Context: an optimization exercise on an open-source flow, tuned for small area, a short achievable clock period and few clock cycles. The choices shown serve that exercise and are no tape-out recipe. RTL that was checked went through simulation tests only; none was proved equivalent to the original. Some runs may be left out. An edit can pass the tests and still lose a function that they never use. Function not checked in run 1: the RTL went through the layout flow alone.

Run 1, placement by cell class:
Scale bar: 100 um.
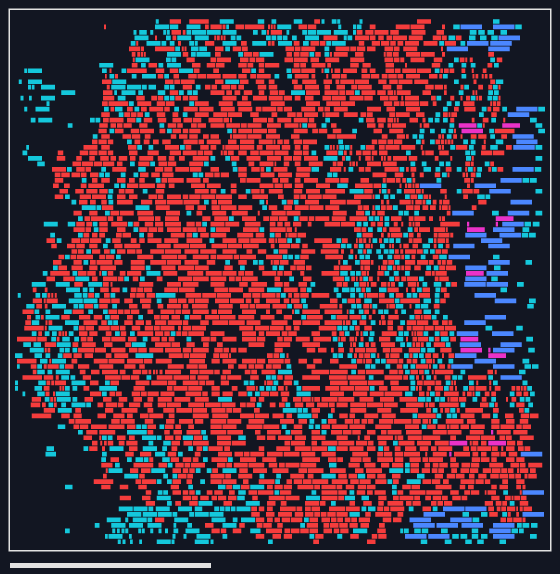
Run 1, the routed nets:
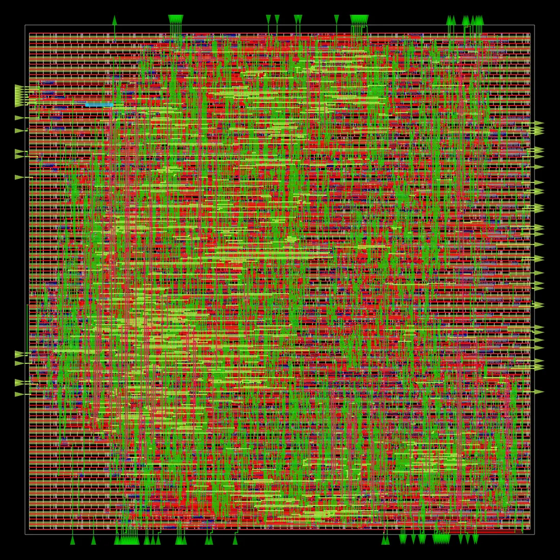
Run 1, supply network:
Scale bar: 100 um. Pins as bars on the die edge. Tap cells in grey.
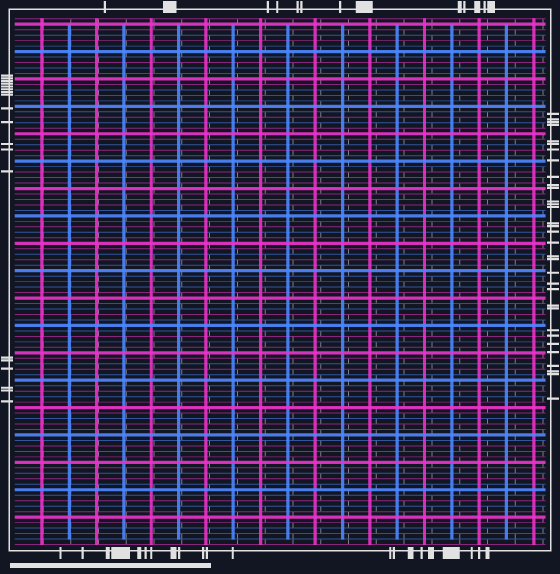
Run 1, congestion heat map:
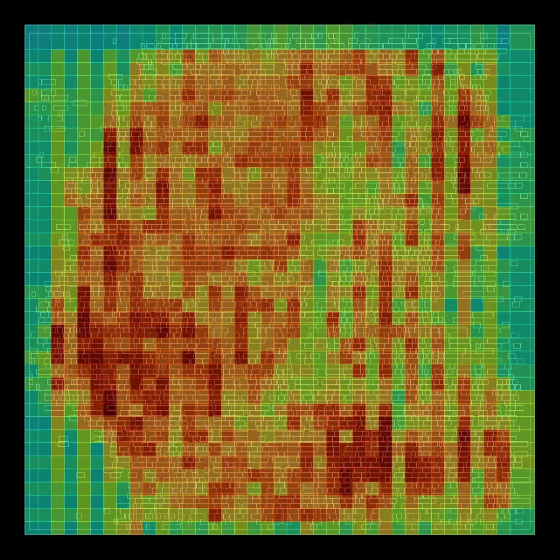
==> flow/design.v <==
module multiplier ( input  wire clk, start, is_signed,
                    input  wire [31:0] a, b,
                    output reg  [63:0] s,
                    output reg  done
                   );
  wire a32 = is_signed & a[31];
  wire one0 = b[0];
  wire two1 = b[1] & ~b[0];
  wire neg2 = b[1];
  wire pp3 = ((one0 & a[0])) ^ neg2;
  wire pp4;
  PP pm4 (one0, two1, neg2, a[1], a[0], pp4);
  wire pp5;
  PP pm5 (one0, two1, neg2, a[2], a[1], pp5);
  wire pp6;
  PP pm6 (one0, two1, neg2, a[3], a[2], pp6);
  wire pp7;
  PP pm7 (one0, two1, neg2, a[4], a[3], pp7);
  wire pp8;
  PP pm8 (one0, two1, neg2, a[5], a[4], pp8);
  wire pp9;
  PP pm9 (one0, two1, neg2, a[6], a[5], pp9);
  wire pp10;
  PP pm10 (one0, two1, neg2, a[7], a[6], pp10);
  wire pp11;
  PP pm11 (one0, two1, neg2, a[8], a[7], pp11);
  wire pp12;
  PP pm12 (one0, two1, neg2, a[9], a[8], pp12);
  wire pp13;
  PP pm13 (one0, two1, neg2, a[10], a[9], pp13);
  wire pp14;
  PP pm14 (one0, two1, neg2, a[11], a[10], pp14);
  wire pp15;
  PP pm15 (one0, two1, neg2, a[12], a[11], pp15);
  wire pp16;
  PP pm16 (one0, two1, neg2, a[13], a[12], pp16);
  wire pp17;
  PP pm17 (one0, two1, neg2, a[14], a[13], pp17);
  wire pp18;
  PP pm18 (one0, two1, neg2, a[15], a[14], pp18);
  wire pp19;
  PP pm19 (one0, two1, neg2, a[16], a[15], pp19);
  wire pp20;
  PP pm20 (one0, two1, neg2, a[17], a[16], pp20);
  wire pp21;
  PP pm21 (one0, two1, neg2, a[18], a[17], pp21);
  wire pp22;
  PP pm22 (one0, two1, neg2, a[19], a[18], pp22);
  wire pp23;
  PP pm23 (one0, two1, neg2, a[20], a[19], pp23);
  wire pp24;
  PP pm24 (one0, two1, neg2, a[21], a[20], pp24);
  wire pp25;
  PP pm25 (one0, two1, neg2, a[22], a[21], pp25);
  wire pp26;
  PP pm26 (one0, two1, neg2, a[23], a[22], pp26);
  wire pp27;
  PP pm27 (one0, two1, neg2, a[24], a[23], pp27);
  wire pp28;
  PP pm28 (one0, two1, neg2, a[25], a[24], pp28);
  wire pp29;
  PP pm29 (one0, two1, neg2, a[26], a[25], pp29);
  wire pp30;
  PP pm30 (one0, two1, neg2, a[27], a[26], pp30);
  wire pp31;
  PP pm31 (one0, two1, neg2, a[28], a[27], pp31);
  wire pp32;
  PP pm32 (one0, two1, neg2, a[29], a[28], pp32);
  wire pp33;
  PP pm33 (one0, two1, neg2, a[30], a[29], pp33);
  wire pp34;
  PP pm34 (one0, two1, neg2, a[31], a[30], pp34);
  wire pp35;
  PP pm35 (one0, two1, neg2, a32, a[31], pp35);
  wire pp36 = ~(((one0 & a32) | (two1 & a32)) ^ neg2);
  wire one37 = b[2] ^ b[1];
  wire two38 = (b[3] & ~b[2] & ~b[1]) | (~b[3] & b[2] & b[1]);
  wire neg39 = b[3];
  wire pp40 = ((one37 & a[0])) ^ neg39;
  wire pp41;
  PP pm41 (one37, two38, neg39, a[1], a[0], pp41);
  wire pp42;
  PP pm42 (one37, two38, neg39, a[2], a[1], pp42);
  wire pp43;
  PP pm43 (one37, two38, neg39, a[3], a[2], pp43);
  wire pp44;
  PP pm44 (one37, two38, neg39, a[4], a[3], pp44);
  wire pp45;
  PP pm45 (one37, two38, neg39, a[5], a[4], pp45);
  wire pp46;
  PP pm46 (one37, two38, neg39, a[6], a[5], pp46);
  wire pp47;
  PP pm47 (one37, two38, neg39, a[7], a[6], pp47);
  wire pp48;
  PP pm48 (one37, two38, neg39, a[8], a[7], pp48);
  wire pp49;
  PP pm49 (one37, two38, neg39, a[9], a[8], pp49);
  wire pp50;
  PP pm50 (one37, two38, neg39, a[10], a[9], pp50);
  wire pp51;
  PP pm51 (one37, two38, neg39, a[11], a[10], pp51);
  wire pp52;
  PP pm52 (one37, two38, neg39, a[12], a[11], pp52);
  wire pp53;
  PP pm53 (one37, two38, neg39, a[13], a[12], pp53);
  wire pp54;
  PP pm54 (one37, two38, neg39, a[14], a[13], pp54);
  wire pp55;
  PP pm55 (one37, two38, neg39, a[15], a[14], pp55);
  wire pp56;
  PP pm56 (one37, two38, neg39, a[16], a[15], pp56);
  wire pp57;
  PP pm57 (one37, two38, neg39, a[17], a[16], pp57);
  wire pp58;
  PP pm58 (one37, two38, neg39, a[18], a[17], pp58);
  wire pp59;
  PP pm59 (one37, two38, neg39, a[19], a[18], pp59);
  wire pp60;
  PP pm60 (one37, two38, neg39, a[20], a[19], pp60);
  wire pp61;
  PP pm61 (one37, two38, neg39, a[21], a[20], pp61);
  wire pp62;
  PP pm62 (one37, two38, neg39, a[22], a[21], pp62);
  wire pp63;
  PP pm63 (one37, two38, neg39, a[23], a[22], pp63);
  wire pp64;
  PP pm64 (one37, two38, neg39, a[24], a[23], pp64);
  wire pp65;
  PP pm65 (one37, two38, neg39, a[25], a[24], pp65);
  wire pp66;
  PP pm66 (one37, two38, neg39, a[26], a[25], pp66);
  wire pp67;
  PP pm67 (one37, two38, neg39, a[27], a[26], pp67);
  wire pp68;
  PP pm68 (one37, two38, neg39, a[28], a[27], pp68);
  wire pp69;
  PP pm69 (one37, two38, neg39, a[29], a[28], pp69);
  wire pp70;
  PP pm70 (one37, two38, neg39, a[30], a[29], pp70);
  wire pp71;
  PP pm71 (one37, two38, neg39, a[31], a[30], pp71);
  wire pp72;
  PP pm72 (one37, two38, neg39, a32, a[31], pp72);
  wire pp73 = ~(((one37 & a32) | (two38 & a32)) ^ neg39);
  wire one74 = b[4] ^ b[3];
  wire two75 = (b[5] & ~b[4] & ~b[3]) | (~b[5] & b[4] & b[3]);
  wire neg76 = b[5];
  wire pp77 = ((one74 & a[0])) ^ neg76;
  wire pp78;
  PP pm78 (one74, two75, neg76, a[1], a[0], pp78);
  wire pp79;
  PP pm79 (one74, two75, neg76, a[2], a[1], pp79);
  wire pp80;
  PP pm80 (one74, two75, neg76, a[3], a[2], pp80);
  wire pp81;
  PP pm81 (one74, two75, neg76, a[4], a[3], pp81);
  wire pp82;
  PP pm82 (one74, two75, neg76, a[5], a[4], pp82);
  wire pp83;
  PP pm83 (one74, two75, neg76, a[6], a[5], pp83);
  wire pp84;
  PP pm84 (one74, two75, neg76, a[7], a[6], pp84);
  wire pp85;
  PP pm85 (one74, two75, neg76, a[8], a[7], pp85);
  wire pp86;
  PP pm86 (one74, two75, neg76, a[9], a[8], pp86);
  wire pp87;
  PP pm87 (one74, two75, neg76, a[10], a[9], pp87);
  wire pp88;
  PP pm88 (one74, two75, neg76, a[11], a[10], pp88);
  wire pp89;
  PP pm89 (one74, two75, neg76, a[12], a[11], pp89);
  wire pp90;
  PP pm90 (one74, two75, neg76, a[13], a[12], pp90);
  wire pp91;
  PP pm91 (one74, two75, neg76, a[14], a[13], pp91);
  wire pp92;
  PP pm92 (one74, two75, neg76, a[15], a[14], pp92);
  wire pp93;
  PP pm93 (one74, two75, neg76, a[16], a[15], pp93);
  wire pp94;
  PP pm94 (one74, two75, neg76, a[17], a[16], pp94);
  wire pp95;
  PP pm95 (one74, two75, neg76, a[18], a[17], pp95);
  wire pp96;
  PP pm96 (one74, two75, neg76, a[19], a[18], pp96);
  wire pp97;
  PP pm97 (one74, two75, neg76, a[20], a[19], pp97);
  wire pp98;
  PP pm98 (one74, two75, neg76, a[21], a[20], pp98);
  wire pp99;
  PP pm99 (one74, two75, neg76, a[22], a[21], pp99);
  wire pp100;
  PP pm100 (one74, two75, neg76, a[23], a[22], pp100);
  wire pp101;
  PP pm101 (one74, two75, neg76, a[24], a[23], pp101);
  wire pp102;
  PP pm102 (one74, two75, neg76, a[25], a[24], pp102);
  wire pp103;
  PP pm103 (one74, two75, neg76, a[26], a[25], pp103);
  wire pp104;
  PP pm104 (one74, two75, neg76, a[27], a[26], pp104);
  wire pp105;
  PP pm105 (one74, two75, neg76, a[28], a[27], pp105);
  wire pp106;
  PP pm106 (one74, two75, neg76, a[29], a[28], pp106);
  wire pp107;
  PP pm107 (one74, two75, neg76, a[30], a[29], pp107);
  wire pp108;
  PP pm108 (one74, two75, neg76, a[31], a[30], pp108);
  wire pp109;
  PP pm109 (one74, two75, neg76, a32, a[31], pp109);
  wire pp110 = ~(((one74 & a32) | (two75 & a32)) ^ neg76);
  wire one111 = b[6] ^ b[5];
  wire two112 = (b[7] & ~b[6] & ~b[5]) | (~b[7] & b[6] & b[5]);
  wire neg113 = b[7];
  wire pp114 = ((one111 & a[0])) ^ neg113;
  wire pp115;
  PP pm115 (one111, two112, neg113, a[1], a[0], pp115);
  wire pp116;
  PP pm116 (one111, two112, neg113, a[2], a[1], pp116);
  wire pp117;
  PP pm117 (one111, two112, neg113, a[3], a[2], pp117);
  wire pp118;
  PP pm118 (one111, two112, neg113, a[4], a[3], pp118);
  wire pp119;
  PP pm119 (one111, two112, neg113, a[5], a[4], pp119);
  wire pp120;
  PP pm120 (one111, two112, neg113, a[6], a[5], pp120);
  wire pp121;
  PP pm121 (one111, two112, neg113, a[7], a[6], pp121);
  wire pp122;
  PP pm122 (one111, two112, neg113, a[8], a[7], pp122);
  wire pp123;
  PP pm123 (one111, two112, neg113, a[9], a[8], pp123);
  wire pp124;
  PP pm124 (one111, two112, neg113, a[10], a[9], pp124);
  wire pp125;
  PP pm125 (one111, two112, neg113, a[11], a[10], pp125);
  wire pp126;
  PP pm126 (one111, two112, neg113, a[12], a[11], pp126);
  wire pp127;
  PP pm127 (one111, two112, neg113, a[13], a[12], pp127);
  wire pp128;
  PP pm128 (one111, two112, neg113, a[14], a[13], pp128);
  wire pp129;
  PP pm129 (one111, two112, neg113, a[15], a[14], pp129);
  wire pp130;
  PP pm130 (one111, two112, neg113, a[16], a[15], pp130);
  wire pp131;
  PP pm131 (one111, two112, neg113, a[17], a[16], pp131);
  wire pp132;
  PP pm132 (one111, two112, neg113, a[18], a[17], pp132);
  wire pp133;
  PP pm133 (one111, two112, neg113, a[19], a[18], pp133);
  wire pp134;
  PP pm134 (one111, two112, neg113, a[20], a[19], pp134);
  wire pp135;
  PP pm135 (one111, two112, neg113, a[21], a[20], pp135);
  wire pp136;
  PP pm136 (one111, two112, neg113, a[22], a[21], pp136);
  wire pp137;
  PP pm137 (one111, two112, neg113, a[23], a[22], pp137);
  wire pp138;
  PP pm138 (one111, two112, neg113, a[24], a[23], pp138);
  wire pp139;
  PP pm139 (one111, two112, neg113, a[25], a[24], pp139);
  wire pp140;
  PP pm140 (one111, two112, neg113, a[26], a[25], pp140);
  wire pp141;
  PP pm141 (one111, two112, neg113, a[27], a[26], pp141);
  wire pp142;
  PP pm142 (one111, two112, neg113, a[28], a[27], pp142);
  wire pp143;
  PP pm143 (one111, two112, neg113, a[29], a[28], pp143);
  wire pp144;
  PP pm144 (one111, two112, neg113, a[30], a[29], pp144);
  wire pp145;
  PP pm145 (one111, two112, neg113, a[31], a[30], pp145);
  wire pp146;
  PP pm146 (one111, two112, neg113, a32, a[31], pp146);
  wire pp147 = ~(((one111 & a32) | (two112 & a32)) ^ neg113);
  wire one148 = b[8] ^ b[7];
  wire two149 = (b[9] & ~b[8] & ~b[7]) | (~b[9] & b[8] & b[7]);
  wire neg150 = b[9];
  wire pp151 = ((one148 & a[0])) ^ neg150;
  wire pp152;
  PP pm152 (one148, two149, neg150, a[1], a[0], pp152);
  wire pp153;
  PP pm153 (one148, two149, neg150, a[2], a[1], pp153);
  wire pp154;
  PP pm154 (one148, two149, neg150, a[3], a[2], pp154);
  wire pp155;
  PP pm155 (one148, two149, neg150, a[4], a[3], pp155);
  wire pp156;
  PP pm156 (one148, two149, neg150, a[5], a[4], pp156);
  wire pp157;
  PP pm157 (one148, two149, neg150, a[6], a[5], pp157);
  wire pp158;
  PP pm158 (one148, two149, neg150, a[7], a[6], pp158);
  wire pp159;
  PP pm159 (one148, two149, neg150, a[8], a[7], pp159);
  wire pp160;
  PP pm160 (one148, two149, neg150, a[9], a[8], pp160);
  wire pp161;
  PP pm161 (one148, two149, neg150, a[10], a[9], pp161);
  wire pp162;
  PP pm162 (one148, two149, neg150, a[11], a[10], pp162);
  wire pp163;
  PP pm163 (one148, two149, neg150, a[12], a[11], pp163);
  wire pp164;
  PP pm164 (one148, two149, neg150, a[13], a[12], pp164);
  wire pp165;
  PP pm165 (one148, two149, neg150, a[14], a[13], pp165);
  wire pp166;
  PP pm166 (one148, two149, neg150, a[15], a[14], pp166);
  wire pp167;
  PP pm167 (one148, two149, neg150, a[16], a[15], pp167);
  wire pp168;
  PP pm168 (one148, two149, neg150, a[17], a[16], pp168);
  wire pp169;
  PP pm169 (one148, two149, neg150, a[18], a[17], pp169);
  wire pp170;
  PP pm170 (one148, two149, neg150, a[19], a[18], pp170);
  wire pp171;
  PP pm171 (one148, two149, neg150, a[20], a[19], pp171);
  wire pp172;
  PP pm172 (one148, two149, neg150, a[21], a[20], pp172);
  wire pp173;
  PP pm173 (one148, two149, neg150, a[22], a[21], pp173);
  wire pp174;
  PP pm174 (one148, two149, neg150, a[23], a[22], pp174);
  wire pp175;
  PP pm175 (one148, two149, neg150, a[24], a[23], pp175);
  wire pp176;
  PP pm176 (one148, two149, neg150, a[25], a[24], pp176);
  wire pp177;
  PP pm177 (one148, two149, neg150, a[26], a[25], pp177);
  wire pp178;
  PP pm178 (one148, two149, neg150, a[27], a[26], pp178);
  wire pp179;
  PP pm179 (one148, two149, neg150, a[28], a[27], pp179);
  wire pp180;
  PP pm180 (one148, two149, neg150, a[29], a[28], pp180);
  wire pp181;
  PP pm181 (one148, two149, neg150, a[30], a[29], pp181);
  wire pp182;
  PP pm182 (one148, two149, neg150, a[31], a[30], pp182);
  wire pp183;
  PP pm183 (one148, two149, neg150, a32, a[31], pp183);
  wire pp184 = ~(((one148 & a32) | (two149 & a32)) ^ neg150);
  wire one185 = b[10] ^ b[9];
  wire two186 = (b[11] & ~b[10] & ~b[9]) | (~b[11] & b[10] & b[9]);
  wire neg187 = b[11];
  wire pp188 = ((one185 & a[0])) ^ neg187;
  wire pp189;
  PP pm189 (one185, two186, neg187, a[1], a[0], pp189);
  wire pp190;
  PP pm190 (one185, two186, neg187, a[2], a[1], pp190);
  wire pp191;
  PP pm191 (one185, two186, neg187, a[3], a[2], pp191);
  wire pp192;
  PP pm192 (one185, two186, neg187, a[4], a[3], pp192);
  wire pp193;
  PP pm193 (one185, two186, neg187, a[5], a[4], pp193);
  wire pp194;
  PP pm194 (one185, two186, neg187, a[6], a[5], pp194);
  wire pp195;
  PP pm195 (one185, two186, neg187, a[7], a[6], pp195);
  wire pp196;
  PP pm196 (one185, two186, neg187, a[8], a[7], pp196);
  wire pp197;
  PP pm197 (one185, two186, neg187, a[9], a[8], pp197);
  wire pp198;
  PP pm198 (one185, two186, neg187, a[10], a[9], pp198);
  wire pp199;
  PP pm199 (one185, two186, neg187, a[11], a[10], pp199);
  wire pp200;
  PP pm200 (one185, two186, neg187, a[12], a[11], pp200);
  wire pp201;
  PP pm201 (one185, two186, neg187, a[13], a[12], pp201);
  wire pp202;
  PP pm202 (one185, two186, neg187, a[14], a[13], pp202);
  wire pp203;
  PP pm203 (one185, two186, neg187, a[15], a[14], pp203);
  wire pp204;
  PP pm204 (one185, two186, neg187, a[16], a[15], pp204);
  wire pp205;
  PP pm205 (one185, two186, neg187, a[17], a[16], pp205);
  wire pp206;
  PP pm206 (one185, two186, neg187, a[18], a[17], pp206);
  wire pp207;
  PP pm207 (one185, two186, neg187, a[19], a[18], pp207);
  wire pp208;
  PP pm208 (one185, two186, neg187, a[20], a[19], pp208);
  wire pp209;
  PP pm209 (one185, two186, neg187, a[21], a[20], pp209);
  wire pp210;
  PP pm210 (one185, two186, neg187, a[22], a[21], pp210);
  wire pp211;
  PP pm211 (one185, two186, neg187, a[23], a[22], pp211);
  wire pp212;
  PP pm212 (one185, two186, neg187, a[24], a[23], pp212);
  wire pp213;
  PP pm213 (one185, two186, neg187, a[25], a[24], pp213);
  wire pp214;
  PP pm214 (one185, two186, neg187, a[26], a[25], pp214);
  wire pp215;
  PP pm215 (one185, two186, neg187, a[27], a[26], pp215);
  wire pp216;
  PP pm216 (one185, two186, neg187, a[28], a[27], pp216);
  wire pp217;
  PP pm217 (one185, two186, neg187, a[29], a[28], pp217);
  wire pp218;
  PP pm218 (one185, two186, neg187, a[30], a[29], pp218);
  wire pp219;
  PP pm219 (one185, two186, neg187, a[31], a[30], pp219);
  wire pp220;
  PP pm220 (one185, two186, neg187, a32, a[31], pp220);
  wire pp221 = ~(((one185 & a32) | (two186 & a32)) ^ neg187);
  wire one222 = b[12] ^ b[11];
  wire two223 = (b[13] & ~b[12] & ~b[11]) | (~b[13] & b[12] & b[11]);
  wire neg224 = b[13];
  wire pp225 = ((one222 & a[0])) ^ neg224;
  wire pp226;
  PP pm226 (one222, two223, neg224, a[1], a[0], pp226);
  wire pp227;
  PP pm227 (one222, two223, neg224, a[2], a[1], pp227);
  wire pp228;
  PP pm228 (one222, two223, neg224, a[3], a[2], pp228);
  wire pp229;
  PP pm229 (one222, two223, neg224, a[4], a[3], pp229);
  wire pp230;
  PP pm230 (one222, two223, neg224, a[5], a[4], pp230);
  wire pp231;
  PP pm231 (one222, two223, neg224, a[6], a[5], pp231);
  wire pp232;
  PP pm232 (one222, two223, neg224, a[7], a[6], pp232);
  wire pp233;
  PP pm233 (one222, two223, neg224, a[8], a[7], pp233);
  wire pp234;
  PP pm234 (one222, two223, neg224, a[9], a[8], pp234);
  wire pp235;
  PP pm235 (one222, two223, neg224, a[10], a[9], pp235);
  wire pp236;
  PP pm236 (one222, two223, neg224, a[11], a[10], pp236);
  wire pp237;
  PP pm237 (one222, two223, neg224, a[12], a[11], pp237);
  wire pp238;
  PP pm238 (one222, two223, neg224, a[13], a[12], pp238);
  wire pp239;
  PP pm239 (one222, two223, neg224, a[14], a[13], pp239);
  wire pp240;
  PP pm240 (one222, two223, neg224, a[15], a[14], pp240);
  wire pp241;
  PP pm241 (one222, two223, neg224, a[16], a[15], pp241);
  wire pp242;
  PP pm242 (one222, two223, neg224, a[17], a[16], pp242);
  wire pp243;
  PP pm243 (one222, two223, neg224, a[18], a[17], pp243);
  wire pp244;
  PP pm244 (one222, two223, neg224, a[19], a[18], pp244);
  wire pp245;
  PP pm245 (one222, two223, neg224, a[20], a[19], pp245);
  wire pp246;
  PP pm246 (one222, two223, neg224, a[21], a[20], pp246);
  wire pp247;
  PP pm247 (one222, two223, neg224, a[22], a[21], pp247);
  wire pp248;
  PP pm248 (one222, two223, neg224, a[23], a[22], pp248);
  wire pp249;
  PP pm249 (one222, two223, neg224, a[24], a[23], pp249);
  wire pp250;
  PP pm250 (one222, two223, neg224, a[25], a[24], pp250);
  wire pp251;
  PP pm251 (one222, two223, neg224, a[26], a[25], pp251);
  wire pp252;
  PP pm252 (one222, two223, neg224, a[27], a[26], pp252);
  wire pp253;
  PP pm253 (one222, two223, neg224, a[28], a[27], pp253);
  wire pp254;
  PP pm254 (one222, two223, neg224, a[29], a[28], pp254);
  wire pp255;
  PP pm255 (one222, two223, neg224, a[30], a[29], pp255);
  wire pp256;
  PP pm256 (one222, two223, neg224, a[31], a[30], pp256);
  wire pp257;
  PP pm257 (one222, two223, neg224, a32, a[31], pp257);
  wire pp258 = ~(((one222 & a32) | (two223 & a32)) ^ neg224);
  wire one259 = b[14] ^ b[13];
  wire two260 = (b[15] & ~b[14] & ~b[13]) | (~b[15] & b[14] & b[13]);
  wire neg261 = b[15];
  wire pp262 = ((one259 & a[0])) ^ neg261;
  wire pp263;
  PP pm263 (one259, two260, neg261, a[1], a[0], pp263);
  wire pp264;
  PP pm264 (one259, two260, neg261, a[2], a[1], pp264);
  wire pp265;
  PP pm265 (one259, two260, neg261, a[3], a[2], pp265);
  wire pp266;
  PP pm266 (one259, two260, neg261, a[4], a[3], pp266);
  wire pp267;
  PP pm267 (one259, two260, neg261, a[5], a[4], pp267);
  wire pp268;
  PP pm268 (one259, two260, neg261, a[6], a[5], pp268);
  wire pp269;
  PP pm269 (one259, two260, neg261, a[7], a[6], pp269);
  wire pp270;
  PP pm270 (one259, two260, neg261, a[8], a[7], pp270);
  wire pp271;
  PP pm271 (one259, two260, neg261, a[9], a[8], pp271);
  wire pp272;
  PP pm272 (one259, two260, neg261, a[10], a[9], pp272);
  wire pp273;
  PP pm273 (one259, two260, neg261, a[11], a[10], pp273);
  wire pp274;
  PP pm274 (one259, two260, neg261, a[12], a[11], pp274);
  wire pp275;
  PP pm275 (one259, two260, neg261, a[13], a[12], pp275);
  wire pp276;
  PP pm276 (one259, two260, neg261, a[14], a[13], pp276);
  wire pp277;
  PP pm277 (one259, two260, neg261, a[15], a[14], pp277);
  wire pp278;
  PP pm278 (one259, two260, neg261, a[16], a[15], pp278);
  wire pp279;
  PP pm279 (one259, two260, neg261, a[17], a[16], pp279);
  wire pp280;
  PP pm280 (one259, two260, neg261, a[18], a[17], pp280);
  wire pp281;
  PP pm281 (one259, two260, neg261, a[19], a[18], pp281);
  wire pp282;
  PP pm282 (one259, two260, neg261, a[20], a[19], pp282);
  wire pp283;
  PP pm283 (one259, two260, neg261, a[21], a[20], pp283);
  wire pp284;
  PP pm284 (one259, two260, neg261, a[22], a[21], pp284);
  wire pp285;
  PP pm285 (one259, two260, neg261, a[23], a[22], pp285);
  wire pp286;
  PP pm286 (one259, two260, neg261, a[24], a[23], pp286);
  wire pp287;
  PP pm287 (one259, two260, neg261, a[25], a[24], pp287);
  wire pp288;
  PP pm288 (one259, two260, neg261, a[26], a[25], pp288);
  wire pp289;
  PP pm289 (one259, two260, neg261, a[27], a[26], pp289);
  wire pp290;
  PP pm290 (one259, two260, neg261, a[28], a[27], pp290);
  wire pp291;
  PP pm291 (one259, two260, neg261, a[29], a[28], pp291);
  wire pp292;
  PP pm292 (one259, two260, neg261, a[30], a[29], pp292);
  wire pp293;
  PP pm293 (one259, two260, neg261, a[31], a[30], pp293);
  wire pp294;
  PP pm294 (one259, two260, neg261, a32, a[31], pp294);
  wire pp295 = ~(((one259 & a32) | (two260 & a32)) ^ neg261);
  wire one296 = b[16] ^ b[15];
  wire two297 = (b[17] & ~b[16] & ~b[15]) | (~b[17] & b[16] & b[15]);
  wire neg298 = b[17];
  wire pp299 = ((one296 & a[0])) ^ neg298;
  wire pp300;
  PP pm300 (one296, two297, neg298, a[1], a[0], pp300);
  wire pp301;
  PP pm301 (one296, two297, neg298, a[2], a[1], pp301);
  wire pp302;
  PP pm302 (one296, two297, neg298, a[3], a[2], pp302);
  wire pp303;
  PP pm303 (one296, two297, neg298, a[4], a[3], pp303);
  wire pp304;
  PP pm304 (one296, two297, neg298, a[5], a[4], pp304);
  wire pp305;
  PP pm305 (one296, two297, neg298, a[6], a[5], pp305);
  wire pp306;
  PP pm306 (one296, two297, neg298, a[7], a[6], pp306);
  wire pp307;
  PP pm307 (one296, two297, neg298, a[8], a[7], pp307);
  wire pp308;
  PP pm308 (one296, two297, neg298, a[9], a[8], pp308);
  wire pp309;
  PP pm309 (one296, two297, neg298, a[10], a[9], pp309);
  wire pp310;
  PP pm310 (one296, two297, neg298, a[11], a[10], pp310);
  wire pp311;
  PP pm311 (one296, two297, neg298, a[12], a[11], pp311);
  wire pp312;
  PP pm312 (one296, two297, neg298, a[13], a[12], pp312);
  wire pp313;
  PP pm313 (one296, two297, neg298, a[14], a[13], pp313);
  wire pp314;
  PP pm314 (one296, two297, neg298, a[15], a[14], pp314);
  wire pp315;
  PP pm315 (one296, two297, neg298, a[16], a[15], pp315);
  wire pp316;
  PP pm316 (one296, two297, neg298, a[17], a[16], pp316);
  wire pp317;
  PP pm317 (one296, two297, neg298, a[18], a[17], pp317);
  wire pp318;
  PP pm318 (one296, two297, neg298, a[19], a[18], pp318);
  wire pp319;
  PP pm319 (one296, two297, neg298, a[20], a[19], pp319);
  wire pp320;
  PP pm320 (one296, two297, neg298, a[21], a[20], pp320);
  wire pp321;
  PP pm321 (one296, two297, neg298, a[22], a[21], pp321);
  wire pp322;
  PP pm322 (one296, two297, neg298, a[23], a[22], pp322);
  wire pp323;
  PP pm323 (one296, two297, neg298, a[24], a[23], pp323);
  wire pp324;
  PP pm324 (one296, two297, neg298, a[25], a[24], pp324);
  wire pp325;
  PP pm325 (one296, two297, neg298, a[26], a[25], pp325);
  wire pp326;
  PP pm326 (one296, two297, neg298, a[27], a[26], pp326);
  wire pp327;
  PP pm327 (one296, two297, neg298, a[28], a[27], pp327);
  wire pp328;
  PP pm328 (one296, two297, neg298, a[29], a[28], pp328);
  wire pp329;
  PP pm329 (one296, two297, neg298, a[30], a[29], pp329);
  wire pp330;
  PP pm330 (one296, two297, neg298, a[31], a[30], pp330);
  wire pp331;
  PP pm331 (one296, two297, neg298, a32, a[31], pp331);
  wire pp332 = ~(((one296 & a32) | (two297 & a32)) ^ neg298);
  wire one333 = b[18] ^ b[17];
  wire two334 = (b[19] & ~b[18] & ~b[17]) | (~b[19] & b[18] & b[17]);
  wire neg335 = b[19];
  wire pp336 = ((one333 & a[0])) ^ neg335;
  wire pp337;
  PP pm337 (one333, two334, neg335, a[1], a[0], pp337);
  wire pp338;
  PP pm338 (one333, two334, neg335, a[2], a[1], pp338);
  wire pp339;
  PP pm339 (one333, two334, neg335, a[3], a[2], pp339);
  wire pp340;
  PP pm340 (one333, two334, neg335, a[4], a[3], pp340);
  wire pp341;
  PP pm341 (one333, two334, neg335, a[5], a[4], pp341);
  wire pp342;
  PP pm342 (one333, two334, neg335, a[6], a[5], pp342);
  wire pp343;
  PP pm343 (one333, two334, neg335, a[7], a[6], pp343);
  wire pp344;
  PP pm344 (one333, two334, neg335, a[8], a[7], pp344);
  wire pp345;
  PP pm345 (one333, two334, neg335, a[9], a[8], pp345);
  wire pp346;
  PP pm346 (one333, two334, neg335, a[10], a[9], pp346);
  wire pp347;
  PP pm347 (one333, two334, neg335, a[11], a[10], pp347);
  wire pp348;
  PP pm348 (one333, two334, neg335, a[12], a[11], pp348);
  wire pp349;
  PP pm349 (one333, two334, neg335, a[13], a[12], pp349);
  wire pp350;
  PP pm350 (one333, two334, neg335, a[14], a[13], pp350);
  wire pp351;
  PP pm351 (one333, two334, neg335, a[15], a[14], pp351);
  wire pp352;
  PP pm352 (one333, two334, neg335, a[16], a[15], pp352);
  wire pp353;
  PP pm353 (one333, two334, neg335, a[17], a[16], pp353);
  wire pp354;
  PP pm354 (one333, two334, neg335, a[18], a[17], pp354);
  wire pp355;
  PP pm355 (one333, two334, neg335, a[19], a[18], pp355);
  wire pp356;
  PP pm356 (one333, two334, neg335, a[20], a[19], pp356);
  wire pp357;
  PP pm357 (one333, two334, neg335, a[21], a[20], pp357);
  wire pp358;
  PP pm358 (one333, two334, neg335, a[22], a[21], pp358);
  wire pp359;
  PP pm359 (one333, two334, neg335, a[23], a[22], pp359);
  wire pp360;
  PP pm360 (one333, two334, neg335, a[24], a[23], pp360);
  wire pp361;
  PP pm361 (one333, two334, neg335, a[25], a[24], pp361);
  wire pp362;
  PP pm362 (one333, two334, neg335, a[26], a[25], pp362);
  wire pp363;
  PP pm363 (one333, two334, neg335, a[27], a[26], pp363);
  wire pp364;
  PP pm364 (one333, two334, neg335, a[28], a[27], pp364);
  wire pp365;
  PP pm365 (one333, two334, neg335, a[29], a[28], pp365);
  wire pp366;
  PP pm366 (one333, two334, neg335, a[30], a[29], pp366);
  wire pp367;
  PP pm367 (one333, two334, neg335, a[31], a[30], pp367);
  wire pp368;
  PP pm368 (one333, two334, neg335, a32, a[31], pp368);
  wire pp369 = ~(((one333 & a32) | (two334 & a32)) ^ neg335);
  wire one370 = b[20] ^ b[19];
  wire two371 = (b[21] & ~b[20] & ~b[19]) | (~b[21] & b[20] & b[19]);
  wire neg372 = b[21];
  wire pp373 = ((one370 & a[0])) ^ neg372;
  wire pp374;
  PP pm374 (one370, two371, neg372, a[1], a[0], pp374);
  wire pp375;
  PP pm375 (one370, two371, neg372, a[2], a[1], pp375);
  wire pp376;
  PP pm376 (one370, two371, neg372, a[3], a[2], pp376);
  wire pp377;
  PP pm377 (one370, two371, neg372, a[4], a[3], pp377);
  wire pp378;
  PP pm378 (one370, two371, neg372, a[5], a[4], pp378);
  wire pp379;
  PP pm379 (one370, two371, neg372, a[6], a[5], pp379);
  wire pp380;
  PP pm380 (one370, two371, neg372, a[7], a[6], pp380);
  wire pp381;
  PP pm381 (one370, two371, neg372, a[8], a[7], pp381);
  wire pp382;
  PP pm382 (one370, two371, neg372, a[9], a[8], pp382);
  wire pp383;
  PP pm383 (one370, two371, neg372, a[10], a[9], pp383);
  wire pp384;
  PP pm384 (one370, two371, neg372, a[11], a[10], pp384);
  wire pp385;
  PP pm385 (one370, two371, neg372, a[12], a[11], pp385);
  wire pp386;
  PP pm386 (one370, two371, neg372, a[13], a[12], pp386);
  wire pp387;
  PP pm387 (one370, two371, neg372, a[14], a[13], pp387);
  wire pp388;
  PP pm388 (one370, two371, neg372, a[15], a[14], pp388);
  wire pp389;
  PP pm389 (one370, two371, neg372, a[16], a[15], pp389);
  wire pp390;
  PP pm390 (one370, two371, neg372, a[17], a[16], pp390);
  wire pp391;
  PP pm391 (one370, two371, neg372, a[18], a[17], pp391);
  wire pp392;
  PP pm392 (one370, two371, neg372, a[19], a[18], pp392);
  wire pp393;
  PP pm393 (one370, two371, neg372, a[20], a[19], pp393);
  wire pp394;
  PP pm394 (one370, two371, neg372, a[21], a[20], pp394);
  wire pp395;
  PP pm395 (one370, two371, neg372, a[22], a[21], pp395);
  wire pp396;
  PP pm396 (one370, two371, neg372, a[23], a[22], pp396);
  wire pp397;
  PP pm397 (one370, two371, neg372, a[24], a[23], pp397);
  wire pp398;
  PP pm398 (one370, two371, neg372, a[25], a[24], pp398);
  wire pp399;
  PP pm399 (one370, two371, neg372, a[26], a[25], pp399);
  wire pp400;
  PP pm400 (one370, two371, neg372, a[27], a[26], pp400);
  wire pp401;
  PP pm401 (one370, two371, neg372, a[28], a[27], pp401);
  wire pp402;
  PP pm402 (one370, two371, neg372, a[29], a[28], pp402);
  wire pp403;
  PP pm403 (one370, two371, neg372, a[30], a[29], pp403);
  wire pp404;
  PP pm404 (one370, two371, neg372, a[31], a[30], pp404);
  wire pp405;
  PP pm405 (one370, two371, neg372, a32, a[31], pp405);
  wire pp406 = ~(((one370 & a32) | (two371 & a32)) ^ neg372);
  wire one407 = b[22] ^ b[21];
  wire two408 = (b[23] & ~b[22] & ~b[21]) | (~b[23] & b[22] & b[21]);
  wire neg409 = b[23];
  wire pp410 = ((one407 & a[0])) ^ neg409;
  wire pp411;
  PP pm411 (one407, two408, neg409, a[1], a[0], pp411);
  wire pp412;
  PP pm412 (one407, two408, neg409, a[2], a[1], pp412);
  wire pp413;
  PP pm413 (one407, two408, neg409, a[3], a[2], pp413);
  wire pp414;
  PP pm414 (one407, two408, neg409, a[4], a[3], pp414);
  wire pp415;
  PP pm415 (one407, two408, neg409, a[5], a[4], pp415);
  wire pp416;
  PP pm416 (one407, two408, neg409, a[6], a[5], pp416);
  wire pp417;
  PP pm417 (one407, two408, neg409, a[7], a[6], pp417);
  wire pp418;
  PP pm418 (one407, two408, neg409, a[8], a[7], pp418);
  wire pp419;
  PP pm419 (one407, two408, neg409, a[9], a[8], pp419);
  wire pp420;
  PP pm420 (one407, two408, neg409, a[10], a[9], pp420);
  wire pp421;
  PP pm421 (one407, two408, neg409, a[11], a[10], pp421);
  wire pp422;
  PP pm422 (one407, two408, neg409, a[12], a[11], pp422);
  wire pp423;
  PP pm423 (one407, two408, neg409, a[13], a[12], pp423);
  wire pp424;
  PP pm424 (one407, two408, neg409, a[14], a[13], pp424);
  wire pp425;
  PP pm425 (one407, two408, neg409, a[15], a[14], pp425);
  wire pp426;
  PP pm426 (one407, two408, neg409, a[16], a[15], pp426);
  wire pp427;
  PP pm427 (one407, two408, neg409, a[17], a[16], pp427);
  wire pp428;
  PP pm428 (one407, two408, neg409, a[18], a[17], pp428);
  wire pp429;
  PP pm429 (one407, two408, neg409, a[19], a[18], pp429);
  wire pp430;
  PP pm430 (one407, two408, neg409, a[20], a[19], pp430);
  wire pp431;
  PP pm431 (one407, two408, neg409, a[21], a[20], pp431);
  wire pp432;
  PP pm432 (one407, two408, neg409, a[22], a[21], pp432);
  wire pp433;
  PP pm433 (one407, two408, neg409, a[23], a[22], pp433);
  wire pp434;
  PP pm434 (one407, two408, neg409, a[24], a[23], pp434);
  wire pp435;
  PP pm435 (one407, two408, neg409, a[25], a[24], pp435);
  wire pp436;
  PP pm436 (one407, two408, neg409, a[26], a[25], pp436);
  wire pp437;
  PP pm437 (one407, two408, neg409, a[27], a[26], pp437);
  wire pp438;
  PP pm438 (one407, two408, neg409, a[28], a[27], pp438);
  wire pp439;
  PP pm439 (one407, two408, neg409, a[29], a[28], pp439);
  wire pp440;
  PP pm440 (one407, two408, neg409, a[30], a[29], pp440);
  wire pp441;
  PP pm441 (one407, two408, neg409, a[31], a[30], pp441);
  wire pp442;
  PP pm442 (one407, two408, neg409, a32, a[31], pp442);
  wire pp443 = ~(((one407 & a32) | (two408 & a32)) ^ neg409);
  wire one444 = b[24] ^ b[23];
  wire two445 = (b[25] & ~b[24] & ~b[23]) | (~b[25] & b[24] & b[23]);
  wire neg446 = b[25];
  wire pp447 = ((one444 & a[0])) ^ neg446;
  wire pp448;
  PP pm448 (one444, two445, neg446, a[1], a[0], pp448);
  wire pp449;
  PP pm449 (one444, two445, neg446, a[2], a[1], pp449);
  wire pp450;
  PP pm450 (one444, two445, neg446, a[3], a[2], pp450);
  wire pp451;
  PP pm451 (one444, two445, neg446, a[4], a[3], pp451);
  wire pp452;
  PP pm452 (one444, two445, neg446, a[5], a[4], pp452);
  wire pp453;
  PP pm453 (one444, two445, neg446, a[6], a[5], pp453);
  wire pp454;
  PP pm454 (one444, two445, neg446, a[7], a[6], pp454);
  wire pp455;
  PP pm455 (one444, two445, neg446, a[8], a[7], pp455);
  wire pp456;
  PP pm456 (one444, two445, neg446, a[9], a[8], pp456);
  wire pp457;
  PP pm457 (one444, two445, neg446, a[10], a[9], pp457);
  wire pp458;
  PP pm458 (one444, two445, neg446, a[11], a[10], pp458);
  wire pp459;
  PP pm459 (one444, two445, neg446, a[12], a[11], pp459);
  wire pp460;
  PP pm460 (one444, two445, neg446, a[13], a[12], pp460);
  wire pp461;
  PP pm461 (one444, two445, neg446, a[14], a[13], pp461);
  wire pp462;
  PP pm462 (one444, two445, neg446, a[15], a[14], pp462);
  wire pp463;
  PP pm463 (one444, two445, neg446, a[16], a[15], pp463);
  wire pp464;
  PP pm464 (one444, two445, neg446, a[17], a[16], pp464);
  wire pp465;
  PP pm465 (one444, two445, neg446, a[18], a[17], pp465);
  wire pp466;
  PP pm466 (one444, two445, neg446, a[19], a[18], pp466);
  wire pp467;
  PP pm467 (one444, two445, neg446, a[20], a[19], pp467);
  wire pp468;
  PP pm468 (one444, two445, neg446, a[21], a[20], pp468);
  wire pp469;
  PP pm469 (one444, two445, neg446, a[22], a[21], pp469);
  wire pp470;
  PP pm470 (one444, two445, neg446, a[23], a[22], pp470);
  wire pp471;
  PP pm471 (one444, two445, neg446, a[24], a[23], pp471);
  wire pp472;
  PP pm472 (one444, two445, neg446, a[25], a[24], pp472);
  wire pp473;
  PP pm473 (one444, two445, neg446, a[26], a[25], pp473);
  wire pp474;
  PP pm474 (one444, two445, neg446, a[27], a[26], pp474);
  wire pp475;
  PP pm475 (one444, two445, neg446, a[28], a[27], pp475);
  wire pp476;
  PP pm476 (one444, two445, neg446, a[29], a[28], pp476);
  wire pp477;
  PP pm477 (one444, two445, neg446, a[30], a[29], pp477);
  wire pp478;
  PP pm478 (one444, two445, neg446, a[31], a[30], pp478);
  wire pp479;
  PP pm479 (one444, two445, neg446, a32, a[31], pp479);
  wire pp480 = ~(((one444 & a32) | (two445 & a32)) ^ neg446);
  wire one481 = b[26] ^ b[25];
  wire two482 = (b[27] & ~b[26] & ~b[25]) | (~b[27] & b[26] & b[25]);
  wire neg483 = b[27];
  wire pp484 = ((one481 & a[0])) ^ neg483;
  wire pp485;
  PP pm485 (one481, two482, neg483, a[1], a[0], pp485);
  wire pp486;
  PP pm486 (one481, two482, neg483, a[2], a[1], pp486);
  wire pp487;
  PP pm487 (one481, two482, neg483, a[3], a[2], pp487);
  wire pp488;
  PP pm488 (one481, two482, neg483, a[4], a[3], pp488);
  wire pp489;
  PP pm489 (one481, two482, neg483, a[5], a[4], pp489);
  wire pp490;
  PP pm490 (one481, two482, neg483, a[6], a[5], pp490);
  wire pp491;
  PP pm491 (one481, two482, neg483, a[7], a[6], pp491);
  wire pp492;
  PP pm492 (one481, two482, neg483, a[8], a[7], pp492);
  wire pp493;
  PP pm493 (one481, two482, neg483, a[9], a[8], pp493);
  wire pp494;
  PP pm494 (one481, two482, neg483, a[10], a[9], pp494);
  wire pp495;
  PP pm495 (one481, two482, neg483, a[11], a[10], pp495);
  wire pp496;
  PP pm496 (one481, two482, neg483, a[12], a[11], pp496);
  wire pp497;
  PP pm497 (one481, two482, neg483, a[13], a[12], pp497);
  wire pp498;
  PP pm498 (one481, two482, neg483, a[14], a[13], pp498);
  wire pp499;
  PP pm499 (one481, two482, neg483, a[15], a[14], pp499);
  wire pp500;
  PP pm500 (one481, two482, neg483, a[16], a[15], pp500);
  wire pp501;
  PP pm501 (one481, two482, neg483, a[17], a[16], pp501);
  wire pp502;
  PP pm502 (one481, two482, neg483, a[18], a[17], pp502);
  wire pp503;
  PP pm503 (one481, two482, neg483, a[19], a[18], pp503);
  wire pp504;
  PP pm504 (one481, two482, neg483, a[20], a[19], pp504);
  wire pp505;
  PP pm505 (one481, two482, neg483, a[21], a[20], pp505);
  wire pp506;
  PP pm506 (one481, two482, neg483, a[22], a[21], pp506);
  wire pp507;
  PP pm507 (one481, two482, neg483, a[23], a[22], pp507);
  wire pp508;
  PP pm508 (one481, two482, neg483, a[24], a[23], pp508);
  wire pp509;
  PP pm509 (one481, two482, neg483, a[25], a[24], pp509);
  wire pp510;
  PP pm510 (one481, two482, neg483, a[26], a[25], pp510);
  wire pp511;
  PP pm511 (one481, two482, neg483, a[27], a[26], pp511);
  wire pp512;
  PP pm512 (one481, two482, neg483, a[28], a[27], pp512);
  wire pp513;
  PP pm513 (one481, two482, neg483, a[29], a[28], pp513);
  wire pp514;
  PP pm514 (one481, two482, neg483, a[30], a[29], pp514);
  wire pp515;
  PP pm515 (one481, two482, neg483, a[31], a[30], pp515);
  wire pp516;
  PP pm516 (one481, two482, neg483, a32, a[31], pp516);
  wire pp517 = ~(((one481 & a32) | (two482 & a32)) ^ neg483);
  wire one518 = b[28] ^ b[27];
  wire two519 = (b[29] & ~b[28] & ~b[27]) | (~b[29] & b[28] & b[27]);
  wire neg520 = b[29];
  wire pp521 = ((one518 & a[0])) ^ neg520;
  wire pp522;
  PP pm522 (one518, two519, neg520, a[1], a[0], pp522);
  wire pp523;
  PP pm523 (one518, two519, neg520, a[2], a[1], pp523);
  wire pp524;
  PP pm524 (one518, two519, neg520, a[3], a[2], pp524);
  wire pp525;
  PP pm525 (one518, two519, neg520, a[4], a[3], pp525);
  wire pp526;
  PP pm526 (one518, two519, neg520, a[5], a[4], pp526);
  wire pp527;
  PP pm527 (one518, two519, neg520, a[6], a[5], pp527);
  wire pp528;
  PP pm528 (one518, two519, neg520, a[7], a[6], pp528);
  wire pp529;
  PP pm529 (one518, two519, neg520, a[8], a[7], pp529);
  wire pp530;
  PP pm530 (one518, two519, neg520, a[9], a[8], pp530);
  wire pp531;
  PP pm531 (one518, two519, neg520, a[10], a[9], pp531);
  wire pp532;
  PP pm532 (one518, two519, neg520, a[11], a[10], pp532);
  wire pp533;
  PP pm533 (one518, two519, neg520, a[12], a[11], pp533);
  wire pp534;
  PP pm534 (one518, two519, neg520, a[13], a[12], pp534);
  wire pp535;
  PP pm535 (one518, two519, neg520, a[14], a[13], pp535);
  wire pp536;
  PP pm536 (one518, two519, neg520, a[15], a[14], pp536);
  wire pp537;
  PP pm537 (one518, two519, neg520, a[16], a[15], pp537);
  wire pp538;
  PP pm538 (one518, two519, neg520, a[17], a[16], pp538);
  wire pp539;
  PP pm539 (one518, two519, neg520, a[18], a[17], pp539);
  wire pp540;
  PP pm540 (one518, two519, neg520, a[19], a[18], pp540);
  wire pp541;
  PP pm541 (one518, two519, neg520, a[20], a[19], pp541);
  wire pp542;
  PP pm542 (one518, two519, neg520, a[21], a[20], pp542);
  wire pp543;
  PP pm543 (one518, two519, neg520, a[22], a[21], pp543);
  wire pp544;
  PP pm544 (one518, two519, neg520, a[23], a[22], pp544);
  wire pp545;
  PP pm545 (one518, two519, neg520, a[24], a[23], pp545);
  wire pp546;
  PP pm546 (one518, two519, neg520, a[25], a[24], pp546);
  wire pp547;
  PP pm547 (one518, two519, neg520, a[26], a[25], pp547);
  wire pp548;
  PP pm548 (one518, two519, neg520, a[27], a[26], pp548);
  wire pp549;
  PP pm549 (one518, two519, neg520, a[28], a[27], pp549);
  wire pp550;
  PP pm550 (one518, two519, neg520, a[29], a[28], pp550);
  wire pp551;
  PP pm551 (one518, two519, neg520, a[30], a[29], pp551);
  wire pp552;
  PP pm552 (one518, two519, neg520, a[31], a[30], pp552);
  wire pp553;
  PP pm553 (one518, two519, neg520, a32, a[31], pp553);
  wire pp554 = ~(((one518 & a32) | (two519 & a32)) ^ neg520);
  wire one555 = b[30] ^ b[29];
  wire two556 = (b[31] & ~b[30] & ~b[29]) | (~b[31] & b[30] & b[29]);
  wire neg557 = b[31];
  wire pp558 = ((one555 & a[0])) ^ neg557;
  wire pp559;
  PP pm559 (one555, two556, neg557, a[1], a[0], pp559);
  wire pp560;
  PP pm560 (one555, two556, neg557, a[2], a[1], pp560);
  wire pp561;
  PP pm561 (one555, two556, neg557, a[3], a[2], pp561);
  wire pp562;
  PP pm562 (one555, two556, neg557, a[4], a[3], pp562);
  wire pp563;
  PP pm563 (one555, two556, neg557, a[5], a[4], pp563);
  wire pp564;
  PP pm564 (one555, two556, neg557, a[6], a[5], pp564);
  wire pp565;
  PP pm565 (one555, two556, neg557, a[7], a[6], pp565);
  wire pp566;
  PP pm566 (one555, two556, neg557, a[8], a[7], pp566);
  wire pp567;
  PP pm567 (one555, two556, neg557, a[9], a[8], pp567);
  wire pp568;
  PP pm568 (one555, two556, neg557, a[10], a[9], pp568);
  wire pp569;
  PP pm569 (one555, two556, neg557, a[11], a[10], pp569);
  wire pp570;
  PP pm570 (one555, two556, neg557, a[12], a[11], pp570);
  wire pp571;
  PP pm571 (one555, two556, neg557, a[13], a[12], pp571);
  wire pp572;
  PP pm572 (one555, two556, neg557, a[14], a[13], pp572);
  wire pp573;
  PP pm573 (one555, two556, neg557, a[15], a[14], pp573);
  wire pp574;
  PP pm574 (one555, two556, neg557, a[16], a[15], pp574);
  wire pp575;
  PP pm575 (one555, two556, neg557, a[17], a[16], pp575);
  wire pp576;
  PP pm576 (one555, two556, neg557, a[18], a[17], pp576);
  wire pp577;
  PP pm577 (one555, two556, neg557, a[19], a[18], pp577);
  wire pp578;
  PP pm578 (one555, two556, neg557, a[20], a[19], pp578);
  wire pp579;
  PP pm579 (one555, two556, neg557, a[21], a[20], pp579);
  wire pp580;
  PP pm580 (one555, two556, neg557, a[22], a[21], pp580);
  wire pp581;
  PP pm581 (one555, two556, neg557, a[23], a[22], pp581);
  wire pp582;
  PP pm582 (one555, two556, neg557, a[24], a[23], pp582);
  wire pp583;
  PP pm583 (one555, two556, neg557, a[25], a[24], pp583);
  wire pp584;
  PP pm584 (one555, two556, neg557, a[26], a[25], pp584);
  wire pp585;
  PP pm585 (one555, two556, neg557, a[27], a[26], pp585);
  wire pp586;
  PP pm586 (one555, two556, neg557, a[28], a[27], pp586);
  wire pp587;
  PP pm587 (one555, two556, neg557, a[29], a[28], pp587);
  wire pp588;
  PP pm588 (one555, two556, neg557, a[30], a[29], pp588);
  wire pp589;
  PP pm589 (one555, two556, neg557, a[31], a[30], pp589);
  wire pp590;
  PP pm590 (one555, two556, neg557, a32, a[31], pp590);
  wire pp591 = ~(((one555 & a32) | (two556 & a32)) ^ neg557);
  wire d16_592 = b[31] & ~is_signed;
  wire pp593 = d16_592 & a[0];
  wire pp594 = d16_592 & a[1];
  wire pp595 = d16_592 & a[2];
  wire pp596 = d16_592 & a[3];
  wire pp597 = d16_592 & a[4];
  wire pp598 = d16_592 & a[5];
  wire pp599 = d16_592 & a[6];
  wire pp600 = d16_592 & a[7];
  wire pp601 = d16_592 & a[8];
  wire pp602 = d16_592 & a[9];
  wire pp603 = d16_592 & a[10];
  wire pp604 = d16_592 & a[11];
  wire pp605 = d16_592 & a[12];
  wire pp606 = d16_592 & a[13];
  wire pp607 = d16_592 & a[14];
  wire pp608 = d16_592 & a[15];
  wire pp609 = d16_592 & a[16];
  wire pp610 = d16_592 & a[17];
  wire pp611 = d16_592 & a[18];
  wire pp612 = d16_592 & a[19];
  wire pp613 = d16_592 & a[20];
  wire pp614 = d16_592 & a[21];
  wire pp615 = d16_592 & a[22];
  wire pp616 = d16_592 & a[23];
  wire pp617 = d16_592 & a[24];
  wire pp618 = d16_592 & a[25];
  wire pp619 = d16_592 & a[26];
  wire pp620 = d16_592 & a[27];
  wire pp621 = d16_592 & a[28];
  wire pp622 = d16_592 & a[29];
  wire pp623 = d16_592 & a[30];
  wire pp624 = d16_592 & a[31];
  wire cf625 = ~pp71;
  wire cf626 = ~pp72;
  wire cf627 = ~pp597;
  wire cf628 = ~pp599;
  wire cf629 = ~pp601;
  wire cf630 = ~pp603;
  wire cf631 = ~pp605;
  wire cf632 = ~pp607;
  wire cf633 = ~pp609;
  wire cf634 = ~pp611;
  wire cf635 = ~pp613;
  wire cf636 = ~pp615;
  wire cf637 = ~pp617;
  wire cf638 = ~pp619;
  wire cf639 = ~pp621;
  wire cf640 = ~pp623;
  wire s641, c641;
  HA ha641 (neg39, pp40, s641, c641);
  wire s642, c642;
  HA ha642 (pp41, pp6, s642, c642);
  wire s643, c643;
  FA fa643 (neg76, pp42, pp7, s643, c643);
  wire s644, c644;
  HA ha644 (pp77, c642, s644, c644);
  wire s645, c645;
  FA fa645 (pp43, pp78, pp8, s645, c645);
  wire s646, c646;
  HA ha646 (c643, s645, s646, c646);
  wire s647, c647;
  FA fa647 (neg113, pp114, pp44, s647, c647);
  wire s648, c648;
  FA fa648 (pp79, pp9, c645, s648, c648);
  wire s649, c649;
  HA ha649 (s647, c646, s649, c649);
  wire s650, c650;
  FA fa650 (pp10, pp115, pp45, s650, c650);
  wire s651, c651;
  FA fa651 (pp80, c647, s650, s651, c651);
  wire s652, c652;
  HA ha652 (c648, s651, s652, c652);
  wire s653, c653;
  FA fa653 (neg150, pp11, pp116, s653, c653);
  wire s654, c654;
  FA fa654 (pp151, pp46, pp81, s654, c654);
  wire s655, c655;
  FA fa655 (c650, s653, s654, s655, c655);
  wire s656, c656;
  HA ha656 (c651, s655, s656, c656);
  wire s657, c657;
  FA fa657 (pp117, pp12, pp152, s657, c657);
  wire s658, c658;
  FA fa658 (pp47, pp82, c653, s658, c658);
  wire s659, c659;
  FA fa659 (c654, s657, c655, s659, c659);
  wire s660, c660;
  HA ha660 (s658, c656, s660, c660);
  wire s661, c661;
  FA fa661 (neg187, pp118, pp13, s661, c661);
  wire s662, c662;
  FA fa662 (pp153, pp188, pp48, s662, c662);
  wire s663, c663;
  FA fa663 (pp83, c657, s661, s663, c663);
  wire s664, c664;
  FA fa664 (s662, c658, s663, s664, c664);
  wire s665, c665;
  HA ha665 (c659, s664, s665, c665);
  wire s666, c666;
  FA fa666 (pp119, pp14, pp154, s666, c666);
  wire s667, c667;
  FA fa667 (pp189, pp49, pp84, s667, c667);
  wire s668, c668;
  FA fa668 (c661, c662, s666, s668, c668);
  wire s669, c669;
  FA fa669 (s667, c663, s668, s669, c669);
  wire s670, c670;
  HA ha670 (c664, s669, s670, c670);
  wire s671, c671;
  FA fa671 (neg224, pp120, pp15, s671, c671);
  wire s672, c672;
  FA fa672 (pp155, pp190, pp225, s672, c672);
  wire s673, c673;
  FA fa673 (pp50, pp85, c666, s673, c673);
  wire s674, c674;
  FA fa674 (c667, s671, s672, s674, c674);
  wire s675, c675;
  FA fa675 (c668, s673, s674, s675, c675);
  wire s676, c676;
  HA ha676 (c669, s675, s676, c676);
  wire s677, c677;
  FA fa677 (pp121, pp156, pp16, s677, c677);
  wire s678, c678;
  FA fa678 (pp191, pp226, pp51, s678, c678);
  wire s679, c679;
  FA fa679 (pp86, c671, c672, s679, c679);
  wire s680, c680;
  FA fa680 (s677, s678, c673, s680, c680);
  wire s681, c681;
  FA fa681 (c674, s679, s680, s681, c681);
  wire s682, c682;
  HA ha682 (c675, c676, s682, c682);
  wire s683, c683;
  FA fa683 (neg261, pp122, pp157, s683, c683);
  wire s684, c684;
  FA fa684 (pp17, pp192, pp227, s684, c684);
  wire s685, c685;
  FA fa685 (pp262, pp52, pp87, s685, c685);
  wire s686, c686;
  FA fa686 (c677, c678, s683, s686, c686);
  wire s687, c687;
  FA fa687 (s684, s685, c679, s687, c687);
  wire s688, c688;
  FA fa688 (s686, c680, s687, s688, c688);
  wire s689, c689;
  HA ha689 (c681, s688, s689, c689);
  wire s690, c690;
  FA fa690 (pp123, pp158, pp18, s690, c690);
  wire s691, c691;
  FA fa691 (pp193, pp228, pp263, s691, c691);
  wire s692, c692;
  FA fa692 (pp53, pp88, c683, s692, c692);
  wire s693, c693;
  FA fa693 (c684, c685, s690, s693, c693);
  wire s694, c694;
  FA fa694 (s691, c686, s692, s694, c694);
  wire s695, c695;
  FA fa695 (s693, c687, s694, s695, c695);
  wire s696, c696;
  HA ha696 (c688, s695, s696, c696);
  wire s697, c697;
  FA fa697 (neg298, pp124, pp159, s697, c697);
  wire s698, c698;
  FA fa698 (pp19, pp194, pp229, s698, c698);
  wire s699, c699;
  FA fa699 (pp264, pp299, pp54, s699, c699);
  wire s700, c700;
  FA fa700 (pp89, c690, c691, s700, c700);
  wire s701, c701;
  FA fa701 (s697, s698, s699, s701, c701);
  wire s702, c702;
  FA fa702 (c692, c693, s700, s702, c702);
  wire s703, c703;
  FA fa703 (s701, c694, s702, s703, c703);
  wire s704, c704;
  HA ha704 (c695, s703, s704, c704);
  wire s705, c705;
  FA fa705 (pp125, pp160, pp195, s705, c705);
  wire s706, c706;
  FA fa706 (pp20, pp230, pp265, s706, c706);
  wire s707, c707;
  FA fa707 (pp300, pp55, pp90, s707, c707);
  wire s708, c708;
  FA fa708 (c697, c698, c699, s708, c708);
  wire s709, c709;
  FA fa709 (s705, s706, s707, s709, c709);
  wire s710, c710;
  FA fa710 (c700, c701, s708, s710, c710);
  wire s711, c711;
  FA fa711 (s709, c702, s710, s711, c711);
  wire s712, c712;
  HA ha712 (c703, s711, s712, c712);
  wire s713, c713;
  FA fa713 (neg335, pp126, pp161, s713, c713);
  wire s714, c714;
  FA fa714 (pp196, pp21, pp231, s714, c714);
  wire s715, c715;
  FA fa715 (pp266, pp301, pp336, s715, c715);
  wire s716, c716;
  FA fa716 (pp56, pp91, c705, s716, c716);
  wire s717, c717;
  FA fa717 (c706, c707, s713, s717, c717);
  wire s718, c718;
  FA fa718 (s714, s715, c708, s718, c718);
  wire s719, c719;
  FA fa719 (c709, s716, s717, s719, c719);
  wire s720, c720;
  FA fa720 (c710, s718, s719, s720, c720);
  wire s721, c721;
  HA ha721 (c711, s720, s721, c721);
  wire s722, c722;
  FA fa722 (pp127, pp162, pp197, s722, c722);
  wire s723, c723;
  FA fa723 (pp22, pp232, pp267, s723, c723);
  wire s724, c724;
  FA fa724 (pp302, pp337, pp57, s724, c724);
  wire s725, c725;
  FA fa725 (pp92, c713, c714, s725, c725);
  wire s726, c726;
  FA fa726 (c715, s722, s723, s726, c726);
  wire s727, c727;
  FA fa727 (s724, c716, c717, s727, c727);
  wire s728, c728;
  FA fa728 (s725, s726, c718, s728, c728);
  wire s729, c729;
  FA fa729 (c719, s727, s728, s729, c729);
  wire s730, c730;
  HA ha730 (c720, s729, s730, c730);
  wire s731, c731;
  FA fa731 (neg372, pp128, pp163, s731, c731);
  wire s732, c732;
  FA fa732 (pp198, pp23, pp233, s732, c732);
  wire s733, c733;
  FA fa733 (pp268, pp303, pp338, s733, c733);
  wire s734, c734;
  FA fa734 (pp373, pp58, pp93, s734, c734);
  wire s735, c735;
  FA fa735 (c722, c723, c724, s735, c735);
  wire s736, c736;
  FA fa736 (s731, s732, s733, s736, c736);
  wire s737, c737;
  FA fa737 (s734, c725, c726, s737, c737);
  wire s738, c738;
  FA fa738 (s735, s736, c727, s738, c738);
  wire s739, c739;
  FA fa739 (s737, c728, s738, s739, c739);
  wire s740, c740;
  HA ha740 (c729, s739, s740, c740);
  wire s741, c741;
  FA fa741 (pp129, pp164, pp199, s741, c741);
  wire s742, c742;
  FA fa742 (pp234, pp24, pp269, s742, c742);
  wire s743, c743;
  FA fa743 (pp304, pp339, pp374, s743, c743);
  wire s744, c744;
  FA fa744 (pp59, pp94, c731, s744, c744);
  wire s745, c745;
  FA fa745 (c732, c733, c734, s745, c745);
  wire s746, c746;
  FA fa746 (s741, s742, s743, s746, c746);
  wire s747, c747;
  FA fa747 (c735, c736, s744, s747, c747);
  wire s748, c748;
  FA fa748 (s745, s746, c737, s748, c748);
  wire s749, c749;
  FA fa749 (s747, c738, s748, s749, c749);
  wire s750, c750;
  HA ha750 (c739, s749, s750, c750);
  wire s751, c751;
  FA fa751 (neg409, pp130, pp165, s751, c751);
  wire s752, c752;
  FA fa752 (pp200, pp235, pp25, s752, c752);
  wire s753, c753;
  FA fa753 (pp270, pp305, pp340, s753, c753);
  wire s754, c754;
  FA fa754 (pp375, pp410, pp60, s754, c754);
  wire s755, c755;
  FA fa755 (pp95, c741, c742, s755, c755);
  wire s756, c756;
  FA fa756 (c743, s751, s752, s756, c756);
  wire s757, c757;
  FA fa757 (s753, s754, c744, s757, c757);
  wire s758, c758;
  FA fa758 (c745, c746, s755, s758, c758);
  wire s759, c759;
  FA fa759 (s756, c747, s757, s759, c759);
  wire s760, c760;
  FA fa760 (s758, c748, s759, s760, c760);
  wire s761, c761;
  HA ha761 (c749, s760, s761, c761);
  wire s762, c762;
  FA fa762 (pp131, pp166, pp201, s762, c762);
  wire s763, c763;
  FA fa763 (pp236, pp26, pp271, s763, c763);
  wire s764, c764;
  FA fa764 (pp306, pp341, pp376, s764, c764);
  wire s765, c765;
  FA fa765 (pp411, pp61, pp96, s765, c765);
  wire s766, c766;
  FA fa766 (c751, c752, c753, s766, c766);
  wire s767, c767;
  FA fa767 (c754, s762, s763, s767, c767);
  wire s768, c768;
  FA fa768 (s764, s765, c755, s768, c768);
  wire s769, c769;
  FA fa769 (c756, s766, s767, s769, c769);
  wire s770, c770;
  FA fa770 (c757, c758, s768, s770, c770);
  wire s771, c771;
  FA fa771 (s769, c759, s770, s771, c771);
  wire s772, c772;
  HA ha772 (c760, s771, s772, c772);
  wire s773, c773;
  FA fa773 (neg446, pp132, pp167, s773, c773);
  wire s774, c774;
  FA fa774 (pp202, pp237, pp27, s774, c774);
  wire s775, c775;
  FA fa775 (pp272, pp307, pp342, s775, c775);
  wire s776, c776;
  FA fa776 (pp377, pp412, pp447, s776, c776);
  wire s777, c777;
  FA fa777 (pp62, pp97, c762, s777, c777);
  wire s778, c778;
  FA fa778 (c763, c764, c765, s778, c778);
  wire s779, c779;
  FA fa779 (s773, s774, s775, s779, c779);
  wire s780, c780;
  FA fa780 (s776, c766, c767, s780, c780);
  wire s781, c781;
  FA fa781 (s777, s778, s779, s781, c781);
  wire s782, c782;
  FA fa782 (c768, c769, s780, s782, c782);
  wire s783, c783;
  FA fa783 (s781, c770, s782, s783, c783);
  wire s784, c784;
  HA ha784 (c771, s783, s784, c784);
  wire s785, c785;
  FA fa785 (pp133, pp168, pp203, s785, c785);
  wire s786, c786;
  FA fa786 (pp238, pp273, pp28, s786, c786);
  wire s787, c787;
  FA fa787 (pp308, pp343, pp378, s787, c787);
  wire s788, c788;
  FA fa788 (pp413, pp448, pp63, s788, c788);
  wire s789, c789;
  FA fa789 (pp98, c773, c774, s789, c789);
  wire s790, c790;
  FA fa790 (c775, c776, s785, s790, c790);
  wire s791, c791;
  FA fa791 (s786, s787, s788, s791, c791);
  wire s792, c792;
  FA fa792 (c777, c778, c779, s792, c792);
  wire s793, c793;
  FA fa793 (s789, s790, s791, s793, c793);
  wire s794, c794;
  FA fa794 (c780, c781, s792, s794, c794);
  wire s795, c795;
  FA fa795 (s793, c782, s794, s795, c795);
  wire s796, c796;
  HA ha796 (c783, s795, s796, c796);
  wire s797, c797;
  FA fa797 (neg483, pp134, pp169, s797, c797);
  wire s798, c798;
  FA fa798 (pp204, pp239, pp274, s798, c798);
  wire s799, c799;
  FA fa799 (pp29, pp309, pp344, s799, c799);
  wire s800, c800;
  FA fa800 (pp379, pp414, pp449, s800, c800);
  wire s801, c801;
  FA fa801 (pp484, pp64, pp99, s801, c801);
  wire s802, c802;
  FA fa802 (c785, c786, c787, s802, c802);
  wire s803, c803;
  FA fa803 (c788, s797, s798, s803, c803);
  wire s804, c804;
  FA fa804 (s799, s800, s801, s804, c804);
  wire s805, c805;
  FA fa805 (c789, c790, c791, s805, c805);
  wire s806, c806;
  FA fa806 (s802, s803, s804, s806, c806);
  wire s807, c807;
  FA fa807 (c792, c793, s805, s807, c807);
  wire s808, c808;
  FA fa808 (s806, c794, s807, s808, c808);
  wire s809, c809;
  HA ha809 (c795, s808, s809, c809);
  wire s810, c810;
  FA fa810 (pp100, pp135, pp170, s810, c810);
  wire s811, c811;
  FA fa811 (pp205, pp240, pp275, s811, c811);
  wire s812, c812;
  FA fa812 (pp30, pp310, pp345, s812, c812);
  wire s813, c813;
  FA fa813 (pp380, pp415, pp450, s813, c813);
  wire s814, c814;
  FA fa814 (pp485, pp65, c797, s814, c814);
  wire s815, c815;
  FA fa815 (c798, c799, c800, s815, c815);
  wire s816, c816;
  FA fa816 (c801, s810, s811, s816, c816);
  wire s817, c817;
  FA fa817 (s812, s813, c802, s817, c817);
  wire s818, c818;
  FA fa818 (c803, c804, s814, s818, c818);
  wire s819, c819;
  FA fa819 (s815, s816, c805, s819, c819);
  wire s820, c820;
  FA fa820 (s817, c806, s818, s820, c820);
  wire s821, c821;
  FA fa821 (c807, s819, s820, s821, c821);
  wire s822, c822;
  HA ha822 (c808, s821, s822, c822);
  wire s823, c823;
  FA fa823 (neg520, pp101, pp136, s823, c823);
  wire s824, c824;
  FA fa824 (pp171, pp206, pp241, s824, c824);
  wire s825, c825;
  FA fa825 (pp276, pp31, pp311, s825, c825);
  wire s826, c826;
  FA fa826 (pp346, pp381, pp416, s826, c826);
  wire s827, c827;
  FA fa827 (pp451, pp486, pp521, s827, c827);
  wire s828, c828;
  FA fa828 (pp66, c810, c811, s828, c828);
  wire s829, c829;
  FA fa829 (c812, c813, s823, s829, c829);
  wire s830, c830;
  FA fa830 (s824, s825, s826, s830, c830);
  wire s831, c831;
  FA fa831 (s827, c814, c815, s831, c831);
  wire s832, c832;
  FA fa832 (c816, s828, s829, s832, c832);
  wire s833, c833;
  FA fa833 (s830, c817, c818, s833, c833);
  wire s834, c834;
  FA fa834 (s831, s832, c819, s834, c834);
  wire s835, c835;
  FA fa835 (c820, s833, s834, s835, c835);
  wire s836, c836;
  HA ha836 (c821, c822, s836, c836);
  wire s837, c837;
  FA fa837 (pp102, pp137, pp172, s837, c837);
  wire s838, c838;
  FA fa838 (pp207, pp242, pp277, s838, c838);
  wire s839, c839;
  FA fa839 (pp312, pp32, pp347, s839, c839);
  wire s840, c840;
  FA fa840 (pp382, pp417, pp452, s840, c840);
  wire s841, c841;
  FA fa841 (pp487, pp522, pp67, s841, c841);
  wire s842, c842;
  FA fa842 (c823, c824, c825, s842, c842);
  wire s843, c843;
  FA fa843 (c826, c827, s837, s843, c843);
  wire s844, c844;
  FA fa844 (s838, s839, s840, s844, c844);
  wire s845, c845;
  FA fa845 (s841, c828, c829, s845, c845);
  wire s846, c846;
  FA fa846 (c830, s842, s843, s846, c846);
  wire s847, c847;
  FA fa847 (s844, c831, c832, s847, c847);
  wire s848, c848;
  FA fa848 (s845, s846, c833, s848, c848);
  wire s849, c849;
  FA fa849 (s847, c834, s848, s849, c849);
  wire s850, c850;
  HA ha850 (c835, s849, s850, c850);
  wire s851, c851;
  FA fa851 (neg557, pp103, pp138, s851, c851);
  wire s852, c852;
  FA fa852 (pp173, pp208, pp243, s852, c852);
  wire s853, c853;
  FA fa853 (pp278, pp313, pp33, s853, c853);
  wire s854, c854;
  FA fa854 (pp348, pp383, pp418, s854, c854);
  wire s855, c855;
  FA fa855 (pp453, pp488, pp523, s855, c855);
  wire s856, c856;
  FA fa856 (pp558, pp68, c837, s856, c856);
  wire s857, c857;
  FA fa857 (c838, c839, c840, s857, c857);
  wire s858, c858;
  FA fa858 (c841, s851, s852, s858, c858);
  wire s859, c859;
  FA fa859 (s853, s854, s855, s859, c859);
  wire s860, c860;
  FA fa860 (c842, c843, c844, s860, c860);
  wire s861, c861;
  FA fa861 (s856, s857, s858, s861, c861);
  wire s862, c862;
  FA fa862 (s859, c845, c846, s862, c862);
  wire s863, c863;
  FA fa863 (s860, s861, c847, s863, c863);
  wire s864, c864;
  FA fa864 (s862, c848, s863, s864, c864);
  wire s865, c865;
  HA ha865 (c849, s864, s865, c865);
  wire s866, c866;
  FA fa866 (pp104, pp139, pp174, s866, c866);
  wire s867, c867;
  FA fa867 (pp209, pp244, pp279, s867, c867);
  wire s868, c868;
  FA fa868 (pp314, pp34, pp349, s868, c868);
  wire s869, c869;
  FA fa869 (pp384, pp419, pp454, s869, c869);
  wire s870, c870;
  FA fa870 (pp489, pp524, pp559, s870, c870);
  wire s871, c871;
  FA fa871 (pp69, c851, c852, s871, c871);
  wire s872, c872;
  FA fa872 (c853, c854, c855, s872, c872);
  wire s873, c873;
  FA fa873 (s866, s867, s868, s873, c873);
  wire s874, c874;
  FA fa874 (s869, s870, c856, s874, c874);
  wire s875, c875;
  FA fa875 (c857, c858, c859, s875, c875);
  wire s876, c876;
  FA fa876 (s871, s872, s873, s876, c876);
  wire s877, c877;
  FA fa877 (c860, s874, c861, s877, c877);
  wire s878, c878;
  FA fa878 (s875, s876, c862, s878, c878);
  wire s879, c879;
  FA fa879 (s877, c863, s878, s879, c879);
  wire s880, c880;
  HA ha880 (c864, s879, s880, c880);
  wire s881, c881;
  FA fa881 (pp105, pp140, pp175, s881, c881);
  wire s882, c882;
  FA fa882 (pp210, pp245, pp280, s882, c882);
  wire s883, c883;
  FA fa883 (pp315, pp35, pp350, s883, c883);
  wire s884, c884;
  FA fa884 (pp385, pp420, pp455, s884, c884);
  wire s885, c885;
  FA fa885 (pp490, pp525, pp560, s885, c885);
  wire s886, c886;
  FA fa886 (pp593, pp70, c866, s886, c886);
  wire s887, c887;
  FA fa887 (c867, c868, c869, s887, c887);
  wire s888, c888;
  FA fa888 (c870, s881, s882, s888, c888);
  wire s889, c889;
  FA fa889 (s883, s884, s885, s889, c889);
  wire s890, c890;
  FA fa890 (c871, c872, c873, s890, c890);
  wire s891, c891;
  FA fa891 (s886, s887, s888, s891, c891);
  wire s892, c892;
  FA fa892 (s889, c874, c875, s892, c892);
  wire s893, c893;
  FA fa893 (c876, s890, s891, s893, c893);
  wire s894, c894;
  FA fa894 (c877, s892, s893, s894, c894);
  wire s895, c895;
  FA fa895 (c878, s894, c879, s895, c895);
  wire s896, c896;
  FA fa896 (cf625, pp106, pp141, s896, c896);
  wire s897, c897;
  FA fa897 (pp176, pp211, pp246, s897, c897);
  wire s898, c898;
  FA fa898 (pp281, pp316, pp351, s898, c898);
  wire s899, c899;
  FA fa899 (pp36, pp386, pp421, s899, c899);
  wire s900, c900;
  FA fa900 (pp456, pp491, pp526, s900, c900);
  wire s901, c901;
  FA fa901 (pp561, pp594, c881, s901, c901);
  wire s902, c902;
  FA fa902 (c882, c883, c884, s902, c902);
  wire s903, c903;
  FA fa903 (c885, s896, s897, s903, c903);
  wire s904, c904;
  FA fa904 (s898, s899, s900, s904, c904);
  wire s905, c905;
  FA fa905 (c886, c887, c888, s905, c905);
  wire s906, c906;
  FA fa906 (c889, s901, s902, s906, c906);
  wire s907, c907;
  FA fa907 (s903, s904, c890, s907, c907);
  wire s908, c908;
  FA fa908 (c891, s905, s906, s908, c908);
  wire s909, c909;
  FA fa909 (c892, s907, c893, s909, c909);
  wire s910, c910;
  FA fa910 (s908, c894, s909, s910, c910);
  wire s911, c911;
  FA fa911 (cf626, pp107, pp142, s911, c911);
  wire s912, c912;
  FA fa912 (pp177, pp212, pp247, s912, c912);
  wire s913, c913;
  FA fa913 (pp282, pp317, pp352, s913, c913);
  wire s914, c914;
  FA fa914 (pp387, pp422, pp457, s914, c914);
  wire s915, c915;
  FA fa915 (pp492, pp527, pp562, s915, c915);
  wire s916, c916;
  FA fa916 (pp595, pp71, c896, s916, c916);
  wire s917, c917;
  FA fa917 (c897, c898, c899, s917, c917);
  wire s918, c918;
  FA fa918 (c900, s911, s912, s918, c918);
  wire s919, c919;
  FA fa919 (s913, s914, s915, s919, c919);
  wire s920, c920;
  FA fa920 (c901, c902, c903, s920, c920);
  wire s921, c921;
  FA fa921 (c904, s916, s917, s921, c921);
  wire s922, c922;
  FA fa922 (s918, s919, c905, s922, c922);
  wire s923, c923;
  FA fa923 (c906, s920, s921, s923, c923);
  wire s924, c924;
  FA fa924 (c907, c908, s922, s924, c924);
  wire s925, c925;
  FA fa925 (s923, c909, s924, s925, c925);
  wire s926, c926;
  FA fa926 (pp108, pp143, pp178, s926, c926);
  wire s927, c927;
  FA fa927 (pp213, pp248, pp283, s927, c927);
  wire s928, c928;
  FA fa928 (pp318, pp353, pp388, s928, c928);
  wire s929, c929;
  FA fa929 (pp423, pp458, pp493, s929, c929);
  wire s930, c930;
  FA fa930 (pp528, pp563, pp596, s930, c930);
  wire s931, c931;
  FA fa931 (pp72, pp73, c911, s931, c931);
  wire s932, c932;
  FA fa932 (c912, c913, c914, s932, c932);
  wire s933, c933;
  FA fa933 (c915, s926, s927, s933, c933);
  wire s934, c934;
  FA fa934 (s928, s929, s930, s934, c934);
  wire s935, c935;
  FA fa935 (c916, c917, c918, s935, c935);
  wire s936, c936;
  FA fa936 (c919, s931, s932, s936, c936);
  wire s937, c937;
  FA fa937 (s933, s934, c920, s937, c937);
  wire s938, c938;
  FA fa938 (c921, s935, s936, s938, c938);
  wire s939, c939;
  FA fa939 (c922, c923, s937, s939, c939);
  wire s940, c940;
  FA fa940 (s938, c924, s939, s940, c940);
  wire s941, c941;
  FA fa941 (cf627, pp109, pp144, s941, c941);
  wire s942, c942;
  FA fa942 (pp179, pp214, pp249, s942, c942);
  wire s943, c943;
  FA fa943 (pp284, pp319, pp354, s943, c943);
  wire s944, c944;
  FA fa944 (pp389, pp424, pp459, s944, c944);
  wire s945, c945;
  FA fa945 (pp494, pp529, pp564, s945, c945);
  wire s946, c946;
  FA fa946 (c926, c927, c928, s946, c946);
  wire s947, c947;
  FA fa947 (c929, c930, s941, s947, c947);
  wire s948, c948;
  FA fa948 (s942, s943, s944, s948, c948);
  wire s949, c949;
  FA fa949 (s945, c931, c932, s949, c949);
  wire s950, c950;
  FA fa950 (c933, c934, s946, s950, c950);
  wire s951, c951;
  FA fa951 (s947, s948, c935, s951, c951);
  wire s952, c952;
  FA fa952 (c936, s949, s950, s952, c952);
  wire s953, c953;
  FA fa953 (c937, c938, s951, s953, c953);
  wire s954, c954;
  FA fa954 (s952, c939, s953, s954, c954);
  wire s955, c955;
  FA fa955 (pp110, pp145, pp180, s955, c955);
  wire s956, c956;
  FA fa956 (pp215, pp250, pp285, s956, c956);
  wire s957, c957;
  FA fa957 (pp320, pp355, pp390, s957, c957);
  wire s958, c958;
  FA fa958 (pp425, pp460, pp495, s958, c958);
  wire s959, c959;
  FA fa959 (pp530, pp565, pp597, s959, c959);
  wire s960, c960;
  FA fa960 (pp598, c941, c942, s960, c960);
  wire s961, c961;
  FA fa961 (c943, c944, c945, s961, c961);
  wire s962, c962;
  FA fa962 (s955, s956, s957, s962, c962);
  wire s963, c963;
  FA fa963 (s958, s959, c946, s963, c963);
  wire s964, c964;
  FA fa964 (c947, c948, s960, s964, c964);
  wire s965, c965;
  FA fa965 (s961, s962, c949, s965, c965);
  wire s966, c966;
  FA fa966 (c950, s963, s964, s966, c966);
  wire s967, c967;
  FA fa967 (c951, s965, c952, s967, c967);
  wire s968, c968;
  FA fa968 (s966, c953, s967, s968, c968);
  wire s969, c969;
  FA fa969 (cf628, pp146, pp181, s969, c969);
  wire s970, c970;
  FA fa970 (pp216, pp251, pp286, s970, c970);
  wire s971, c971;
  FA fa971 (pp321, pp356, pp391, s971, c971);
  wire s972, c972;
  FA fa972 (pp426, pp461, pp496, s972, c972);
  wire s973, c973;
  FA fa973 (pp531, pp566, c955, s973, c973);
  wire s974, c974;
  FA fa974 (c956, c957, c958, s974, c974);
  wire s975, c975;
  FA fa975 (c959, s969, s970, s975, c975);
  wire s976, c976;
  FA fa976 (s971, s972, c960, s976, c976);
  wire s977, c977;
  FA fa977 (c961, c962, s973, s977, c977);
  wire s978, c978;
  FA fa978 (s974, s975, c963, s978, c978);
  wire s979, c979;
  FA fa979 (c964, s976, s977, s979, c979);
  wire s980, c980;
  FA fa980 (c965, s978, c966, s980, c980);
  wire s981, c981;
  FA fa981 (s979, c967, s980, s981, c981);
  wire s982, c982;
  FA fa982 (pp147, pp182, pp217, s982, c982);
  wire s983, c983;
  FA fa983 (pp252, pp287, pp322, s983, c983);
  wire s984, c984;
  FA fa984 (pp357, pp392, pp427, s984, c984);
  wire s985, c985;
  FA fa985 (pp462, pp497, pp532, s985, c985);
  wire s986, c986;
  FA fa986 (pp567, pp599, pp600, s986, c986);
  wire s987, c987;
  FA fa987 (c969, c970, c971, s987, c987);
  wire s988, c988;
  FA fa988 (c972, s982, s983, s988, c988);
  wire s989, c989;
  FA fa989 (s984, s985, s986, s989, c989);
  wire s990, c990;
  FA fa990 (c973, c974, c975, s990, c990);
  wire s991, c991;
  FA fa991 (s987, s988, s989, s991, c991);
  wire s992, c992;
  FA fa992 (c976, c977, s990, s992, c992);
  wire s993, c993;
  FA fa993 (s991, c978, c979, s993, c993);
  wire s994, c994;
  FA fa994 (s992, c980, s993, s994, c994);
  wire s995, c995;
  FA fa995 (cf629, pp183, pp218, s995, c995);
  wire s996, c996;
  FA fa996 (pp253, pp288, pp323, s996, c996);
  wire s997, c997;
  FA fa997 (pp358, pp393, pp428, s997, c997);
  wire s998, c998;
  FA fa998 (pp463, pp498, pp533, s998, c998);
  wire s999, c999;
  FA fa999 (pp568, c982, c983, s999, c999);
  wire s1000, c1000;
  FA fa1000 (c984, c985, c986, s1000, c1000);
  wire s1001, c1001;
  FA fa1001 (s995, s996, s997, s1001, c1001);
  wire s1002, c1002;
  FA fa1002 (s998, c987, c988, s1002, c1002);
  wire s1003, c1003;
  FA fa1003 (c989, s1000, s999, s1003, c1003);
  wire s1004, c1004;
  FA fa1004 (s1001, c990, c991, s1004, c1004);
  wire s1005, c1005;
  FA fa1005 (s1002, s1003, c992, s1005, c1005);
  wire s1006, c1006;
  FA fa1006 (s1004, c993, s1005, s1006, c1006);
  wire s1007, c1007;
  FA fa1007 (pp184, pp219, pp254, s1007, c1007);
  wire s1008, c1008;
  FA fa1008 (pp289, pp324, pp359, s1008, c1008);
  wire s1009, c1009;
  FA fa1009 (pp394, pp429, pp464, s1009, c1009);
  wire s1010, c1010;
  FA fa1010 (pp499, pp534, pp569, s1010, c1010);
  wire s1011, c1011;
  FA fa1011 (pp601, pp602, c995, s1011, c1011);
  wire s1012, c1012;
  FA fa1012 (c996, c997, c998, s1012, c1012);
  wire s1013, c1013;
  FA fa1013 (s1007, s1008, s1009, s1013, c1013);
  wire s1014, c1014;
  FA fa1014 (s1010, c1000, c999, s1014, c1014);
  wire s1015, c1015;
  FA fa1015 (c1001, s1011, s1012, s1015, c1015);
  wire s1016, c1016;
  FA fa1016 (s1013, c1002, c1003, s1016, c1016);
  wire s1017, c1017;
  FA fa1017 (s1014, s1015, c1004, s1017, c1017);
  wire s1018, c1018;
  FA fa1018 (s1016, c1005, s1017, s1018, c1018);
  wire s1019, c1019;
  FA fa1019 (cf630, pp220, pp255, s1019, c1019);
  wire s1020, c1020;
  FA fa1020 (pp290, pp325, pp360, s1020, c1020);
  wire s1021, c1021;
  FA fa1021 (pp395, pp430, pp465, s1021, c1021);
  wire s1022, c1022;
  FA fa1022 (pp500, pp535, pp570, s1022, c1022);
  wire s1023, c1023;
  FA fa1023 (c1007, c1008, c1009, s1023, c1023);
  wire s1024, c1024;
  FA fa1024 (c1010, s1019, s1020, s1024, c1024);
  wire s1025, c1025;
  FA fa1025 (s1021, s1022, c1011, s1025, c1025);
  wire s1026, c1026;
  FA fa1026 (c1012, c1013, s1023, s1026, c1026);
  wire s1027, c1027;
  FA fa1027 (s1024, c1014, c1015, s1027, c1027);
  wire s1028, c1028;
  FA fa1028 (s1025, s1026, c1016, s1028, c1028);
  wire s1029, c1029;
  FA fa1029 (s1027, c1017, s1028, s1029, c1029);
  wire s1030, c1030;
  FA fa1030 (pp221, pp256, pp291, s1030, c1030);
  wire s1031, c1031;
  FA fa1031 (pp326, pp361, pp396, s1031, c1031);
  wire s1032, c1032;
  FA fa1032 (pp431, pp466, pp501, s1032, c1032);
  wire s1033, c1033;
  FA fa1033 (pp536, pp571, pp603, s1033, c1033);
  wire s1034, c1034;
  FA fa1034 (pp604, c1019, c1020, s1034, c1034);
  wire s1035, c1035;
  FA fa1035 (c1021, c1022, s1030, s1035, c1035);
  wire s1036, c1036;
  FA fa1036 (s1031, s1032, s1033, s1036, c1036);
  wire s1037, c1037;
  FA fa1037 (c1023, c1024, s1034, s1037, c1037);
  wire s1038, c1038;
  FA fa1038 (s1035, s1036, c1025, s1038, c1038);
  wire s1039, c1039;
  FA fa1039 (c1026, s1037, c1027, s1039, c1039);
  wire s1040, c1040;
  FA fa1040 (s1038, c1028, s1039, s1040, c1040);
  wire s1041, c1041;
  FA fa1041 (cf631, pp257, pp292, s1041, c1041);
  wire s1042, c1042;
  FA fa1042 (pp327, pp362, pp397, s1042, c1042);
  wire s1043, c1043;
  FA fa1043 (pp432, pp467, pp502, s1043, c1043);
  wire s1044, c1044;
  FA fa1044 (pp537, pp572, c1030, s1044, c1044);
  wire s1045, c1045;
  FA fa1045 (c1031, c1032, c1033, s1045, c1045);
  wire s1046, c1046;
  FA fa1046 (s1041, s1042, s1043, s1046, c1046);
  wire s1047, c1047;
  FA fa1047 (c1034, c1035, c1036, s1047, c1047);
  wire s1048, c1048;
  FA fa1048 (s1044, s1045, s1046, s1048, c1048);
  wire s1049, c1049;
  FA fa1049 (c1037, s1047, s1048, s1049, c1049);
  wire s1050, c1050;
  FA fa1050 (c1038, s1049, c1039, s1050, c1050);
  wire s1051, c1051;
  FA fa1051 (pp258, pp293, pp328, s1051, c1051);
  wire s1052, c1052;
  FA fa1052 (pp363, pp398, pp433, s1052, c1052);
  wire s1053, c1053;
  FA fa1053 (pp468, pp503, pp538, s1053, c1053);
  wire s1054, c1054;
  FA fa1054 (pp573, pp605, pp606, s1054, c1054);
  wire s1055, c1055;
  FA fa1055 (c1041, c1042, c1043, s1055, c1055);
  wire s1056, c1056;
  FA fa1056 (s1051, s1052, s1053, s1056, c1056);
  wire s1057, c1057;
  FA fa1057 (s1054, c1044, c1045, s1057, c1057);
  wire s1058, c1058;
  FA fa1058 (c1046, s1055, s1056, s1058, c1058);
  wire s1059, c1059;
  FA fa1059 (c1047, s1057, c1048, s1059, c1059);
  wire s1060, c1060;
  FA fa1060 (s1058, c1049, s1059, s1060, c1060);
  wire s1061, c1061;
  FA fa1061 (cf632, pp294, pp329, s1061, c1061);
  wire s1062, c1062;
  FA fa1062 (pp364, pp399, pp434, s1062, c1062);
  wire s1063, c1063;
  FA fa1063 (pp469, pp504, pp539, s1063, c1063);
  wire s1064, c1064;
  FA fa1064 (pp574, c1051, c1052, s1064, c1064);
  wire s1065, c1065;
  FA fa1065 (c1053, c1054, s1061, s1065, c1065);
  wire s1066, c1066;
  FA fa1066 (s1062, s1063, c1055, s1066, c1066);
  wire s1067, c1067;
  FA fa1067 (c1056, s1064, s1065, s1067, c1067);
  wire s1068, c1068;
  FA fa1068 (c1057, s1066, c1058, s1068, c1068);
  wire s1069, c1069;
  FA fa1069 (s1067, c1059, s1068, s1069, c1069);
  wire s1070, c1070;
  FA fa1070 (pp295, pp330, pp365, s1070, c1070);
  wire s1071, c1071;
  FA fa1071 (pp400, pp435, pp470, s1071, c1071);
  wire s1072, c1072;
  FA fa1072 (pp505, pp540, pp575, s1072, c1072);
  wire s1073, c1073;
  FA fa1073 (pp607, pp608, c1061, s1073, c1073);
  wire s1074, c1074;
  FA fa1074 (c1062, c1063, s1070, s1074, c1074);
  wire s1075, c1075;
  FA fa1075 (s1071, s1072, c1064, s1075, c1075);
  wire s1076, c1076;
  FA fa1076 (c1065, s1073, s1074, s1076, c1076);
  wire s1077, c1077;
  FA fa1077 (c1066, s1075, c1067, s1077, c1077);
  wire s1078, c1078;
  FA fa1078 (s1076, c1068, s1077, s1078, c1078);
  wire s1079, c1079;
  FA fa1079 (cf633, pp331, pp366, s1079, c1079);
  wire s1080, c1080;
  FA fa1080 (pp401, pp436, pp471, s1080, c1080);
  wire s1081, c1081;
  FA fa1081 (pp506, pp541, pp576, s1081, c1081);
  wire s1082, c1082;
  FA fa1082 (c1070, c1071, c1072, s1082, c1082);
  wire s1083, c1083;
  FA fa1083 (s1079, s1080, s1081, s1083, c1083);
  wire s1084, c1084;
  FA fa1084 (c1073, c1074, s1082, s1084, c1084);
  wire s1085, c1085;
  FA fa1085 (s1083, c1075, c1076, s1085, c1085);
  wire s1086, c1086;
  FA fa1086 (s1084, c1077, s1085, s1086, c1086);
  wire s1087, c1087;
  FA fa1087 (pp332, pp367, pp402, s1087, c1087);
  wire s1088, c1088;
  FA fa1088 (pp437, pp472, pp507, s1088, c1088);
  wire s1089, c1089;
  FA fa1089 (pp542, pp577, pp609, s1089, c1089);
  wire s1090, c1090;
  FA fa1090 (pp610, c1079, c1080, s1090, c1090);
  wire s1091, c1091;
  FA fa1091 (c1081, s1087, s1088, s1091, c1091);
  wire s1092, c1092;
  FA fa1092 (s1089, c1082, c1083, s1092, c1092);
  wire s1093, c1093;
  FA fa1093 (s1090, s1091, c1084, s1093, c1093);
  wire s1094, c1094;
  FA fa1094 (s1092, c1085, s1093, s1094, c1094);
  wire s1095, c1095;
  FA fa1095 (cf634, pp368, pp403, s1095, c1095);
  wire s1096, c1096;
  FA fa1096 (pp438, pp473, pp508, s1096, c1096);
  wire s1097, c1097;
  FA fa1097 (pp543, pp578, c1087, s1097, c1097);
  wire s1098, c1098;
  FA fa1098 (c1088, c1089, s1095, s1098, c1098);
  wire s1099, c1099;
  FA fa1099 (s1096, c1090, c1091, s1099, c1099);
  wire s1100, c1100;
  FA fa1100 (s1097, s1098, c1092, s1100, c1100);
  wire s1101, c1101;
  FA fa1101 (s1099, c1093, s1100, s1101, c1101);
  wire s1102, c1102;
  FA fa1102 (pp369, pp404, pp439, s1102, c1102);
  wire s1103, c1103;
  FA fa1103 (pp474, pp509, pp544, s1103, c1103);
  wire s1104, c1104;
  FA fa1104 (pp579, pp611, pp612, s1104, c1104);
  wire s1105, c1105;
  FA fa1105 (c1095, c1096, s1102, s1105, c1105);
  wire s1106, c1106;
  FA fa1106 (s1103, s1104, c1097, s1106, c1106);
  wire s1107, c1107;
  FA fa1107 (c1098, s1105, c1099, s1107, c1107);
  wire s1108, c1108;
  FA fa1108 (s1106, c1100, s1107, s1108, c1108);
  wire s1109, c1109;
  FA fa1109 (cf635, pp405, pp440, s1109, c1109);
  wire s1110, c1110;
  FA fa1110 (pp475, pp510, pp545, s1110, c1110);
  wire s1111, c1111;
  FA fa1111 (pp580, c1102, c1103, s1111, c1111);
  wire s1112, c1112;
  FA fa1112 (c1104, s1109, s1110, s1112, c1112);
  wire s1113, c1113;
  FA fa1113 (c1105, s1111, s1112, s1113, c1113);
  wire s1114, c1114;
  FA fa1114 (c1106, s1113, c1107, s1114, c1114);
  wire s1115, c1115;
  FA fa1115 (pp406, pp441, pp476, s1115, c1115);
  wire s1116, c1116;
  FA fa1116 (pp511, pp546, pp581, s1116, c1116);
  wire s1117, c1117;
  FA fa1117 (pp613, pp614, c1109, s1117, c1117);
  wire s1118, c1118;
  FA fa1118 (c1110, s1115, s1116, s1118, c1118);
  wire s1119, c1119;
  FA fa1119 (c1111, c1112, s1117, s1119, c1119);
  wire s1120, c1120;
  FA fa1120 (s1118, c1113, s1119, s1120, c1120);
  wire s1121, c1121;
  FA fa1121 (cf636, pp442, pp477, s1121, c1121);
  wire s1122, c1122;
  FA fa1122 (pp512, pp547, pp582, s1122, c1122);
  wire s1123, c1123;
  FA fa1123 (c1115, c1116, s1121, s1123, c1123);
  wire s1124, c1124;
  FA fa1124 (s1122, c1117, c1118, s1124, c1124);
  wire s1125, c1125;
  FA fa1125 (s1123, c1119, s1124, s1125, c1125);
  wire s1126, c1126;
  FA fa1126 (pp443, pp478, pp513, s1126, c1126);
  wire s1127, c1127;
  FA fa1127 (pp548, pp583, pp615, s1127, c1127);
  wire s1128, c1128;
  FA fa1128 (pp616, c1121, c1122, s1128, c1128);
  wire s1129, c1129;
  FA fa1129 (s1126, s1127, c1123, s1129, c1129);
  wire s1130, c1130;
  FA fa1130 (s1128, c1124, s1129, s1130, c1130);
  wire s1131, c1131;
  FA fa1131 (cf637, pp479, pp514, s1131, c1131);
  wire s1132, c1132;
  FA fa1132 (pp549, pp584, c1126, s1132, c1132);
  wire s1133, c1133;
  FA fa1133 (c1127, s1131, c1128, s1133, c1133);
  wire s1134, c1134;
  FA fa1134 (s1132, c1129, s1133, s1134, c1134);
  wire s1135, c1135;
  FA fa1135 (pp480, pp515, pp550, s1135, c1135);
  wire s1136, c1136;
  FA fa1136 (pp585, pp617, pp618, s1136, c1136);
  wire s1137, c1137;
  FA fa1137 (c1131, s1135, s1136, s1137, c1137);
  wire s1138, c1138;
  FA fa1138 (c1132, s1137, c1133, s1138, c1138);
  wire s1139, c1139;
  FA fa1139 (cf638, pp516, pp551, s1139, c1139);
  wire s1140, c1140;
  FA fa1140 (pp586, c1135, c1136, s1140, c1140);
  wire s1141, c1141;
  FA fa1141 (s1139, c1137, s1140, s1141, c1141);
  wire s1142, c1142;
  FA fa1142 (pp517, pp552, pp587, s1142, c1142);
  wire s1143, c1143;
  FA fa1143 (pp619, pp620, c1139, s1143, c1143);
  wire s1144, c1144;
  FA fa1144 (s1142, c1140, s1143, s1144, c1144);
  wire s1145, c1145;
  FA fa1145 (cf639, pp553, pp588, s1145, c1145);
  wire s1146, c1146;
  FA fa1146 (c1142, s1145, c1143, s1146, c1146);
  wire s1147, c1147;
  FA fa1147 (pp554, pp589, pp621, s1147, c1147);
  wire s1148, c1148;
  FA fa1148 (pp622, c1145, s1147, s1148, c1148);
  wire s1149, c1149;
  FA fa1149 (cf640, pp590, c1147, s1149, c1149);
  wire s1150 = pp591 ^ pp623 ^ pp624;
  wire [63:0] x = {c1149, c1148, c1146, c1144, c1141, c1138, c1134, c1130, c1125, c1120, c1114, c1108, c1101, c1094, c1086, c1078, c1069, c1060, c1050, c1040, c1029, c1018, c1006, c994, c981, c968, c954, c940, c925, c910, c895, c880, c865, c850, c836, s835, c809, c796, c784, c772, c761, c750, c740, c730, c721, c712, c704, c696, c689, c682, s681, c670, c665, c660, s659, c652, c649, s648, c644, s643, c641, pp5, pp4, pp3};
  wire [63:0] y = {s1150, s1149, s1148, s1146, s1144, s1141, s1138, s1134, s1130, s1125, s1120, s1114, s1108, s1101, s1094, s1086, s1078, s1069, s1060, s1050, s1040, s1029, s1018, s1006, s994, s981, s968, s954, s940, s925, s910, s895, s880, s865, s850, s836, s822, s809, s796, s784, s772, s761, s750, s740, s730, s721, s712, s704, s696, s689, s682, s676, s670, s665, s660, s656, s652, s649, s646, s644, s642, s641, 1'b0, neg2};
  wire [63:0] p = x + y;
  always @(posedge clk)
    if (start) begin
      s    <= p;
      done <= 1'b1;
    end
endmodule
module FA (input wire x, y, z, output wire s, c);
  assign s = x ^ y ^ z;
  assign c = (x & y) | (x & z) | (y & z);
endmodule
module PP (input wire one, two, neg, x, y, output wire p);
  assign p = ((one & x) | (two & y)) ^ neg;
endmodule
module HA (input wire x, y, output wire s, c);
  assign s = x ^ y;
  assign c = x & y;
endmodule
==> flow/run.sh <==
#!/bin/bash
# synth_recipe.tcl (not shown) runs the flow's synth.tcl, then flattens the netlist and writes it again
# the make line also repeats each setting of config.mk as NAME=value (left out here)
make -C /OpenROAD-flow-scripts/flow DESIGN_CONFIG=/design/flow/config.mk WORK_HOME=/design/flow/orfs CLKGATE_MAP_FILE= SYNTH_SCRIPT=/design/flow/synth_recipe.tcl finish
==> flow/config.mk <==
export PLATFORM = sky130hd
export DESIGN_NAME = multiplier
export DESIGN_NICKNAME = multiplier
export VERILOG_FILES = /design/flow/design.v
export SDC_FILE = /design/flow/constraint.sdc
export NUM_CORES = 4
export LEC_CHECK = 0
export CAP_MARGIN = 20
export CORE_MARGIN = 2
export CORE_UTILIZATION = 40
export SLEW_MARGIN = 20
export SYNTH_HIERARCHICAL = 1
==> flow/constraint.sdc <==
create_clock -name core_clock -period 6.0 [get_ports {clk}]
set_input_delay 1.2000 -clock core_clock [delete_from_list [all_inputs] [get_ports {clk}]]
set_output_delay 1.2000 -clock core_clock [all_outputs]
set_load 0.01 [all_outputs]
==> summary.md, run 1 <==
| Metric | Value |
|---|---|
| Most frequent cell after synthesis | xnor2_1 |
| Post-synthesis compound-gate area fraction | 28.8% |
| Share of layout cells above drive strength 1 | 55.1% |
| Final setup violation count | 48 |
| Finished layout cell area | 40700 um^2 |
| Remaining antenna violation count after routing | 0 |
| Setup Fix Bufs, Post-CTS | 40 |
| Seq area share | 4.73% |
| First-pass GRT wire length | 164 mm |
| Final worst-path cycle share | 122% |
| Num CTS Buffers | 9 |
| Status | finished with violations |
| SO Faults | setup timing |
| Cells after DPL | 4139 |
| Inserted Diodes | 0 |
| Min Tclk post-route | 7.31 ns |
| Crit-path most repeated cell | fa_2 |
| Post-Synth XOR/XNOR Area | 18.9% |
| Sequential cells | 64 |
| Final setup margin | -1.31 ns |
| Crit Path Class | primary input to flip-flop |
| Leading cell type in the layout, fill and taps excluded | buf_4 |
| Rows | 96 |
-- 'placement by cell class' (at the start) --
| colour | class | cells | share of their area |
|---|---|---|---|
| magenta | clock drivers and dummy loads | 16 | 0.77% |
| cyan | other buffers and delay cells | 906 | 22% |
| red | combinational and other logic | 2306 | 73% |
| blue | flops | 64 | 4.9% |

-- 'the routed nets' (at the start) --
Via Count: 24600
GRT Total Usage: 30.4%
wl on met1: 45.9 mm

-- 'supply network' (at the start) --
| colour | net |
|---|---|
| magenta | VSS |
| blue | VDD |
tap cells: 931
met4 straps: 19
met1 rails: 97

-- 'congestion heat map' (at the start) --
Wirelength per Cell: 25.9 um
GRT busiest layer: met2

==> run 2: a larger rewrite; changed files in full <==
removed: flow/run.sh
==> flow/design.v <==
module multiplier ( input  wire clk, start, is_signed,
                    input  wire [31:0] a, b,
                    output wire [63:0] s,
                    output reg  done
                   );
  reg  [32:0] ar;             
  wire [32:0] ar_d;
  reg  [33:0] sr, cr;         
  reg  [31:0] l;              
  reg         ci;             
  reg  [7:0] plx, ply;      
  reg  [3:0] e1, e2, en;     
  reg         corr;           
  reg  [2:0] st;
  reg         cl;             
  reg         f0;             
  reg  [31:0] hr;             
  wire fin = (st == 3'd4);
  wire sq1 = sr[0] & ~f0;
  wire cq2 = cr[0] & ~f0;
  wire sq3 = sr[1] & ~f0;
  wire cq4 = cr[1] & ~f0;
  wire sq5 = sr[2] & ~f0;
  wire cq6 = cr[2] & ~f0;
  wire sq7 = sr[3] & ~f0;
  wire cq8 = cr[3] & ~f0;
  wire sq9 = sr[4] & ~f0;
  wire cq10 = cr[4] & ~f0;
  wire sq11 = sr[5] & ~f0;
  wire cq12 = cr[5] & ~f0;
  wire sq13 = sr[6] & ~f0;
  wire cq14 = cr[6] & ~f0;
  wire sq15 = sr[7] & ~f0;
  wire cq16 = cr[7] & ~f0;
  wire sq17 = sr[8] & ~f0;
  wire cq18 = cr[8] & ~f0;
  wire sq19 = sr[9] & ~f0;
  wire cq20 = cr[9] & ~f0;
  wire sq21 = sr[10] & ~f0;
  wire cq22 = cr[10] & ~f0;
  wire sq23 = sr[11] & ~f0;
  wire cq24 = cr[11] & ~f0;
  wire sq25 = sr[12] & ~f0;
  wire cq26 = cr[12] & ~f0;
  wire sq27 = sr[13] & ~f0;
  wire cq28 = cr[13] & ~f0;
  wire sq29 = sr[14] & ~f0;
  wire cq30 = cr[14] & ~f0;
  wire sq31 = sr[15] & ~f0;
  wire cq32 = cr[15] & ~f0;
  wire sq33 = sr[16] & ~f0;
  wire cq34 = cr[16] & ~f0;
  wire sq35 = sr[17] & ~f0;
  wire cq36 = cr[17] & ~f0;
  wire sq37 = sr[18] & ~f0;
  wire cq38 = cr[18] & ~f0;
  wire sq39 = sr[19] & ~f0;
  wire cq40 = cr[19] & ~f0;
  wire sq41 = sr[20] & ~f0;
  wire cq42 = cr[20] & ~f0;
  wire sq43 = sr[21] & ~f0;
  wire cq44 = cr[21] & ~f0;
  wire sq45 = sr[22] & ~f0;
  wire cq46 = cr[22] & ~f0;
  wire sq47 = sr[23] & ~f0;
  wire cq48 = cr[23] & ~f0;
  wire sq49 = sr[24] & ~f0;
  wire cq50 = cr[24] & ~f0;
  wire sq51 = sr[25] & ~f0;
  wire cq52 = cr[25] & ~f0;
  wire sq53 = sr[26] & ~f0;
  wire cq54 = cr[26] & ~f0;
  wire sq55 = sr[27] & ~f0;
  wire cq56 = cr[27] & ~f0;
  wire sq57 = sr[28] & ~f0;
  wire cq58 = cr[28] & ~f0;
  wire sq59 = sr[29] & ~f0;
  wire cq60 = cr[29] & ~f0;
  wire sq61 = sr[30] & ~f0;
  wire cq62 = cr[30] & ~f0;
  wire sq63 = sr[31] & ~f0;
  wire cq64 = cr[31] & ~f0;
  wire sq65 = sr[32] & ~f0;
  wire cq66 = cr[32] & ~f0;
  wire sq67 = sr[33] & ~f0;
  wire cq68 = cr[33] & ~f0;
  wire pp69 = (e1[0] & ar[0]) ^ en[0];
  wire pp70;
  PP u71 (e1[0], e2[0], en[0], ar[1], ar[0], pp70);
  wire pp72;
  PP u73 (e1[0], e2[0], en[0], ar[2], ar[1], pp72);
  wire pp74;
  PP u75 (e1[0], e2[0], en[0], ar[3], ar[2], pp74);
  wire pp76;
  PP u77 (e1[0], e2[0], en[0], ar[4], ar[3], pp76);
  wire pp78;
  PP u79 (e1[0], e2[0], en[0], ar[5], ar[4], pp78);
  wire pp80;
  PP u81 (e1[0], e2[0], en[0], ar[6], ar[5], pp80);
  wire pp82;
  PP u83 (e1[0], e2[0], en[0], ar[7], ar[6], pp82);
  wire pp84;
  PP u85 (e1[0], e2[0], en[0], ar[8], ar[7], pp84);
  wire pp86;
  PP u87 (e1[0], e2[0], en[0], ar[9], ar[8], pp86);
  wire pp88;
  PP u89 (e1[0], e2[0], en[0], ar[10], ar[9], pp88);
  wire pp90;
  PP u91 (e1[0], e2[0], en[0], ar[11], ar[10], pp90);
  wire pp92;
  PP u93 (e1[0], e2[0], en[0], ar[12], ar[11], pp92);
  wire pp94;
  PP u95 (e1[0], e2[0], en[0], ar[13], ar[12], pp94);
  wire pp96;
  PP u97 (e1[0], e2[0], en[0], ar[14], ar[13], pp96);
  wire pp98;
  PP u99 (e1[0], e2[0], en[0], ar[15], ar[14], pp98);
  wire pp100;
  PP u101 (e1[0], e2[0], en[0], ar[16], ar[15], pp100);
  wire pp102;
  PP u103 (e1[0], e2[0], en[0], ar[17], ar[16], pp102);
  wire pp104;
  PP u105 (e1[0], e2[0], en[0], ar[18], ar[17], pp104);
  wire pp106;
  PP u107 (e1[0], e2[0], en[0], ar[19], ar[18], pp106);
  wire pp108;
  PP u109 (e1[0], e2[0], en[0], ar[20], ar[19], pp108);
  wire pp110;
  PP u111 (e1[0], e2[0], en[0], ar[21], ar[20], pp110);
  wire pp112;
  PP u113 (e1[0], e2[0], en[0], ar[22], ar[21], pp112);
  wire pp114;
  PP u115 (e1[0], e2[0], en[0], ar[23], ar[22], pp114);
  wire pp116;
  PP u117 (e1[0], e2[0], en[0], ar[24], ar[23], pp116);
  wire pp118;
  PP u119 (e1[0], e2[0], en[0], ar[25], ar[24], pp118);
  wire pp120;
  PP u121 (e1[0], e2[0], en[0], ar[26], ar[25], pp120);
  wire pp122;
  PP u123 (e1[0], e2[0], en[0], ar[27], ar[26], pp122);
  wire pp124;
  PP u125 (e1[0], e2[0], en[0], ar[28], ar[27], pp124);
  wire pp126;
  PP u127 (e1[0], e2[0], en[0], ar[29], ar[28], pp126);
  wire pp128;
  PP u129 (e1[0], e2[0], en[0], ar[30], ar[29], pp128);
  wire pp130;
  PP u131 (e1[0], e2[0], en[0], ar[31], ar[30], pp130);
  wire pp132;
  PP u133 (e1[0], e2[0], en[0], ar[32], ar[31], pp132);
  wire sg134 = ~(((e1[0] | e2[0]) & ar[32]) ^ en[0]);
  wire pp135 = (e1[1] & ar[0]) ^ en[1];
  wire pp136;
  PP u137 (e1[1], e2[1], en[1], ar[1], ar[0], pp136);
  wire pp138;
  PP u139 (e1[1], e2[1], en[1], ar[2], ar[1], pp138);
  wire pp140;
  PP u141 (e1[1], e2[1], en[1], ar[3], ar[2], pp140);
  wire pp142;
  PP u143 (e1[1], e2[1], en[1], ar[4], ar[3], pp142);
  wire pp144;
  PP u145 (e1[1], e2[1], en[1], ar[5], ar[4], pp144);
  wire pp146;
  PP u147 (e1[1], e2[1], en[1], ar[6], ar[5], pp146);
  wire pp148;
  PP u149 (e1[1], e2[1], en[1], ar[7], ar[6], pp148);
  wire pp150;
  PP u151 (e1[1], e2[1], en[1], ar[8], ar[7], pp150);
  wire pp152;
  PP u153 (e1[1], e2[1], en[1], ar[9], ar[8], pp152);
  wire pp154;
  PP u155 (e1[1], e2[1], en[1], ar[10], ar[9], pp154);
  wire pp156;
  PP u157 (e1[1], e2[1], en[1], ar[11], ar[10], pp156);
  wire pp158;
  PP u159 (e1[1], e2[1], en[1], ar[12], ar[11], pp158);
  wire pp160;
  PP u161 (e1[1], e2[1], en[1], ar[13], ar[12], pp160);
  wire pp162;
  PP u163 (e1[1], e2[1], en[1], ar[14], ar[13], pp162);
  wire pp164;
  PP u165 (e1[1], e2[1], en[1], ar[15], ar[14], pp164);
  wire pp166;
  PP u167 (e1[1], e2[1], en[1], ar[16], ar[15], pp166);
  wire pp168;
  PP u169 (e1[1], e2[1], en[1], ar[17], ar[16], pp168);
  wire pp170;
  PP u171 (e1[1], e2[1], en[1], ar[18], ar[17], pp170);
  wire pp172;
  PP u173 (e1[1], e2[1], en[1], ar[19], ar[18], pp172);
  wire pp174;
  PP u175 (e1[1], e2[1], en[1], ar[20], ar[19], pp174);
  wire pp176;
  PP u177 (e1[1], e2[1], en[1], ar[21], ar[20], pp176);
  wire pp178;
  PP u179 (e1[1], e2[1], en[1], ar[22], ar[21], pp178);
  wire pp180;
  PP u181 (e1[1], e2[1], en[1], ar[23], ar[22], pp180);
  wire pp182;
  PP u183 (e1[1], e2[1], en[1], ar[24], ar[23], pp182);
  wire pp184;
  PP u185 (e1[1], e2[1], en[1], ar[25], ar[24], pp184);
  wire pp186;
  PP u187 (e1[1], e2[1], en[1], ar[26], ar[25], pp186);
  wire pp188;
  PP u189 (e1[1], e2[1], en[1], ar[27], ar[26], pp188);
  wire pp190;
  PP u191 (e1[1], e2[1], en[1], ar[28], ar[27], pp190);
  wire pp192;
  PP u193 (e1[1], e2[1], en[1], ar[29], ar[28], pp192);
  wire pp194;
  PP u195 (e1[1], e2[1], en[1], ar[30], ar[29], pp194);
  wire pp196;
  PP u197 (e1[1], e2[1], en[1], ar[31], ar[30], pp196);
  wire pp198;
  PP u199 (e1[1], e2[1], en[1], ar[32], ar[31], pp198);
  wire sg200 = ~(((e1[1] | e2[1]) & ar[32]) ^ en[1]);
  wire pp201 = (e1[2] & ar[0]) ^ en[2];
  wire pp202;
  PP u203 (e1[2], e2[2], en[2], ar[1], ar[0], pp202);
  wire pp204;
  PP u205 (e1[2], e2[2], en[2], ar[2], ar[1], pp204);
  wire pp206;
  PP u207 (e1[2], e2[2], en[2], ar[3], ar[2], pp206);
  wire pp208;
  PP u209 (e1[2], e2[2], en[2], ar[4], ar[3], pp208);
  wire pp210;
  PP u211 (e1[2], e2[2], en[2], ar[5], ar[4], pp210);
  wire pp212;
  PP u213 (e1[2], e2[2], en[2], ar[6], ar[5], pp212);
  wire pp214;
  PP u215 (e1[2], e2[2], en[2], ar[7], ar[6], pp214);
  wire pp216;
  PP u217 (e1[2], e2[2], en[2], ar[8], ar[7], pp216);
  wire pp218;
  PP u219 (e1[2], e2[2], en[2], ar[9], ar[8], pp218);
  wire pp220;
  PP u221 (e1[2], e2[2], en[2], ar[10], ar[9], pp220);
  wire pp222;
  PP u223 (e1[2], e2[2], en[2], ar[11], ar[10], pp222);
  wire pp224;
  PP u225 (e1[2], e2[2], en[2], ar[12], ar[11], pp224);
  wire pp226;
  PP u227 (e1[2], e2[2], en[2], ar[13], ar[12], pp226);
  wire pp228;
  PP u229 (e1[2], e2[2], en[2], ar[14], ar[13], pp228);
  wire pp230;
  PP u231 (e1[2], e2[2], en[2], ar[15], ar[14], pp230);
  wire pp232;
  PP u233 (e1[2], e2[2], en[2], ar[16], ar[15], pp232);
  wire pp234;
  PP u235 (e1[2], e2[2], en[2], ar[17], ar[16], pp234);
  wire pp236;
  PP u237 (e1[2], e2[2], en[2], ar[18], ar[17], pp236);
  wire pp238;
  PP u239 (e1[2], e2[2], en[2], ar[19], ar[18], pp238);
  wire pp240;
  PP u241 (e1[2], e2[2], en[2], ar[20], ar[19], pp240);
  wire pp242;
  PP u243 (e1[2], e2[2], en[2], ar[21], ar[20], pp242);
  wire pp244;
  PP u245 (e1[2], e2[2], en[2], ar[22], ar[21], pp244);
  wire pp246;
  PP u247 (e1[2], e2[2], en[2], ar[23], ar[22], pp246);
  wire pp248;
  PP u249 (e1[2], e2[2], en[2], ar[24], ar[23], pp248);
  wire pp250;
  PP u251 (e1[2], e2[2], en[2], ar[25], ar[24], pp250);
  wire pp252;
  PP u253 (e1[2], e2[2], en[2], ar[26], ar[25], pp252);
  wire pp254;
  PP u255 (e1[2], e2[2], en[2], ar[27], ar[26], pp254);
  wire pp256;
  PP u257 (e1[2], e2[2], en[2], ar[28], ar[27], pp256);
  wire pp258;
  PP u259 (e1[2], e2[2], en[2], ar[29], ar[28], pp258);
  wire pp260;
  PP u261 (e1[2], e2[2], en[2], ar[30], ar[29], pp260);
  wire pp262;
  PP u263 (e1[2], e2[2], en[2], ar[31], ar[30], pp262);
  wire pp264;
  PP u265 (e1[2], e2[2], en[2], ar[32], ar[31], pp264);
  wire sg266 = ~(((e1[2] | e2[2]) & ar[32]) ^ en[2]);
  wire pp267 = (e1[3] & ar[0]) ^ en[3];
  wire pp268;
  PP u269 (e1[3], e2[3], en[3], ar[1], ar[0], pp268);
  wire pp270;
  PP u271 (e1[3], e2[3], en[3], ar[2], ar[1], pp270);
  wire pp272;
  PP u273 (e1[3], e2[3], en[3], ar[3], ar[2], pp272);
  wire pp274;
  PP u275 (e1[3], e2[3], en[3], ar[4], ar[3], pp274);
  wire pp276;
  PP u277 (e1[3], e2[3], en[3], ar[5], ar[4], pp276);
  wire pp278;
  PP u279 (e1[3], e2[3], en[3], ar[6], ar[5], pp278);
  wire pp280;
  PP u281 (e1[3], e2[3], en[3], ar[7], ar[6], pp280);
  wire pp282;
  PP u283 (e1[3], e2[3], en[3], ar[8], ar[7], pp282);
  wire pp284;
  PP u285 (e1[3], e2[3], en[3], ar[9], ar[8], pp284);
  wire pp286;
  PP u287 (e1[3], e2[3], en[3], ar[10], ar[9], pp286);
  wire pp288;
  PP u289 (e1[3], e2[3], en[3], ar[11], ar[10], pp288);
  wire pp290;
  PP u291 (e1[3], e2[3], en[3], ar[12], ar[11], pp290);
  wire pp292;
  PP u293 (e1[3], e2[3], en[3], ar[13], ar[12], pp292);
  wire pp294;
  PP u295 (e1[3], e2[3], en[3], ar[14], ar[13], pp294);
  wire pp296;
  PP u297 (e1[3], e2[3], en[3], ar[15], ar[14], pp296);
  wire pp298;
  PP u299 (e1[3], e2[3], en[3], ar[16], ar[15], pp298);
  wire pp300;
  PP u301 (e1[3], e2[3], en[3], ar[17], ar[16], pp300);
  wire pp302;
  PP u303 (e1[3], e2[3], en[3], ar[18], ar[17], pp302);
  wire pp304;
  PP u305 (e1[3], e2[3], en[3], ar[19], ar[18], pp304);
  wire pp306;
  PP u307 (e1[3], e2[3], en[3], ar[20], ar[19], pp306);
  wire pp308;
  PP u309 (e1[3], e2[3], en[3], ar[21], ar[20], pp308);
  wire pp310;
  PP u311 (e1[3], e2[3], en[3], ar[22], ar[21], pp310);
  wire pp312;
  PP u313 (e1[3], e2[3], en[3], ar[23], ar[22], pp312);
  wire pp314;
  PP u315 (e1[3], e2[3], en[3], ar[24], ar[23], pp314);
  wire pp316;
  PP u317 (e1[3], e2[3], en[3], ar[25], ar[24], pp316);
  wire pp318;
  PP u319 (e1[3], e2[3], en[3], ar[26], ar[25], pp318);
  wire pp320;
  PP u321 (e1[3], e2[3], en[3], ar[27], ar[26], pp320);
  wire pp322;
  PP u323 (e1[3], e2[3], en[3], ar[28], ar[27], pp322);
  wire pp324;
  PP u325 (e1[3], e2[3], en[3], ar[29], ar[28], pp324);
  wire pp326;
  PP u327 (e1[3], e2[3], en[3], ar[30], ar[29], pp326);
  wire pp328;
  PP u329 (e1[3], e2[3], en[3], ar[31], ar[30], pp328);
  wire pp330;
  PP u331 (e1[3], e2[3], en[3], ar[32], ar[31], pp330);
  wire sg332 = ~(((e1[3] | e2[3]) & ar[32]) ^ en[3]);
  wire pc333 = cl & ar[0];
  wire pc334 = cl & ar[1];
  wire pc335 = cl & ar[2];
  wire pc336 = cl & ar[3];
  wire pc337 = cl & ar[4];
  wire pc338 = cl & ar[5];
  wire pc339 = cl & ar[6];
  wire pc340 = cl & ar[7];
  wire pc341 = cl & ar[8];
  wire pc342 = cl & ar[9];
  wire pc343 = cl & ar[10];
  wire pc344 = cl & ar[11];
  wire pc345 = cl & ar[12];
  wire pc346 = cl & ar[13];
  wire pc347 = cl & ar[14];
  wire pc348 = cl & ar[15];
  wire pc349 = cl & ar[16];
  wire pc350 = cl & ar[17];
  wire pc351 = cl & ar[18];
  wire pc352 = cl & ar[19];
  wire pc353 = cl & ar[20];
  wire pc354 = cl & ar[21];
  wire pc355 = cl & ar[22];
  wire pc356 = cl & ar[23];
  wire pc357 = cl & ar[24];
  wire pc358 = cl & ar[25];
  wire pc359 = cl & ar[26];
  wire pc360 = cl & ar[27];
  wire pc361 = cl & ar[28];
  wire pc362 = cl & ar[29];
  wire pc363 = cl & ar[30];
  wire pc364 = cl & ar[31];
  wire cf365 = ~pp198;
  wire cf366 = ~pp264;
  wire cf367 = ~pp330;
  wire _w1, _w2;
  FX u368 (en[0], cq2, sq1, _w1, _w2);
  wire _w3, _w4;
  FX u369 (cq4, sq3, pp70, _w3, _w4);
  wire _w5, _w6;
  FX u370 (en[1], cq6, sq5, _w5, _w6);
  wire _w7, _w8;
  FX u371 (pp135, pp72, _w5, _w7, _w8);
  wire _w9, _w10;
  FX u372 (cq8, sq7, pp136, _w9, _w10);
  wire _w11, _w12;
  FX u373 (pp74, _w6, _w9, _w11, _w12);
  wire _w13, _w14;
  FX u374 (en[2], cq10, sq9, _w13, _w14);
  wire _w15, _w16;
  FX u375 (pp138, pp201, pp76, _w15, _w16);
  wire _w17, _w18;
  FX u376 (_w13, _w10, _w15, _w17, _w18);
  wire _w19, _w20;
  FX u377 (cq12, sq11, pp140, _w19, _w20);
  wire _w21, _w22;
  FX u378 (pp202, pp78, _w14, _w21, _w22);
  wire _w23, _w24;
  FX u379 (_w19, _w16, _w21, _w23, _w24);
  wire _w25, _w26;
  FX u380 (en[3], cq14, sq13, _w25, _w26);
  wire _w27, _w28;
  FX u381 (pp142, pp204, pp267, _w27, _w28);
  wire _w29, _w30;
  FX u382 (pp80, _w25, _w20, _w29, _w30);
  wire _w31, _w32;
  FX u383 (_w27, _w22, _w29, _w31, _w32);
  wire _w33, _w34;
  FX u384 (cq16, sq15, pp144, _w33, _w34);
  wire _w35, _w36;
  FX u385 (pp206, pp268, pp82, _w35, _w36);
  wire _w37, _w38;
  FX u386 (_w26, _w33, _w28, _w37, _w38);
  wire _w39, _w40;
  FX u387 (_w35, _w30, _w37, _w39, _w40);
  wire _w41, _w42;
  FX u388 (cq18, sq17, pp146, _w41, _w42);
  wire _w43, _w44;
  FX u389 (pp208, pp270, pp84, _w43, _w44);
  wire _w45, _w46;
  FX u390 (pc333, _w41, _w34, _w45, _w46);
  wire _w47, _w48;
  FX u391 (_w36, _w43, _w38, _w47, _w48);
  wire _w49, _w50;
  HX u392 (_w45, _w47, _w49, _w50);
  wire _w51, _w52;
  FX u393 (cq20, sq19, pp148, _w51, _w52);
  wire _w53, _w54;
  FX u394 (pp210, pp272, pp86, _w53, _w54);
  wire _w55, _w56;
  FX u395 (pc334, _w51, _w42, _w55, _w56);
  wire _w57, _w58;
  FX u396 (_w44, _w53, _w46, _w57, _w58);
  wire _w59, _w60;
  FX u397 (_w55, _w57, _w48, _w59, _w60);
  wire _w61, _w62;
  FX u398 (cq22, sq21, pp150, _w61, _w62);
  wire _w63, _w64;
  FX u399 (pp212, pp274, pp88, _w63, _w64);
  wire _w65, _w66;
  FX u400 (pc335, _w61, _w52, _w65, _w66);
  wire _w67, _w68;
  FX u401 (_w54, _w63, _w56, _w67, _w68);
  wire _w69, _w70;
  FX u402 (_w65, _w67, _w58, _w69, _w70);
  wire _w71, _w72;
  FX u403 (cq24, sq23, pp152, _w71, _w72);
  wire _w73, _w74;
  FX u404 (pp214, pp276, pp90, _w73, _w74);
  wire _w75, _w76;
  FX u405 (pc336, _w71, _w62, _w75, _w76);
  wire _w77, _w78;
  FX u406 (_w64, _w73, _w66, _w77, _w78);
  wire _w79, _w80;
  FX u407 (_w75, _w77, _w68, _w79, _w80);
  wire _w81, _w82;
  FX u408 (cq26, sq25, pp154, _w81, _w82);
  wire _w83, _w84;
  FX u409 (pp216, pp278, pp92, _w83, _w84);
  wire _w85, _w86;
  FX u410 (pc337, _w81, _w72, _w85, _w86);
  wire _w87, _w88;
  FX u411 (_w74, _w83, _w76, _w87, _w88);
  wire _w89, _w90;
  FX u412 (_w85, _w87, _w78, _w89, _w90);
  wire _w91, _w92;
  FX u413 (cq28, sq27, pp156, _w91, _w92);
  wire _w93, _w94;
  FX u414 (pp218, pp280, pp94, _w93, _w94);
  wire _w95, _w96;
  FX u415 (pc338, _w91, _w82, _w95, _w96);
  wire _w97, _w98;
  FX u416 (_w84, _w93, _w86, _w97, _w98);
  wire _w99, _w100;
  FX u417 (_w95, _w97, _w88, _w99, _w100);
  wire _w101, _w102;
  FX u418 (cq30, sq29, pp158, _w101, _w102);
  wire _w103, _w104;
  FX u419 (pp220, pp282, pp96, _w103, _w104);
  wire _w105, _w106;
  FX u420 (pc339, _w101, _w92, _w105, _w106);
  wire _w107, _w108;
  FX u421 (_w94, _w103, _w96, _w107, _w108);
  wire _w109, _w110;
  FX u422 (_w105, _w107, _w98, _w109, _w110);
  wire _w111, _w112;
  FX u423 (cq32, sq31, pp160, _w111, _w112);
  wire _w113, _w114;
  FX u424 (pp222, pp284, pp98, _w113, _w114);
  wire _w115, _w116;
  FX u425 (pc340, _w111, _w102, _w115, _w116);
  wire _w117, _w118;
  FX u426 (_w104, _w113, _w106, _w117, _w118);
  wire _w119, _w120;
  FX u427 (_w115, _w117, _w108, _w119, _w120);
  wire _w121, _w122;
  FX u428 (cq34, sq33, pp100, _w121, _w122);
  wire _w123, _w124;
  FX u429 (pp162, pp224, pp286, _w123, _w124);
  wire _w125, _w126;
  FX u430 (pc341, _w121, _w112, _w125, _w126);
  wire _w127, _w128;
  FX u431 (_w114, _w123, _w116, _w127, _w128);
  wire _w129, _w130;
  FX u432 (_w125, _w127, _w118, _w129, _w130);
  wire _w131, _w132;
  FX u433 (cq36, sq35, pp102, _w131, _w132);
  wire _w133, _w134;
  FX u434 (pp164, pp226, pp288, _w133, _w134);
  wire _w135, _w136;
  FX u435 (pc342, _w131, _w122, _w135, _w136);
  wire _w137, _w138;
  FX u436 (_w124, _w133, _w126, _w137, _w138);
  wire _w139, _w140;
  FX u437 (_w135, _w137, _w128, _w139, _w140);
  wire _w141, _w142;
  FX u438 (cq38, sq37, pp104, _w141, _w142);
  wire _w143, _w144;
  FX u439 (pp166, pp228, pp290, _w143, _w144);
  wire _w145, _w146;
  FX u440 (pc343, _w141, _w132, _w145, _w146);
  wire _w147, _w148;
  FX u441 (_w134, _w143, _w136, _w147, _w148);
  wire _w149, _w150;
  FX u442 (_w145, _w147, _w138, _w149, _w150);
  wire _w151, _w152;
  FX u443 (cq40, sq39, pp106, _w151, _w152);
  wire _w153, _w154;
  FX u444 (pp168, pp230, pp292, _w153, _w154);
  wire _w155, _w156;
  FX u445 (pc344, _w151, _w142, _w155, _w156);
  wire _w157, _w158;
  FX u446 (_w144, _w153, _w146, _w157, _w158);
  wire _w159, _w160;
  FX u447 (_w155, _w157, _w148, _w159, _w160);
  wire _w161, _w162;
  FX u448 (cq42, sq41, pp108, _w161, _w162);
  wire _w163, _w164;
  FX u449 (pp170, pp232, pp294, _w163, _w164);
  wire _w165, _w166;
  FX u450 (pc345, _w161, _w152, _w165, _w166);
  wire _w167, _w168;
  FX u451 (_w154, _w163, _w156, _w167, _w168);
  wire _w169, _w170;
  FX u452 (_w165, _w167, _w158, _w169, _w170);
  wire _w171, _w172;
  FX u453 (cq44, sq43, pp110, _w171, _w172);
  wire _w173, _w174;
  FX u454 (pp172, pp234, pp296, _w173, _w174);
  wire _w175, _w176;
  FX u455 (pc346, _w171, _w162, _w175, _w176);
  wire _w177, _w178;
  FX u456 (_w164, _w173, _w166, _w177, _w178);
  wire _w179, _w180;
  FX u457 (_w175, _w177, _w168, _w179, _w180);
  wire _w181, _w182;
  FX u458 (cq46, sq45, pp112, _w181, _w182);
  wire _w183, _w184;
  FX u459 (pp174, pp236, pp298, _w183, _w184);
  wire _w185, _w186;
  FX u460 (pc347, _w181, _w172, _w185, _w186);
  wire _w187, _w188;
  FX u461 (_w174, _w183, _w176, _w187, _w188);
  wire _w189, _w190;
  FX u462 (_w185, _w187, _w178, _w189, _w190);
  wire _w191, _w192;
  FX u463 (cq48, sq47, pp114, _w191, _w192);
  wire _w193, _w194;
  FX u464 (pp176, pp238, pp300, _w193, _w194);
  wire _w195, _w196;
  FX u465 (pc348, _w191, _w182, _w195, _w196);
  wire _w197, _w198;
  FX u466 (_w184, _w193, _w186, _w197, _w198);
  wire _w199, _w200;
  FX u467 (_w195, _w197, _w188, _w199, _w200);
  wire _w201, _w202;
  FX u468 (cq50, sq49, pp116, _w201, _w202);
  wire _w203, _w204;
  FX u469 (pp178, pp240, pp302, _w203, _w204);
  wire _w205, _w206;
  FX u470 (pc349, _w201, _w192, _w205, _w206);
  wire _w207, _w208;
  FX u471 (_w194, _w203, _w196, _w207, _w208);
  wire _w209, _w210;
  FX u472 (_w205, _w207, _w198, _w209, _w210);
  wire _w211, _w212;
  FX u473 (cq52, sq51, pp118, _w211, _w212);
  wire _w213, _w214;
  FX u474 (pp180, pp242, pp304, _w213, _w214);
  wire _w215, _w216;
  FX u475 (pc350, _w211, _w202, _w215, _w216);
  wire _w217, _w218;
  FX u476 (_w204, _w213, _w206, _w217, _w218);
  wire _w219, _w220;
  FX u477 (_w215, _w217, _w208, _w219, _w220);
  wire _w221, _w222;
  FX u478 (cq54, sq53, pp120, _w221, _w222);
  wire _w223, _w224;
  FX u479 (pp182, pp244, pp306, _w223, _w224);
  wire _w225, _w226;
  FX u480 (pc351, _w221, _w212, _w225, _w226);
  wire _w227, _w228;
  FX u481 (_w214, _w223, _w216, _w227, _w228);
  wire _w229, _w230;
  FX u482 (_w225, _w227, _w218, _w229, _w230);
  wire _w231, _w232;
  FX u483 (cq56, sq55, pp122, _w231, _w232);
  wire _w233, _w234;
  FX u484 (pp184, pp246, pp308, _w233, _w234);
  wire _w235, _w236;
  FX u485 (pc352, _w231, _w222, _w235, _w236);
  wire _w237, _w238;
  FX u486 (_w224, _w233, _w226, _w237, _w238);
  wire _w239, _w240;
  FX u487 (_w235, _w237, _w228, _w239, _w240);
  wire _w241, _w242;
  FX u488 (cq58, sq57, pp124, _w241, _w242);
  wire _w243, _w244;
  FX u489 (pp186, pp248, pp310, _w243, _w244);
  wire _w245, _w246;
  FX u490 (pc353, _w241, _w232, _w245, _w246);
  wire _w247, _w248;
  FX u491 (_w234, _w243, _w236, _w247, _w248);
  wire _w249, _w250;
  FX u492 (_w245, _w247, _w238, _w249, _w250);
  wire _w251, _w252;
  FX u493 (cq60, sq59, pp126, _w251, _w252);
  wire _w253, _w254;
  FX u494 (pp188, pp250, pp312, _w253, _w254);
  wire _w255, _w256;
  FX u495 (pc354, _w251, _w242, _w255, _w256);
  wire _w257, _w258;
  FX u496 (_w244, _w253, _w246, _w257, _w258);
  wire _w259, _w260;
  FX u497 (_w255, _w257, _w248, _w259, _w260);
  wire _w261, _w262;
  FX u498 (cq62, sq61, pp128, _w261, _w262);
  wire _w263, _w264;
  FX u499 (pp190, pp252, pp314, _w263, _w264);
  wire _w265, _w266;
  FX u500 (pc355, _w261, _w252, _w265, _w266);
  wire _w267, _w268;
  FX u501 (_w254, _w263, _w256, _w267, _w268);
  wire _w269, _w270;
  FX u502 (_w265, _w267, _w258, _w269, _w270);
  wire _w271, _w272;
  FX u503 (cq64, sq63, pp130, _w271, _w272);
  wire _w273, _w274;
  FX u504 (pp192, pp254, pp316, _w273, _w274);
  wire _w275, _w276;
  FX u505 (pc356, _w271, _w262, _w275, _w276);
  wire _w277, _w278;
  FX u506 (_w264, _w273, _w266, _w277, _w278);
  wire _w279, _w280;
  FX u507 (_w275, _w277, _w268, _w279, _w280);
  wire _w281, _w282;
  FX u508 (cq66, sq65, pp132, _w281, _w282);
  wire _w283, _w284;
  FX u509 (pp194, pp256, pp318, _w283, _w284);
  wire _w285, _w286;
  FX u510 (pc357, _w281, _w272, _w285, _w286);
  wire _w287, _w288;
  FX u511 (_w274, _w283, _w276, _w287, _w288);
  wire _w289, _w290;
  FX u512 (_w285, _w287, _w278, _w289, _w290);
  wire _w291, _w292;
  FX u513 (f0, cq68, sq67, _w291, _w292);
  wire _w293, _w294;
  FX u514 (pp196, pp258, pp320, _w293, _w294);
  wire _w295, _w296;
  FX u515 (sg134, pc358, _w291, _w295, _w296);
  wire _w297, _w298;
  FX u516 (_w282, _w284, _w293, _w297, _w298);
  wire _w299, _w300;
  FX u517 (_w295, _w286, _w297, _w299, _w300);
  wire _w301, _w302;
  HX u518 (_w288, _w299, _w301, _w302);
  wire _w303, _w304;
  FX u519 (cf365, pp260, pp322, _w303, _w304);
  wire _w305, _w306;
  FX u520 (pc359, _w292, _w294, _w305, _w306);
  wire _w307, _w308;
  FX u521 (_w303, _w296, _w305, _w307, _w308);
  wire _w309, _w310;
  FX u522 (_w298, _w307, _w300, _w309, _w310);
  wire _w311, _w312;
  FX u523 (pp198, pp262, pp324, _w311, _w312);
  wire _w313, _w314;
  FX u524 (sg200, pc360, _w304, _w313, _w314);
  wire _w315, _w316;
  FX u525 (_w311, _w313, _w306, _w315, _w316);
  wire _w317, _w318;
  HX u526 (_w315, _w308, _w317, _w318);
  wire _w319, _w320;
  FX u527 (cf366, pp326, pc361, _w319, _w320);
  wire _w321, _w322;
  FX u528 (_w312, _w319, _w314, _w321, _w322);
  wire _w323, _w324;
  HX u529 (_w321, _w316, _w323, _w324);
  wire _w325, _w326;
  FX u530 (pp264, pp328, sg266, _w325, _w326);
  wire _w327, _w328;
  FX u531 (pc362, _w320, _w325, _w327, _w328);
  wire _w329, _w330;
  HX u532 (_w327, _w322, _w329, _w330);
  wire _w331, _w332;
  FX u533 (cf367, pc363, _w326, _w331, _w332);
  wire _w333, _w334;
  HX u534 (_w331, _w328, _w333, _w334);
  wire _w335, _w336;
  FX u535 (pp330, sg332, pc364, _w335, _w336);
  wire _w337, _w338;
  HX u536 (_w335, _w332, _w337, _w338);
  wire _w339, _w340;
  HX u537 (1'b1, _w336, _w339, _w340);
  wire [41:0] tx = {_w340, _w338, _w334, _w330, _w324, _w318, _w310, _w302, _w290, _w280, _w270, _w260, _w250, _w240, _w230, _w220, _w210, _w200, _w190, _w180, _w170, _w160, _w150, _w140, _w130, _w120, _w110, _w100, _w90, _w80, _w70, _w60, _w50, _w40, _w32, _w24, _w18, _w12, _w8, _w4, _w2, pp69};
  wire [41:0] ty = {1'b0, _w339, _w337, _w333, _w329, _w323, _w317, _w309, _w301, _w289, _w279, _w269, _w259, _w249, _w239, _w229, _w219, _w209, _w199, _w189, _w179, _w169, _w159, _w149, _w139, _w129, _w119, _w109, _w99, _w89, _w79, _w69, _w59, _w49, _w39, _w31, _w23, _w17, _w11, _w7, _w3, _w1};
  wire [8:0] lo = f0 ? 9'd0 : plx + ply + ci;
  wire g538, g539;
  PGN u540 (fx[0], fy[0], g538, g539);
  wire g541, g542;
  PGN u543 (fx[1], fy[1], g541, g542);
  wire g544, g545;
  PGN u546 (fx[2], fy[2], g544, g545);
  wire g547, g548;
  PGN u549 (fx[3], fy[3], g547, g548);
  wire g550, g551;
  PGN u552 (fx[4], fy[4], g550, g551);
  wire g553, g554;
  PGN u555 (fx[5], fy[5], g553, g554);
  wire g556, g557;
  PGN u558 (fx[6], fy[6], g556, g557);
  wire g559, g560;
  PGN u561 (fx[7], fy[7], g559, g560);
  wire g562, g563;
  PGN u564 (fx[8], fy[8], g562, g563);
  wire g565, g566;
  PGN u567 (fx[9], fy[9], g565, g566);
  wire g568, g569;
  PGN u570 (fx[10], fy[10], g568, g569);
  wire g571, g572;
  PGN u573 (fx[11], fy[11], g571, g572);
  wire g574, g575;
  PGN u576 (fx[12], fy[12], g574, g575);
  wire g577, g578;
  PGN u579 (fx[13], fy[13], g577, g578);
  wire g580, g581;
  PGN u582 (fx[14], fy[14], g580, g581);
  wire g583, g584;
  PGN u585 (fx[15], fy[15], g583, g584);
  wire g586, g587;
  PGN u588 (fx[16], fy[16], g586, g587);
  wire g589, g590;
  PGN u591 (fx[17], fy[17], g589, g590);
  wire g592, g593;
  PGN u594 (fx[18], fy[18], g592, g593);
  wire g595, g596;
  PGN u597 (fx[19], fy[19], g595, g596);
  wire g598, g599;
  PGN u600 (fx[20], fy[20], g598, g599);
  wire g601, g602;
  PGN u603 (fx[21], fy[21], g601, g602);
  wire g604, g605;
  PGN u606 (fx[22], fy[22], g604, g605);
  wire g607, g608;
  PGN u609 (fx[23], fy[23], g607, g608);
  wire g610, g611;
  PGN u612 (fx[24], fy[24], g610, g611);
  wire g613, g614;
  PGN u615 (fx[25], fy[25], g613, g614);
  wire g616, g617;
  PGN u618 (fx[26], fy[26], g616, g617);
  wire g619, g620;
  PGN u621 (fx[27], fy[27], g619, g620);
  wire g622, g623;
  PGN u624 (fx[28], fy[28], g622, g623);
  wire g625, g626;
  PGN u627 (fx[29], fy[29], g625, g626);
  wire g628, g629;
  PGN u630 (fx[30], fy[30], g628, g629);
  wire g631, g632;
  PGN u633 (fx[31], fy[31], g631, g632);
  wire g634, g635;
  PGN u636 (fx[32], fy[32], g634, g635);
  wire g637, g638;
  PGN u639 (fx[33], fy[33], g637, g638);
  wire g640, g641;
  PGN u642 (fx[34], fy[34], g640, g641);
  wire g643, g644;
  PGN u645 (fx[35], fy[35], g643, g644);
  wire g646, g647;
  PGN u648 (fx[36], fy[36], g646, g647);
  wire g649, g650;
  PGN u651 (fx[37], fy[37], g649, g650);
  wire g652, g653;
  PGN u654 (fx[38], fy[38], g652, g653);
  wire g655, g656;
  PGN u657 (fx[39], fy[39], g655, g656);
  wire n658 = ~ci;
  wire k659;
  NODEI u660 (g539, g538, n658, k659);
  wire k661, k662;
  NODEIP u663 (g545, g544, g542, g541, k661, k662);
  wire k664, k665;
  NODEIP u666 (g551, g550, g548, g547, k664, k665);
  wire k667, k668;
  NODEIP u669 (g557, g556, g554, g553, k667, k668);
  wire k670, k671;
  NODEIP u672 (g563, g562, g560, g559, k670, k671);
  wire k673, k674;
  NODEIP u675 (g569, g568, g566, g565, k673, k674);
  wire k676, k677;
  NODEIP u678 (g575, g574, g572, g571, k676, k677);
  wire k679, k680;
  NODEIP u681 (g581, g580, g578, g577, k679, k680);
  wire k682, k683;
  NODEIP u684 (g587, g586, g584, g583, k682, k683);
  wire k685, k686;
  NODEIP u687 (g593, g592, g590, g589, k685, k686);
  wire k688, k689;
  NODEIP u690 (g599, g598, g596, g595, k688, k689);
  wire k691, k692;
  NODEIP u693 (g605, g604, g602, g601, k691, k692);
  wire k694, k695;
  NODEIP u696 (g611, g610, g608, g607, k694, k695);
  wire k697, k698;
  NODEIP u699 (g617, g616, g614, g613, k697, k698);
  wire k700, k701;
  NODEIP u702 (g623, g622, g620, g619, k700, k701);
  wire k703, k704;
  NODEIP u705 (g629, g628, g626, g625, k703, k704);
  wire k706, k707;
  NODEIP u708 (g635, g634, g632, g631, k706, k707);
  wire k709, k710;
  NODEIP u711 (g641, g640, g638, g637, k709, k710);
  wire k712, k713;
  NODEIP u714 (g647, g646, g644, g643, k712, k713);
  wire k715, k716;
  NODEIP u717 (g653, g652, g650, g649, k715, k716);
  wire n718 = ~k659;
  wire k719;
  NODEI u720 (g542, g541, n718, k719);
  wire k721;
  NODE u722 (k661, k662, k659, k721);
  wire n723 = ~k664;
  wire n724 = ~k665;
  wire k725, k726;
  NODEIP u727 (g554, g553, n723, n724, k725, k726);
  wire k728, k729;
  NODEP u730 (k667, k668, k664, k665, k728, k729);
  wire n731 = ~k670;
  wire n732 = ~k671;
  wire k733, k734;
  NODEIP u735 (g566, g565, n731, n732, k733, k734);
  wire k736, k737;
  NODEP u738 (k673, k674, k670, k671, k736, k737);
  wire n739 = ~k676;
  wire n740 = ~k677;
  wire k741, k742;
  NODEIP u743 (g578, g577, n739, n740, k741, k742);
  wire k744, k745;
  NODEP u746 (k679, k680, k676, k677, k744, k745);
  wire n747 = ~k682;
  wire n748 = ~k683;
  wire k749, k750;
  NODEIP u751 (g590, g589, n747, n748, k749, k750);
  wire k752, k753;
  NODEP u754 (k685, k686, k682, k683, k752, k753);
  wire n755 = ~k688;
  wire n756 = ~k689;
  wire k757, k758;
  NODEIP u759 (g602, g601, n755, n756, k757, k758);
  wire k760, k761;
  NODEP u762 (k691, k692, k688, k689, k760, k761);
  wire n763 = ~k694;
  wire n764 = ~k695;
  wire k765, k766;
  NODEIP u767 (g614, g613, n763, n764, k765, k766);
  wire k768, k769;
  NODEP u770 (k697, k698, k694, k695, k768, k769);
  wire n771 = ~k700;
  wire n772 = ~k701;
  wire k773, k774;
  NODEIP u775 (g626, g625, n771, n772, k773, k774);
  wire k776, k777;
  NODEP u778 (k703, k704, k700, k701, k776, k777);
  wire n779 = ~k706;
  wire n780 = ~k707;
  wire k781, k782;
  NODEIP u783 (g638, g637, n779, n780, k781, k782);
  wire k784, k785;
  NODEP u786 (k709, k710, k706, k707, k784, k785);
  wire n787 = ~k712;
  wire n788 = ~k713;
  wire k789, k790;
  NODEIP u791 (g650, g649, n787, n788, k789, k790);
  wire k792, k793;
  NODEP u794 (k715, k716, k712, k713, k792, k793);
  wire k795;
  NODEI u796 (g548, g547, k721, k795);
  wire n797 = ~k721;
  wire k798;
  NODE u799 (k664, k665, n797, k798);
  wire k800;
  NODE u801 (k725, k726, n797, k800);
  wire k802;
  NODEI u803 (k728, k729, k721, k802);
  wire k804, k805;
  NODEIP u806 (g572, g571, k736, k737, k804, k805);
  wire n807 = ~k736;
  wire n808 = ~k737;
  wire k809, k810;
  NODEP u811 (k676, k677, n807, n808, k809, k810);
  wire k812, k813;
  NODEP u814 (k741, k742, n807, n808, k812, k813);
  wire k815, k816;
  NODEIP u817 (k744, k745, k736, k737, k815, k816);
  wire k818, k819;
  NODEIP u820 (g596, g595, k752, k753, k818, k819);
  wire n821 = ~k752;
  wire n822 = ~k753;
  wire k823, k824;
  NODEP u825 (k688, k689, n821, n822, k823, k824);
  wire k826, k827;
  NODEP u828 (k757, k758, n821, n822, k826, k827);
  wire k829, k830;
  NODEIP u831 (k760, k761, k752, k753, k829, k830);
  wire k832, k833;
  NODEIP u834 (g620, g619, k768, k769, k832, k833);
  wire n835 = ~k768;
  wire n836 = ~k769;
  wire k837, k838;
  NODEP u839 (k700, k701, n835, n836, k837, k838);
  wire k840, k841;
  NODEP u842 (k773, k774, n835, n836, k840, k841);
  wire k843, k844;
  NODEIP u845 (k776, k777, k768, k769, k843, k844);
  wire k846, k847;
  NODEIP u848 (g644, g643, k784, k785, k846, k847);
  wire n849 = ~k784;
  wire n850 = ~k785;
  wire k851, k852;
  NODEP u853 (k712, k713, n849, n850, k851, k852);
  wire k854, k855;
  NODEP u856 (k789, k790, n849, n850, k854, k855);
  wire k857, k858;
  NODEIP u859 (k792, k793, k784, k785, k857, k858);
  wire n860 = ~k802;
  wire k861;
  NODEI u862 (g560, g559, n860, k861);
  wire k863;
  NODE u864 (k670, k671, k802, k863);
  wire k865;
  NODE u866 (k733, k734, k802, k865);
  wire k867;
  NODEI u868 (k736, k737, n860, k867);
  wire k869;
  NODE u870 (k804, k805, k802, k869);
  wire k871;
  NODEI u872 (k809, k810, n860, k871);
  wire k873;
  NODEI u874 (k812, k813, n860, k873);
  wire k875;
  NODE u876 (k815, k816, k802, k875);
  wire n877 = ~k829;
  wire n878 = ~k830;
  wire k879, k880;
  NODEIP u881 (g608, g607, n877, n878, k879, k880);
  wire k882, k883;
  NODEP u884 (k694, k695, k829, k830, k882, k883);
  wire k885, k886;
  NODEP u887 (k765, k766, k829, k830, k885, k886);
  wire k888, k889;
  NODEIP u890 (k768, k769, n877, n878, k888, k889);
  wire k891, k892;
  NODEP u893 (k832, k833, k829, k830, k891, k892);
  wire k894, k895;
  NODEIP u896 (k837, k838, n877, n878, k894, k895);
  wire k897, k898;
  NODEIP u899 (k840, k841, n877, n878, k897, k898);
  wire k900, k901;
  NODEP u902 (k843, k844, k829, k830, k900, k901);
  wire n903 = ~k857;
  wire n904 = ~k858;
  wire k905, k906;
  NODEIP u907 (g656, g655, n903, n904, k905, k906);
  wire k908;
  NODEI u909 (g584, g583, k875, k908);
  wire n910 = ~k875;
  wire k911;
  NODE u912 (k682, k683, n910, k911);
  wire k913;
  NODE u914 (k749, k750, n910, k913);
  wire k915;
  NODEI u916 (k752, k753, k875, k915);
  wire k917;
  NODE u918 (k818, k819, n910, k917);
  wire k919;
  NODEI u920 (k823, k824, k875, k919);
  wire k921;
  NODEI u922 (k826, k827, k875, k921);
  wire k923;
  NODE u924 (k829, k830, n910, k923);
  wire k925;
  NODE u926 (k879, k880, n910, k925);
  wire k927;
  NODEI u928 (k882, k883, k875, k927);
  wire k929;
  NODEI u930 (k885, k886, k875, k929);
  wire k931;
  NODE u932 (k888, k889, n910, k931);
  wire k933;
  NODEI u934 (k891, k892, k875, k933);
  wire k935;
  NODE u936 (k894, k895, n910, k935);
  wire k937;
  NODE u938 (k897, k898, n910, k937);
  wire k939;
  NODEI u940 (k900, k901, k875, k939);
  wire n941 = ~k939;
  wire k942;
  NODEI u943 (g632, g631, n941, k942);
  wire k944;
  NODE u945 (k706, k707, k939, k944);
  wire k946;
  NODE u947 (k781, k782, k939, k946);
  wire k948;
  NODEI u949 (k784, k785, n941, k948);
  wire k950;
  NODE u951 (k846, k847, k939, k950);
  wire k952;
  NODEI u953 (k851, k852, n941, k952);
  wire k954;
  NODEI u955 (k854, k855, n941, k954);
  wire k956;
  NODE u957 (k857, k858, k939, k956);
  wire k958;
  NODE u959 (k905, k906, k939, k958);
  wire r960 = ~(g538 ^ ci);
  wire r961 = ~(g541 ^ k659);
  wire r962 = ~(g544 ^ k719);
  wire r963 = g547 ^ k721;
  wire r964 = ~(g550 ^ k795);
  wire r965 = g553 ^ k798;
  wire r966 = g556 ^ k800;
  wire r967 = ~(g559 ^ k802);
  wire r968 = ~(g562 ^ k861);
  wire r969 = g565 ^ k863;
  wire r970 = g568 ^ k865;
  wire r971 = ~(g571 ^ k867);
  wire r972 = g574 ^ k869;
  wire r973 = ~(g577 ^ k871);
  wire r974 = ~(g580 ^ k873);
  wire r975 = g583 ^ k875;
  wire r976 = ~(g586 ^ k908);
  wire r977 = g589 ^ k911;
  wire r978 = g592 ^ k913;
  wire r979 = ~(g595 ^ k915);
  wire r980 = g598 ^ k917;
  wire r981 = ~(g601 ^ k919);
  wire r982 = ~(g604 ^ k921);
  wire r983 = g607 ^ k923;
  wire r984 = g610 ^ k925;
  wire r985 = ~(g613 ^ k927);
  wire r986 = ~(g616 ^ k929);
  wire r987 = g619 ^ k931;
  wire r988 = ~(g622 ^ k933);
  wire r989 = g625 ^ k935;
  wire r990 = g628 ^ k937;
  wire r991 = ~(g631 ^ k939);
  wire r992 = ~(g634 ^ k942);
  wire r993 = g637 ^ k944;
  wire r994 = g640 ^ k946;
  wire r995 = ~(g643 ^ k948);
  wire r996 = g646 ^ k950;
  wire r997 = ~(g649 ^ k952);
  wire r998 = ~(g652 ^ k954);
  wire r999 = g655 ^ k956;
  wire [39:0] fx = {sr[31:0], plx};
  wire [39:0] fy = {cr[31:0], ply};
  wire [39:0] fsum = {r999, r998, r997, r996, r995, r994, r993, r992, r991, r990, r989, r988, r987, r986, r985, r984, r983, r982, r981, r980, r979, r978, r977, r976, r975, r974, r973, r972, r971, r970, r969, r968, r967, r966, r965, r964, r963, r962, r961, r960};
  wire [8:0] bw = {b[7:0], 1'b0};
  wire [8:0] lw = l[15:7];
  wire [3:0] b1, b2, bn, l1, l2, ln;
  genvar g;
  generate
    for (g = 0; g < 4; g = g + 1) begin : enc
      ENC eb (bw[2*g+2], bw[2*g+1], bw[2*g], b1[g], b2[g], bn[g]);
      ENC el (lw[2*g+2], lw[2*g+1], lw[2*g], l1[g], l2[g], ln[g]);
    end
  endgenerate
  assign s = {hr, l};
  always @(posedge clk) begin
    sr  <= tx[41:8];
    cr  <= ty[41:8];
    plx <= tx[7:0];
    ply <= ty[7:0];
    ci  <= lo[8];
    f0  <= start;
  end
  always @(posedge clk)
    if (fin && !done)
      hr <= fsum[39:8];
  always @(posedge clk)
    if (start) begin
      l    <= b;
      corr <= b[31] & ~is_signed;
      cl   <= 1'b0;
      st   <= 3'd0;
      done <= 1'b0;
    end else if (!done) begin
      st <= st + 3'd1;
      cl <= corr & (st == 3'd2);
      if (fin) begin
        l    <= {fsum[7:0], l[31:8]};
        done <= 1'b1;
      end else begin
        l   <= {lo[7:0], l[31:8]};
      end
    end
  wire [32:0] a_in = {is_signed & a[31], a};
  generate
    for (g = 0; g < 33; g = g + 1) begin : hold_a
      MX ma (start, a_in[g], ar[g], ar_d[g]);
    end
  endgenerate
  always @(posedge clk) ar <= ar_d;
  always @(posedge clk)
    if (start) begin
      e1 <= b1;
      e2 <= b2;
      en <= bn;
    end else begin
      e1 <= l1;
      e2 <= l2;
      en <= ln;
    end
endmodule
module ENC (input wire b2, b1, b0, output wire one, two, neg);
  assign one = b1 ^ b0;
  assign two = (b2 & ~b1 & ~b0) | (~b2 & b1 & b0);
  assign neg = b2 & ~(b1 & b0);
endmodule
module MX (input wire s, a, b, output wire y);
  assign y = s ? a : b;
endmodule
module PP (input wire one, two, neg, x, y, output wire p);
  assign p = ((one & x) | (two & y)) ^ neg;
endmodule
module FA (input wire x, y, z, output wire s, c);
  assign s = x ^ y ^ z;
  assign c = (x & y) | (x & z) | (y & z);
endmodule
module FX (input wire x, y, z, output wire s, c);
  wire t;
  X2 x1 (x, y, t);
  X2 x2 (t, z, s);
  MAJ m (x, y, z, c);
endmodule
module X2 (input wire x, y, output wire s);
  assign s = x ^ y;
endmodule
module MAJ (input wire x, y, z, output wire c);
  assign c = (x & y) | (x & z) | (y & z);
endmodule
module HA (input wire x, y, output wire s, c);
  assign s = x ^ y;
  assign c = x & y;
endmodule
module HX (input wire x, y, output wire s, c);
  X2 u1 (x, y, s);
  AN2 u2 (x, y, c);
endmodule
module AN2 (input wire x, y, output wire s);
  assign s = x & y;
endmodule
module PGN (input wire x, y, output wire pn, gn);
  XN2 p (x, y, pn);
  ND2 g (x, y, gn);
endmodule
module XN2 (input wire x, y, output wire s);
  assign s = ~(x ^ y);
endmodule
module ND2 (input wire x, y, output wire s);
  assign s = ~(x & y);
endmodule
module NODE (input wire gh, ph, gl, output wire gn);
  assign gn = ~(gh | (ph & gl));
endmodule
module NODEP (input wire gh, ph, gl, pl, output wire gn, pn);
  assign gn = ~(gh | (ph & gl));
  assign pn = ~(ph & pl);
endmodule
module NODEI (input wire ghn, phn, gln, output wire g);
  assign g = ~(ghn & (phn | gln));
endmodule
module NODEIP (input wire ghn, phn, gln, pln, output wire g, p);
  assign g = ~(ghn & (phn | gln));
  assign p = ~(phn | pln);
endmodule
==> flow/flow/run.sh <==
#!/bin/bash
# The standard layout, with faster port buffers (buf_2 instead of the
# default delay-cell buffer) so register-to-port paths are not limited by them.
set -euo pipefail
bash standard.sh "BUFFER_PORTS_ARGS=-buffer_cell sky130_fd_sc_hd__buf_2" finish > standard_flow.log 2>&1
==> flow/standard.sh <==
#!/bin/bash
# synth_recipe.tcl (not shown) runs the flow's synth.tcl, then flattens the netlist and writes it again
# the make line also repeats each setting of config.mk as NAME=value (left out here)
make -C /OpenROAD-flow-scripts/flow DESIGN_CONFIG=/design/flow/config.mk WORK_HOME=/design/flow/orfs CLKGATE_MAP_FILE= SYNTH_SCRIPT=/design/flow/synth_recipe.tcl "${@:-finish}"
==> flow/config.mk <==
export PLATFORM = sky130hd
export DESIGN_NAME = multiplier
export DESIGN_NICKNAME = multiplier
export VERILOG_FILES = /design/flow/design.v
export SDC_FILE = /design/flow/constraint.sdc
export NUM_CORES = 4
export LEC_CHECK = 0
export CAP_MARGIN = 20
export CORE_MARGIN = 2
export CORE_UTILIZATION = 50
export SETUP_SLACK_MARGIN = 3.5
export SLEW_MARGIN = 20
export SYNTH_HIERARCHICAL = 1
Run 2, placement by cell class:
Scale bar: 50 um.
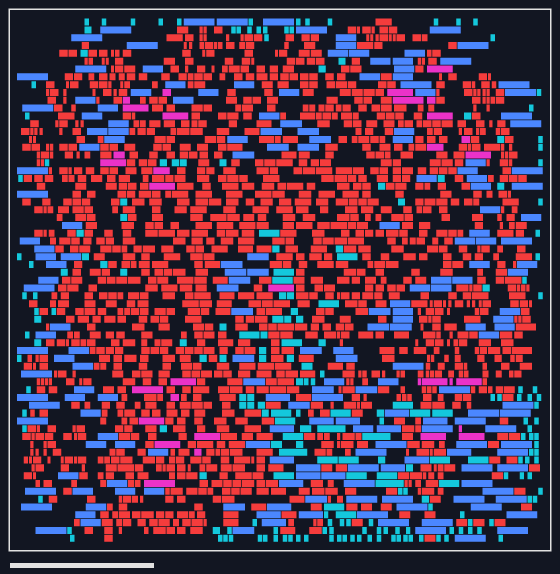
finished layout cell area: 20400 um^2
Core Footprint: 33400 um^2
Seq area share: 23.3%

==> run 2 against run 1 <==
  * The run now finishes clean
  * Cell area decreased by 50%
  * Global-route usage down 4.6 points
  * First-iteration DRC count decreased by 69%
==> summary.md, run 2 <==
| Metric | Value |
|---|---|
| RSZ-0062 raised after global routing | true |
| Wl on met1 | 20.9 mm (-55%) |
| Num CTS Buffers | 17 (+8) |
| Drt pass-1 iters | 5 |
| Via Count | 12300 (-50%) |
| Yosys synthesis warning count | 7 |
| Min Tclk post-route | 2.51 ns (-4.81 ns) |
| GRT busiest layer | met2 |
| Share of layout cells above drive strength 1 | 44.9% (-10 points) |
| Remaining antenna violation count after routing | 0 (unchanged) |
| Rows | 67 (-30%) |
| Crit Path Class | flip-flop to flip-flop |
| Final setup violation count | 0 (-100%) |
| Number of gates resized after CTS | 47 |
| Cells after DPL | 2184 (-47%) |
| Setup Fix Bufs, Post-CTS | 40 (unchanged) |
| Sequential cells | 200 (+210%) |
| First-pass GRT wire length | 70.3 mm (-57%) |
| Crit-path most repeated cell | xor2_1 |
| Inserted Diodes | 1 (+1) |
| Clock sinks | 200 |
| Final setup margin | 3.49 ns (+4.81 ns) |
| Commonest non-fill, non-tap cells in the layout | xor2_1 (344), maj3_2 (162), xnor2_1 (139) |
| Final worst-path cycle share | 41.8% (-80 points) |
| Status | timing/DRC/antenna clean |
| Leading cell type in the layout, fill and taps excluded | xor2_1 |
Testbench counts for the RTL of run 2, summed over its fixed seeds: cycles 9,600.
Run 2, the routed nets:
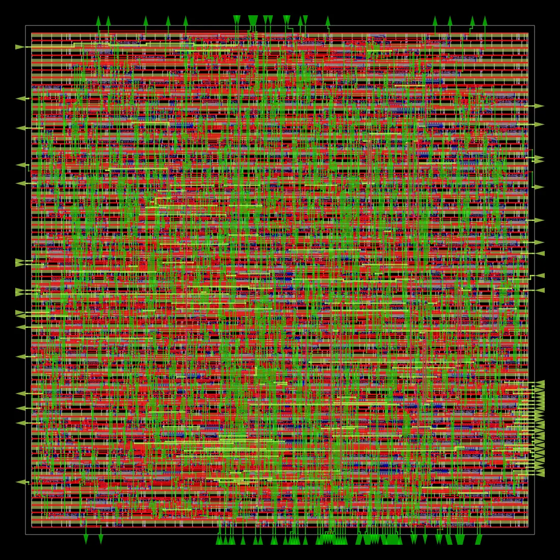
Wirelength per Cell: 19.8 um
GRT Total Usage: 25.8%
Total Routed Length: 45.6 mm
WL met3: 1.81 mm

==> run 3, diff against run 2 <==
--- a/flow/config.mk
+++ b/flow/config.mk
@@ -9,5 +9,5 @@
 export CORE_MARGIN = 2
 export CORE_UTILIZATION = 50
-export SETUP_SLACK_MARGIN = 3.5
+export SETUP_SLACK_MARGIN = 3.3
 export SLEW_MARGIN = 20
 export SYNTH_HIERARCHICAL = 1
Run 3, supply network:
Scale bar: 50 um. Pins as bars on the die edge. Tap cells in grey.
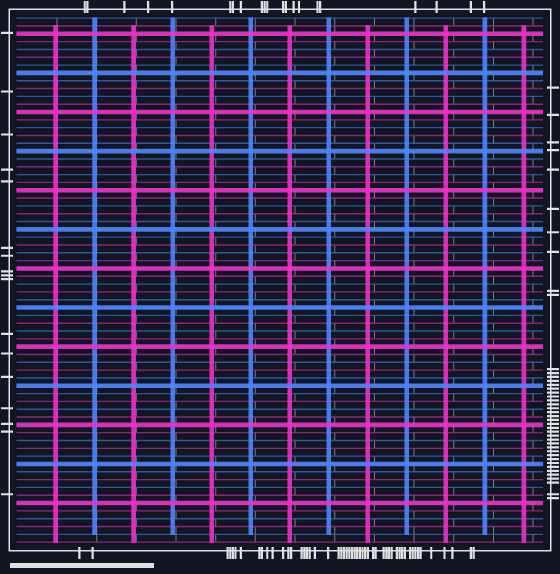
| colour | net |
|---|---|
| magenta | VSS |
| blue | VDD |
tap cells: 448
met4 straps: 13
signal pins: 132
met1 rails: 68

Run 3, clock distribution:
Scale bar: 50 um.
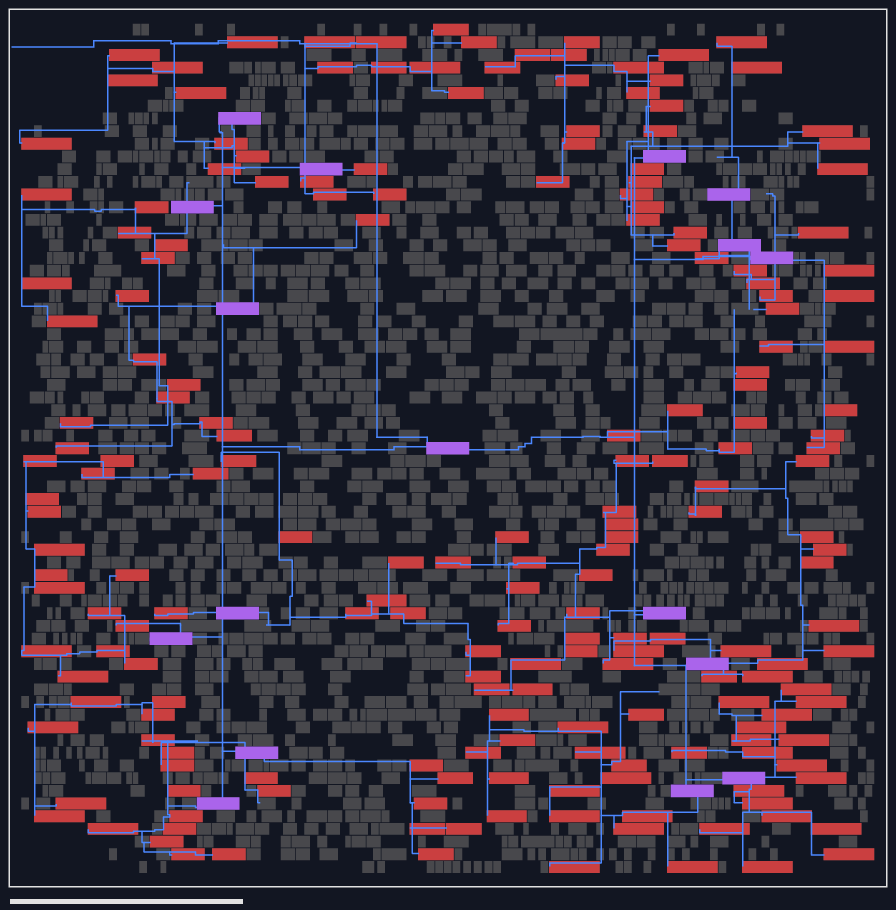
[blue] clock wires | length: 3020 um
[red] flip-flops | count: 200
[purple] clock drivers | count: 17
flops lie: widely spread

==> run 3 against run 2 <==
  * Still clean
  * Synthesized cell count is the same
  * Global-route usage down 1.3 points
  * Non-clock buffer count is 57 lower
  * First-iteration DRC count shrank 11%
  * Synthesized area did not move
  * Die area is the same
  * Sequential share of layout area grew 1.2 points
  * Highest routed layer unchanged
==> summary.md, run 3 <==
| Metric | Value |
|---|---|
| Status | timing/DRC/antenna clean |
| Via Count | 12000 (-2.4%) |
| Wirelength per Cell | 19.2 um (-3.4%) |
| Hold path startpoint | st[1] |
| Inserted Diodes | 0 (-1) |
| Multi-input comb cells | 1359 |
| Syn avg cell area | 10.5 um^2 |
| Hold Path Cell Cnt | 2 |
| Largest register FFs | 34 |
| First-pass GRT wire length | 67.3 mm (-4.4%) |
| Yosys synthesis warning count | 7 (unchanged) |
| CP max stage delay | 0.35 ns |
| Rows | 67 (unchanged) |
| Final setup margin | 3.40 ns (-0.0916 ns) |
| GRT busiest layer | met2 |
| Worst slew margin | 55.0% |
| Min Tclk post-route | 2.60 ns (+0.0916 ns) |
| Number of gates resized after CTS | 21 (-55%) |
| Setup Fix Bufs, Post-CTS | 2 (-95%) |
| Finished layout cell area | 19200 um^2 (-5.9%) |
| Crit path DAT | 2.96 ns |
| Cells after DPL | 2192 (+0.37%) |
| GRT Total Usage | 24.5% (-1.3 points) |
| Seq area share | 24.5% (+1.2 points) |
| Sequential cells | 200 (unchanged) |
| RSZ-0062 raised after global routing | true |
| Vias/cell | 5.38 |
| Final setup violation count | 0 (unchanged) |
| Total Routed Length | 42.9 mm (-5.8%) |
| Clock skew | 0.0149 ns |
| Initial Util | 50.6% |
| Critical Path End | cr[21] |
| Share of layout cells above drive strength 1 | 39.0% (-5.9 points) |
| Wl on met1 | 20.3 mm (-2.9%) |
| WL met3 | 1.53 mm (-15%) |
| Post-DP HPWL | 29.9 mm |
| Commonest non-fill, non-tap cells in the layout | xor2_1 (357), xnor2_1 (189), maj3_2 (162) |
| Crit-path most repeated cell | xor2_1 |
| Die Y | 188 um |
| Fraction of area in multi-input gates | 63.0% |
| Drt pass-1 iters | 4 (-1) |
| Core Footprint | 33400 um^2 (unchanged) |
| Final worst-path cycle share | 43.3% (+1.5 points) |
| Crit Path Class | flip-flop to flip-flop |
| Num CTS Buffers | 17 (unchanged) |
| Clock sinks | 200 (unchanged) |
| Leading cell type in the layout, fill and taps excluded | xor2_1 |
| Remaining antenna violation count after routing | 0 (unchanged) |
Run 3, the routed nets:
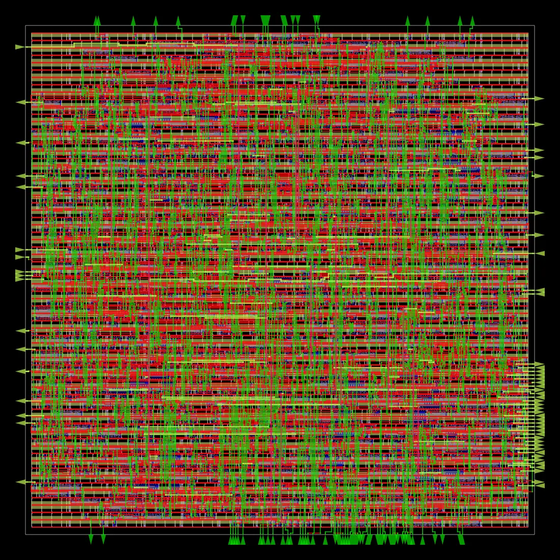

==> run 4, diff against run 3 <==
--- a/flow/config.mk
+++ b/flow/config.mk
@@ -9,5 +9,5 @@
 export CORE_MARGIN = 2
 export CORE_UTILIZATION = 50
-export SETUP_SLACK_MARGIN = 3.3
+export SETUP_SLACK_MARGIN = 3.0
 export SLEW_MARGIN = 20
 export SYNTH_HIERARCHICAL = 1
Run 4, the routed nets:
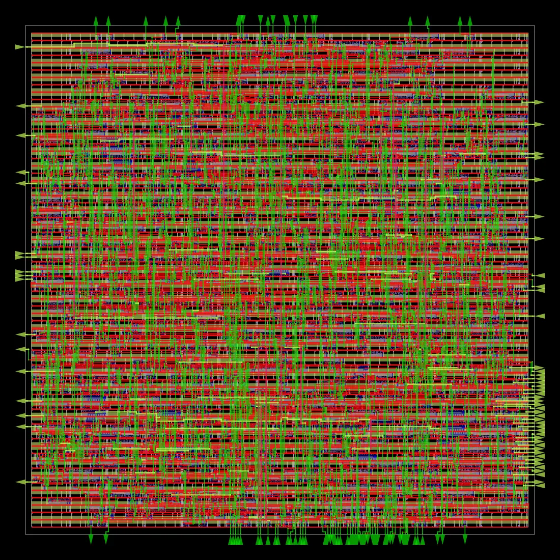
wl on met1: 19.7 mm
Via Count: 12000
WL met3: 1.17 mm
met2 wire length: 19.3 mm

==> run 4 against run 3 <==
  * Fmax down 7.0%
  * Register-to-register slack worse by 0.19 ns
  * Critical path depth up 2
  * Sequential share of layout area rose by 0.32 points
  * Non-clock buffer count is 14 lower
  * Largest cell class unchanged
==> summary.md, run 4 <==
| Metric | Value |
|---|---|
| Status | timing/DRC/antenna clean |
| Core Footprint | 33400 um^2 (unchanged) |
| First-pass GRT wire length | 65.4 mm (-2.7%) |
| Rows | 67 (unchanged) |
| Number of gates resized after CTS | 5 (-76%) |
| Leading cell type in the layout, fill and taps excluded | xor2_1 |
| Min Tclk post-route | 2.79 ns (+0.195 ns) |
| Cells after DPL | 2193 (+0.046%) |
| Post-DP HPWL | 29.5 mm (-1.4%) |
| Setup Fix Bufs, Post-CTS | 0 (-2) |
| Wirelength per Cell | 18.4 um (-4.1%) |
| Multi-input comb cells | 1359 (unchanged) |
| Crit Path Class | flip-flop to flip-flop |
| Yosys synthesis warning count | 7 (unchanged) |
| CP max stage delay | 0.51 ns (+0.16 ns) |
| Worst slew margin | 47.5% (-7.5 points) |
| Critical Path End | cr[26] |
| Fraction of area in multi-input gates | 64.0% (+0.98 points) |
| GRT Total Usage | 23.6% (-0.89 points) |
| Finished layout cell area | 18800 um^2 (-2.1%) |
| Die Y | 188 um (unchanged) |
| Final worst-path cycle share | 46.5% (+3.2 points) |
| Inserted Diodes | 1 (+1) |
| Nonclk buf count | 146 |
| Num CTS Buffers | 17 (unchanged) |
| Post-DP Area | 18200 um^2 |
| Crit path DAT | 3.18 ns (+0.22 ns) |
| Nets | 1851 |
| Final setup violation count | 0 (unchanged) |
| Share of layout cells above drive strength 1 | 36.5% (-2.5 points) |
| RSZ-0062 raised after global routing | false |
| Total Routed Length | 40.9 mm (-4.6%) |
| Commonest non-fill, non-tap cells in the layout | xor2_1 (360), xnor2_1 (192), maj3_2 (162) |
| Largest register FFs | 34 (unchanged) |
| Hold path startpoint | corr |
| Initial Util | 50.6% (unchanged) |
| Seq area share | 24.8% (+0.32 points) |
| Sequential cells | 200 (unchanged) |
| Final setup margin | 3.21 ns (-0.195 ns) |
| GRT busiest layer | met2 |
| Remaining antenna violation count after routing | 0 (unchanged) |
| Clock sinks | 200 (unchanged) |
Run 4, wiring by layer:
Scale bar: 50 um.
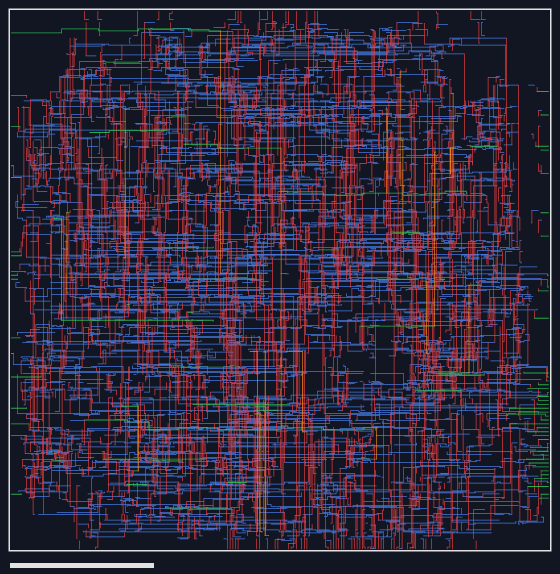
| colour | layer | wire length |
|---|---|---|
| blue | metal 1 | 19700 um |
| orange | metal 4 | 790 um |
| red | metal 2 | 19300 um |
| green | metal 3 | 1170 um |

==> run 5, diff against run 4 <==
--- a/flow/config.mk
+++ b/flow/config.mk
@@ -9,5 +9,5 @@
 export CORE_MARGIN = 2
 export CORE_UTILIZATION = 50
-export SETUP_SLACK_MARGIN = 3.0
+export SETUP_SLACK_MARGIN = 2.7
 export SLEW_MARGIN = 20
 export SYNTH_HIERARCHICAL = 1
==> run 5 against run 4 <==
  * Cell area about the same
  * First-iteration DRC count fell by 11%
  * Cell count about the same
  * Core utilization about the same
  * Sequential share of layout area barely moved
  * Sequential cell count is the same
  * Non-clock buffer count decreased by 1
  * Die area unchanged
  * Clock skew is 0.0030 ns higher
==> summary.md, run 5 <==
| Metric | Value |
|---|---|
| Status | timing/DRC/antenna clean |
| Hold path startpoint | corr |
| Via Count | 11900 (-0.33%) |
| Sequential cells | 200 (unchanged) |
| First-pass GRT wire length | 66.3 mm (+1.4%) |
| GRT Total Usage | 23.9% (+0.32 points) |
| Final worst-path cycle share | 51.8% (+5.3 points) |
| Rows | 67 (unchanged) |
| Nonclk buf count | 145 (-0.68%) |
| Inserted Diodes | 0 (-1) |
| GRT busiest layer | met2 |
| Total Routed Length | 41.3 mm (+0.87%) |
| Number of gates resized after CTS | 1 (-4) |
| Post-DP Area | 18200 um^2 (about the same) |
| Fraction of area in multi-input gates | 63.9% (about the same) |
| Wirelength per Cell | 18.6 um (+0.96%) |
| Remaining antenna violation count after routing | 0 (unchanged) |
| Commonest non-fill, non-tap cells in the layout | xor2_1 (360), xnor2_1 (192), maj3_2 (162) |
| Setup Fix Bufs, Post-CTS | 0 (unchanged) |
| Min Tclk post-route | 3.11 ns (+0.318 ns) |
| Final setup margin | 2.89 ns (-0.318 ns) |
| WL met3 | 1.27 mm (+8.7%) |
| Met2 wire length | 19.5 mm (+0.95%) |
| Cells after DPL | 2192 (-0.046%) |
| Seq area share | 24.8% (-0.025 points) |
| Core Footprint | 33400 um^2 (unchanged) |
| Clock sinks | 200 (unchanged) |
| Crit path DAT | 3.32 ns (+0.14 ns) |
| Die Y | 188 um (unchanged) |
| Post-DP HPWL | 29.6 mm (+0.45%) |
| Final setup violation count | 0 (unchanged) |
Run 5, supply network:
Scale bar: 50 um. Pins as bars on the die edge. Tap cells in grey.
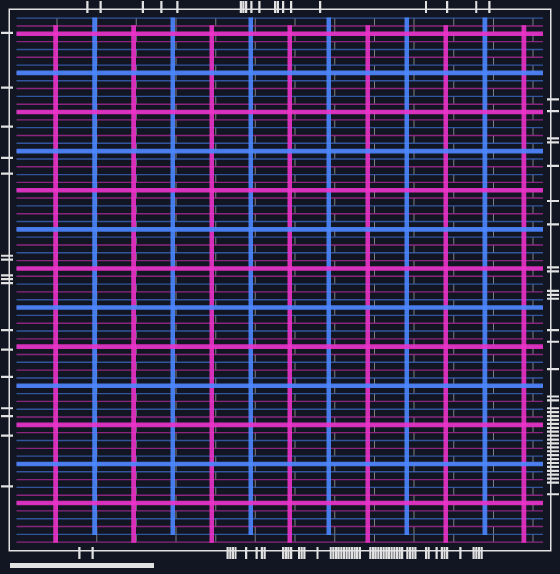
| colour | net |
|---|---|
| magenta | VSS |
| blue | VDD |
met1 rails: 68
met5 straps: 13
met4 straps: 13
signal pins: 132
tap cells: 448

Run 5, wiring by layer:
Scale bar: 50 um.
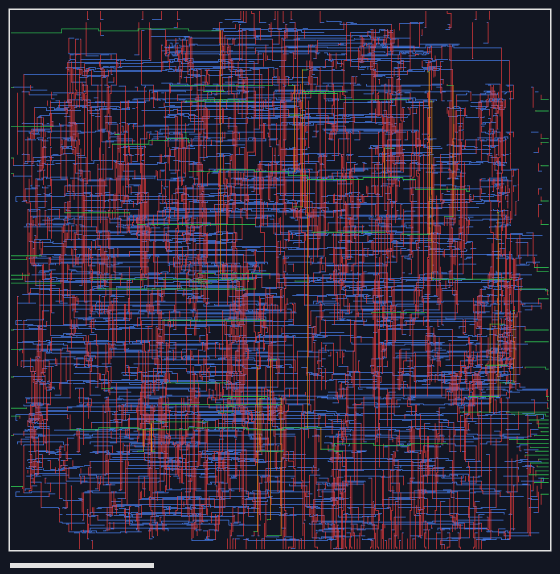
| colour | layer | wire length |
|---|---|---|
| red | metal 2 | 19500 um |
| blue | metal 1 | 19800 um |
| green | metal 3 | 1270 um |
| orange | metal 4 | 745 um |

Run 5, the routed nets:
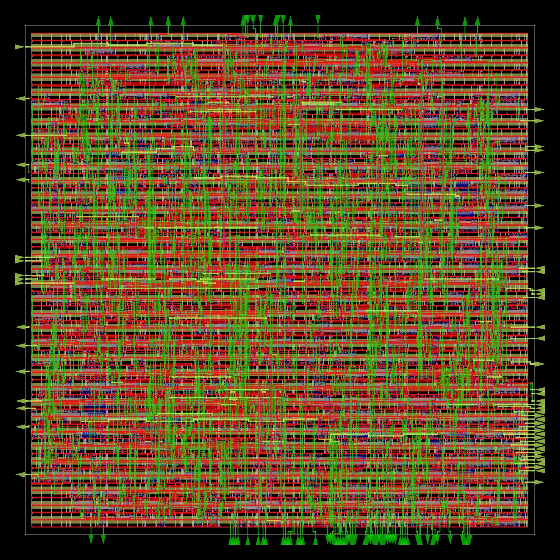

==> run 6, diff against run 5 <==
--- a/flow/config.mk
+++ b/flow/config.mk
@@ -8,6 +8,6 @@
 export CAP_MARGIN = 20
 export CORE_MARGIN = 2
-export CORE_UTILIZATION = 50
-export SETUP_SLACK_MARGIN = 2.7
+export CORE_UTILIZATION = 60
+export SETUP_SLACK_MARGIN = 3.4
 export SLEW_MARGIN = 20
 export SYNTH_HIERARCHICAL = 1
Run 6, the routed nets:
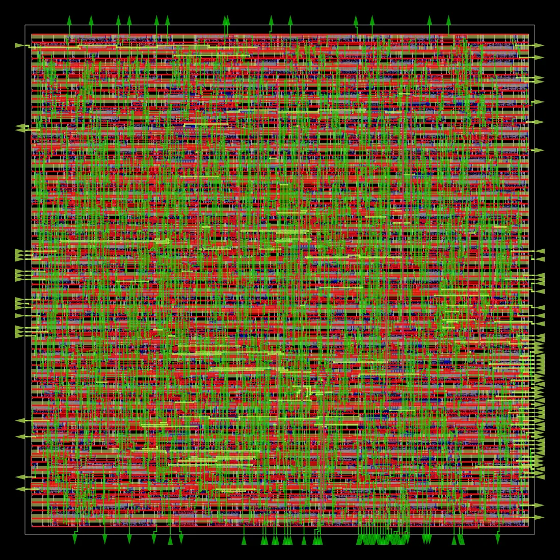
met2 wire length: 21.3 mm
GRT Total Usage: 29.2%
Total Routed Length: 42.6 mm
WL met3: 1.37 mm

Run 6, supply network:
Scale bar: 50 um. Pins as bars on the die edge. Tap cells in grey.
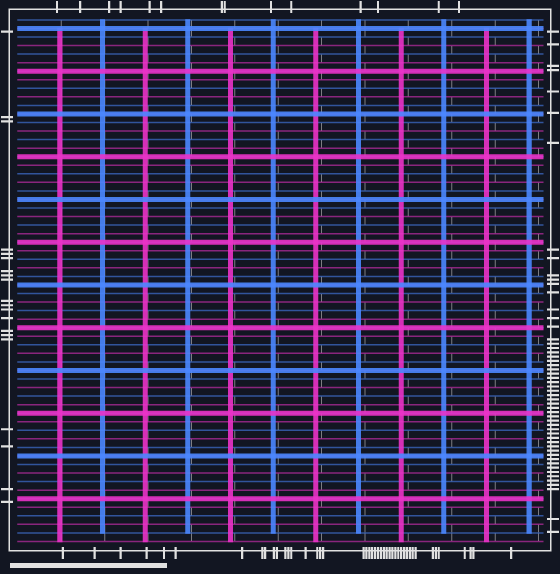
Core Footprint: 27800 um^2
Die Y: 172 um
Die W: 172 um

==> run 6 against run 5 <==
  * Still clean on timing, DRC and antenna
  * Global-route usage is 5.3 points higher
  * First-iteration DRC count is 69% higher
==> summary.md, run 6 <==
| Metric | Value |
|---|---|
| Status | timing/DRC/antenna clean |
| Post-DP Area | 18100 um^2 (-0.51%) |
| GRT busiest layer | met2 |
| Final setup margin | 3.36 ns (+0.466 ns) |
| Nonclk buf count | 192 (+32%) |
| Final core utilization | 70.1% |
| Crit path DAT | 2.98 ns (-0.34 ns) |
| Min Tclk post-route | 2.64 ns (-0.466 ns) |
| Fraction of area in multi-input gates | 62.4% (-1.6 points) |
| Wirelength per Cell | 19.3 um (+4.3%) |
| Cells after DPL | 2119 (-3.3%) |
| Seq area share | 24.3% (-0.57 points) |
| Post-DP HPWL | 28.6 mm (-3.4%) |
| First-pass GRT wire length | 67.0 mm (+1.1%) |
| Via Count | 12400 (+3.8%) |
| Clock sinks | 200 (unchanged) |
| Setup Fix Bufs, Post-CTS | 15 (+15) |
| Inserted Diodes | 1 (+1) |
| Sequential cells | 200 (unchanged) |
| Largest net degree at the start of global routing | 67 |
| Number of gates resized after CTS | 45 (+44) |
| Worst slew margin | 48.4% |
| Final worst-path cycle share | 44.1% (-7.8 points) |
| Commonest non-fill, non-tap cells in the layout | xor2_1 (356), xnor2_1 (186), maj3_2 (162) |
Run 6, wiring by layer:
Scale bar: 50 um.
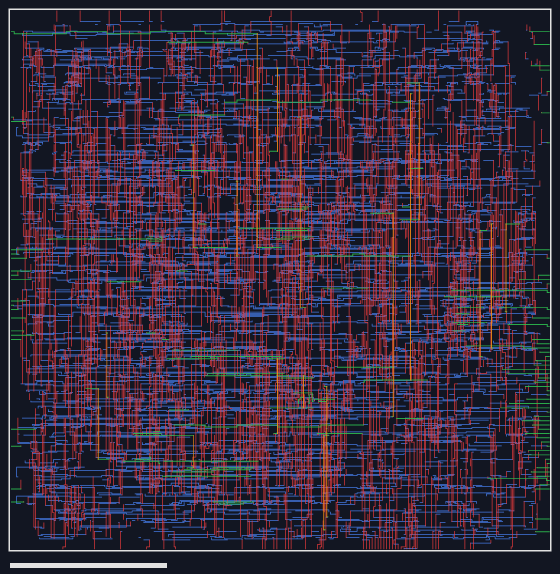

==> run 7, diff against run 6 <==
--- a/flow/design.v
+++ b/flow/design.v
@@ -87,265 +87,265 @@
   wire pp69 = (e1[0] & ar[0]) ^ en[0];
   wire pp70;
-  PP u71 (e1[0], e2[0], en[0], ar[1], ar[0], pp70);
+  PPS u71 (e1[0], e2[0], en[0], ar[1], ar[0], pp70);
   wire pp72;
-  PP u73 (e1[0], e2[0], en[0], ar[2], ar[1], pp72);
+  PPS u73 (e1[0], e2[0], en[0], ar[2], ar[1], pp72);
   wire pp74;
-  PP u75 (e1[0], e2[0], en[0], ar[3], ar[2], pp74);
+  PPS u75 (e1[0], e2[0], en[0], ar[3], ar[2], pp74);
   wire pp76;
-  PP u77 (e1[0], e2[0], en[0], ar[4], ar[3], pp76);
+  PPS u77 (e1[0], e2[0], en[0], ar[4], ar[3], pp76);
   wire pp78;
-  PP u79 (e1[0], e2[0], en[0], ar[5], ar[4], pp78);
+  PPS u79 (e1[0], e2[0], en[0], ar[5], ar[4], pp78);
   wire pp80;
-  PP u81 (e1[0], e2[0], en[0], ar[6], ar[5], pp80);
+  PPS u81 (e1[0], e2[0], en[0], ar[6], ar[5], pp80);
   wire pp82;
-  PP u83 (e1[0], e2[0], en[0], ar[7], ar[6], pp82);
+  PPS u83 (e1[0], e2[0], en[0], ar[7], ar[6], pp82);
   wire pp84;
-  PP u85 (e1[0], e2[0], en[0], ar[8], ar[7], pp84);
+  PPS u85 (e1[0], e2[0], en[0], ar[8], ar[7], pp84);
   wire pp86;
-  PP u87 (e1[0], e2[0], en[0], ar[9], ar[8], pp86);
+  PPS u87 (e1[0], e2[0], en[0], ar[9], ar[8], pp86);
   wire pp88;
-  PP u89 (e1[0], e2[0], en[0], ar[10], ar[9], pp88);
+  PPS u89 (e1[0], e2[0], en[0], ar[10], ar[9], pp88);
   wire pp90;
-  PP u91 (e1[0], e2[0], en[0], ar[11], ar[10], pp90);
+  PPS u91 (e1[0], e2[0], en[0], ar[11], ar[10], pp90);
   wire pp92;
-  PP u93 (e1[0], e2[0], en[0], ar[12], ar[11], pp92);
+  PPS u93 (e1[0], e2[0], en[0], ar[12], ar[11], pp92);
   wire pp94;
-  PP u95 (e1[0], e2[0], en[0], ar[13], ar[12], pp94);
+  PPS u95 (e1[0], e2[0], en[0], ar[13], ar[12], pp94);
   wire pp96;
-  PP u97 (e1[0], e2[0], en[0], ar[14], ar[13], pp96);
+  PPS u97 (e1[0], e2[0], en[0], ar[14], ar[13], pp96);
   wire pp98;
-  PP u99 (e1[0], e2[0], en[0], ar[15], ar[14], pp98);
+  PPS u99 (e1[0], e2[0], en[0], ar[15], ar[14], pp98);
   wire pp100;
-  PP u101 (e1[0], e2[0], en[0], ar[16], ar[15], pp100);
+  PPS u101 (e1[0], e2[0], en[0], ar[16], ar[15], pp100);
   wire pp102;
-  PP u103 (e1[0], e2[0], en[0], ar[17], ar[16], pp102);
+  PPS u103 (e1[0], e2[0], en[0], ar[17], ar[16], pp102);
   wire pp104;
-  PP u105 (e1[0], e2[0], en[0], ar[18], ar[17], pp104);
+  PPS u105 (e1[0], e2[0], en[0], ar[18], ar[17], pp104);
   wire pp106;
-  PP u107 (e1[0], e2[0], en[0], ar[19], ar[18], pp106);
+  PPS u107 (e1[0], e2[0], en[0], ar[19], ar[18], pp106);
   wire pp108;
-  PP u109 (e1[0], e2[0], en[0], ar[20], ar[19], pp108);
+  PPS u109 (e1[0], e2[0], en[0], ar[20], ar[19], pp108);
   wire pp110;
-  PP u111 (e1[0], e2[0], en[0], ar[21], ar[20], pp110);
+  PPS u111 (e1[0], e2[0], en[0], ar[21], ar[20], pp110);
   wire pp112;
-  PP u113 (e1[0], e2[0], en[0], ar[22], ar[21], pp112);
+  PPS u113 (e1[0], e2[0], en[0], ar[22], ar[21], pp112);
   wire pp114;
-  PP u115 (e1[0], e2[0], en[0], ar[23], ar[22], pp114);
+  PPS u115 (e1[0], e2[0], en[0], ar[23], ar[22], pp114);
   wire pp116;
-  PP u117 (e1[0], e2[0], en[0], ar[24], ar[23], pp116);
+  PPS u117 (e1[0], e2[0], en[0], ar[24], ar[23], pp116);
   wire pp118;
-  PP u119 (e1[0], e2[0], en[0], ar[25], ar[24], pp118);
+  PPS u119 (e1[0], e2[0], en[0], ar[25], ar[24], pp118);
   wire pp120;
-  PP u121 (e1[0], e2[0], en[0], ar[26], ar[25], pp120);
+  PPS u121 (e1[0], e2[0], en[0], ar[26], ar[25], pp120);
   wire pp122;
-  PP u123 (e1[0], e2[0], en[0], ar[27], ar[26], pp122);
+  PPS u123 (e1[0], e2[0], en[0], ar[27], ar[26], pp122);
   wire pp124;
-  PP u125 (e1[0], e2[0], en[0], ar[28], ar[27], pp124);
+  PPS u125 (e1[0], e2[0], en[0], ar[28], ar[27], pp124);
   wire pp126;
-  PP u127 (e1[0], e2[0], en[0], ar[29], ar[28], pp126);
+  PPS u127 (e1[0], e2[0], en[0], ar[29], ar[28], pp126);
   wire pp128;
-  PP u129 (e1[0], e2[0], en[0], ar[30], ar[29], pp128);
+  PPS u129 (e1[0], e2[0], en[0], ar[30], ar[29], pp128);
   wire pp130;
-  PP u131 (e1[0], e2[0], en[0], ar[31], ar[30], pp130);
+  PPS u131 (e1[0], e2[0], en[0], ar[31], ar[30], pp130);
   wire pp132;
-  PP u133 (e1[0], e2[0], en[0], ar[32], ar[31], pp132);
+  PPS u133 (e1[0], e2[0], en[0], ar[32], ar[31], pp132);
   wire sg134 = ~(((e1[0] | e2[0]) & ar[32]) ^ en[0]);
   wire pp135 = (e1[1] & ar[0]) ^ en[1];
   wire pp136;
-  PP u137 (e1[1], e2[1], en[1], ar[1], ar[0], pp136);
+  PPS u137 (e1[1], e2[1], en[1], ar[1], ar[0], pp136);
   wire pp138;
-  PP u139 (e1[1], e2[1], en[1], ar[2], ar[1], pp138);
+  PPS u139 (e1[1], e2[1], en[1], ar[2], ar[1], pp138);
   wire pp140;
-  PP u141 (e1[1], e2[1], en[1], ar[3], ar[2], pp140);
+  PPS u141 (e1[1], e2[1], en[1], ar[3], ar[2], pp140);
   wire pp142;
-  PP u143 (e1[1], e2[1], en[1], ar[4], ar[3], pp142);
+  PPS u143 (e1[1], e2[1], en[1], ar[4], ar[3], pp142);
   wire pp144;
-  PP u145 (e1[1], e2[1], en[1], ar[5], ar[4], pp144);
+  PPS u145 (e1[1], e2[1], en[1], ar[5], ar[4], pp144);
   wire pp146;
-  PP u147 (e1[1], e2[1], en[1], ar[6], ar[5], pp146);
+  PPS u147 (e1[1], e2[1], en[1], ar[6], ar[5], pp146);
   wire pp148;
-  PP u149 (e1[1], e2[1], en[1], ar[7], ar[6], pp148);
+  PPS u149 (e1[1], e2[1], en[1], ar[7], ar[6], pp148);
   wire pp150;
-  PP u151 (e1[1], e2[1], en[1], ar[8], ar[7], pp150);
+  PPS u151 (e1[1], e2[1], en[1], ar[8], ar[7], pp150);
   wire pp152;
-  PP u153 (e1[1], e2[1], en[1], ar[9], ar[8], pp152);
+  PPS u153 (e1[1], e2[1], en[1], ar[9], ar[8], pp152);
   wire pp154;
-  PP u155 (e1[1], e2[1], en[1], ar[10], ar[9], pp154);
+  PPS u155 (e1[1], e2[1], en[1], ar[10], ar[9], pp154);
   wire pp156;
-  PP u157 (e1[1], e2[1], en[1], ar[11], ar[10], pp156);
+  PPS u157 (e1[1], e2[1], en[1], ar[11], ar[10], pp156);
   wire pp158;
-  PP u159 (e1[1], e2[1], en[1], ar[12], ar[11], pp158);
+  PPS u159 (e1[1], e2[1], en[1], ar[12], ar[11], pp158);
   wire pp160;
-  PP u161 (e1[1], e2[1], en[1], ar[13], ar[12], pp160);
+  PPS u161 (e1[1], e2[1], en[1], ar[13], ar[12], pp160);
   wire pp162;
-  PP u163 (e1[1], e2[1], en[1], ar[14], ar[13], pp162);
+  PPS u163 (e1[1], e2[1], en[1], ar[14], ar[13], pp162);
   wire pp164;
-  PP u165 (e1[1], e2[1], en[1], ar[15], ar[14], pp164);
+  PPS u165 (e1[1], e2[1], en[1], ar[15], ar[14], pp164);
   wire pp166;
-  PP u167 (e1[1], e2[1], en[1], ar[16], ar[15], pp166);
+  PPS u167 (e1[1], e2[1], en[1], ar[16], ar[15], pp166);
   wire pp168;
-  PP u169 (e1[1], e2[1], en[1], ar[17], ar[16], pp168);
+  PPS u169 (e1[1], e2[1], en[1], ar[17], ar[16], pp168);
   wire pp170;
-  PP u171 (e1[1], e2[1], en[1], ar[18], ar[17], pp170);
+  PPS u171 (e1[1], e2[1], en[1], ar[18], ar[17], pp170);
   wire pp172;
-  PP u173 (e1[1], e2[1], en[1], ar[19], ar[18], pp172);
+  PPS u173 (e1[1], e2[1], en[1], ar[19], ar[18], pp172);
   wire pp174;
-  PP u175 (e1[1], e2[1], en[1], ar[20], ar[19], pp174);
+  PPS u175 (e1[1], e2[1], en[1], ar[20], ar[19], pp174);
   wire pp176;
-  PP u177 (e1[1], e2[1], en[1], ar[21], ar[20], pp176);
+  PPS u177 (e1[1], e2[1], en[1], ar[21], ar[20], pp176);
   wire pp178;
-  PP u179 (e1[1], e2[1], en[1], ar[22], ar[21], pp178);
+  PPS u179 (e1[1], e2[1], en[1], ar[22], ar[21], pp178);
   wire pp180;
-  PP u181 (e1[1], e2[1], en[1], ar[23], ar[22], pp180);
+  PPS u181 (e1[1], e2[1], en[1], ar[23], ar[22], pp180);
   wire pp182;
-  PP u183 (e1[1], e2[1], en[1], ar[24], ar[23], pp182);
+  PPS u183 (e1[1], e2[1], en[1], ar[24], ar[23], pp182);
   wire pp184;
-  PP u185 (e1[1], e2[1], en[1], ar[25], ar[24], pp184);
+  PPS u185 (e1[1], e2[1], en[1], ar[25], ar[24], pp184);
   wire pp186;
-  PP u187 (e1[1], e2[1], en[1], ar[26], ar[25], pp186);
+  PPS u187 (e1[1], e2[1], en[1], ar[26], ar[25], pp186);
   wire pp188;
-  PP u189 (e1[1], e2[1], en[1], ar[27], ar[26], pp188);
+  PPS u189 (e1[1], e2[1], en[1], ar[27], ar[26], pp188);
   wire pp190;
-  PP u191 (e1[1], e2[1], en[1], ar[28], ar[27], pp190);
+  PPS u191 (e1[1], e2[1], en[1], ar[28], ar[27], pp190);
   wire pp192;
-  PP u193 (e1[1], e2[1], en[1], ar[29], ar[28], pp192);
+  PPS u193 (e1[1], e2[1], en[1], ar[29], ar[28], pp192);
   wire pp194;
-  PP u195 (e1[1], e2[1], en[1], ar[30], ar[29], pp194);
+  PPS u195 (e1[1], e2[1], en[1], ar[30], ar[29], pp194);
   wire pp196;
-  PP u197 (e1[1], e2[1], en[1], ar[31], ar[30], pp196);
+  PPS u197 (e1[1], e2[1], en[1], ar[31], ar[30], pp196);
   wire pp198;
-  PP u199 (e1[1], e2[1], en[1], ar[32], ar[31], pp198);
+  PPS u199 (e1[1], e2[1], en[1], ar[32], ar[31], pp198);
   wire sg200 = ~(((e1[1] | e2[1]) & ar[32]) ^ en[1]);
   wire pp201 = (e1[2] & ar[0]) ^ en[2];
   wire pp202;
-  PP u203 (e1[2], e2[2], en[2], ar[1], ar[0], pp202);
+  PPS u203 (e1[2], e2[2], en[2], ar[1], ar[0], pp202);
   wire pp204;
-  PP u205 (e1[2], e2[2], en[2], ar[2], ar[1], pp204);
+  PPS u205 (e1[2], e2[2], en[2], ar[2], ar[1], pp204);
   wire pp206;
-  PP u207 (e1[2], e2[2], en[2], ar[3], ar[2], pp206);
+  PPS u207 (e1[2], e2[2], en[2], ar[3], ar[2], pp206);
   wire pp208;
-  PP u209 (e1[2], e2[2], en[2], ar[4], ar[3], pp208);
+  PPS u209 (e1[2], e2[2], en[2], ar[4], ar[3], pp208);
   wire pp210;
-  PP u211 (e1[2], e2[2], en[2], ar[5], ar[4], pp210);
+  PPS u211 (e1[2], e2[2], en[2], ar[5], ar[4], pp210);
   wire pp212;
-  PP u213 (e1[2], e2[2], en[2], ar[6], ar[5], pp212);
+  PPS u213 (e1[2], e2[2], en[2], ar[6], ar[5], pp212);
   wire pp214;
-  PP u215 (e1[2], e2[2], en[2], ar[7], ar[6], pp214);
+  PPS u215 (e1[2], e2[2], en[2], ar[7], ar[6], pp214);
   wire pp216;
-  PP u217 (e1[2], e2[2], en[2], ar[8], ar[7], pp216);
+  PPS u217 (e1[2], e2[2], en[2], ar[8], ar[7], pp216);
   wire pp218;
-  PP u219 (e1[2], e2[2], en[2], ar[9], ar[8], pp218);
+  PPS u219 (e1[2], e2[2], en[2], ar[9], ar[8], pp218);
   wire pp220;
-  PP u221 (e1[2], e2[2], en[2], ar[10], ar[9], pp220);
+  PPS u221 (e1[2], e2[2], en[2], ar[10], ar[9], pp220);
   wire pp222;
-  PP u223 (e1[2], e2[2], en[2], ar[11], ar[10], pp222);
+  PPS u223 (e1[2], e2[2], en[2], ar[11], ar[10], pp222);
   wire pp224;
-  PP u225 (e1[2], e2[2], en[2], ar[12], ar[11], pp224);
+  PPS u225 (e1[2], e2[2], en[2], ar[12], ar[11], pp224);
   wire pp226;
-  PP u227 (e1[2], e2[2], en[2], ar[13], ar[12], pp226);
+  PPS u227 (e1[2], e2[2], en[2], ar[13], ar[12], pp226);
   wire pp228;
-  PP u229 (e1[2], e2[2], en[2], ar[14], ar[13], pp228);
+  PPS u229 (e1[2], e2[2], en[2], ar[14], ar[13], pp228);
   wire pp230;
-  PP u231 (e1[2], e2[2], en[2], ar[15], ar[14], pp230);
+  PPS u231 (e1[2], e2[2], en[2], ar[15], ar[14], pp230);
   wire pp232;
-  PP u233 (e1[2], e2[2], en[2], ar[16], ar[15], pp232);
+  PPS u233 (e1[2], e2[2], en[2], ar[16], ar[15], pp232);
   wire pp234;
-  PP u235 (e1[2], e2[2], en[2], ar[17], ar[16], pp234);
+  PPS u235 (e1[2], e2[2], en[2], ar[17], ar[16], pp234);
   wire pp236;
-  PP u237 (e1[2], e2[2], en[2], ar[18], ar[17], pp236);
+  PPS u237 (e1[2], e2[2], en[2], ar[18], ar[17], pp236);
   wire pp238;
-  PP u239 (e1[2], e2[2], en[2], ar[19], ar[18], pp238);
+  PPS u239 (e1[2], e2[2], en[2], ar[19], ar[18], pp238);
   wire pp240;
-  PP u241 (e1[2], e2[2], en[2], ar[20], ar[19], pp240);
+  PPS u241 (e1[2], e2[2], en[2], ar[20], ar[19], pp240);
   wire pp242;
-  PP u243 (e1[2], e2[2], en[2], ar[21], ar[20], pp242);
+  PPS u243 (e1[2], e2[2], en[2], ar[21], ar[20], pp242);
   wire pp244;
-  PP u245 (e1[2], e2[2], en[2], ar[22], ar[21], pp244);
+  PPS u245 (e1[2], e2[2], en[2], ar[22], ar[21], pp244);
   wire pp246;
-  PP u247 (e1[2], e2[2], en[2], ar[23], ar[22], pp246);
+  PPS u247 (e1[2], e2[2], en[2], ar[23], ar[22], pp246);
   wire pp248;
-  PP u249 (e1[2], e2[2], en[2], ar[24], ar[23], pp248);
+  PPS u249 (e1[2], e2[2], en[2], ar[24], ar[23], pp248);
   wire pp250;
-  PP u251 (e1[2], e2[2], en[2], ar[25], ar[24], pp250);
+  PPS u251 (e1[2], e2[2], en[2], ar[25], ar[24], pp250);
   wire pp252;
-  PP u253 (e1[2], e2[2], en[2], ar[26], ar[25], pp252);
+  PPS u253 (e1[2], e2[2], en[2], ar[26], ar[25], pp252);
   wire pp254;
-  PP u255 (e1[2], e2[2], en[2], ar[27], ar[26], pp254);
+  PPS u255 (e1[2], e2[2], en[2], ar[27], ar[26], pp254);
   wire pp256;
-  PP u257 (e1[2], e2[2], en[2], ar[28], ar[27], pp256);
+  PPS u257 (e1[2], e2[2], en[2], ar[28], ar[27], pp256);
   wire pp258;
-  PP u259 (e1[2], e2[2], en[2], ar[29], ar[28], pp258);
+  PPS u259 (e1[2], e2[2], en[2], ar[29], ar[28], pp258);
   wire pp260;
-  PP u261 (e1[2], e2[2], en[2], ar[30], ar[29], pp260);
+  PPS u261 (e1[2], e2[2], en[2], ar[30], ar[29], pp260);
   wire pp262;
-  PP u263 (e1[2], e2[2], en[2], ar[31], ar[30], pp262);
+  PPS u263 (e1[2], e2[2], en[2], ar[31], ar[30], pp262);
   wire pp264;
-  PP u265 (e1[2], e2[2], en[2], ar[32], ar[31], pp264);
+  PPS u265 (e1[2], e2[2], en[2], ar[32], ar[31], pp264);
   wire sg266 = ~(((e1[2] | e2[2]) & ar[32]) ^ en[2]);
   wire pp267 = (e1[3] & ar[0]) ^ en[3];
   wire pp268;
-  PP u269 (e1[3], e2[3], en[3], ar[1], ar[0], pp268);
+  PPS u269 (e1[3], e2[3], en[3], ar[1], ar[0], pp268);
   wire pp270;
-  PP u271 (e1[3], e2[3], en[3], ar[2], ar[1], pp270);
+  PPS u271 (e1[3], e2[3], en[3], ar[2], ar[1], pp270);
   wire pp272;
-  PP u273 (e1[3], e2[3], en[3], ar[3], ar[2], pp272);
+  PPS u273 (e1[3], e2[3], en[3], ar[3], ar[2], pp272);
   wire pp274;
-  PP u275 (e1[3], e2[3], en[3], ar[4], ar[3], pp274);
+  PPS u275 (e1[3], e2[3], en[3], ar[4], ar[3], pp274);
   wire pp276;
-  PP u277 (e1[3], e2[3], en[3], ar[5], ar[4], pp276);
+  PPS u277 (e1[3], e2[3], en[3], ar[5], ar[4], pp276);
   wire pp278;
-  PP u279 (e1[3], e2[3], en[3], ar[6], ar[5], pp278);
+  PPS u279 (e1[3], e2[3], en[3], ar[6], ar[5], pp278);
   wire pp280;
-  PP u281 (e1[3], e2[3], en[3], ar[7], ar[6], pp280);
+  PPS u281 (e1[3], e2[3], en[3], ar[7], ar[6], pp280);
   wire pp282;
-  PP u283 (e1[3], e2[3], en[3], ar[8], ar[7], pp282);
+  PPS u283 (e1[3], e2[3], en[3], ar[8], ar[7], pp282);
   wire pp284;
-  PP u285 (e1[3], e2[3], en[3], ar[9], ar[8], pp284);
+  PPS u285 (e1[3], e2[3], en[3], ar[9], ar[8], pp284);
   wire pp286;
-  PP u287 (e1[3], e2[3], en[3], ar[10], ar[9], pp286);
+  PPS u287 (e1[3], e2[3], en[3], ar[10], ar[9], pp286);
   wire pp288;
-  PP u289 (e1[3], e2[3], en[3], ar[11], ar[10], pp288);
+  PPS u289 (e1[3], e2[3], en[3], ar[11], ar[10], pp288);
   wire pp290;
-  PP u291 (e1[3], e2[3], en[3], ar[12], ar[11], pp290);
+  PPS u291 (e1[3], e2[3], en[3], ar[12], ar[11], pp290);
   wire pp292;
-  PP u293 (e1[3], e2[3], en[3], ar[13], ar[12], pp292);
+  PPS u293 (e1[3], e2[3], en[3], ar[13], ar[12], pp292);
   wire pp294;
-  PP u295 (e1[3], e2[3], en[3], ar[14], ar[13], pp294);
+  PPS u295 (e1[3], e2[3], en[3], ar[14], ar[13], pp294);
   wire pp296;
-  PP u297 (e1[3], e2[3], en[3], ar[15], ar[14], pp296);
+  PPS u297 (e1[3], e2[3], en[3], ar[15], ar[14], pp296);
   wire pp298;
-  PP u299 (e1[3], e2[3], en[3], ar[16], ar[15], pp298);
+  PPS u299 (e1[3], e2[3], en[3], ar[16], ar[15], pp298);
   wire pp300;
-  PP u301 (e1[3], e2[3], en[3], ar[17], ar[16], pp300);
+  PPS u301 (e1[3], e2[3], en[3], ar[17], ar[16], pp300);
   wire pp302;
-  PP u303 (e1[3], e2[3], en[3], ar[18], ar[17], pp302);
+  PPS u303 (e1[3], e2[3], en[3], ar[18], ar[17], pp302);
   wire pp304;
-  PP u305 (e1[3], e2[3], en[3], ar[19], ar[18], pp304);
+  PPS u305 (e1[3], e2[3], en[3], ar[19], ar[18], pp304);
   wire pp306;
-  PP u307 (e1[3], e2[3], en[3], ar[20], ar[19], pp306);
+  PPS u307 (e1[3], e2[3], en[3], ar[20], ar[19], pp306);
   wire pp308;
-  PP u309 (e1[3], e2[3], en[3], ar[21], ar[20], pp308);
+  PPS u309 (e1[3], e2[3], en[3], ar[21], ar[20], pp308);
   wire pp310;
-  PP u311 (e1[3], e2[3], en[3], ar[22], ar[21], pp310);
+  PPS u311 (e1[3], e2[3], en[3], ar[22], ar[21], pp310);
   wire pp312;
-  PP u313 (e1[3], e2[3], en[3], ar[23], ar[22], pp312);
+  PPS u313 (e1[3], e2[3], en[3], ar[23], ar[22], pp312);
   wire pp314;
-  PP u315 (e1[3], e2[3], en[3], ar[24], ar[23], pp314);
+  PPS u315 (e1[3], e2[3], en[3], ar[24], ar[23], pp314);
   wire pp316;
-  PP u317 (e1[3], e2[3], en[3], ar[25], ar[24], pp316);
+  PPS u317 (e1[3], e2[3], en[3], ar[25], ar[24], pp316);
   wire pp318;
-  PP u319 (e1[3], e2[3], en[3], ar[26], ar[25], pp318);
+  PPS u319 (e1[3], e2[3], en[3], ar[26], ar[25], pp318);
   wire pp320;
-  PP u321 (e1[3], e2[3], en[3], ar[27], ar[26], pp320);
+  PPS u321 (e1[3], e2[3], en[3], ar[27], ar[26], pp320);
   wire pp322;
-  PP u323 (e1[3], e2[3], en[3], ar[28], ar[27], pp322);
+  PPS u323 (e1[3], e2[3], en[3], ar[28], ar[27], pp322);
   wire pp324;
-  PP u325 (e1[3], e2[3], en[3], ar[29], ar[28], pp324);
+  PPS u325 (e1[3], e2[3], en[3], ar[29], ar[28], pp324);
   wire pp326;
-  PP u327 (e1[3], e2[3], en[3], ar[30], ar[29], pp326);
+  PPS u327 (e1[3], e2[3], en[3], ar[30], ar[29], pp326);
   wire pp328;
-  PP u329 (e1[3], e2[3], en[3], ar[31], ar[30], pp328);
+  PPS u329 (e1[3], e2[3], en[3], ar[31], ar[30], pp328);
   wire pp330;
-  PP u331 (e1[3], e2[3], en[3], ar[32], ar[31], pp330);
+  PPS u331 (e1[3], e2[3], en[3], ar[32], ar[31], pp330);
   wire sg332 = ~(((e1[3] | e2[3]) & ar[32]) ^ en[3]);
   wire pc333 = cl & ar[0];
@@ -1130,10 +1130,6 @@
     end
   wire [32:0] a_in = {is_signed & a[31], a};
-  generate
-    for (g = 0; g < 33; g = g + 1) begin : hold_a
-      MX ma (start, a_in[g], ar[g], ar_d[g]);
-    end
-  endgenerate
-  always @(posedge clk) ar <= ar_d;
+  always @(posedge clk)
+    if (start) ar <= a_in;
   always @(posedge clk)
     if (start) begin
@@ -1155,4 +1151,8 @@
   assign y = s ? a : b;
 endmodule
+module PPS (input wire one, two, neg, x, y, output wire p);
+  wire n = (one & x) | (two & y);
+  X2 u (n, neg, p);
+endmodule
 module PP (input wire one, two, neg, x, y, output wire p);
   assign p = ((one & x) | (two & y)) ^ neg;
--- a/flow/config.mk
+++ b/flow/config.mk
@@ -8,6 +8,6 @@
 export CAP_MARGIN = 20
 export CORE_MARGIN = 2
-export CORE_UTILIZATION = 60
-export SETUP_SLACK_MARGIN = 3.4
+export CORE_UTILIZATION = 50
+export SETUP_SLACK_MARGIN = 3.3
 export SLEW_MARGIN = 20
 export SYNTH_HIERARCHICAL = 1
Run 7, wiring by layer:
Scale bar: 50 um.
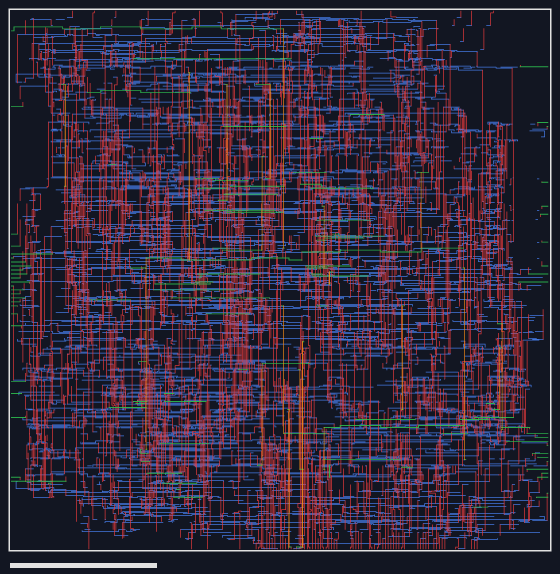
| colour | layer | wire length |
|---|---|---|
| red | metal 2 | 20.6 mm |
| green | metal 3 | 1280 um |
| orange | metal 4 | 794 um |
| blue | metal 1 | 19300 um |

==> run 7 against run 6 <==
  * Still clean
  * Critical path depth decreased by 1
  * Synthesized area shrank 3.8%
  * Global-route usage decreased by 4.4 points
  * Clock skew decreased by 0.0036 ns
  * Wire length down 1.4%
  * Count of clock-buffer cells in the layout unchanged
  * Cell count increased by 1.2%
  * Register-to-register slack better by 0.03 ns
  * Largest cell class unchanged
==> summary.md, run 7 <==
| Metric | Value |
|---|---|
| Status | timing/DRC/antenna clean |
| Number of gates resized after CTS | 22 (-51%) |
| WHS | 0.548 ns |
| Met2 wire length | 20.6 mm (-2.9%) |
| Seq area share | 26.8% (+2.6 points) |
| Min Tclk post-route | 2.62 ns (-0.0263 ns) |
| Via Count | 12000 (-3.2%) |
| Nonclk buf count | 185 (-3.6%) |
| Die Y | 184 um (+7.3%) |
| Sequential cells | 200 (unchanged) |
| Crit path buffers/inverters | 1 |
| Largest net degree at the start of global routing | 44 (-34%) |
| Post-DP HPWL | 29.1 mm (+1.7%) |
| Final setup margin | 3.38 ns (+0.0263 ns) |
| Clock sinks | 200 (unchanged) |
| First-pass GRT wire length | 65.2 mm (-2.8%) |
| Clock skew | 0.0168 ns |
| Core Footprint | 32300 um^2 (+16%) |
| Inserted Diodes | 3 (+2) |
| Final core utilization | 57.8% (-12 points) |
| GRT Total Usage | 24.9% (-4.4 points) |
| Commonest non-fill, non-tap cells in the layout | xor2_1 (483), maj3_2 (162), buf_2 (130) |
| Drt pass-1 iters | 4 |
| Slowest-stage cell, CP | edfxtp_1 |
| Max Slew Vio Count | 0 |
| Cells after DPL | 2155 (+1.7%) |
| Synthesized cell area | 16200 um^2 |
| Critical path endpoint category | flip-flop |
| Wirelength per Cell | 18.9 um (-2.5%) |
| Worst slew margin | 60.5% (+12 points) |
| CP top delay family | adder cells |
| WL met3 | 1.28 mm (-6.6%) |
| Sequential cell area | 5010 um^2 |
| Hold buffers post-CTS | 0 |
Testbench counts for the RTL of run 7, summed over its fixed seeds: cycles 9,600.
Run 7, placement by cell class:
Scale bar: 50 um.
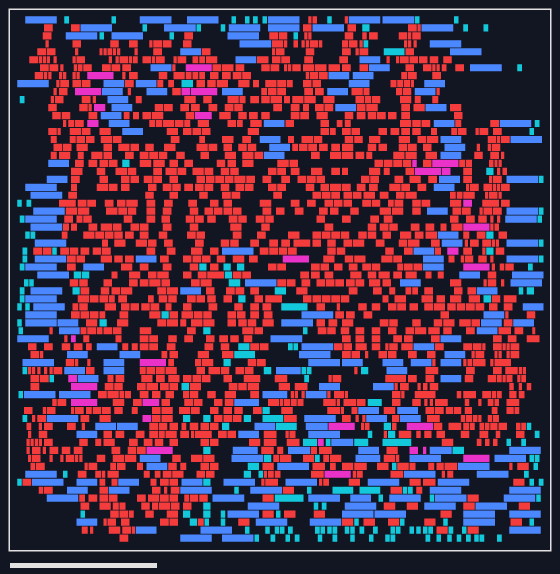
| colour | class | cells | share of their area |
|---|---|---|---|
| red | combinational and other logic | 1366 | 62% |
| cyan | other buffers and delay cells | 185 | 6.8% |
| magenta | clock drivers and dummy loads | 32 | 3.1% |
| blue | flops | 200 | 28% |

Run 7, supply network:
Scale bar: 50 um. Pins as bars on the die edge. Tap cells in grey.
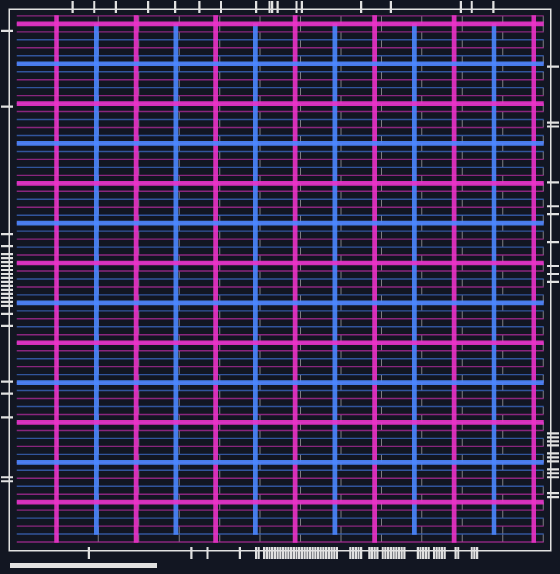

==> run 8, diff against run 7 <==
--- a/flow/config.mk
+++ b/flow/config.mk
@@ -9,5 +9,5 @@
 export CORE_MARGIN = 2
 export CORE_UTILIZATION = 50
-export SETUP_SLACK_MARGIN = 3.3
+export SETUP_SLACK_MARGIN = 3.5
 export SLEW_MARGIN = 20
 export SYNTH_HIERARCHICAL = 1
Run 8, supply network:
Scale bar: 50 um. Pins as bars on the die edge. Tap cells in grey.
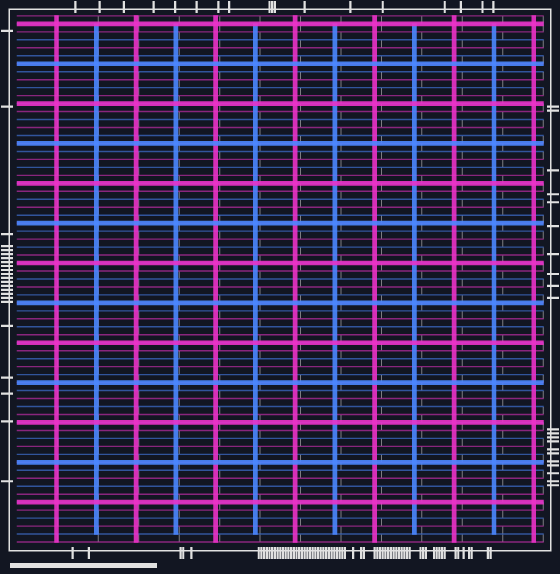
| colour | net |
|---|---|
| magenta | VSS |
| blue | VDD |
met4 straps: 13
signal pins: 132
met5 straps: 13

Run 8, wiring by layer:
Scale bar: 50 um.
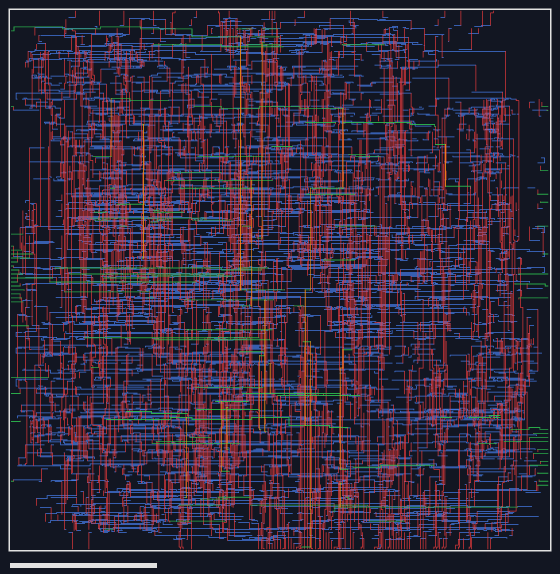
| colour | layer | wire length |
|---|---|---|
| orange | metal 4 | 649 um |
| green | metal 3 | 1750 um |
| red | metal 2 | 21.4 mm |
| blue | metal 1 | 19300 um |

==> run 8 against run 7 <==
  * Still clean on timing, DRC and antenna
  * Wire length up 2.6%
  * Sequential cell count did not move
  * Via count is 3.2% higher
  * Clock skew decreased by 0.0037 ns
  * Setup slack barely moved
  * Core utilization rose by 3.0 points
  * Critical path depth unchanged
  * Highest routed layer unchanged
==> summary.md, run 8 <==
| Metric | Value |
|---|---|
| Status | timing/DRC/antenna clean |
| Leading cell kind | multi-input combinational cells |
| Clock skew | 0.0130 ns (-0.00373 ns) |
| Wirelength per Cell | 18.7 um (-0.92%) |
| Clock sinks | 200 (unchanged) |
| Post-DP HPWL | 28.7 mm (-1.4%) |
| CP max stage delay | 0.53 ns |
| Final core utilization | 60.8% (+3.0 points) |
| Largest net degree at the start of global routing | 81 (+84%) |
| GRT busiest layer | met2 |
| RSZ-0062 raised after global routing | true |
| Largest register FFs | 34 |
| CP top delay family | adder cells |
| Synthesized cell area | 16200 um^2 (unchanged) |
| Clock network latency to the later pin of the worst-skew pair | 0.47 ns |
| Slowest-stage cell, CP | edfxtp_1 |
| Inserted Diodes | 1 (-2) |
| Max Slew Vio Count | 0 (unchanged) |
| Number of gates resized after CTS | 33 (+50%) |
| Sequential cell area | 5030 um^2 (+0.37%) |
| Clock Buffer Count | 18 |
| Final setup margin | 3.38 ns (-0.000210 ns) |
| Wl on met1 | 19.3 mm |
| WHS | 0.532 ns (-0.0160 ns) |
| Hold buffers post-CTS | 0 (unchanged) |
| GRT Total Usage | 25.2% (+0.35 points) |
| Biggest register | sr |
| N_taps | 442 |
| Commonest non-fill, non-tap cells in the layout | xor2_1 (454), maj3_2 (162), buf_2 (130) |
| Synthesis-to-layout area growth | 20.9% |
| Critical path endpoint category | flip-flop |
| Nonclk buf count | 266 (+44%) |
| Via Count | 12400 (+3.2%) |
| Drt pass-1 iters | 5 (+1) |
| Fraction of area in multi-input gates | 58.2% |
| Die Y | 184 um (unchanged) |
| WL met3 | 1.75 mm (+37%) |
| Root buffer cell | clkbuf_16 |
| Yosys synthesis warning count | 7 |
| First-pass GRT wire length | 65.5 mm (+0.53%) |
| Crit Reg-Reg Endpoint | sr[20] |
| Crit path buffers/inverters | 1 (unchanged) |
| CTS tree | built |
| Core Footprint | 32300 um^2 (unchanged) |
| Worst hold-check path type | flip-flop to flip-flop |
| Setup Fix Bufs, Post-CTS | 47 |
| Min Tclk post-route | 2.62 ns (+0.000210 ns) |
| Met2 wire length | 21.4 mm (+3.7%) |
| Sequential cells | 200 (unchanged) |
| Cells after DPL | 2147 (-0.37%) |
| Seq area share | 25.6% (-1.2 points) |
| Worst slew margin | 57.3% (-3.2 points) |
==> run 9, diff against run 8 <==
--- a/flow/config.mk
+++ b/flow/config.mk
@@ -8,6 +8,6 @@
 export CAP_MARGIN = 20
 export CORE_MARGIN = 2
-export CORE_UTILIZATION = 50
-export SETUP_SLACK_MARGIN = 3.5
+export CORE_UTILIZATION = 45
+export SETUP_SLACK_MARGIN = 3.3
 export SLEW_MARGIN = 20
 export SYNTH_HIERARCHICAL = 1
==> run 9 against run 8 <==
  * Still clean on timing, DRC and antenna
  * Wire length fell by 2.7%
  * Worst hold slack got worse by 0.026 ns
  * Clock skew rose by 0.0059 ns
  * Cell count fell by 2.9%
  * Count of clock-buffer cells in the layout rose by 1
  * Core utilization fell by 8.4 points
  * Sequential cell count did not move
  * Cell area fell by 5.1%
  * Critical path type unchanged
  * Highest routed layer unchanged
==> summary.md, run 9 <==
| Metric | Value |
|---|---|
| Status | timing/DRC/antenna clean |
| GRT Total Usage | 22.1% (-3.1 points) |
| Clock skew | 0.0189 ns (+0.00591 ns) |
| RSZ-0062 raised after global routing | true |
| Sequential cells | 200 (unchanged) |
| Largest register FFs | 34 (unchanged) |
| Seq area share | 26.9% (+1.3 points) |
| GRT busiest layer | met2 |
| Max Slew Vio Count | 0 (unchanged) |
| Cells after DPL | 2176 (+1.4%) |
| Die Y | 194 um (+5.3%) |
| Synthesis-to-layout area growth | 14.7% |
| Via Count | 11900 (-3.4%) |
| Nonclk buf count | 182 (-32%) |
| Inserted Diodes | 0 (-1) |
| WL met3 | 1.40 mm (-20%) |
| Worst Hold End | cl |
| Largest net degree at the start of global routing | 55 (-32%) |
| Hold buffers post-CTS | 0 (unchanged) |
| Final setup margin | 3.38 ns (-0.00108 ns) |
| Wl on met1 | 19.7 mm (+2.1%) |
| Slowest-stage cell, CP | edfxtp_1 |
| Crit path buffers/inverters | 1 (unchanged) |
| Worst hold-check path type | flip-flop to flip-flop |
| Clock network area share | 3.18% |
| Yosys synthesis warning count | 7 (unchanged) |
| Critical path endpoint category | flip-flop |
| Crit Reg-Reg Endpoint | sr[27] |
| Setup Fix Bufs, Post-CTS | 4 (-91%) |
| Post-DP HPWL | 29.8 mm (+3.8%) |
| CP max stage delay | 0.54 ns (about the same) |
| Min Tclk post-route | 2.62 ns (+0.00108 ns) |
| Worst slew margin | 49.9% (-7.3 points) |
| IO Pins | 132 |
| Max Buffers Root-to-Sink | 2 |
| Root buffer cell | clkbuf_16 |
| CTS tree | built |
| Synthesized cell area | 16200 um^2 (unchanged) |
| Sequential cell area | 5000 um^2 (-0.47%) |
| Clock Buffer Count | 19 (+1) |
| N_taps | 461 (+4.3%) |
| Leading cell kind | multi-input combinational cells |
| WHS | 0.506 ns (-0.0261 ns) |
| CP top delay family | adder cells |
| Biggest register | sr |
| Clock sinks | 200 (unchanged) |
| Met2 wire length | 20.5 mm (-4.4%) |
| Final core utilization | 52.4% (-8.4 points) |
Run 9, supply network:
Scale bar: 50 um. Pins as bars on the die edge. Tap cells in grey.
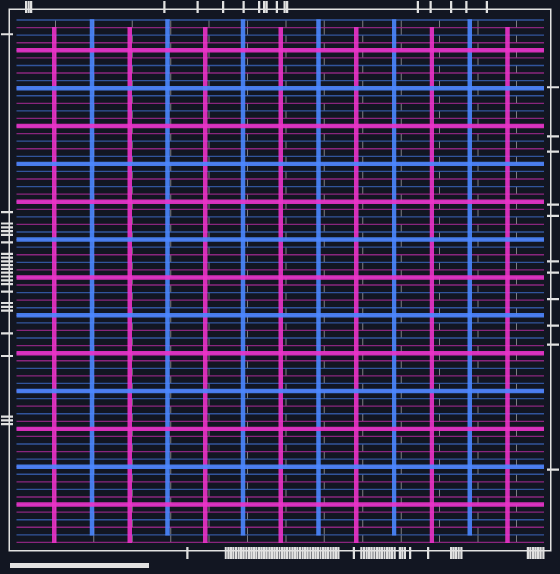
| colour | net |
|---|---|
| magenta | VSS |
| blue | VDD |
met5 straps: 13
met1 rails: 70
rows: 69
tap cells: 461

Run 9, clock distribution:
Scale bar: 50 um.
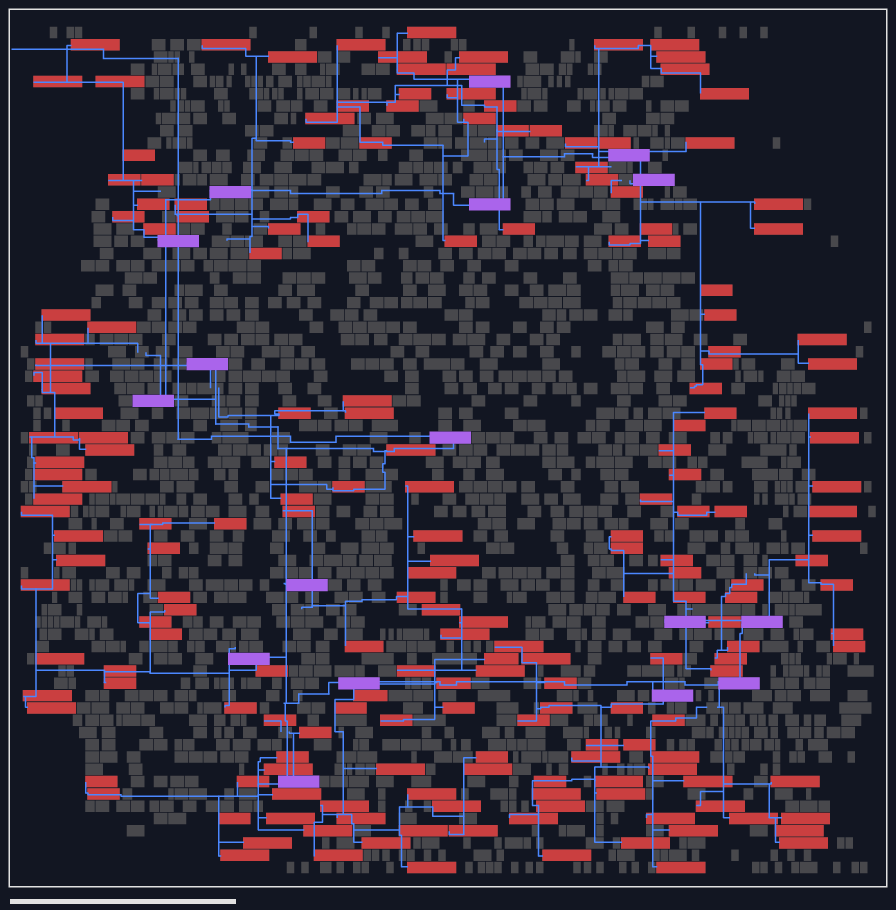
[blue] clock wires | length: 2920 um
[purple] clock drivers | count: 17
[red] flip-flops | count: 200
flops lie: widely spread
routed clock nets: 18

==> run 10, diff against run 9 <==
==> flow/flow/run.sh (replaced) <==
#!/bin/bash
# The standard layout, with faster port buffers (buf_1 instead of the
# default delay-cell buffer) so register-to-port paths are not limited by them.
set -euo pipefail
bash standard.sh "BUFFER_PORTS_ARGS=-buffer_cell sky130_fd_sc_hd__buf_1" finish > standard_flow.log 2>&1
--- a/flow/config.mk
+++ b/flow/config.mk
@@ -8,5 +8,5 @@
 export CAP_MARGIN = 20
 export CORE_MARGIN = 2
-export CORE_UTILIZATION = 45
+export CORE_UTILIZATION = 50
 export SETUP_SLACK_MARGIN = 3.3
 export SLEW_MARGIN = 20
==> run 10 against run 9 <==
  * Cell area rose by 0.47%
  * Cell count fell by 0.13%
  * Non-clock buffer count rose by 13
  * Synthesized area did not move
  * Critical path type unchanged
==> summary.md, run 10 <==
| Metric | Value |
|---|---|
| Status | timing/DRC/antenna clean |
| Leading cell kind | multi-input combinational cells |
| RSZ-0062 raised after global routing | true |
| CP max stage delay | 0.51 ns (-0.03 ns) |
| Seq area share | 26.8% (-0.052 points) |
| Synthesis-to-layout area growth | 15.2% |
| Final core utilization | 58.0% (+5.6 points) |
| Via Count | 12000 (+0.12%) |
| Max Slew Vio Count | 0 (unchanged) |
| Sequential cell area | 5020 um^2 (+0.28%) |
| Sequential cells | 200 (unchanged) |
| WHS | 0.537 ns (+0.0311 ns) |
| Clock sinks | 200 (unchanged) |
| Largest net degree at the start of global routing | 80 (+45%) |
| GRT Total Usage | 24.5% (+2.4 points) |
| Cells after DPL | 2155 (-0.97%) |
| N_taps | 442 (-4.1%) |
| Largest register FFs | 34 (unchanged) |
| Crit Reg-Reg Endpoint | sr[23] |
| Wirelength per Cell | 18.8 um |
| WL met3 | 1.30 mm (-7.6%) |
| CP top delay family | adder cells |
| Nonclk buf count | 195 (+7.1%) |
| Clock Buffer Count | 19 (unchanged) |
| Post-DP HPWL | 29.1 mm (-2.4%) |
| Wl on met1 | 19.1 mm (-3.1%) |
| Final setup margin | 3.38 ns (-0.00323 ns) |
| Setup Fix Bufs, Post-CTS | 6 (+2) |
| Min Tclk post-route | 2.62 ns (+0.00323 ns) |
| Die Y | 184 um (-5.0%) |
| CTS tree | built |
| Critical path endpoint category | flip-flop |
| Hold buffers post-CTS | 0 (unchanged) |
| Clock skew | 0.0139 ns (-0.00499 ns) |
| Biggest register | sr |
| Worst hold-check path type | flip-flop to flip-flop |
| Worst Hold End | cl |
| IO Pins | 132 (unchanged) |
| Inserted Diodes | 3 (+3) |
| Crit path buffers/inverters | 1 (unchanged) |
Run 10, placement by cell class:
Scale bar: 50 um.
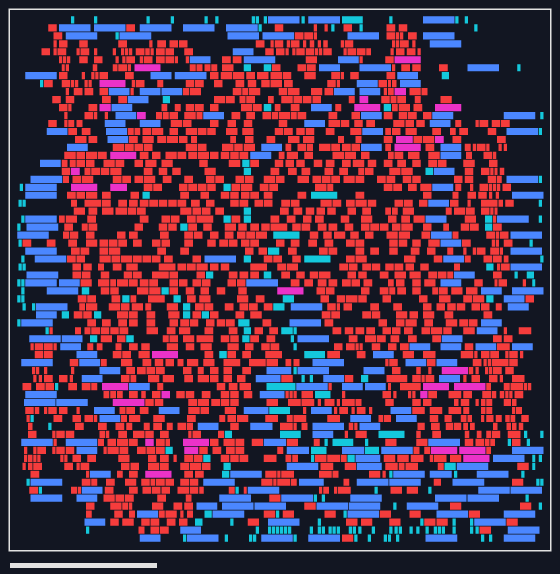
| colour | class | cells | share of their area |
|---|---|---|---|
| magenta | clock drivers and dummy loads | 32 | 3.5% |
| red | combinational and other logic | 1366 | 62% |
| cyan | other buffers and delay cells | 195 | 6.5% |
| blue | flops | 200 | 28% |

Run 10, clock distribution:
Scale bar: 50 um.
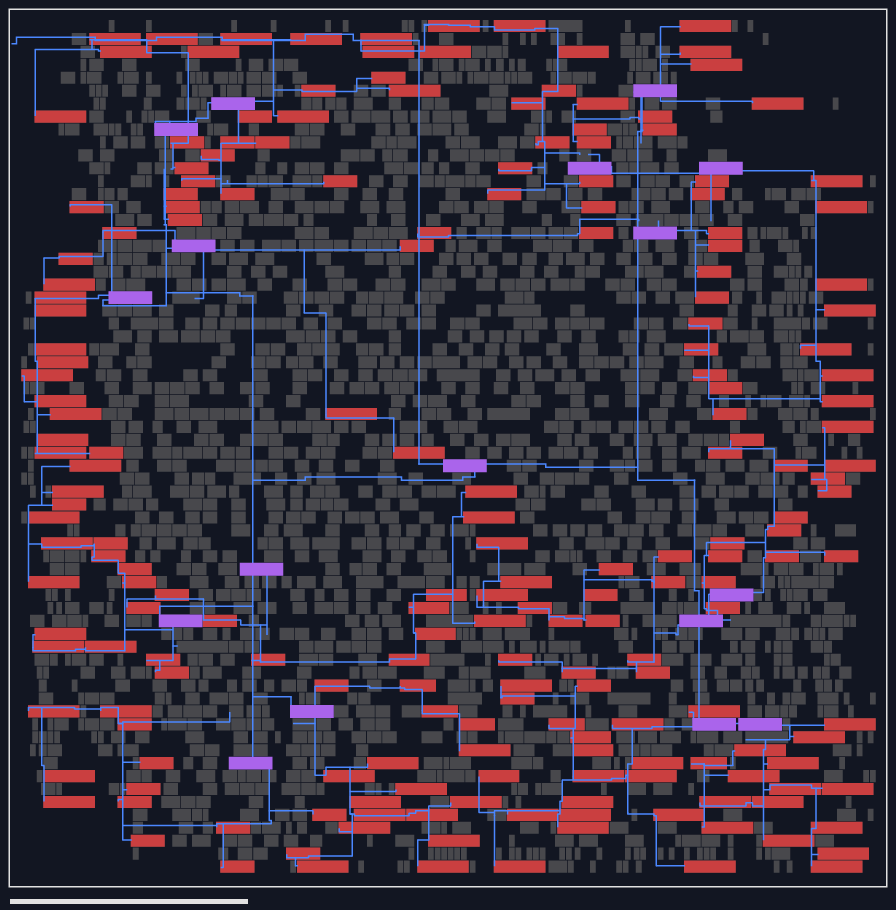
clock network latency to the later pin of the worst-skew pair: 0.47 ns

Run 10, wiring by layer:
Scale bar: 50 um.
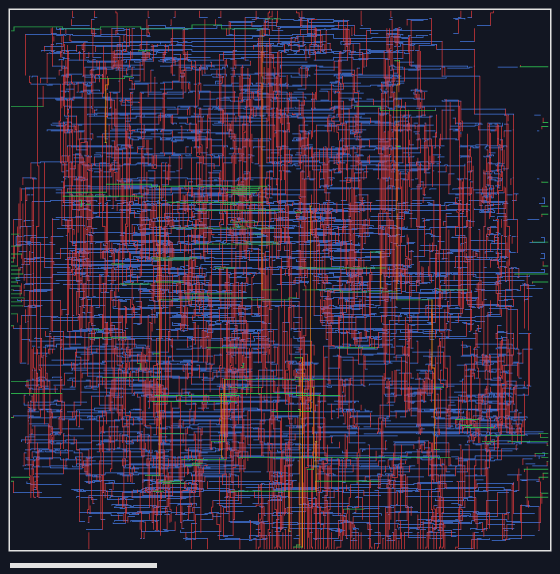

==> run 11, diff against run 10 <==
--- a/flow/design.v
+++ b/flow/design.v
@@ -385,33 +385,33 @@
   wire cf367 = ~pp330;
   wire _w1, _w2;
-  FX u368 (en[0], cq2, sq1, _w1, _w2);
+  FA u368 (sq1, en[0], cq2, _w1, _w2);
   wire _w3, _w4;
-  FX u369 (cq4, sq3, pp70, _w3, _w4);
+  FA u369 (pp70, cq4, sq3, _w3, _w4);
   wire _w5, _w6;
-  FX u370 (en[1], cq6, sq5, _w5, _w6);
+  FA u370 (sq5, en[1], cq6, _w5, _w6);
   wire _w7, _w8;
-  FX u371 (pp135, pp72, _w5, _w7, _w8);
+  FA u371 (_w5, pp135, pp72, _w7, _w8);
   wire _w9, _w10;
-  FX u372 (cq8, sq7, pp136, _w9, _w10);
+  FA u372 (pp136, cq8, sq7, _w9, _w10);
   wire _w11, _w12;
-  FX u373 (pp74, _w6, _w9, _w11, _w12);
+  FA u373 (_w9, pp74, _w6, _w11, _w12);
   wire _w13, _w14;
-  FX u374 (en[2], cq10, sq9, _w13, _w14);
+  FA u374 (sq9, en[2], cq10, _w13, _w14);
   wire _w15, _w16;
-  FX u375 (pp138, pp201, pp76, _w15, _w16);
+  FA u375 (pp76, pp138, pp201, _w15, _w16);
   wire _w17, _w18;
-  FX u376 (_w13, _w10, _w15, _w17, _w18);
+  FA u376 (_w15, _w10, _w13, _w17, _w18);
   wire _w19, _w20;
-  FX u377 (cq12, sq11, pp140, _w19, _w20);
+  FA u377 (pp140, cq12, sq11, _w19, _w20);
   wire _w21, _w22;
-  FX u378 (pp202, pp78, _w14, _w21, _w22);
+  FA u378 (_w14, pp202, pp78, _w21, _w22);
   wire _w23, _w24;
-  FX u379 (_w19, _w16, _w21, _w23, _w24);
+  FX u379 (_w16, _w19, _w21, _w23, _w24);
   wire _w25, _w26;
-  FX u380 (en[3], cq14, sq13, _w25, _w26);
+  FA u380 (sq13, en[3], cq14, _w25, _w26);
   wire _w27, _w28;
-  FX u381 (pp142, pp204, pp267, _w27, _w28);
+  FA u381 (pp267, pp142, pp204, _w27, _w28);
   wire _w29, _w30;
-  FX u382 (pp80, _w25, _w20, _w29, _w30);
+  FA u382 (_w25, pp80, _w20, _w29, _w30);
   wire _w31, _w32;
   FX u383 (_w27, _w22, _w29, _w31, _w32);
@@ -419,15 +419,15 @@
   FX u384 (cq16, sq15, pp144, _w33, _w34);
   wire _w35, _w36;
-  FX u385 (pp206, pp268, pp82, _w35, _w36);
+  FA u385 (pp82, pp206, pp268, _w35, _w36);
   wire _w37, _w38;
-  FX u386 (_w26, _w33, _w28, _w37, _w38);
+  FX u386 (_w33, _w26, _w28, _w37, _w38);
   wire _w39, _w40;
-  FX u387 (_w35, _w30, _w37, _w39, _w40);
+  FX u387 (_w35, _w37, _w30, _w39, _w40);
   wire _w41, _w42;
   FX u388 (cq18, sq17, pp146, _w41, _w42);
   wire _w43, _w44;
-  FX u389 (pp208, pp270, pp84, _w43, _w44);
+  FA u389 (pp84, pp208, pp270, _w43, _w44);
   wire _w45, _w46;
-  FX u390 (pc333, _w41, _w34, _w45, _w46);
+  FA u390 (_w34, pc333, _w41, _w45, _w46);
   wire _w47, _w48;
   FX u391 (_w36, _w43, _w38, _w47, _w48);
@@ -437,7 +437,7 @@
   FX u393 (cq20, sq19, pp148, _w51, _w52);
   wire _w53, _w54;
-  FX u394 (pp210, pp272, pp86, _w53, _w54);
+  FA u394 (pp86, pp210, pp272, _w53, _w54);
   wire _w55, _w56;
-  FX u395 (pc334, _w51, _w42, _w55, _w56);
+  FA u395 (_w42, pc334, _w51, _w55, _w56);
   wire _w57, _w58;
   FX u396 (_w44, _w53, _w46, _w57, _w58);
@@ -447,7 +447,7 @@
   FX u398 (cq22, sq21, pp150, _w61, _w62);
   wire _w63, _w64;
-  FX u399 (pp212, pp274, pp88, _w63, _w64);
+  FA u399 (pp88, pp212, pp274, _w63, _w64);
   wire _w65, _w66;
-  FX u400 (pc335, _w61, _w52, _w65, _w66);
+  FA u400 (_w52, pc335, _w61, _w65, _w66);
   wire _w67, _w68;
   FX u401 (_w54, _w63, _w56, _w67, _w68);
@@ -457,7 +457,7 @@
   FX u403 (cq24, sq23, pp152, _w71, _w72);
   wire _w73, _w74;
-  FX u404 (pp214, pp276, pp90, _w73, _w74);
+  FA u404 (pp90, pp214, pp276, _w73, _w74);
   wire _w75, _w76;
-  FX u405 (pc336, _w71, _w62, _w75, _w76);
+  FA u405 (_w62, pc336, _w71, _w75, _w76);
   wire _w77, _w78;
   FX u406 (_w64, _w73, _w66, _w77, _w78);
@@ -467,7 +467,7 @@
   FX u408 (cq26, sq25, pp154, _w81, _w82);
   wire _w83, _w84;
-  FX u409 (pp216, pp278, pp92, _w83, _w84);
+  FA u409 (pp92, pp216, pp278, _w83, _w84);
   wire _w85, _w86;
-  FX u410 (pc337, _w81, _w72, _w85, _w86);
+  FA u410 (_w72, pc337, _w81, _w85, _w86);
   wire _w87, _w88;
   FX u411 (_w74, _w83, _w76, _w87, _w88);
@@ -477,7 +477,7 @@
   FX u413 (cq28, sq27, pp156, _w91, _w92);
   wire _w93, _w94;
-  FX u414 (pp218, pp280, pp94, _w93, _w94);
+  FA u414 (pp94, pp218, pp280, _w93, _w94);
   wire _w95, _w96;
-  FX u415 (pc338, _w91, _w82, _w95, _w96);
+  FA u415 (_w82, pc338, _w91, _w95, _w96);
   wire _w97, _w98;
   FX u416 (_w84, _w93, _w86, _w97, _w98);
@@ -487,7 +487,7 @@
   FX u418 (cq30, sq29, pp158, _w101, _w102);
   wire _w103, _w104;
-  FX u419 (pp220, pp282, pp96, _w103, _w104);
+  FA u419 (pp96, pp220, pp282, _w103, _w104);
   wire _w105, _w106;
-  FX u420 (pc339, _w101, _w92, _w105, _w106);
+  FA u420 (_w92, pc339, _w101, _w105, _w106);
   wire _w107, _w108;
   FX u421 (_w94, _w103, _w96, _w107, _w108);
@@ -497,7 +497,7 @@
   FX u423 (cq32, sq31, pp160, _w111, _w112);
   wire _w113, _w114;
-  FX u424 (pp222, pp284, pp98, _w113, _w114);
+  FA u424 (pp98, pp222, pp284, _w113, _w114);
   wire _w115, _w116;
-  FX u425 (pc340, _w111, _w102, _w115, _w116);
+  FA u425 (_w102, pc340, _w111, _w115, _w116);
   wire _w117, _w118;
   FX u426 (_w104, _w113, _w106, _w117, _w118);
@@ -507,7 +507,7 @@
   FX u428 (cq34, sq33, pp100, _w121, _w122);
   wire _w123, _w124;
-  FX u429 (pp162, pp224, pp286, _w123, _w124);
+  FA u429 (pp286, pp162, pp224, _w123, _w124);
   wire _w125, _w126;
-  FX u430 (pc341, _w121, _w112, _w125, _w126);
+  FA u430 (_w112, pc341, _w121, _w125, _w126);
   wire _w127, _w128;
   FX u431 (_w114, _w123, _w116, _w127, _w128);
@@ -517,7 +517,7 @@
   FX u433 (cq36, sq35, pp102, _w131, _w132);
   wire _w133, _w134;
-  FX u434 (pp164, pp226, pp288, _w133, _w134);
+  FA u434 (pp288, pp164, pp226, _w133, _w134);
   wire _w135, _w136;
-  FX u435 (pc342, _w131, _w122, _w135, _w136);
+  FA u435 (_w122, pc342, _w131, _w135, _w136);
   wire _w137, _w138;
   FX u436 (_w124, _w133, _w126, _w137, _w138);
@@ -527,7 +527,7 @@
   FX u438 (cq38, sq37, pp104, _w141, _w142);
   wire _w143, _w144;
-  FX u439 (pp166, pp228, pp290, _w143, _w144);
+  FA u439 (pp290, pp166, pp228, _w143, _w144);
   wire _w145, _w146;
-  FX u440 (pc343, _w141, _w132, _w145, _w146);
+  FA u440 (_w132, pc343, _w141, _w145, _w146);
   wire _w147, _w148;
   FX u441 (_w134, _w143, _w136, _w147, _w148);
@@ -537,7 +537,7 @@
   FX u443 (cq40, sq39, pp106, _w151, _w152);
   wire _w153, _w154;
-  FX u444 (pp168, pp230, pp292, _w153, _w154);
+  FA u444 (pp292, pp168, pp230, _w153, _w154);
   wire _w155, _w156;
-  FX u445 (pc344, _w151, _w142, _w155, _w156);
+  FA u445 (_w142, pc344, _w151, _w155, _w156);
   wire _w157, _w158;
   FX u446 (_w144, _w153, _w146, _w157, _w158);
@@ -547,7 +547,7 @@
   FX u448 (cq42, sq41, pp108, _w161, _w162);
   wire _w163, _w164;
-  FX u449 (pp170, pp232, pp294, _w163, _w164);
+  FA u449 (pp294, pp170, pp232, _w163, _w164);
   wire _w165, _w166;
-  FX u450 (pc345, _w161, _w152, _w165, _w166);
+  FA u450 (_w152, pc345, _w161, _w165, _w166);
   wire _w167, _w168;
   FX u451 (_w154, _w163, _w156, _w167, _w168);
@@ -557,7 +557,7 @@
   FX u453 (cq44, sq43, pp110, _w171, _w172);
   wire _w173, _w174;
-  FX u454 (pp172, pp234, pp296, _w173, _w174);
+  FA u454 (pp296, pp172, pp234, _w173, _w174);
   wire _w175, _w176;
-  FX u455 (pc346, _w171, _w162, _w175, _w176);
+  FA u455 (_w162, pc346, _w171, _w175, _w176);
   wire _w177, _w178;
   FX u456 (_w164, _w173, _w166, _w177, _w178);
@@ -567,7 +567,7 @@
   FX u458 (cq46, sq45, pp112, _w181, _w182);
   wire _w183, _w184;
-  FX u459 (pp174, pp236, pp298, _w183, _w184);
+  FA u459 (pp298, pp174, pp236, _w183, _w184);
   wire _w185, _w186;
-  FX u460 (pc347, _w181, _w172, _w185, _w186);
+  FA u460 (_w172, pc347, _w181, _w185, _w186);
   wire _w187, _w188;
   FX u461 (_w174, _w183, _w176, _w187, _w188);
@@ -577,7 +577,7 @@
   FX u463 (cq48, sq47, pp114, _w191, _w192);
   wire _w193, _w194;
-  FX u464 (pp176, pp238, pp300, _w193, _w194);
+  FA u464 (pp300, pp176, pp238, _w193, _w194);
   wire _w195, _w196;
-  FX u465 (pc348, _w191, _w182, _w195, _w196);
+  FA u465 (_w182, pc348, _w191, _w195, _w196);
   wire _w197, _w198;
   FX u466 (_w184, _w193, _w186, _w197, _w198);
@@ -587,7 +587,7 @@
   FX u468 (cq50, sq49, pp116, _w201, _w202);
   wire _w203, _w204;
-  FX u469 (pp178, pp240, pp302, _w203, _w204);
+  FA u469 (pp302, pp178, pp240, _w203, _w204);
   wire _w205, _w206;
-  FX u470 (pc349, _w201, _w192, _w205, _w206);
+  FA u470 (_w192, pc349, _w201, _w205, _w206);
   wire _w207, _w208;
   FX u471 (_w194, _w203, _w196, _w207, _w208);
@@ -597,7 +597,7 @@
   FX u473 (cq52, sq51, pp118, _w211, _w212);
   wire _w213, _w214;
-  FX u474 (pp180, pp242, pp304, _w213, _w214);
+  FA u474 (pp304, pp180, pp242, _w213, _w214);
   wire _w215, _w216;
-  FX u475 (pc350, _w211, _w202, _w215, _w216);
+  FA u475 (_w202, pc350, _w211, _w215, _w216);
   wire _w217, _w218;
   FX u476 (_w204, _w213, _w206, _w217, _w218);
@@ -607,7 +607,7 @@
   FX u478 (cq54, sq53, pp120, _w221, _w222);
   wire _w223, _w224;
-  FX u479 (pp182, pp244, pp306, _w223, _w224);
+  FA u479 (pp306, pp182, pp244, _w223, _w224);
   wire _w225, _w226;
-  FX u480 (pc351, _w221, _w212, _w225, _w226);
+  FA u480 (_w212, pc351, _w221, _w225, _w226);
   wire _w227, _w228;
   FX u481 (_w214, _w223, _w216, _w227, _w228);
@@ -617,7 +617,7 @@
   FX u483 (cq56, sq55, pp122, _w231, _w232);
   wire _w233, _w234;
-  FX u484 (pp184, pp246, pp308, _w233, _w234);
+  FA u484 (pp308, pp184, pp246, _w233, _w234);
   wire _w235, _w236;
-  FX u485 (pc352, _w231, _w222, _w235, _w236);
+  FA u485 (_w222, pc352, _w231, _w235, _w236);
   wire _w237, _w238;
   FX u486 (_w224, _w233, _w226, _w237, _w238);
@@ -627,7 +627,7 @@
   FX u488 (cq58, sq57, pp124, _w241, _w242);
   wire _w243, _w244;
-  FX u489 (pp186, pp248, pp310, _w243, _w244);
+  FA u489 (pp310, pp186, pp248, _w243, _w244);
   wire _w245, _w246;
-  FX u490 (pc353, _w241, _w232, _w245, _w246);
+  FA u490 (_w232, pc353, _w241, _w245, _w246);
   wire _w247, _w248;
   FX u491 (_w234, _w243, _w236, _w247, _w248);
@@ -637,7 +637,7 @@
   FX u493 (cq60, sq59, pp126, _w251, _w252);
   wire _w253, _w254;
-  FX u494 (pp188, pp250, pp312, _w253, _w254);
+  FA u494 (pp312, pp188, pp250, _w253, _w254);
   wire _w255, _w256;
-  FX u495 (pc354, _w251, _w242, _w255, _w256);
+  FA u495 (_w242, pc354, _w251, _w255, _w256);
   wire _w257, _w258;
   FX u496 (_w244, _w253, _w246, _w257, _w258);
@@ -647,7 +647,7 @@
   FX u498 (cq62, sq61, pp128, _w261, _w262);
   wire _w263, _w264;
-  FX u499 (pp190, pp252, pp314, _w263, _w264);
+  FA u499 (pp314, pp190, pp252, _w263, _w264);
   wire _w265, _w266;
-  FX u500 (pc355, _w261, _w252, _w265, _w266);
+  FA u500 (_w252, pc355, _w261, _w265, _w266);
   wire _w267, _w268;
   FX u501 (_w254, _w263, _w256, _w267, _w268);
@@ -657,7 +657,7 @@
   FX u503 (cq64, sq63, pp130, _w271, _w272);
   wire _w273, _w274;
-  FX u504 (pp192, pp254, pp316, _w273, _w274);
+  FA u504 (pp316, pp192, pp254, _w273, _w274);
   wire _w275, _w276;
-  FX u505 (pc356, _w271, _w262, _w275, _w276);
+  FA u505 (_w262, pc356, _w271, _w275, _w276);
   wire _w277, _w278;
   FX u506 (_w264, _w273, _w266, _w277, _w278);
@@ -669,7 +669,7 @@
   FX u509 (pp194, pp256, pp318, _w283, _w284);
   wire _w285, _w286;
-  FX u510 (pc357, _w281, _w272, _w285, _w286);
+  FA u510 (_w272, pc357, _w281, _w285, _w286);
   wire _w287, _w288;
-  FX u511 (_w274, _w283, _w276, _w287, _w288);
+  FX u511 (_w283, _w274, _w276, _w287, _w288);
   wire _w289, _w290;
   FX u512 (_w285, _w287, _w278, _w289, _w290);
@@ -683,9 +683,9 @@
   FX u516 (_w282, _w284, _w293, _w297, _w298);
   wire _w299, _w300;
-  FX u517 (_w295, _w286, _w297, _w299, _w300);
+  FX u517 (_w295, _w297, _w286, _w299, _w300);
   wire _w301, _w302;
   HX u518 (_w288, _w299, _w301, _w302);
   wire _w303, _w304;
-  FX u519 (cf365, pp260, pp322, _w303, _w304);
+  FA u519 (pp322, cf365, pp260, _w303, _w304);
   wire _w305, _w306;
   FX u520 (pc359, _w292, _w294, _w305, _w306);
@@ -695,13 +695,13 @@
   FX u522 (_w298, _w307, _w300, _w309, _w310);
   wire _w311, _w312;
-  FX u523 (pp198, pp262, pp324, _w311, _w312);
+  FA u523 (pp324, pp198, pp262, _w311, _w312);
   wire _w313, _w314;
   FX u524 (sg200, pc360, _w304, _w313, _w314);
   wire _w315, _w316;
-  FX u525 (_w311, _w313, _w306, _w315, _w316);
+  FA u525 (_w306, _w311, _w313, _w315, _w316);
   wire _w317, _w318;
-  HX u526 (_w315, _w308, _w317, _w318);
+  HX u526 (_w308, _w315, _w317, _w318);
   wire _w319, _w320;
-  FX u527 (cf366, pp326, pc361, _w319, _w320);
+  FA u527 (pc361, cf366, pp326, _w319, _w320);
   wire _w321, _w322;
   FX u528 (_w312, _w319, _w314, _w321, _w322);
@@ -709,15 +709,15 @@
   HX u529 (_w321, _w316, _w323, _w324);
   wire _w325, _w326;
-  FX u530 (pp264, pp328, sg266, _w325, _w326);
+  FA u530 (sg266, pp264, pp328, _w325, _w326);
   wire _w327, _w328;
-  FX u531 (pc362, _w320, _w325, _w327, _w328);
+  FA u531 (_w325, pc362, _w320, _w327, _w328);
   wire _w329, _w330;
-  HX u532 (_w327, _w322, _w329, _w330);
+  HX u532 (_w322, _w327, _w329, _w330);
   wire _w331, _w332;
-  FX u533 (cf367, pc363, _w326, _w331, _w332);
+  FA u533 (_w326, cf367, pc363, _w331, _w332);
   wire _w333, _w334;
   HX u534 (_w331, _w328, _w333, _w334);
   wire _w335, _w336;
-  FX u535 (pp330, sg332, pc364, _w335, _w336);
+  FA u535 (pc364, pp330, sg332, _w335, _w336);
   wire _w337, _w338;
   HX u536 (_w335, _w332, _w337, _w338);
==> flow/flow/run.sh (replaced) <==
#!/bin/bash
# The standard layout, with faster port buffers (buf_2 instead of the
# default delay-cell buffer) so register-to-port paths are not limited by them.
set -euo pipefail
bash standard.sh "BUFFER_PORTS_ARGS=-buffer_cell sky130_fd_sc_hd__buf_2" finish > standard_flow.log 2>&1
--- a/flow/config.mk
+++ b/flow/config.mk
@@ -8,5 +8,5 @@
 export CAP_MARGIN = 20
 export CORE_MARGIN = 2
-export CORE_UTILIZATION = 50
+export CORE_UTILIZATION = 45
 export SETUP_SLACK_MARGIN = 3.3
 export SLEW_MARGIN = 20
Run 11, wiring by layer:
Scale bar: 50 um.
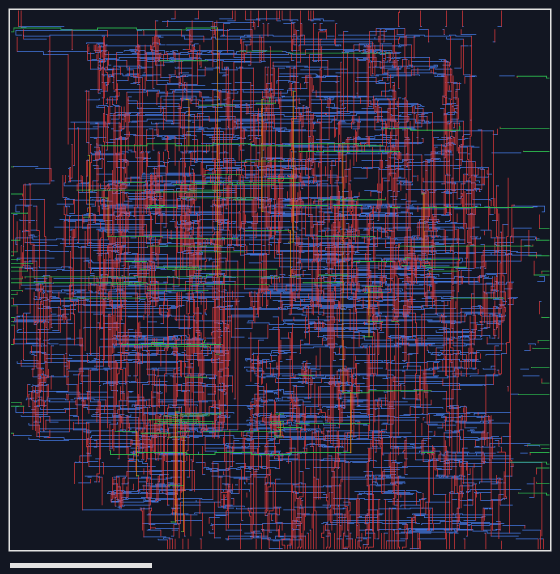
| colour | layer | wire length |
|---|---|---|
| green | metal 3 | 1860 um |
| red | metal 2 | 20.1 mm |
| blue | metal 1 | 18600 um |
| orange | metal 4 | 486 um |

Run 11, congestion heat map:
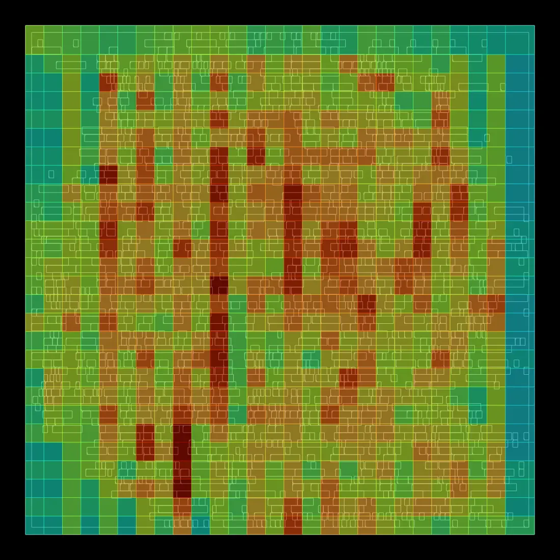
met1 global-route usage: 31.2%
grt met3 use: 3.66%
GRT Total Usage: 23.1%

==> run 11 against run 10 <==
  * Cell area down 3.6%
  * Fmax is 1.1% lower
  * Count of clock-buffer cells in the layout up 6
  * Sequential share of layout area increased by 1.0 points
  * Wire length fell by 2.3%
  * Cell count down 6.4%
  * Die area up 6.6%
  * Still clean
  * Critical path type unchanged
  * Global-route usage is 1.4 points lower
==> summary.md, run 11 <==
| Metric | Value |
|---|---|
| Status | timing/DRC/antenna clean |
| Setup TNS | 0 ns |
| Max Buffers Root-to-Sink | 2 |
| Synthesized cell area | 15600 um^2 |
| Seq area share | 27.9% (+1.0 points) |
| Min Tclk post-route | 2.65 ns (+0.0289 ns) |
| Fillers | 3077 |
| Largest net degree at the start of global routing | 62 (-23%) |
| Clock skew | 0.0149 ns (+0.00100 ns) |
| Sequential cell area | 5020 um^2 (about the same) |
| Nonclk buf count | 186 (-4.6%) |
| Rows | 68 |
| CTS tree | built |
| Die Y | 190 um (+3.3%) |
| Die Area | 36200 um^2 |
| Clock network latency to the later pin of the worst-skew pair | 0.46 ns (about the same) |
| Buffer share of cell area | 6.76% |
| Cells after DPL | 2023 (-6.1%) |
| Max Slew Vio Count | 0 (unchanged) |
| Biggest register | sr |
| Worst hold-check path type | flip-flop to flip-flop |
| Vias/cell | 5.32 |
| Setup Fix Bufs, Post-CTS | 5 (-1) |
| Clock sinks | 200 (unchanged) |
| Hold buffers post-CTS | 0 (unchanged) |
| Inserted Diodes | 0 (-3) |
| Crit Reg-Reg Endpoint | cr[27] |
| Post-DP HPWL | 28.5 mm (-1.9%) |
| N_taps | 455 (+2.9%) |
| Worst Hold End | cl |
| Crit Path Class | flip-flop to flip-flop |
| Crit path launch | ar[26] |
| Final core utilization | 52.5% (-5.5 points) |
| Via Count | 11100 (-6.8%) |
| Synthesis-to-layout area growth | 15.5% |
| IO Pins | 132 (unchanged) |
| Final setup margin | 3.35 ns (-0.0289 ns) |
| Drt pass-1 iters | 5 |
| CP top delay family | adder cells |
| Leading cell kind | multi-input combinational cells |
| Clock Buffer Count | 25 (+6) |
| Sequential cells | 200 (unchanged) |
| Wirelength per Cell | 19.6 um (+4.4%) |
| Worst R2R Setup Slack | 3.35 ns |
| CP max stage delay | 0.57 ns (+0.06 ns) |
| Wl on met1 | 18.6 mm (-2.6%) |
| Crit path buffers/inverters | 1 (unchanged) |
| RSZ-0062 raised after global routing | true |
| WHS | 0.529 ns (-0.00821 ns) |
| Largest register FFs | 34 (unchanged) |
Testbench counts for the RTL of run 11, summed over its fixed seeds: cycles 9,600.
==> run 12, diff against run 11 <==
--- a/flow/design.v
+++ b/flow/design.v
@@ -405,13 +405,13 @@
   FA u377 (pp140, cq12, sq11, _w19, _w20);
   wire _w21, _w22;
-  FA u378 (_w14, pp202, pp78, _w21, _w22);
+  FX u378 (pp202, pp78, _w14, _w21, _w22);
   wire _w23, _w24;
-  FX u379 (_w16, _w19, _w21, _w23, _w24);
+  FA u379 (_w19, _w16, _w21, _w23, _w24);
   wire _w25, _w26;
   FA u380 (sq13, en[3], cq14, _w25, _w26);
   wire _w27, _w28;
-  FA u381 (pp267, pp142, pp204, _w27, _w28);
+  FX u381 (pp142, pp204, pp267, _w27, _w28);
   wire _w29, _w30;
-  FA u382 (_w25, pp80, _w20, _w29, _w30);
+  FX u382 (pp80, _w20, _w25, _w29, _w30);
   wire _w31, _w32;
   FX u383 (_w27, _w22, _w29, _w31, _w32);
@@ -421,5 +421,5 @@
   FA u385 (pp82, pp206, pp268, _w35, _w36);
   wire _w37, _w38;
-  FX u386 (_w33, _w26, _w28, _w37, _w38);
+  FX u386 (_w33, _w28, _w26, _w37, _w38);
   wire _w39, _w40;
   FX u387 (_w35, _w37, _w30, _w39, _w40);
@@ -429,5 +429,5 @@
   FA u389 (pp84, pp208, pp270, _w43, _w44);
   wire _w45, _w46;
-  FA u390 (_w34, pc333, _w41, _w45, _w46);
+  FX u390 (pc333, _w41, _w34, _w45, _w46);
   wire _w47, _w48;
   FX u391 (_w36, _w43, _w38, _w47, _w48);
@@ -437,9 +437,9 @@
   FX u393 (cq20, sq19, pp148, _w51, _w52);
   wire _w53, _w54;
-  FA u394 (pp86, pp210, pp272, _w53, _w54);
+  FX u394 (pp210, pp272, pp86, _w53, _w54);
   wire _w55, _w56;
-  FA u395 (_w42, pc334, _w51, _w55, _w56);
+  FX u395 (pc334, _w51, _w42, _w55, _w56);
   wire _w57, _w58;
-  FX u396 (_w44, _w53, _w46, _w57, _w58);
+  FX u396 (_w53, _w44, _w46, _w57, _w58);
   wire _w59, _w60;
   FX u397 (_w55, _w57, _w48, _w59, _w60);
@@ -449,9 +449,9 @@
   FA u399 (pp88, pp212, pp274, _w63, _w64);
   wire _w65, _w66;
-  FA u400 (_w52, pc335, _w61, _w65, _w66);
+  FX u400 (pc335, _w61, _w52, _w65, _w66);
   wire _w67, _w68;
-  FX u401 (_w54, _w63, _w56, _w67, _w68);
+  FX u401 (_w54, _w56, _w63, _w67, _w68);
   wire _w69, _w70;
-  FX u402 (_w65, _w67, _w58, _w69, _w70);
+  FX u402 (_w65, _w58, _w67, _w69, _w70);
   wire _w71, _w72;
   FX u403 (cq24, sq23, pp152, _w71, _w72);
@@ -459,9 +459,9 @@
   FA u404 (pp90, pp214, pp276, _w73, _w74);
   wire _w75, _w76;
-  FA u405 (_w62, pc336, _w71, _w75, _w76);
+  FX u405 (pc336, _w71, _w62, _w75, _w76);
   wire _w77, _w78;
-  FX u406 (_w64, _w73, _w66, _w77, _w78);
+  FX u406 (_w64, _w66, _w73, _w77, _w78);
   wire _w79, _w80;
-  FX u407 (_w75, _w77, _w68, _w79, _w80);
+  FX u407 (_w75, _w68, _w77, _w79, _w80);
   wire _w81, _w82;
   FX u408 (cq26, sq25, pp154, _w81, _w82);
@@ -469,9 +469,9 @@
   FA u409 (pp92, pp216, pp278, _w83, _w84);
   wire _w85, _w86;
-  FA u410 (_w72, pc337, _w81, _w85, _w86);
+  FX u410 (pc337, _w81, _w72, _w85, _w86);
   wire _w87, _w88;
-  FX u411 (_w74, _w83, _w76, _w87, _w88);
+  FX u411 (_w74, _w76, _w83, _w87, _w88);
   wire _w89, _w90;
-  FX u412 (_w85, _w87, _w78, _w89, _w90);
+  FX u412 (_w85, _w78, _w87, _w89, _w90);
   wire _w91, _w92;
   FX u413 (cq28, sq27, pp156, _w91, _w92);
@@ -479,9 +479,9 @@
   FA u414 (pp94, pp218, pp280, _w93, _w94);
   wire _w95, _w96;
-  FA u415 (_w82, pc338, _w91, _w95, _w96);
+  FX u415 (pc338, _w91, _w82, _w95, _w96);
   wire _w97, _w98;
-  FX u416 (_w84, _w93, _w86, _w97, _w98);
+  FX u416 (_w84, _w86, _w93, _w97, _w98);
   wire _w99, _w100;
-  FX u417 (_w95, _w97, _w88, _w99, _w100);
+  FX u417 (_w95, _w88, _w97, _w99, _w100);
   wire _w101, _w102;
   FX u418 (cq30, sq29, pp158, _w101, _w102);
@@ -489,9 +489,9 @@
   FA u419 (pp96, pp220, pp282, _w103, _w104);
   wire _w105, _w106;
-  FA u420 (_w92, pc339, _w101, _w105, _w106);
+  FX u420 (pc339, _w101, _w92, _w105, _w106);
   wire _w107, _w108;
-  FX u421 (_w94, _w103, _w96, _w107, _w108);
+  FX u421 (_w94, _w96, _w103, _w107, _w108);
   wire _w109, _w110;
-  FX u422 (_w105, _w107, _w98, _w109, _w110);
+  FX u422 (_w105, _w98, _w107, _w109, _w110);
   wire _w111, _w112;
   FX u423 (cq32, sq31, pp160, _w111, _w112);
@@ -499,9 +499,9 @@
   FA u424 (pp98, pp222, pp284, _w113, _w114);
   wire _w115, _w116;
-  FA u425 (_w102, pc340, _w111, _w115, _w116);
+  FX u425 (pc340, _w111, _w102, _w115, _w116);
   wire _w117, _w118;
-  FX u426 (_w104, _w113, _w106, _w117, _w118);
+  FX u426 (_w104, _w106, _w113, _w117, _w118);
   wire _w119, _w120;
-  FX u427 (_w115, _w117, _w108, _w119, _w120);
+  FX u427 (_w115, _w108, _w117, _w119, _w120);
   wire _w121, _w122;
   FX u428 (cq34, sq33, pp100, _w121, _w122);
@@ -509,9 +509,9 @@
   FA u429 (pp286, pp162, pp224, _w123, _w124);
   wire _w125, _w126;
-  FA u430 (_w112, pc341, _w121, _w125, _w126);
+  FX u430 (pc341, _w121, _w112, _w125, _w126);
   wire _w127, _w128;
-  FX u431 (_w114, _w123, _w116, _w127, _w128);
+  FX u431 (_w114, _w116, _w123, _w127, _w128);
   wire _w129, _w130;
-  FX u432 (_w125, _w127, _w118, _w129, _w130);
+  FX u432 (_w125, _w118, _w127, _w129, _w130);
   wire _w131, _w132;
   FX u433 (cq36, sq35, pp102, _w131, _w132);
@@ -519,9 +519,9 @@
   FA u434 (pp288, pp164, pp226, _w133, _w134);
   wire _w135, _w136;
-  FA u435 (_w122, pc342, _w131, _w135, _w136);
+  FX u435 (pc342, _w131, _w122, _w135, _w136);
   wire _w137, _w138;
-  FX u436 (_w124, _w133, _w126, _w137, _w138);
+  FX u436 (_w124, _w126, _w133, _w137, _w138);
   wire _w139, _w140;
-  FX u437 (_w135, _w137, _w128, _w139, _w140);
+  FX u437 (_w135, _w128, _w137, _w139, _w140);
   wire _w141, _w142;
   FX u438 (cq38, sq37, pp104, _w141, _w142);
@@ -529,9 +529,9 @@
   FA u439 (pp290, pp166, pp228, _w143, _w144);
   wire _w145, _w146;
-  FA u440 (_w132, pc343, _w141, _w145, _w146);
+  FX u440 (pc343, _w141, _w132, _w145, _w146);
   wire _w147, _w148;
-  FX u441 (_w134, _w143, _w136, _w147, _w148);
+  FX u441 (_w134, _w136, _w143, _w147, _w148);
   wire _w149, _w150;
-  FX u442 (_w145, _w147, _w138, _w149, _w150);
+  FX u442 (_w145, _w138, _w147, _w149, _w150);
   wire _w151, _w152;
   FX u443 (cq40, sq39, pp106, _w151, _w152);
@@ -539,9 +539,9 @@
   FA u444 (pp292, pp168, pp230, _w153, _w154);
   wire _w155, _w156;
-  FA u445 (_w142, pc344, _w151, _w155, _w156);
+  FX u445 (pc344, _w151, _w142, _w155, _w156);
   wire _w157, _w158;
-  FX u446 (_w144, _w153, _w146, _w157, _w158);
+  FX u446 (_w144, _w146, _w153, _w157, _w158);
   wire _w159, _w160;
-  FX u447 (_w155, _w157, _w148, _w159, _w160);
+  FX u447 (_w155, _w148, _w157, _w159, _w160);
   wire _w161, _w162;
   FX u448 (cq42, sq41, pp108, _w161, _w162);
@@ -549,9 +549,9 @@
   FA u449 (pp294, pp170, pp232, _w163, _w164);
   wire _w165, _w166;
-  FA u450 (_w152, pc345, _w161, _w165, _w166);
+  FX u450 (pc345, _w161, _w152, _w165, _w166);
   wire _w167, _w168;
-  FX u451 (_w154, _w163, _w156, _w167, _w168);
+  FX u451 (_w154, _w156, _w163, _w167, _w168);
   wire _w169, _w170;
-  FX u452 (_w165, _w167, _w158, _w169, _w170);
+  FX u452 (_w165, _w158, _w167, _w169, _w170);
   wire _w171, _w172;
   FX u453 (cq44, sq43, pp110, _w171, _w172);
@@ -559,9 +559,9 @@
   FA u454 (pp296, pp172, pp234, _w173, _w174);
   wire _w175, _w176;
-  FA u455 (_w162, pc346, _w171, _w175, _w176);
+  FX u455 (pc346, _w171, _w162, _w175, _w176);
   wire _w177, _w178;
-  FX u456 (_w164, _w173, _w166, _w177, _w178);
+  FX u456 (_w164, _w166, _w173, _w177, _w178);
   wire _w179, _w180;
-  FX u457 (_w175, _w177, _w168, _w179, _w180);
+  FX u457 (_w175, _w168, _w177, _w179, _w180);
   wire _w181, _w182;
   FX u458 (cq46, sq45, pp112, _w181, _w182);
@@ -569,9 +569,9 @@
   FA u459 (pp298, pp174, pp236, _w183, _w184);
   wire _w185, _w186;
-  FA u460 (_w172, pc347, _w181, _w185, _w186);
+  FX u460 (pc347, _w181, _w172, _w185, _w186);
   wire _w187, _w188;
-  FX u461 (_w174, _w183, _w176, _w187, _w188);
+  FX u461 (_w174, _w176, _w183, _w187, _w188);
   wire _w189, _w190;
-  FX u462 (_w185, _w187, _w178, _w189, _w190);
+  FX u462 (_w185, _w178, _w187, _w189, _w190);
   wire _w191, _w192;
   FX u463 (cq48, sq47, pp114, _w191, _w192);
@@ -579,9 +579,9 @@
   FA u464 (pp300, pp176, pp238, _w193, _w194);
   wire _w195, _w196;
-  FA u465 (_w182, pc348, _w191, _w195, _w196);
+  FX u465 (pc348, _w191, _w182, _w195, _w196);
   wire _w197, _w198;
-  FX u466 (_w184, _w193, _w186, _w197, _w198);
+  FX u466 (_w184, _w186, _w193, _w197, _w198);
   wire _w199, _w200;
-  FX u467 (_w195, _w197, _w188, _w199, _w200);
+  FX u467 (_w195, _w188, _w197, _w199, _w200);
   wire _w201, _w202;
   FX u468 (cq50, sq49, pp116, _w201, _w202);
@@ -589,9 +589,9 @@
   FA u469 (pp302, pp178, pp240, _w203, _w204);
   wire _w205, _w206;
-  FA u470 (_w192, pc349, _w201, _w205, _w206);
+  FX u470 (pc349, _w201, _w192, _w205, _w206);
   wire _w207, _w208;
-  FX u471 (_w194, _w203, _w196, _w207, _w208);
+  FX u471 (_w194, _w196, _w203, _w207, _w208);
   wire _w209, _w210;
-  FX u472 (_w205, _w207, _w198, _w209, _w210);
+  FX u472 (_w205, _w198, _w207, _w209, _w210);
   wire _w211, _w212;
   FX u473 (cq52, sq51, pp118, _w211, _w212);
@@ -599,9 +599,9 @@
   FA u474 (pp304, pp180, pp242, _w213, _w214);
   wire _w215, _w216;
-  FA u475 (_w202, pc350, _w211, _w215, _w216);
+  FX u475 (pc350, _w211, _w202, _w215, _w216);
   wire _w217, _w218;
-  FX u476 (_w204, _w213, _w206, _w217, _w218);
+  FX u476 (_w204, _w206, _w213, _w217, _w218);
   wire _w219, _w220;
-  FX u477 (_w215, _w217, _w208, _w219, _w220);
+  FX u477 (_w215, _w208, _w217, _w219, _w220);
   wire _w221, _w222;
   FX u478 (cq54, sq53, pp120, _w221, _w222);
@@ -609,9 +609,9 @@
   FA u479 (pp306, pp182, pp244, _w223, _w224);
   wire _w225, _w226;
-  FA u480 (_w212, pc351, _w221, _w225, _w226);
+  FX u480 (pc351, _w221, _w212, _w225, _w226);
   wire _w227, _w228;
-  FX u481 (_w214, _w223, _w216, _w227, _w228);
+  FX u481 (_w214, _w216, _w223, _w227, _w228);
   wire _w229, _w230;
-  FX u482 (_w225, _w227, _w218, _w229, _w230);
+  FX u482 (_w225, _w218, _w227, _w229, _w230);
   wire _w231, _w232;
   FX u483 (cq56, sq55, pp122, _w231, _w232);
@@ -619,9 +619,9 @@
   FA u484 (pp308, pp184, pp246, _w233, _w234);
   wire _w235, _w236;
-  FA u485 (_w222, pc352, _w231, _w235, _w236);
+  FX u485 (pc352, _w231, _w222, _w235, _w236);
   wire _w237, _w238;
-  FX u486 (_w224, _w233, _w226, _w237, _w238);
+  FX u486 (_w224, _w226, _w233, _w237, _w238);
   wire _w239, _w240;
-  FX u487 (_w235, _w237, _w228, _w239, _w240);
+  FX u487 (_w235, _w228, _w237, _w239, _w240);
   wire _w241, _w242;
   FX u488 (cq58, sq57, pp124, _w241, _w242);
@@ -629,9 +629,9 @@
   FA u489 (pp310, pp186, pp248, _w243, _w244);
   wire _w245, _w246;
-  FA u490 (_w232, pc353, _w241, _w245, _w246);
+  FX u490 (pc353, _w241, _w232, _w245, _w246);
   wire _w247, _w248;
-  FX u491 (_w234, _w243, _w236, _w247, _w248);
+  FX u491 (_w234, _w236, _w243, _w247, _w248);
   wire _w249, _w250;
-  FX u492 (_w245, _w247, _w238, _w249, _w250);
+  FX u492 (_w245, _w238, _w247, _w249, _w250);
   wire _w251, _w252;
   FX u493 (cq60, sq59, pp126, _w251, _w252);
@@ -639,9 +639,9 @@
   FA u494 (pp312, pp188, pp250, _w253, _w254);
   wire _w255, _w256;
-  FA u495 (_w242, pc354, _w251, _w255, _w256);
+  FX u495 (pc354, _w251, _w242, _w255, _w256);
   wire _w257, _w258;
-  FX u496 (_w244, _w253, _w246, _w257, _w258);
+  FX u496 (_w244, _w246, _w253, _w257, _w258);
   wire _w259, _w260;
-  FX u497 (_w255, _w257, _w248, _w259, _w260);
+  FX u497 (_w255, _w248, _w257, _w259, _w260);
   wire _w261, _w262;
   FX u498 (cq62, sq61, pp128, _w261, _w262);
@@ -649,9 +649,9 @@
   FA u499 (pp314, pp190, pp252, _w263, _w264);
   wire _w265, _w266;
-  FA u500 (_w252, pc355, _w261, _w265, _w266);
+  FX u500 (pc355, _w261, _w252, _w265, _w266);
   wire _w267, _w268;
-  FX u501 (_w254, _w263, _w256, _w267, _w268);
+  FX u501 (_w254, _w256, _w263, _w267, _w268);
   wire _w269, _w270;
-  FX u502 (_w265, _w267, _w258, _w269, _w270);
+  FX u502 (_w265, _w258, _w267, _w269, _w270);
   wire _w271, _w272;
   FX u503 (cq64, sq63, pp130, _w271, _w272);
@@ -661,7 +661,7 @@
   FA u505 (_w262, pc356, _w271, _w275, _w276);
   wire _w277, _w278;
-  FX u506 (_w264, _w273, _w266, _w277, _w278);
+  FX u506 (_w264, _w266, _w273, _w277, _w278);
   wire _w279, _w280;
-  FX u507 (_w275, _w277, _w268, _w279, _w280);
+  FX u507 (_w275, _w268, _w277, _w279, _w280);
   wire _w281, _w282;
   FX u508 (cq66, sq65, pp132, _w281, _w282);
@@ -669,9 +669,9 @@
   FX u509 (pp194, pp256, pp318, _w283, _w284);
   wire _w285, _w286;
-  FA u510 (_w272, pc357, _w281, _w285, _w286);
+  FX u510 (pc357, _w281, _w272, _w285, _w286);
   wire _w287, _w288;
   FX u511 (_w283, _w274, _w276, _w287, _w288);
   wire _w289, _w290;
-  FX u512 (_w285, _w287, _w278, _w289, _w290);
+  FX u512 (_w285, _w278, _w287, _w289, _w290);
   wire _w291, _w292;
   FX u513 (f0, cq68, sq67, _w291, _w292);
@@ -683,7 +683,7 @@
   FX u516 (_w282, _w284, _w293, _w297, _w298);
   wire _w299, _w300;
-  FX u517 (_w295, _w297, _w286, _w299, _w300);
+  FX u517 (_w295, _w286, _w297, _w299, _w300);
   wire _w301, _w302;
-  HX u518 (_w288, _w299, _w301, _w302);
+  HX u518 (_w299, _w288, _w301, _w302);
   wire _w303, _w304;
   FA u519 (pp322, cf365, pp260, _w303, _w304);
@@ -691,5 +691,5 @@
   FX u520 (pc359, _w292, _w294, _w305, _w306);
   wire _w307, _w308;
-  FX u521 (_w303, _w296, _w305, _w307, _w308);
+  FX u521 (_w296, _w305, _w303, _w307, _w308);
   wire _w309, _w310;
   FX u522 (_w298, _w307, _w300, _w309, _w310);
@@ -699,5 +699,5 @@
   FX u524 (sg200, pc360, _w304, _w313, _w314);
   wire _w315, _w316;
-  FA u525 (_w306, _w311, _w313, _w315, _w316);
+  FX u525 (_w306, _w311, _w313, _w315, _w316);
   wire _w317, _w318;
   HX u526 (_w308, _w315, _w317, _w318);
@@ -707,15 +707,15 @@
   FX u528 (_w312, _w319, _w314, _w321, _w322);
   wire _w323, _w324;
-  HX u529 (_w321, _w316, _w323, _w324);
+  HX u529 (_w316, _w321, _w323, _w324);
   wire _w325, _w326;
   FA u530 (sg266, pp264, pp328, _w325, _w326);
   wire _w327, _w328;
-  FA u531 (_w325, pc362, _w320, _w327, _w328);
+  FX u531 (pc362, _w320, _w325, _w327, _w328);
   wire _w329, _w330;
-  HX u532 (_w322, _w327, _w329, _w330);
+  HX u532 (_w327, _w322, _w329, _w330);
   wire _w331, _w332;
   FA u533 (_w326, cf367, pc363, _w331, _w332);
   wire _w333, _w334;
-  HX u534 (_w331, _w328, _w333, _w334);
+  HX u534 (_w328, _w331, _w333, _w334);
   wire _w335, _w336;
   FA u535 (pc364, pp330, sg332, _w335, _w336);
==> run 12 against run 11 <==
  * Still clean
  * Core utilization decreased by 0.13 points
  * Synthesized area rose by 1.6%
  * Cell count rose by 2.3%
  * Sequential cell count did not move
  * First-iteration DRC count increased by 4.5%
  * Non-clock buffer count decreased by 11
  * Cell area rose by 0.49%
  * Wire length is 2.9% lower
  * Global-route usage down 0.74 points
  * Critical path type unchanged
  * Highest routed layer unchanged
==> summary.md, run 12 <==
| Metric | Value |
|---|---|
| Status | timing/DRC/antenna clean |
| Die Area | 36800 um^2 (+1.6%) |
| Worst Hold End | cl |
| IO Pins | 132 (unchanged) |
| Crit path launch | ar[24] |
| Setup TNS | 0 ns (unchanged) |
| Via Count | 11400 (+2.0%) |
| Crit path buffers/inverters | 0 (-1) |
| Final core utilization | 52.3% (-0.13 points) |
| Post-DP HPWL | 28.0 mm (-1.6%) |
| Met1 global-route usage | 30.4% (-0.77 points) |
| Crit Path Class | flip-flop to flip-flop |
| Hold buffers post-CTS | 0 (unchanged) |
| Wl on met1 | 18.6 mm (about the same) |
| Clock Buffer Count | 17 (-32%) |
| Largest register FFs | 34 (unchanged) |
| GRT Total Usage | 22.4% (-0.74 points) |
| Fillers | 3247 (+5.5%) |
| WHS | 0.541 ns (+0.0127 ns) |
| CTS tree | built |
| Leading cell kind | multi-input combinational cells |
| Drt pass-1 iters | 5 (unchanged) |
| Max Slew Vio Count | 0 (unchanged) |
| Nonclk buf count | 175 (-5.9%) |
| Cells after DPL | 2081 (+2.9%) |
| Worst R2R Setup Slack | 3.43 ns (+0.08 ns) |
| Biggest register | sr |
| Vias/cell | 5.30 (-0.30%) |
| Max Buffers Root-to-Sink | 2 (unchanged) |
| Setup Fix Bufs, Post-CTS | 4 (-1) |
| Final setup margin | 3.43 ns (+0.0839 ns) |
| Clock network latency to the later pin of the worst-skew pair | 0.47 ns (about the same) |
| Synthesized cell area | 15900 um^2 (+1.6%) |
| Buffer share of cell area | 5.94% (-0.81 points) |
| Synthesis-to-layout area growth | 14.2% |
| Min Tclk post-route | 2.57 ns (-0.0839 ns) |
| Sequential cell area | 5010 um^2 (-0.30%) |
| Largest net degree at the start of global routing | 45 (-27%) |
| Seq area share | 27.6% (-0.22 points) |
Testbench counts for the RTL of run 12, summed over its fixed seeds: cycles 9,600.
Run 12, clock distribution:
Scale bar: 50 um.
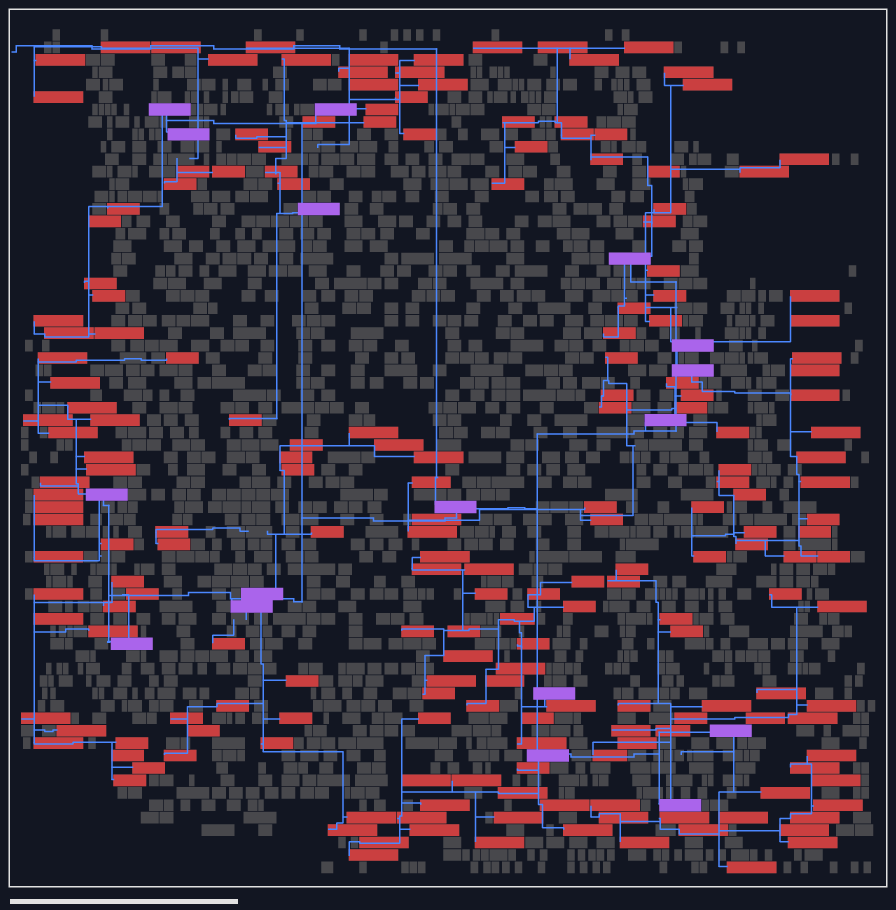
clock skew: 0.0129 ns

Run 12, supply network:
Scale bar: 50 um. Pins as bars on the die edge. Tap cells in grey.
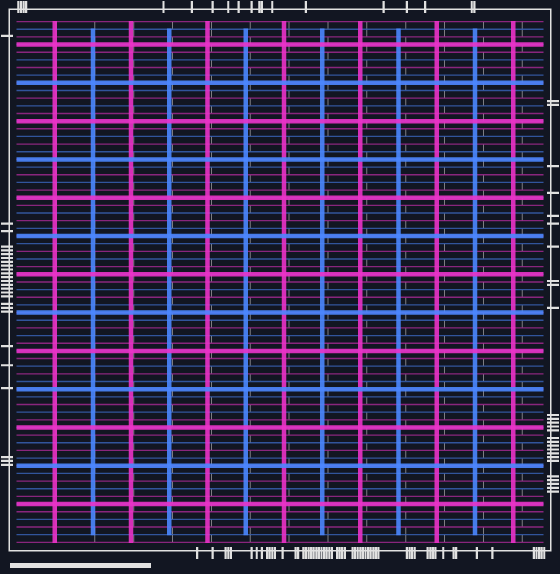
| colour | net |
|---|---|
| magenta | VSS |
| blue | VDD |
met1 rails: 69
met4 straps: 13
tap cells: 455
signal pins: 132

==> separate check: timing with driven ports <==
The results above use ideal ports. As a check the final layouts listed here were re-extracted and re-timed, cells and wires unchanged. Step 1 sets driving cells, clkbuf_16 on the clock port and buf_2 on the other inputs (assumed; they add their load-dependent delay and slew). Step 2 moves the port delays by t, midway between the first and last clock arrival at a register: inputs arrive t later, outputs are due t later. That takes back most of the time a late clock gives input paths. a / b / c = ideal / step 1 / step 2; a / b = the first two.
| run | t (ns) | setup slack, ns | worst setup path after step 2 | slew at the worst register clock pin (ns) | cell pins on the clock port's net |
|---|---|---|---|---|---|
| run 1 | 0.387 | -1.313 / -1.284 / -1.671 | input to register | 0.06 / 0.06 | 1 |
| run 2 | 0.509 | 3.494 / 3.489 / 3.167 | input to register | 0.08 / 0.08 | 1 |
| run 3 | 0.516 | 3.402 / 3.402 / 3.005 | input to register | 0.09 / 0.09 | 1 |
| run 4 | 0.510 | 3.207 / 3.207 / 2.870 | input to register | 0.08 / 0.08 | 1 |
| run 5 | 0.514 | 2.890 / 2.890 / 2.890 | register to register | 0.09 / 0.09 | 1 |
| run 6 | 0.493 | 3.356 / 3.356 / 3.100 | input to register | 0.09 / 0.09 | 1 |
| run 7 | 0.512 | 3.382 / 3.382 / 2.984 | input to register | 0.09 / 0.09 | 1 |
| run 8 | 0.516 | 3.382 / 3.382 / 3.133 | input to register | 0.08 / 0.08 | 1 |
| run 9 | 0.518 | 3.381 / 3.381 / 3.133 | input to register | 0.09 / 0.09 | 1 |
| run 10 | 0.522 | 3.377 / 3.377 / 3.144 | input to register | 0.08 / 0.08 | 1 |
| run 11 | 0.506 | 3.348 / 3.348 / 3.046 | input to register | 0.08 / 0.08 | 1 |
| run 12 | 0.515 | 3.432 / 3.432 / 3.125 | input to register | 0.09 / 0.09 | 1 |
The setup slack of run 7, which loses most, moves by 0.000 ns with the drivers and by -0.398 ns with both steps.
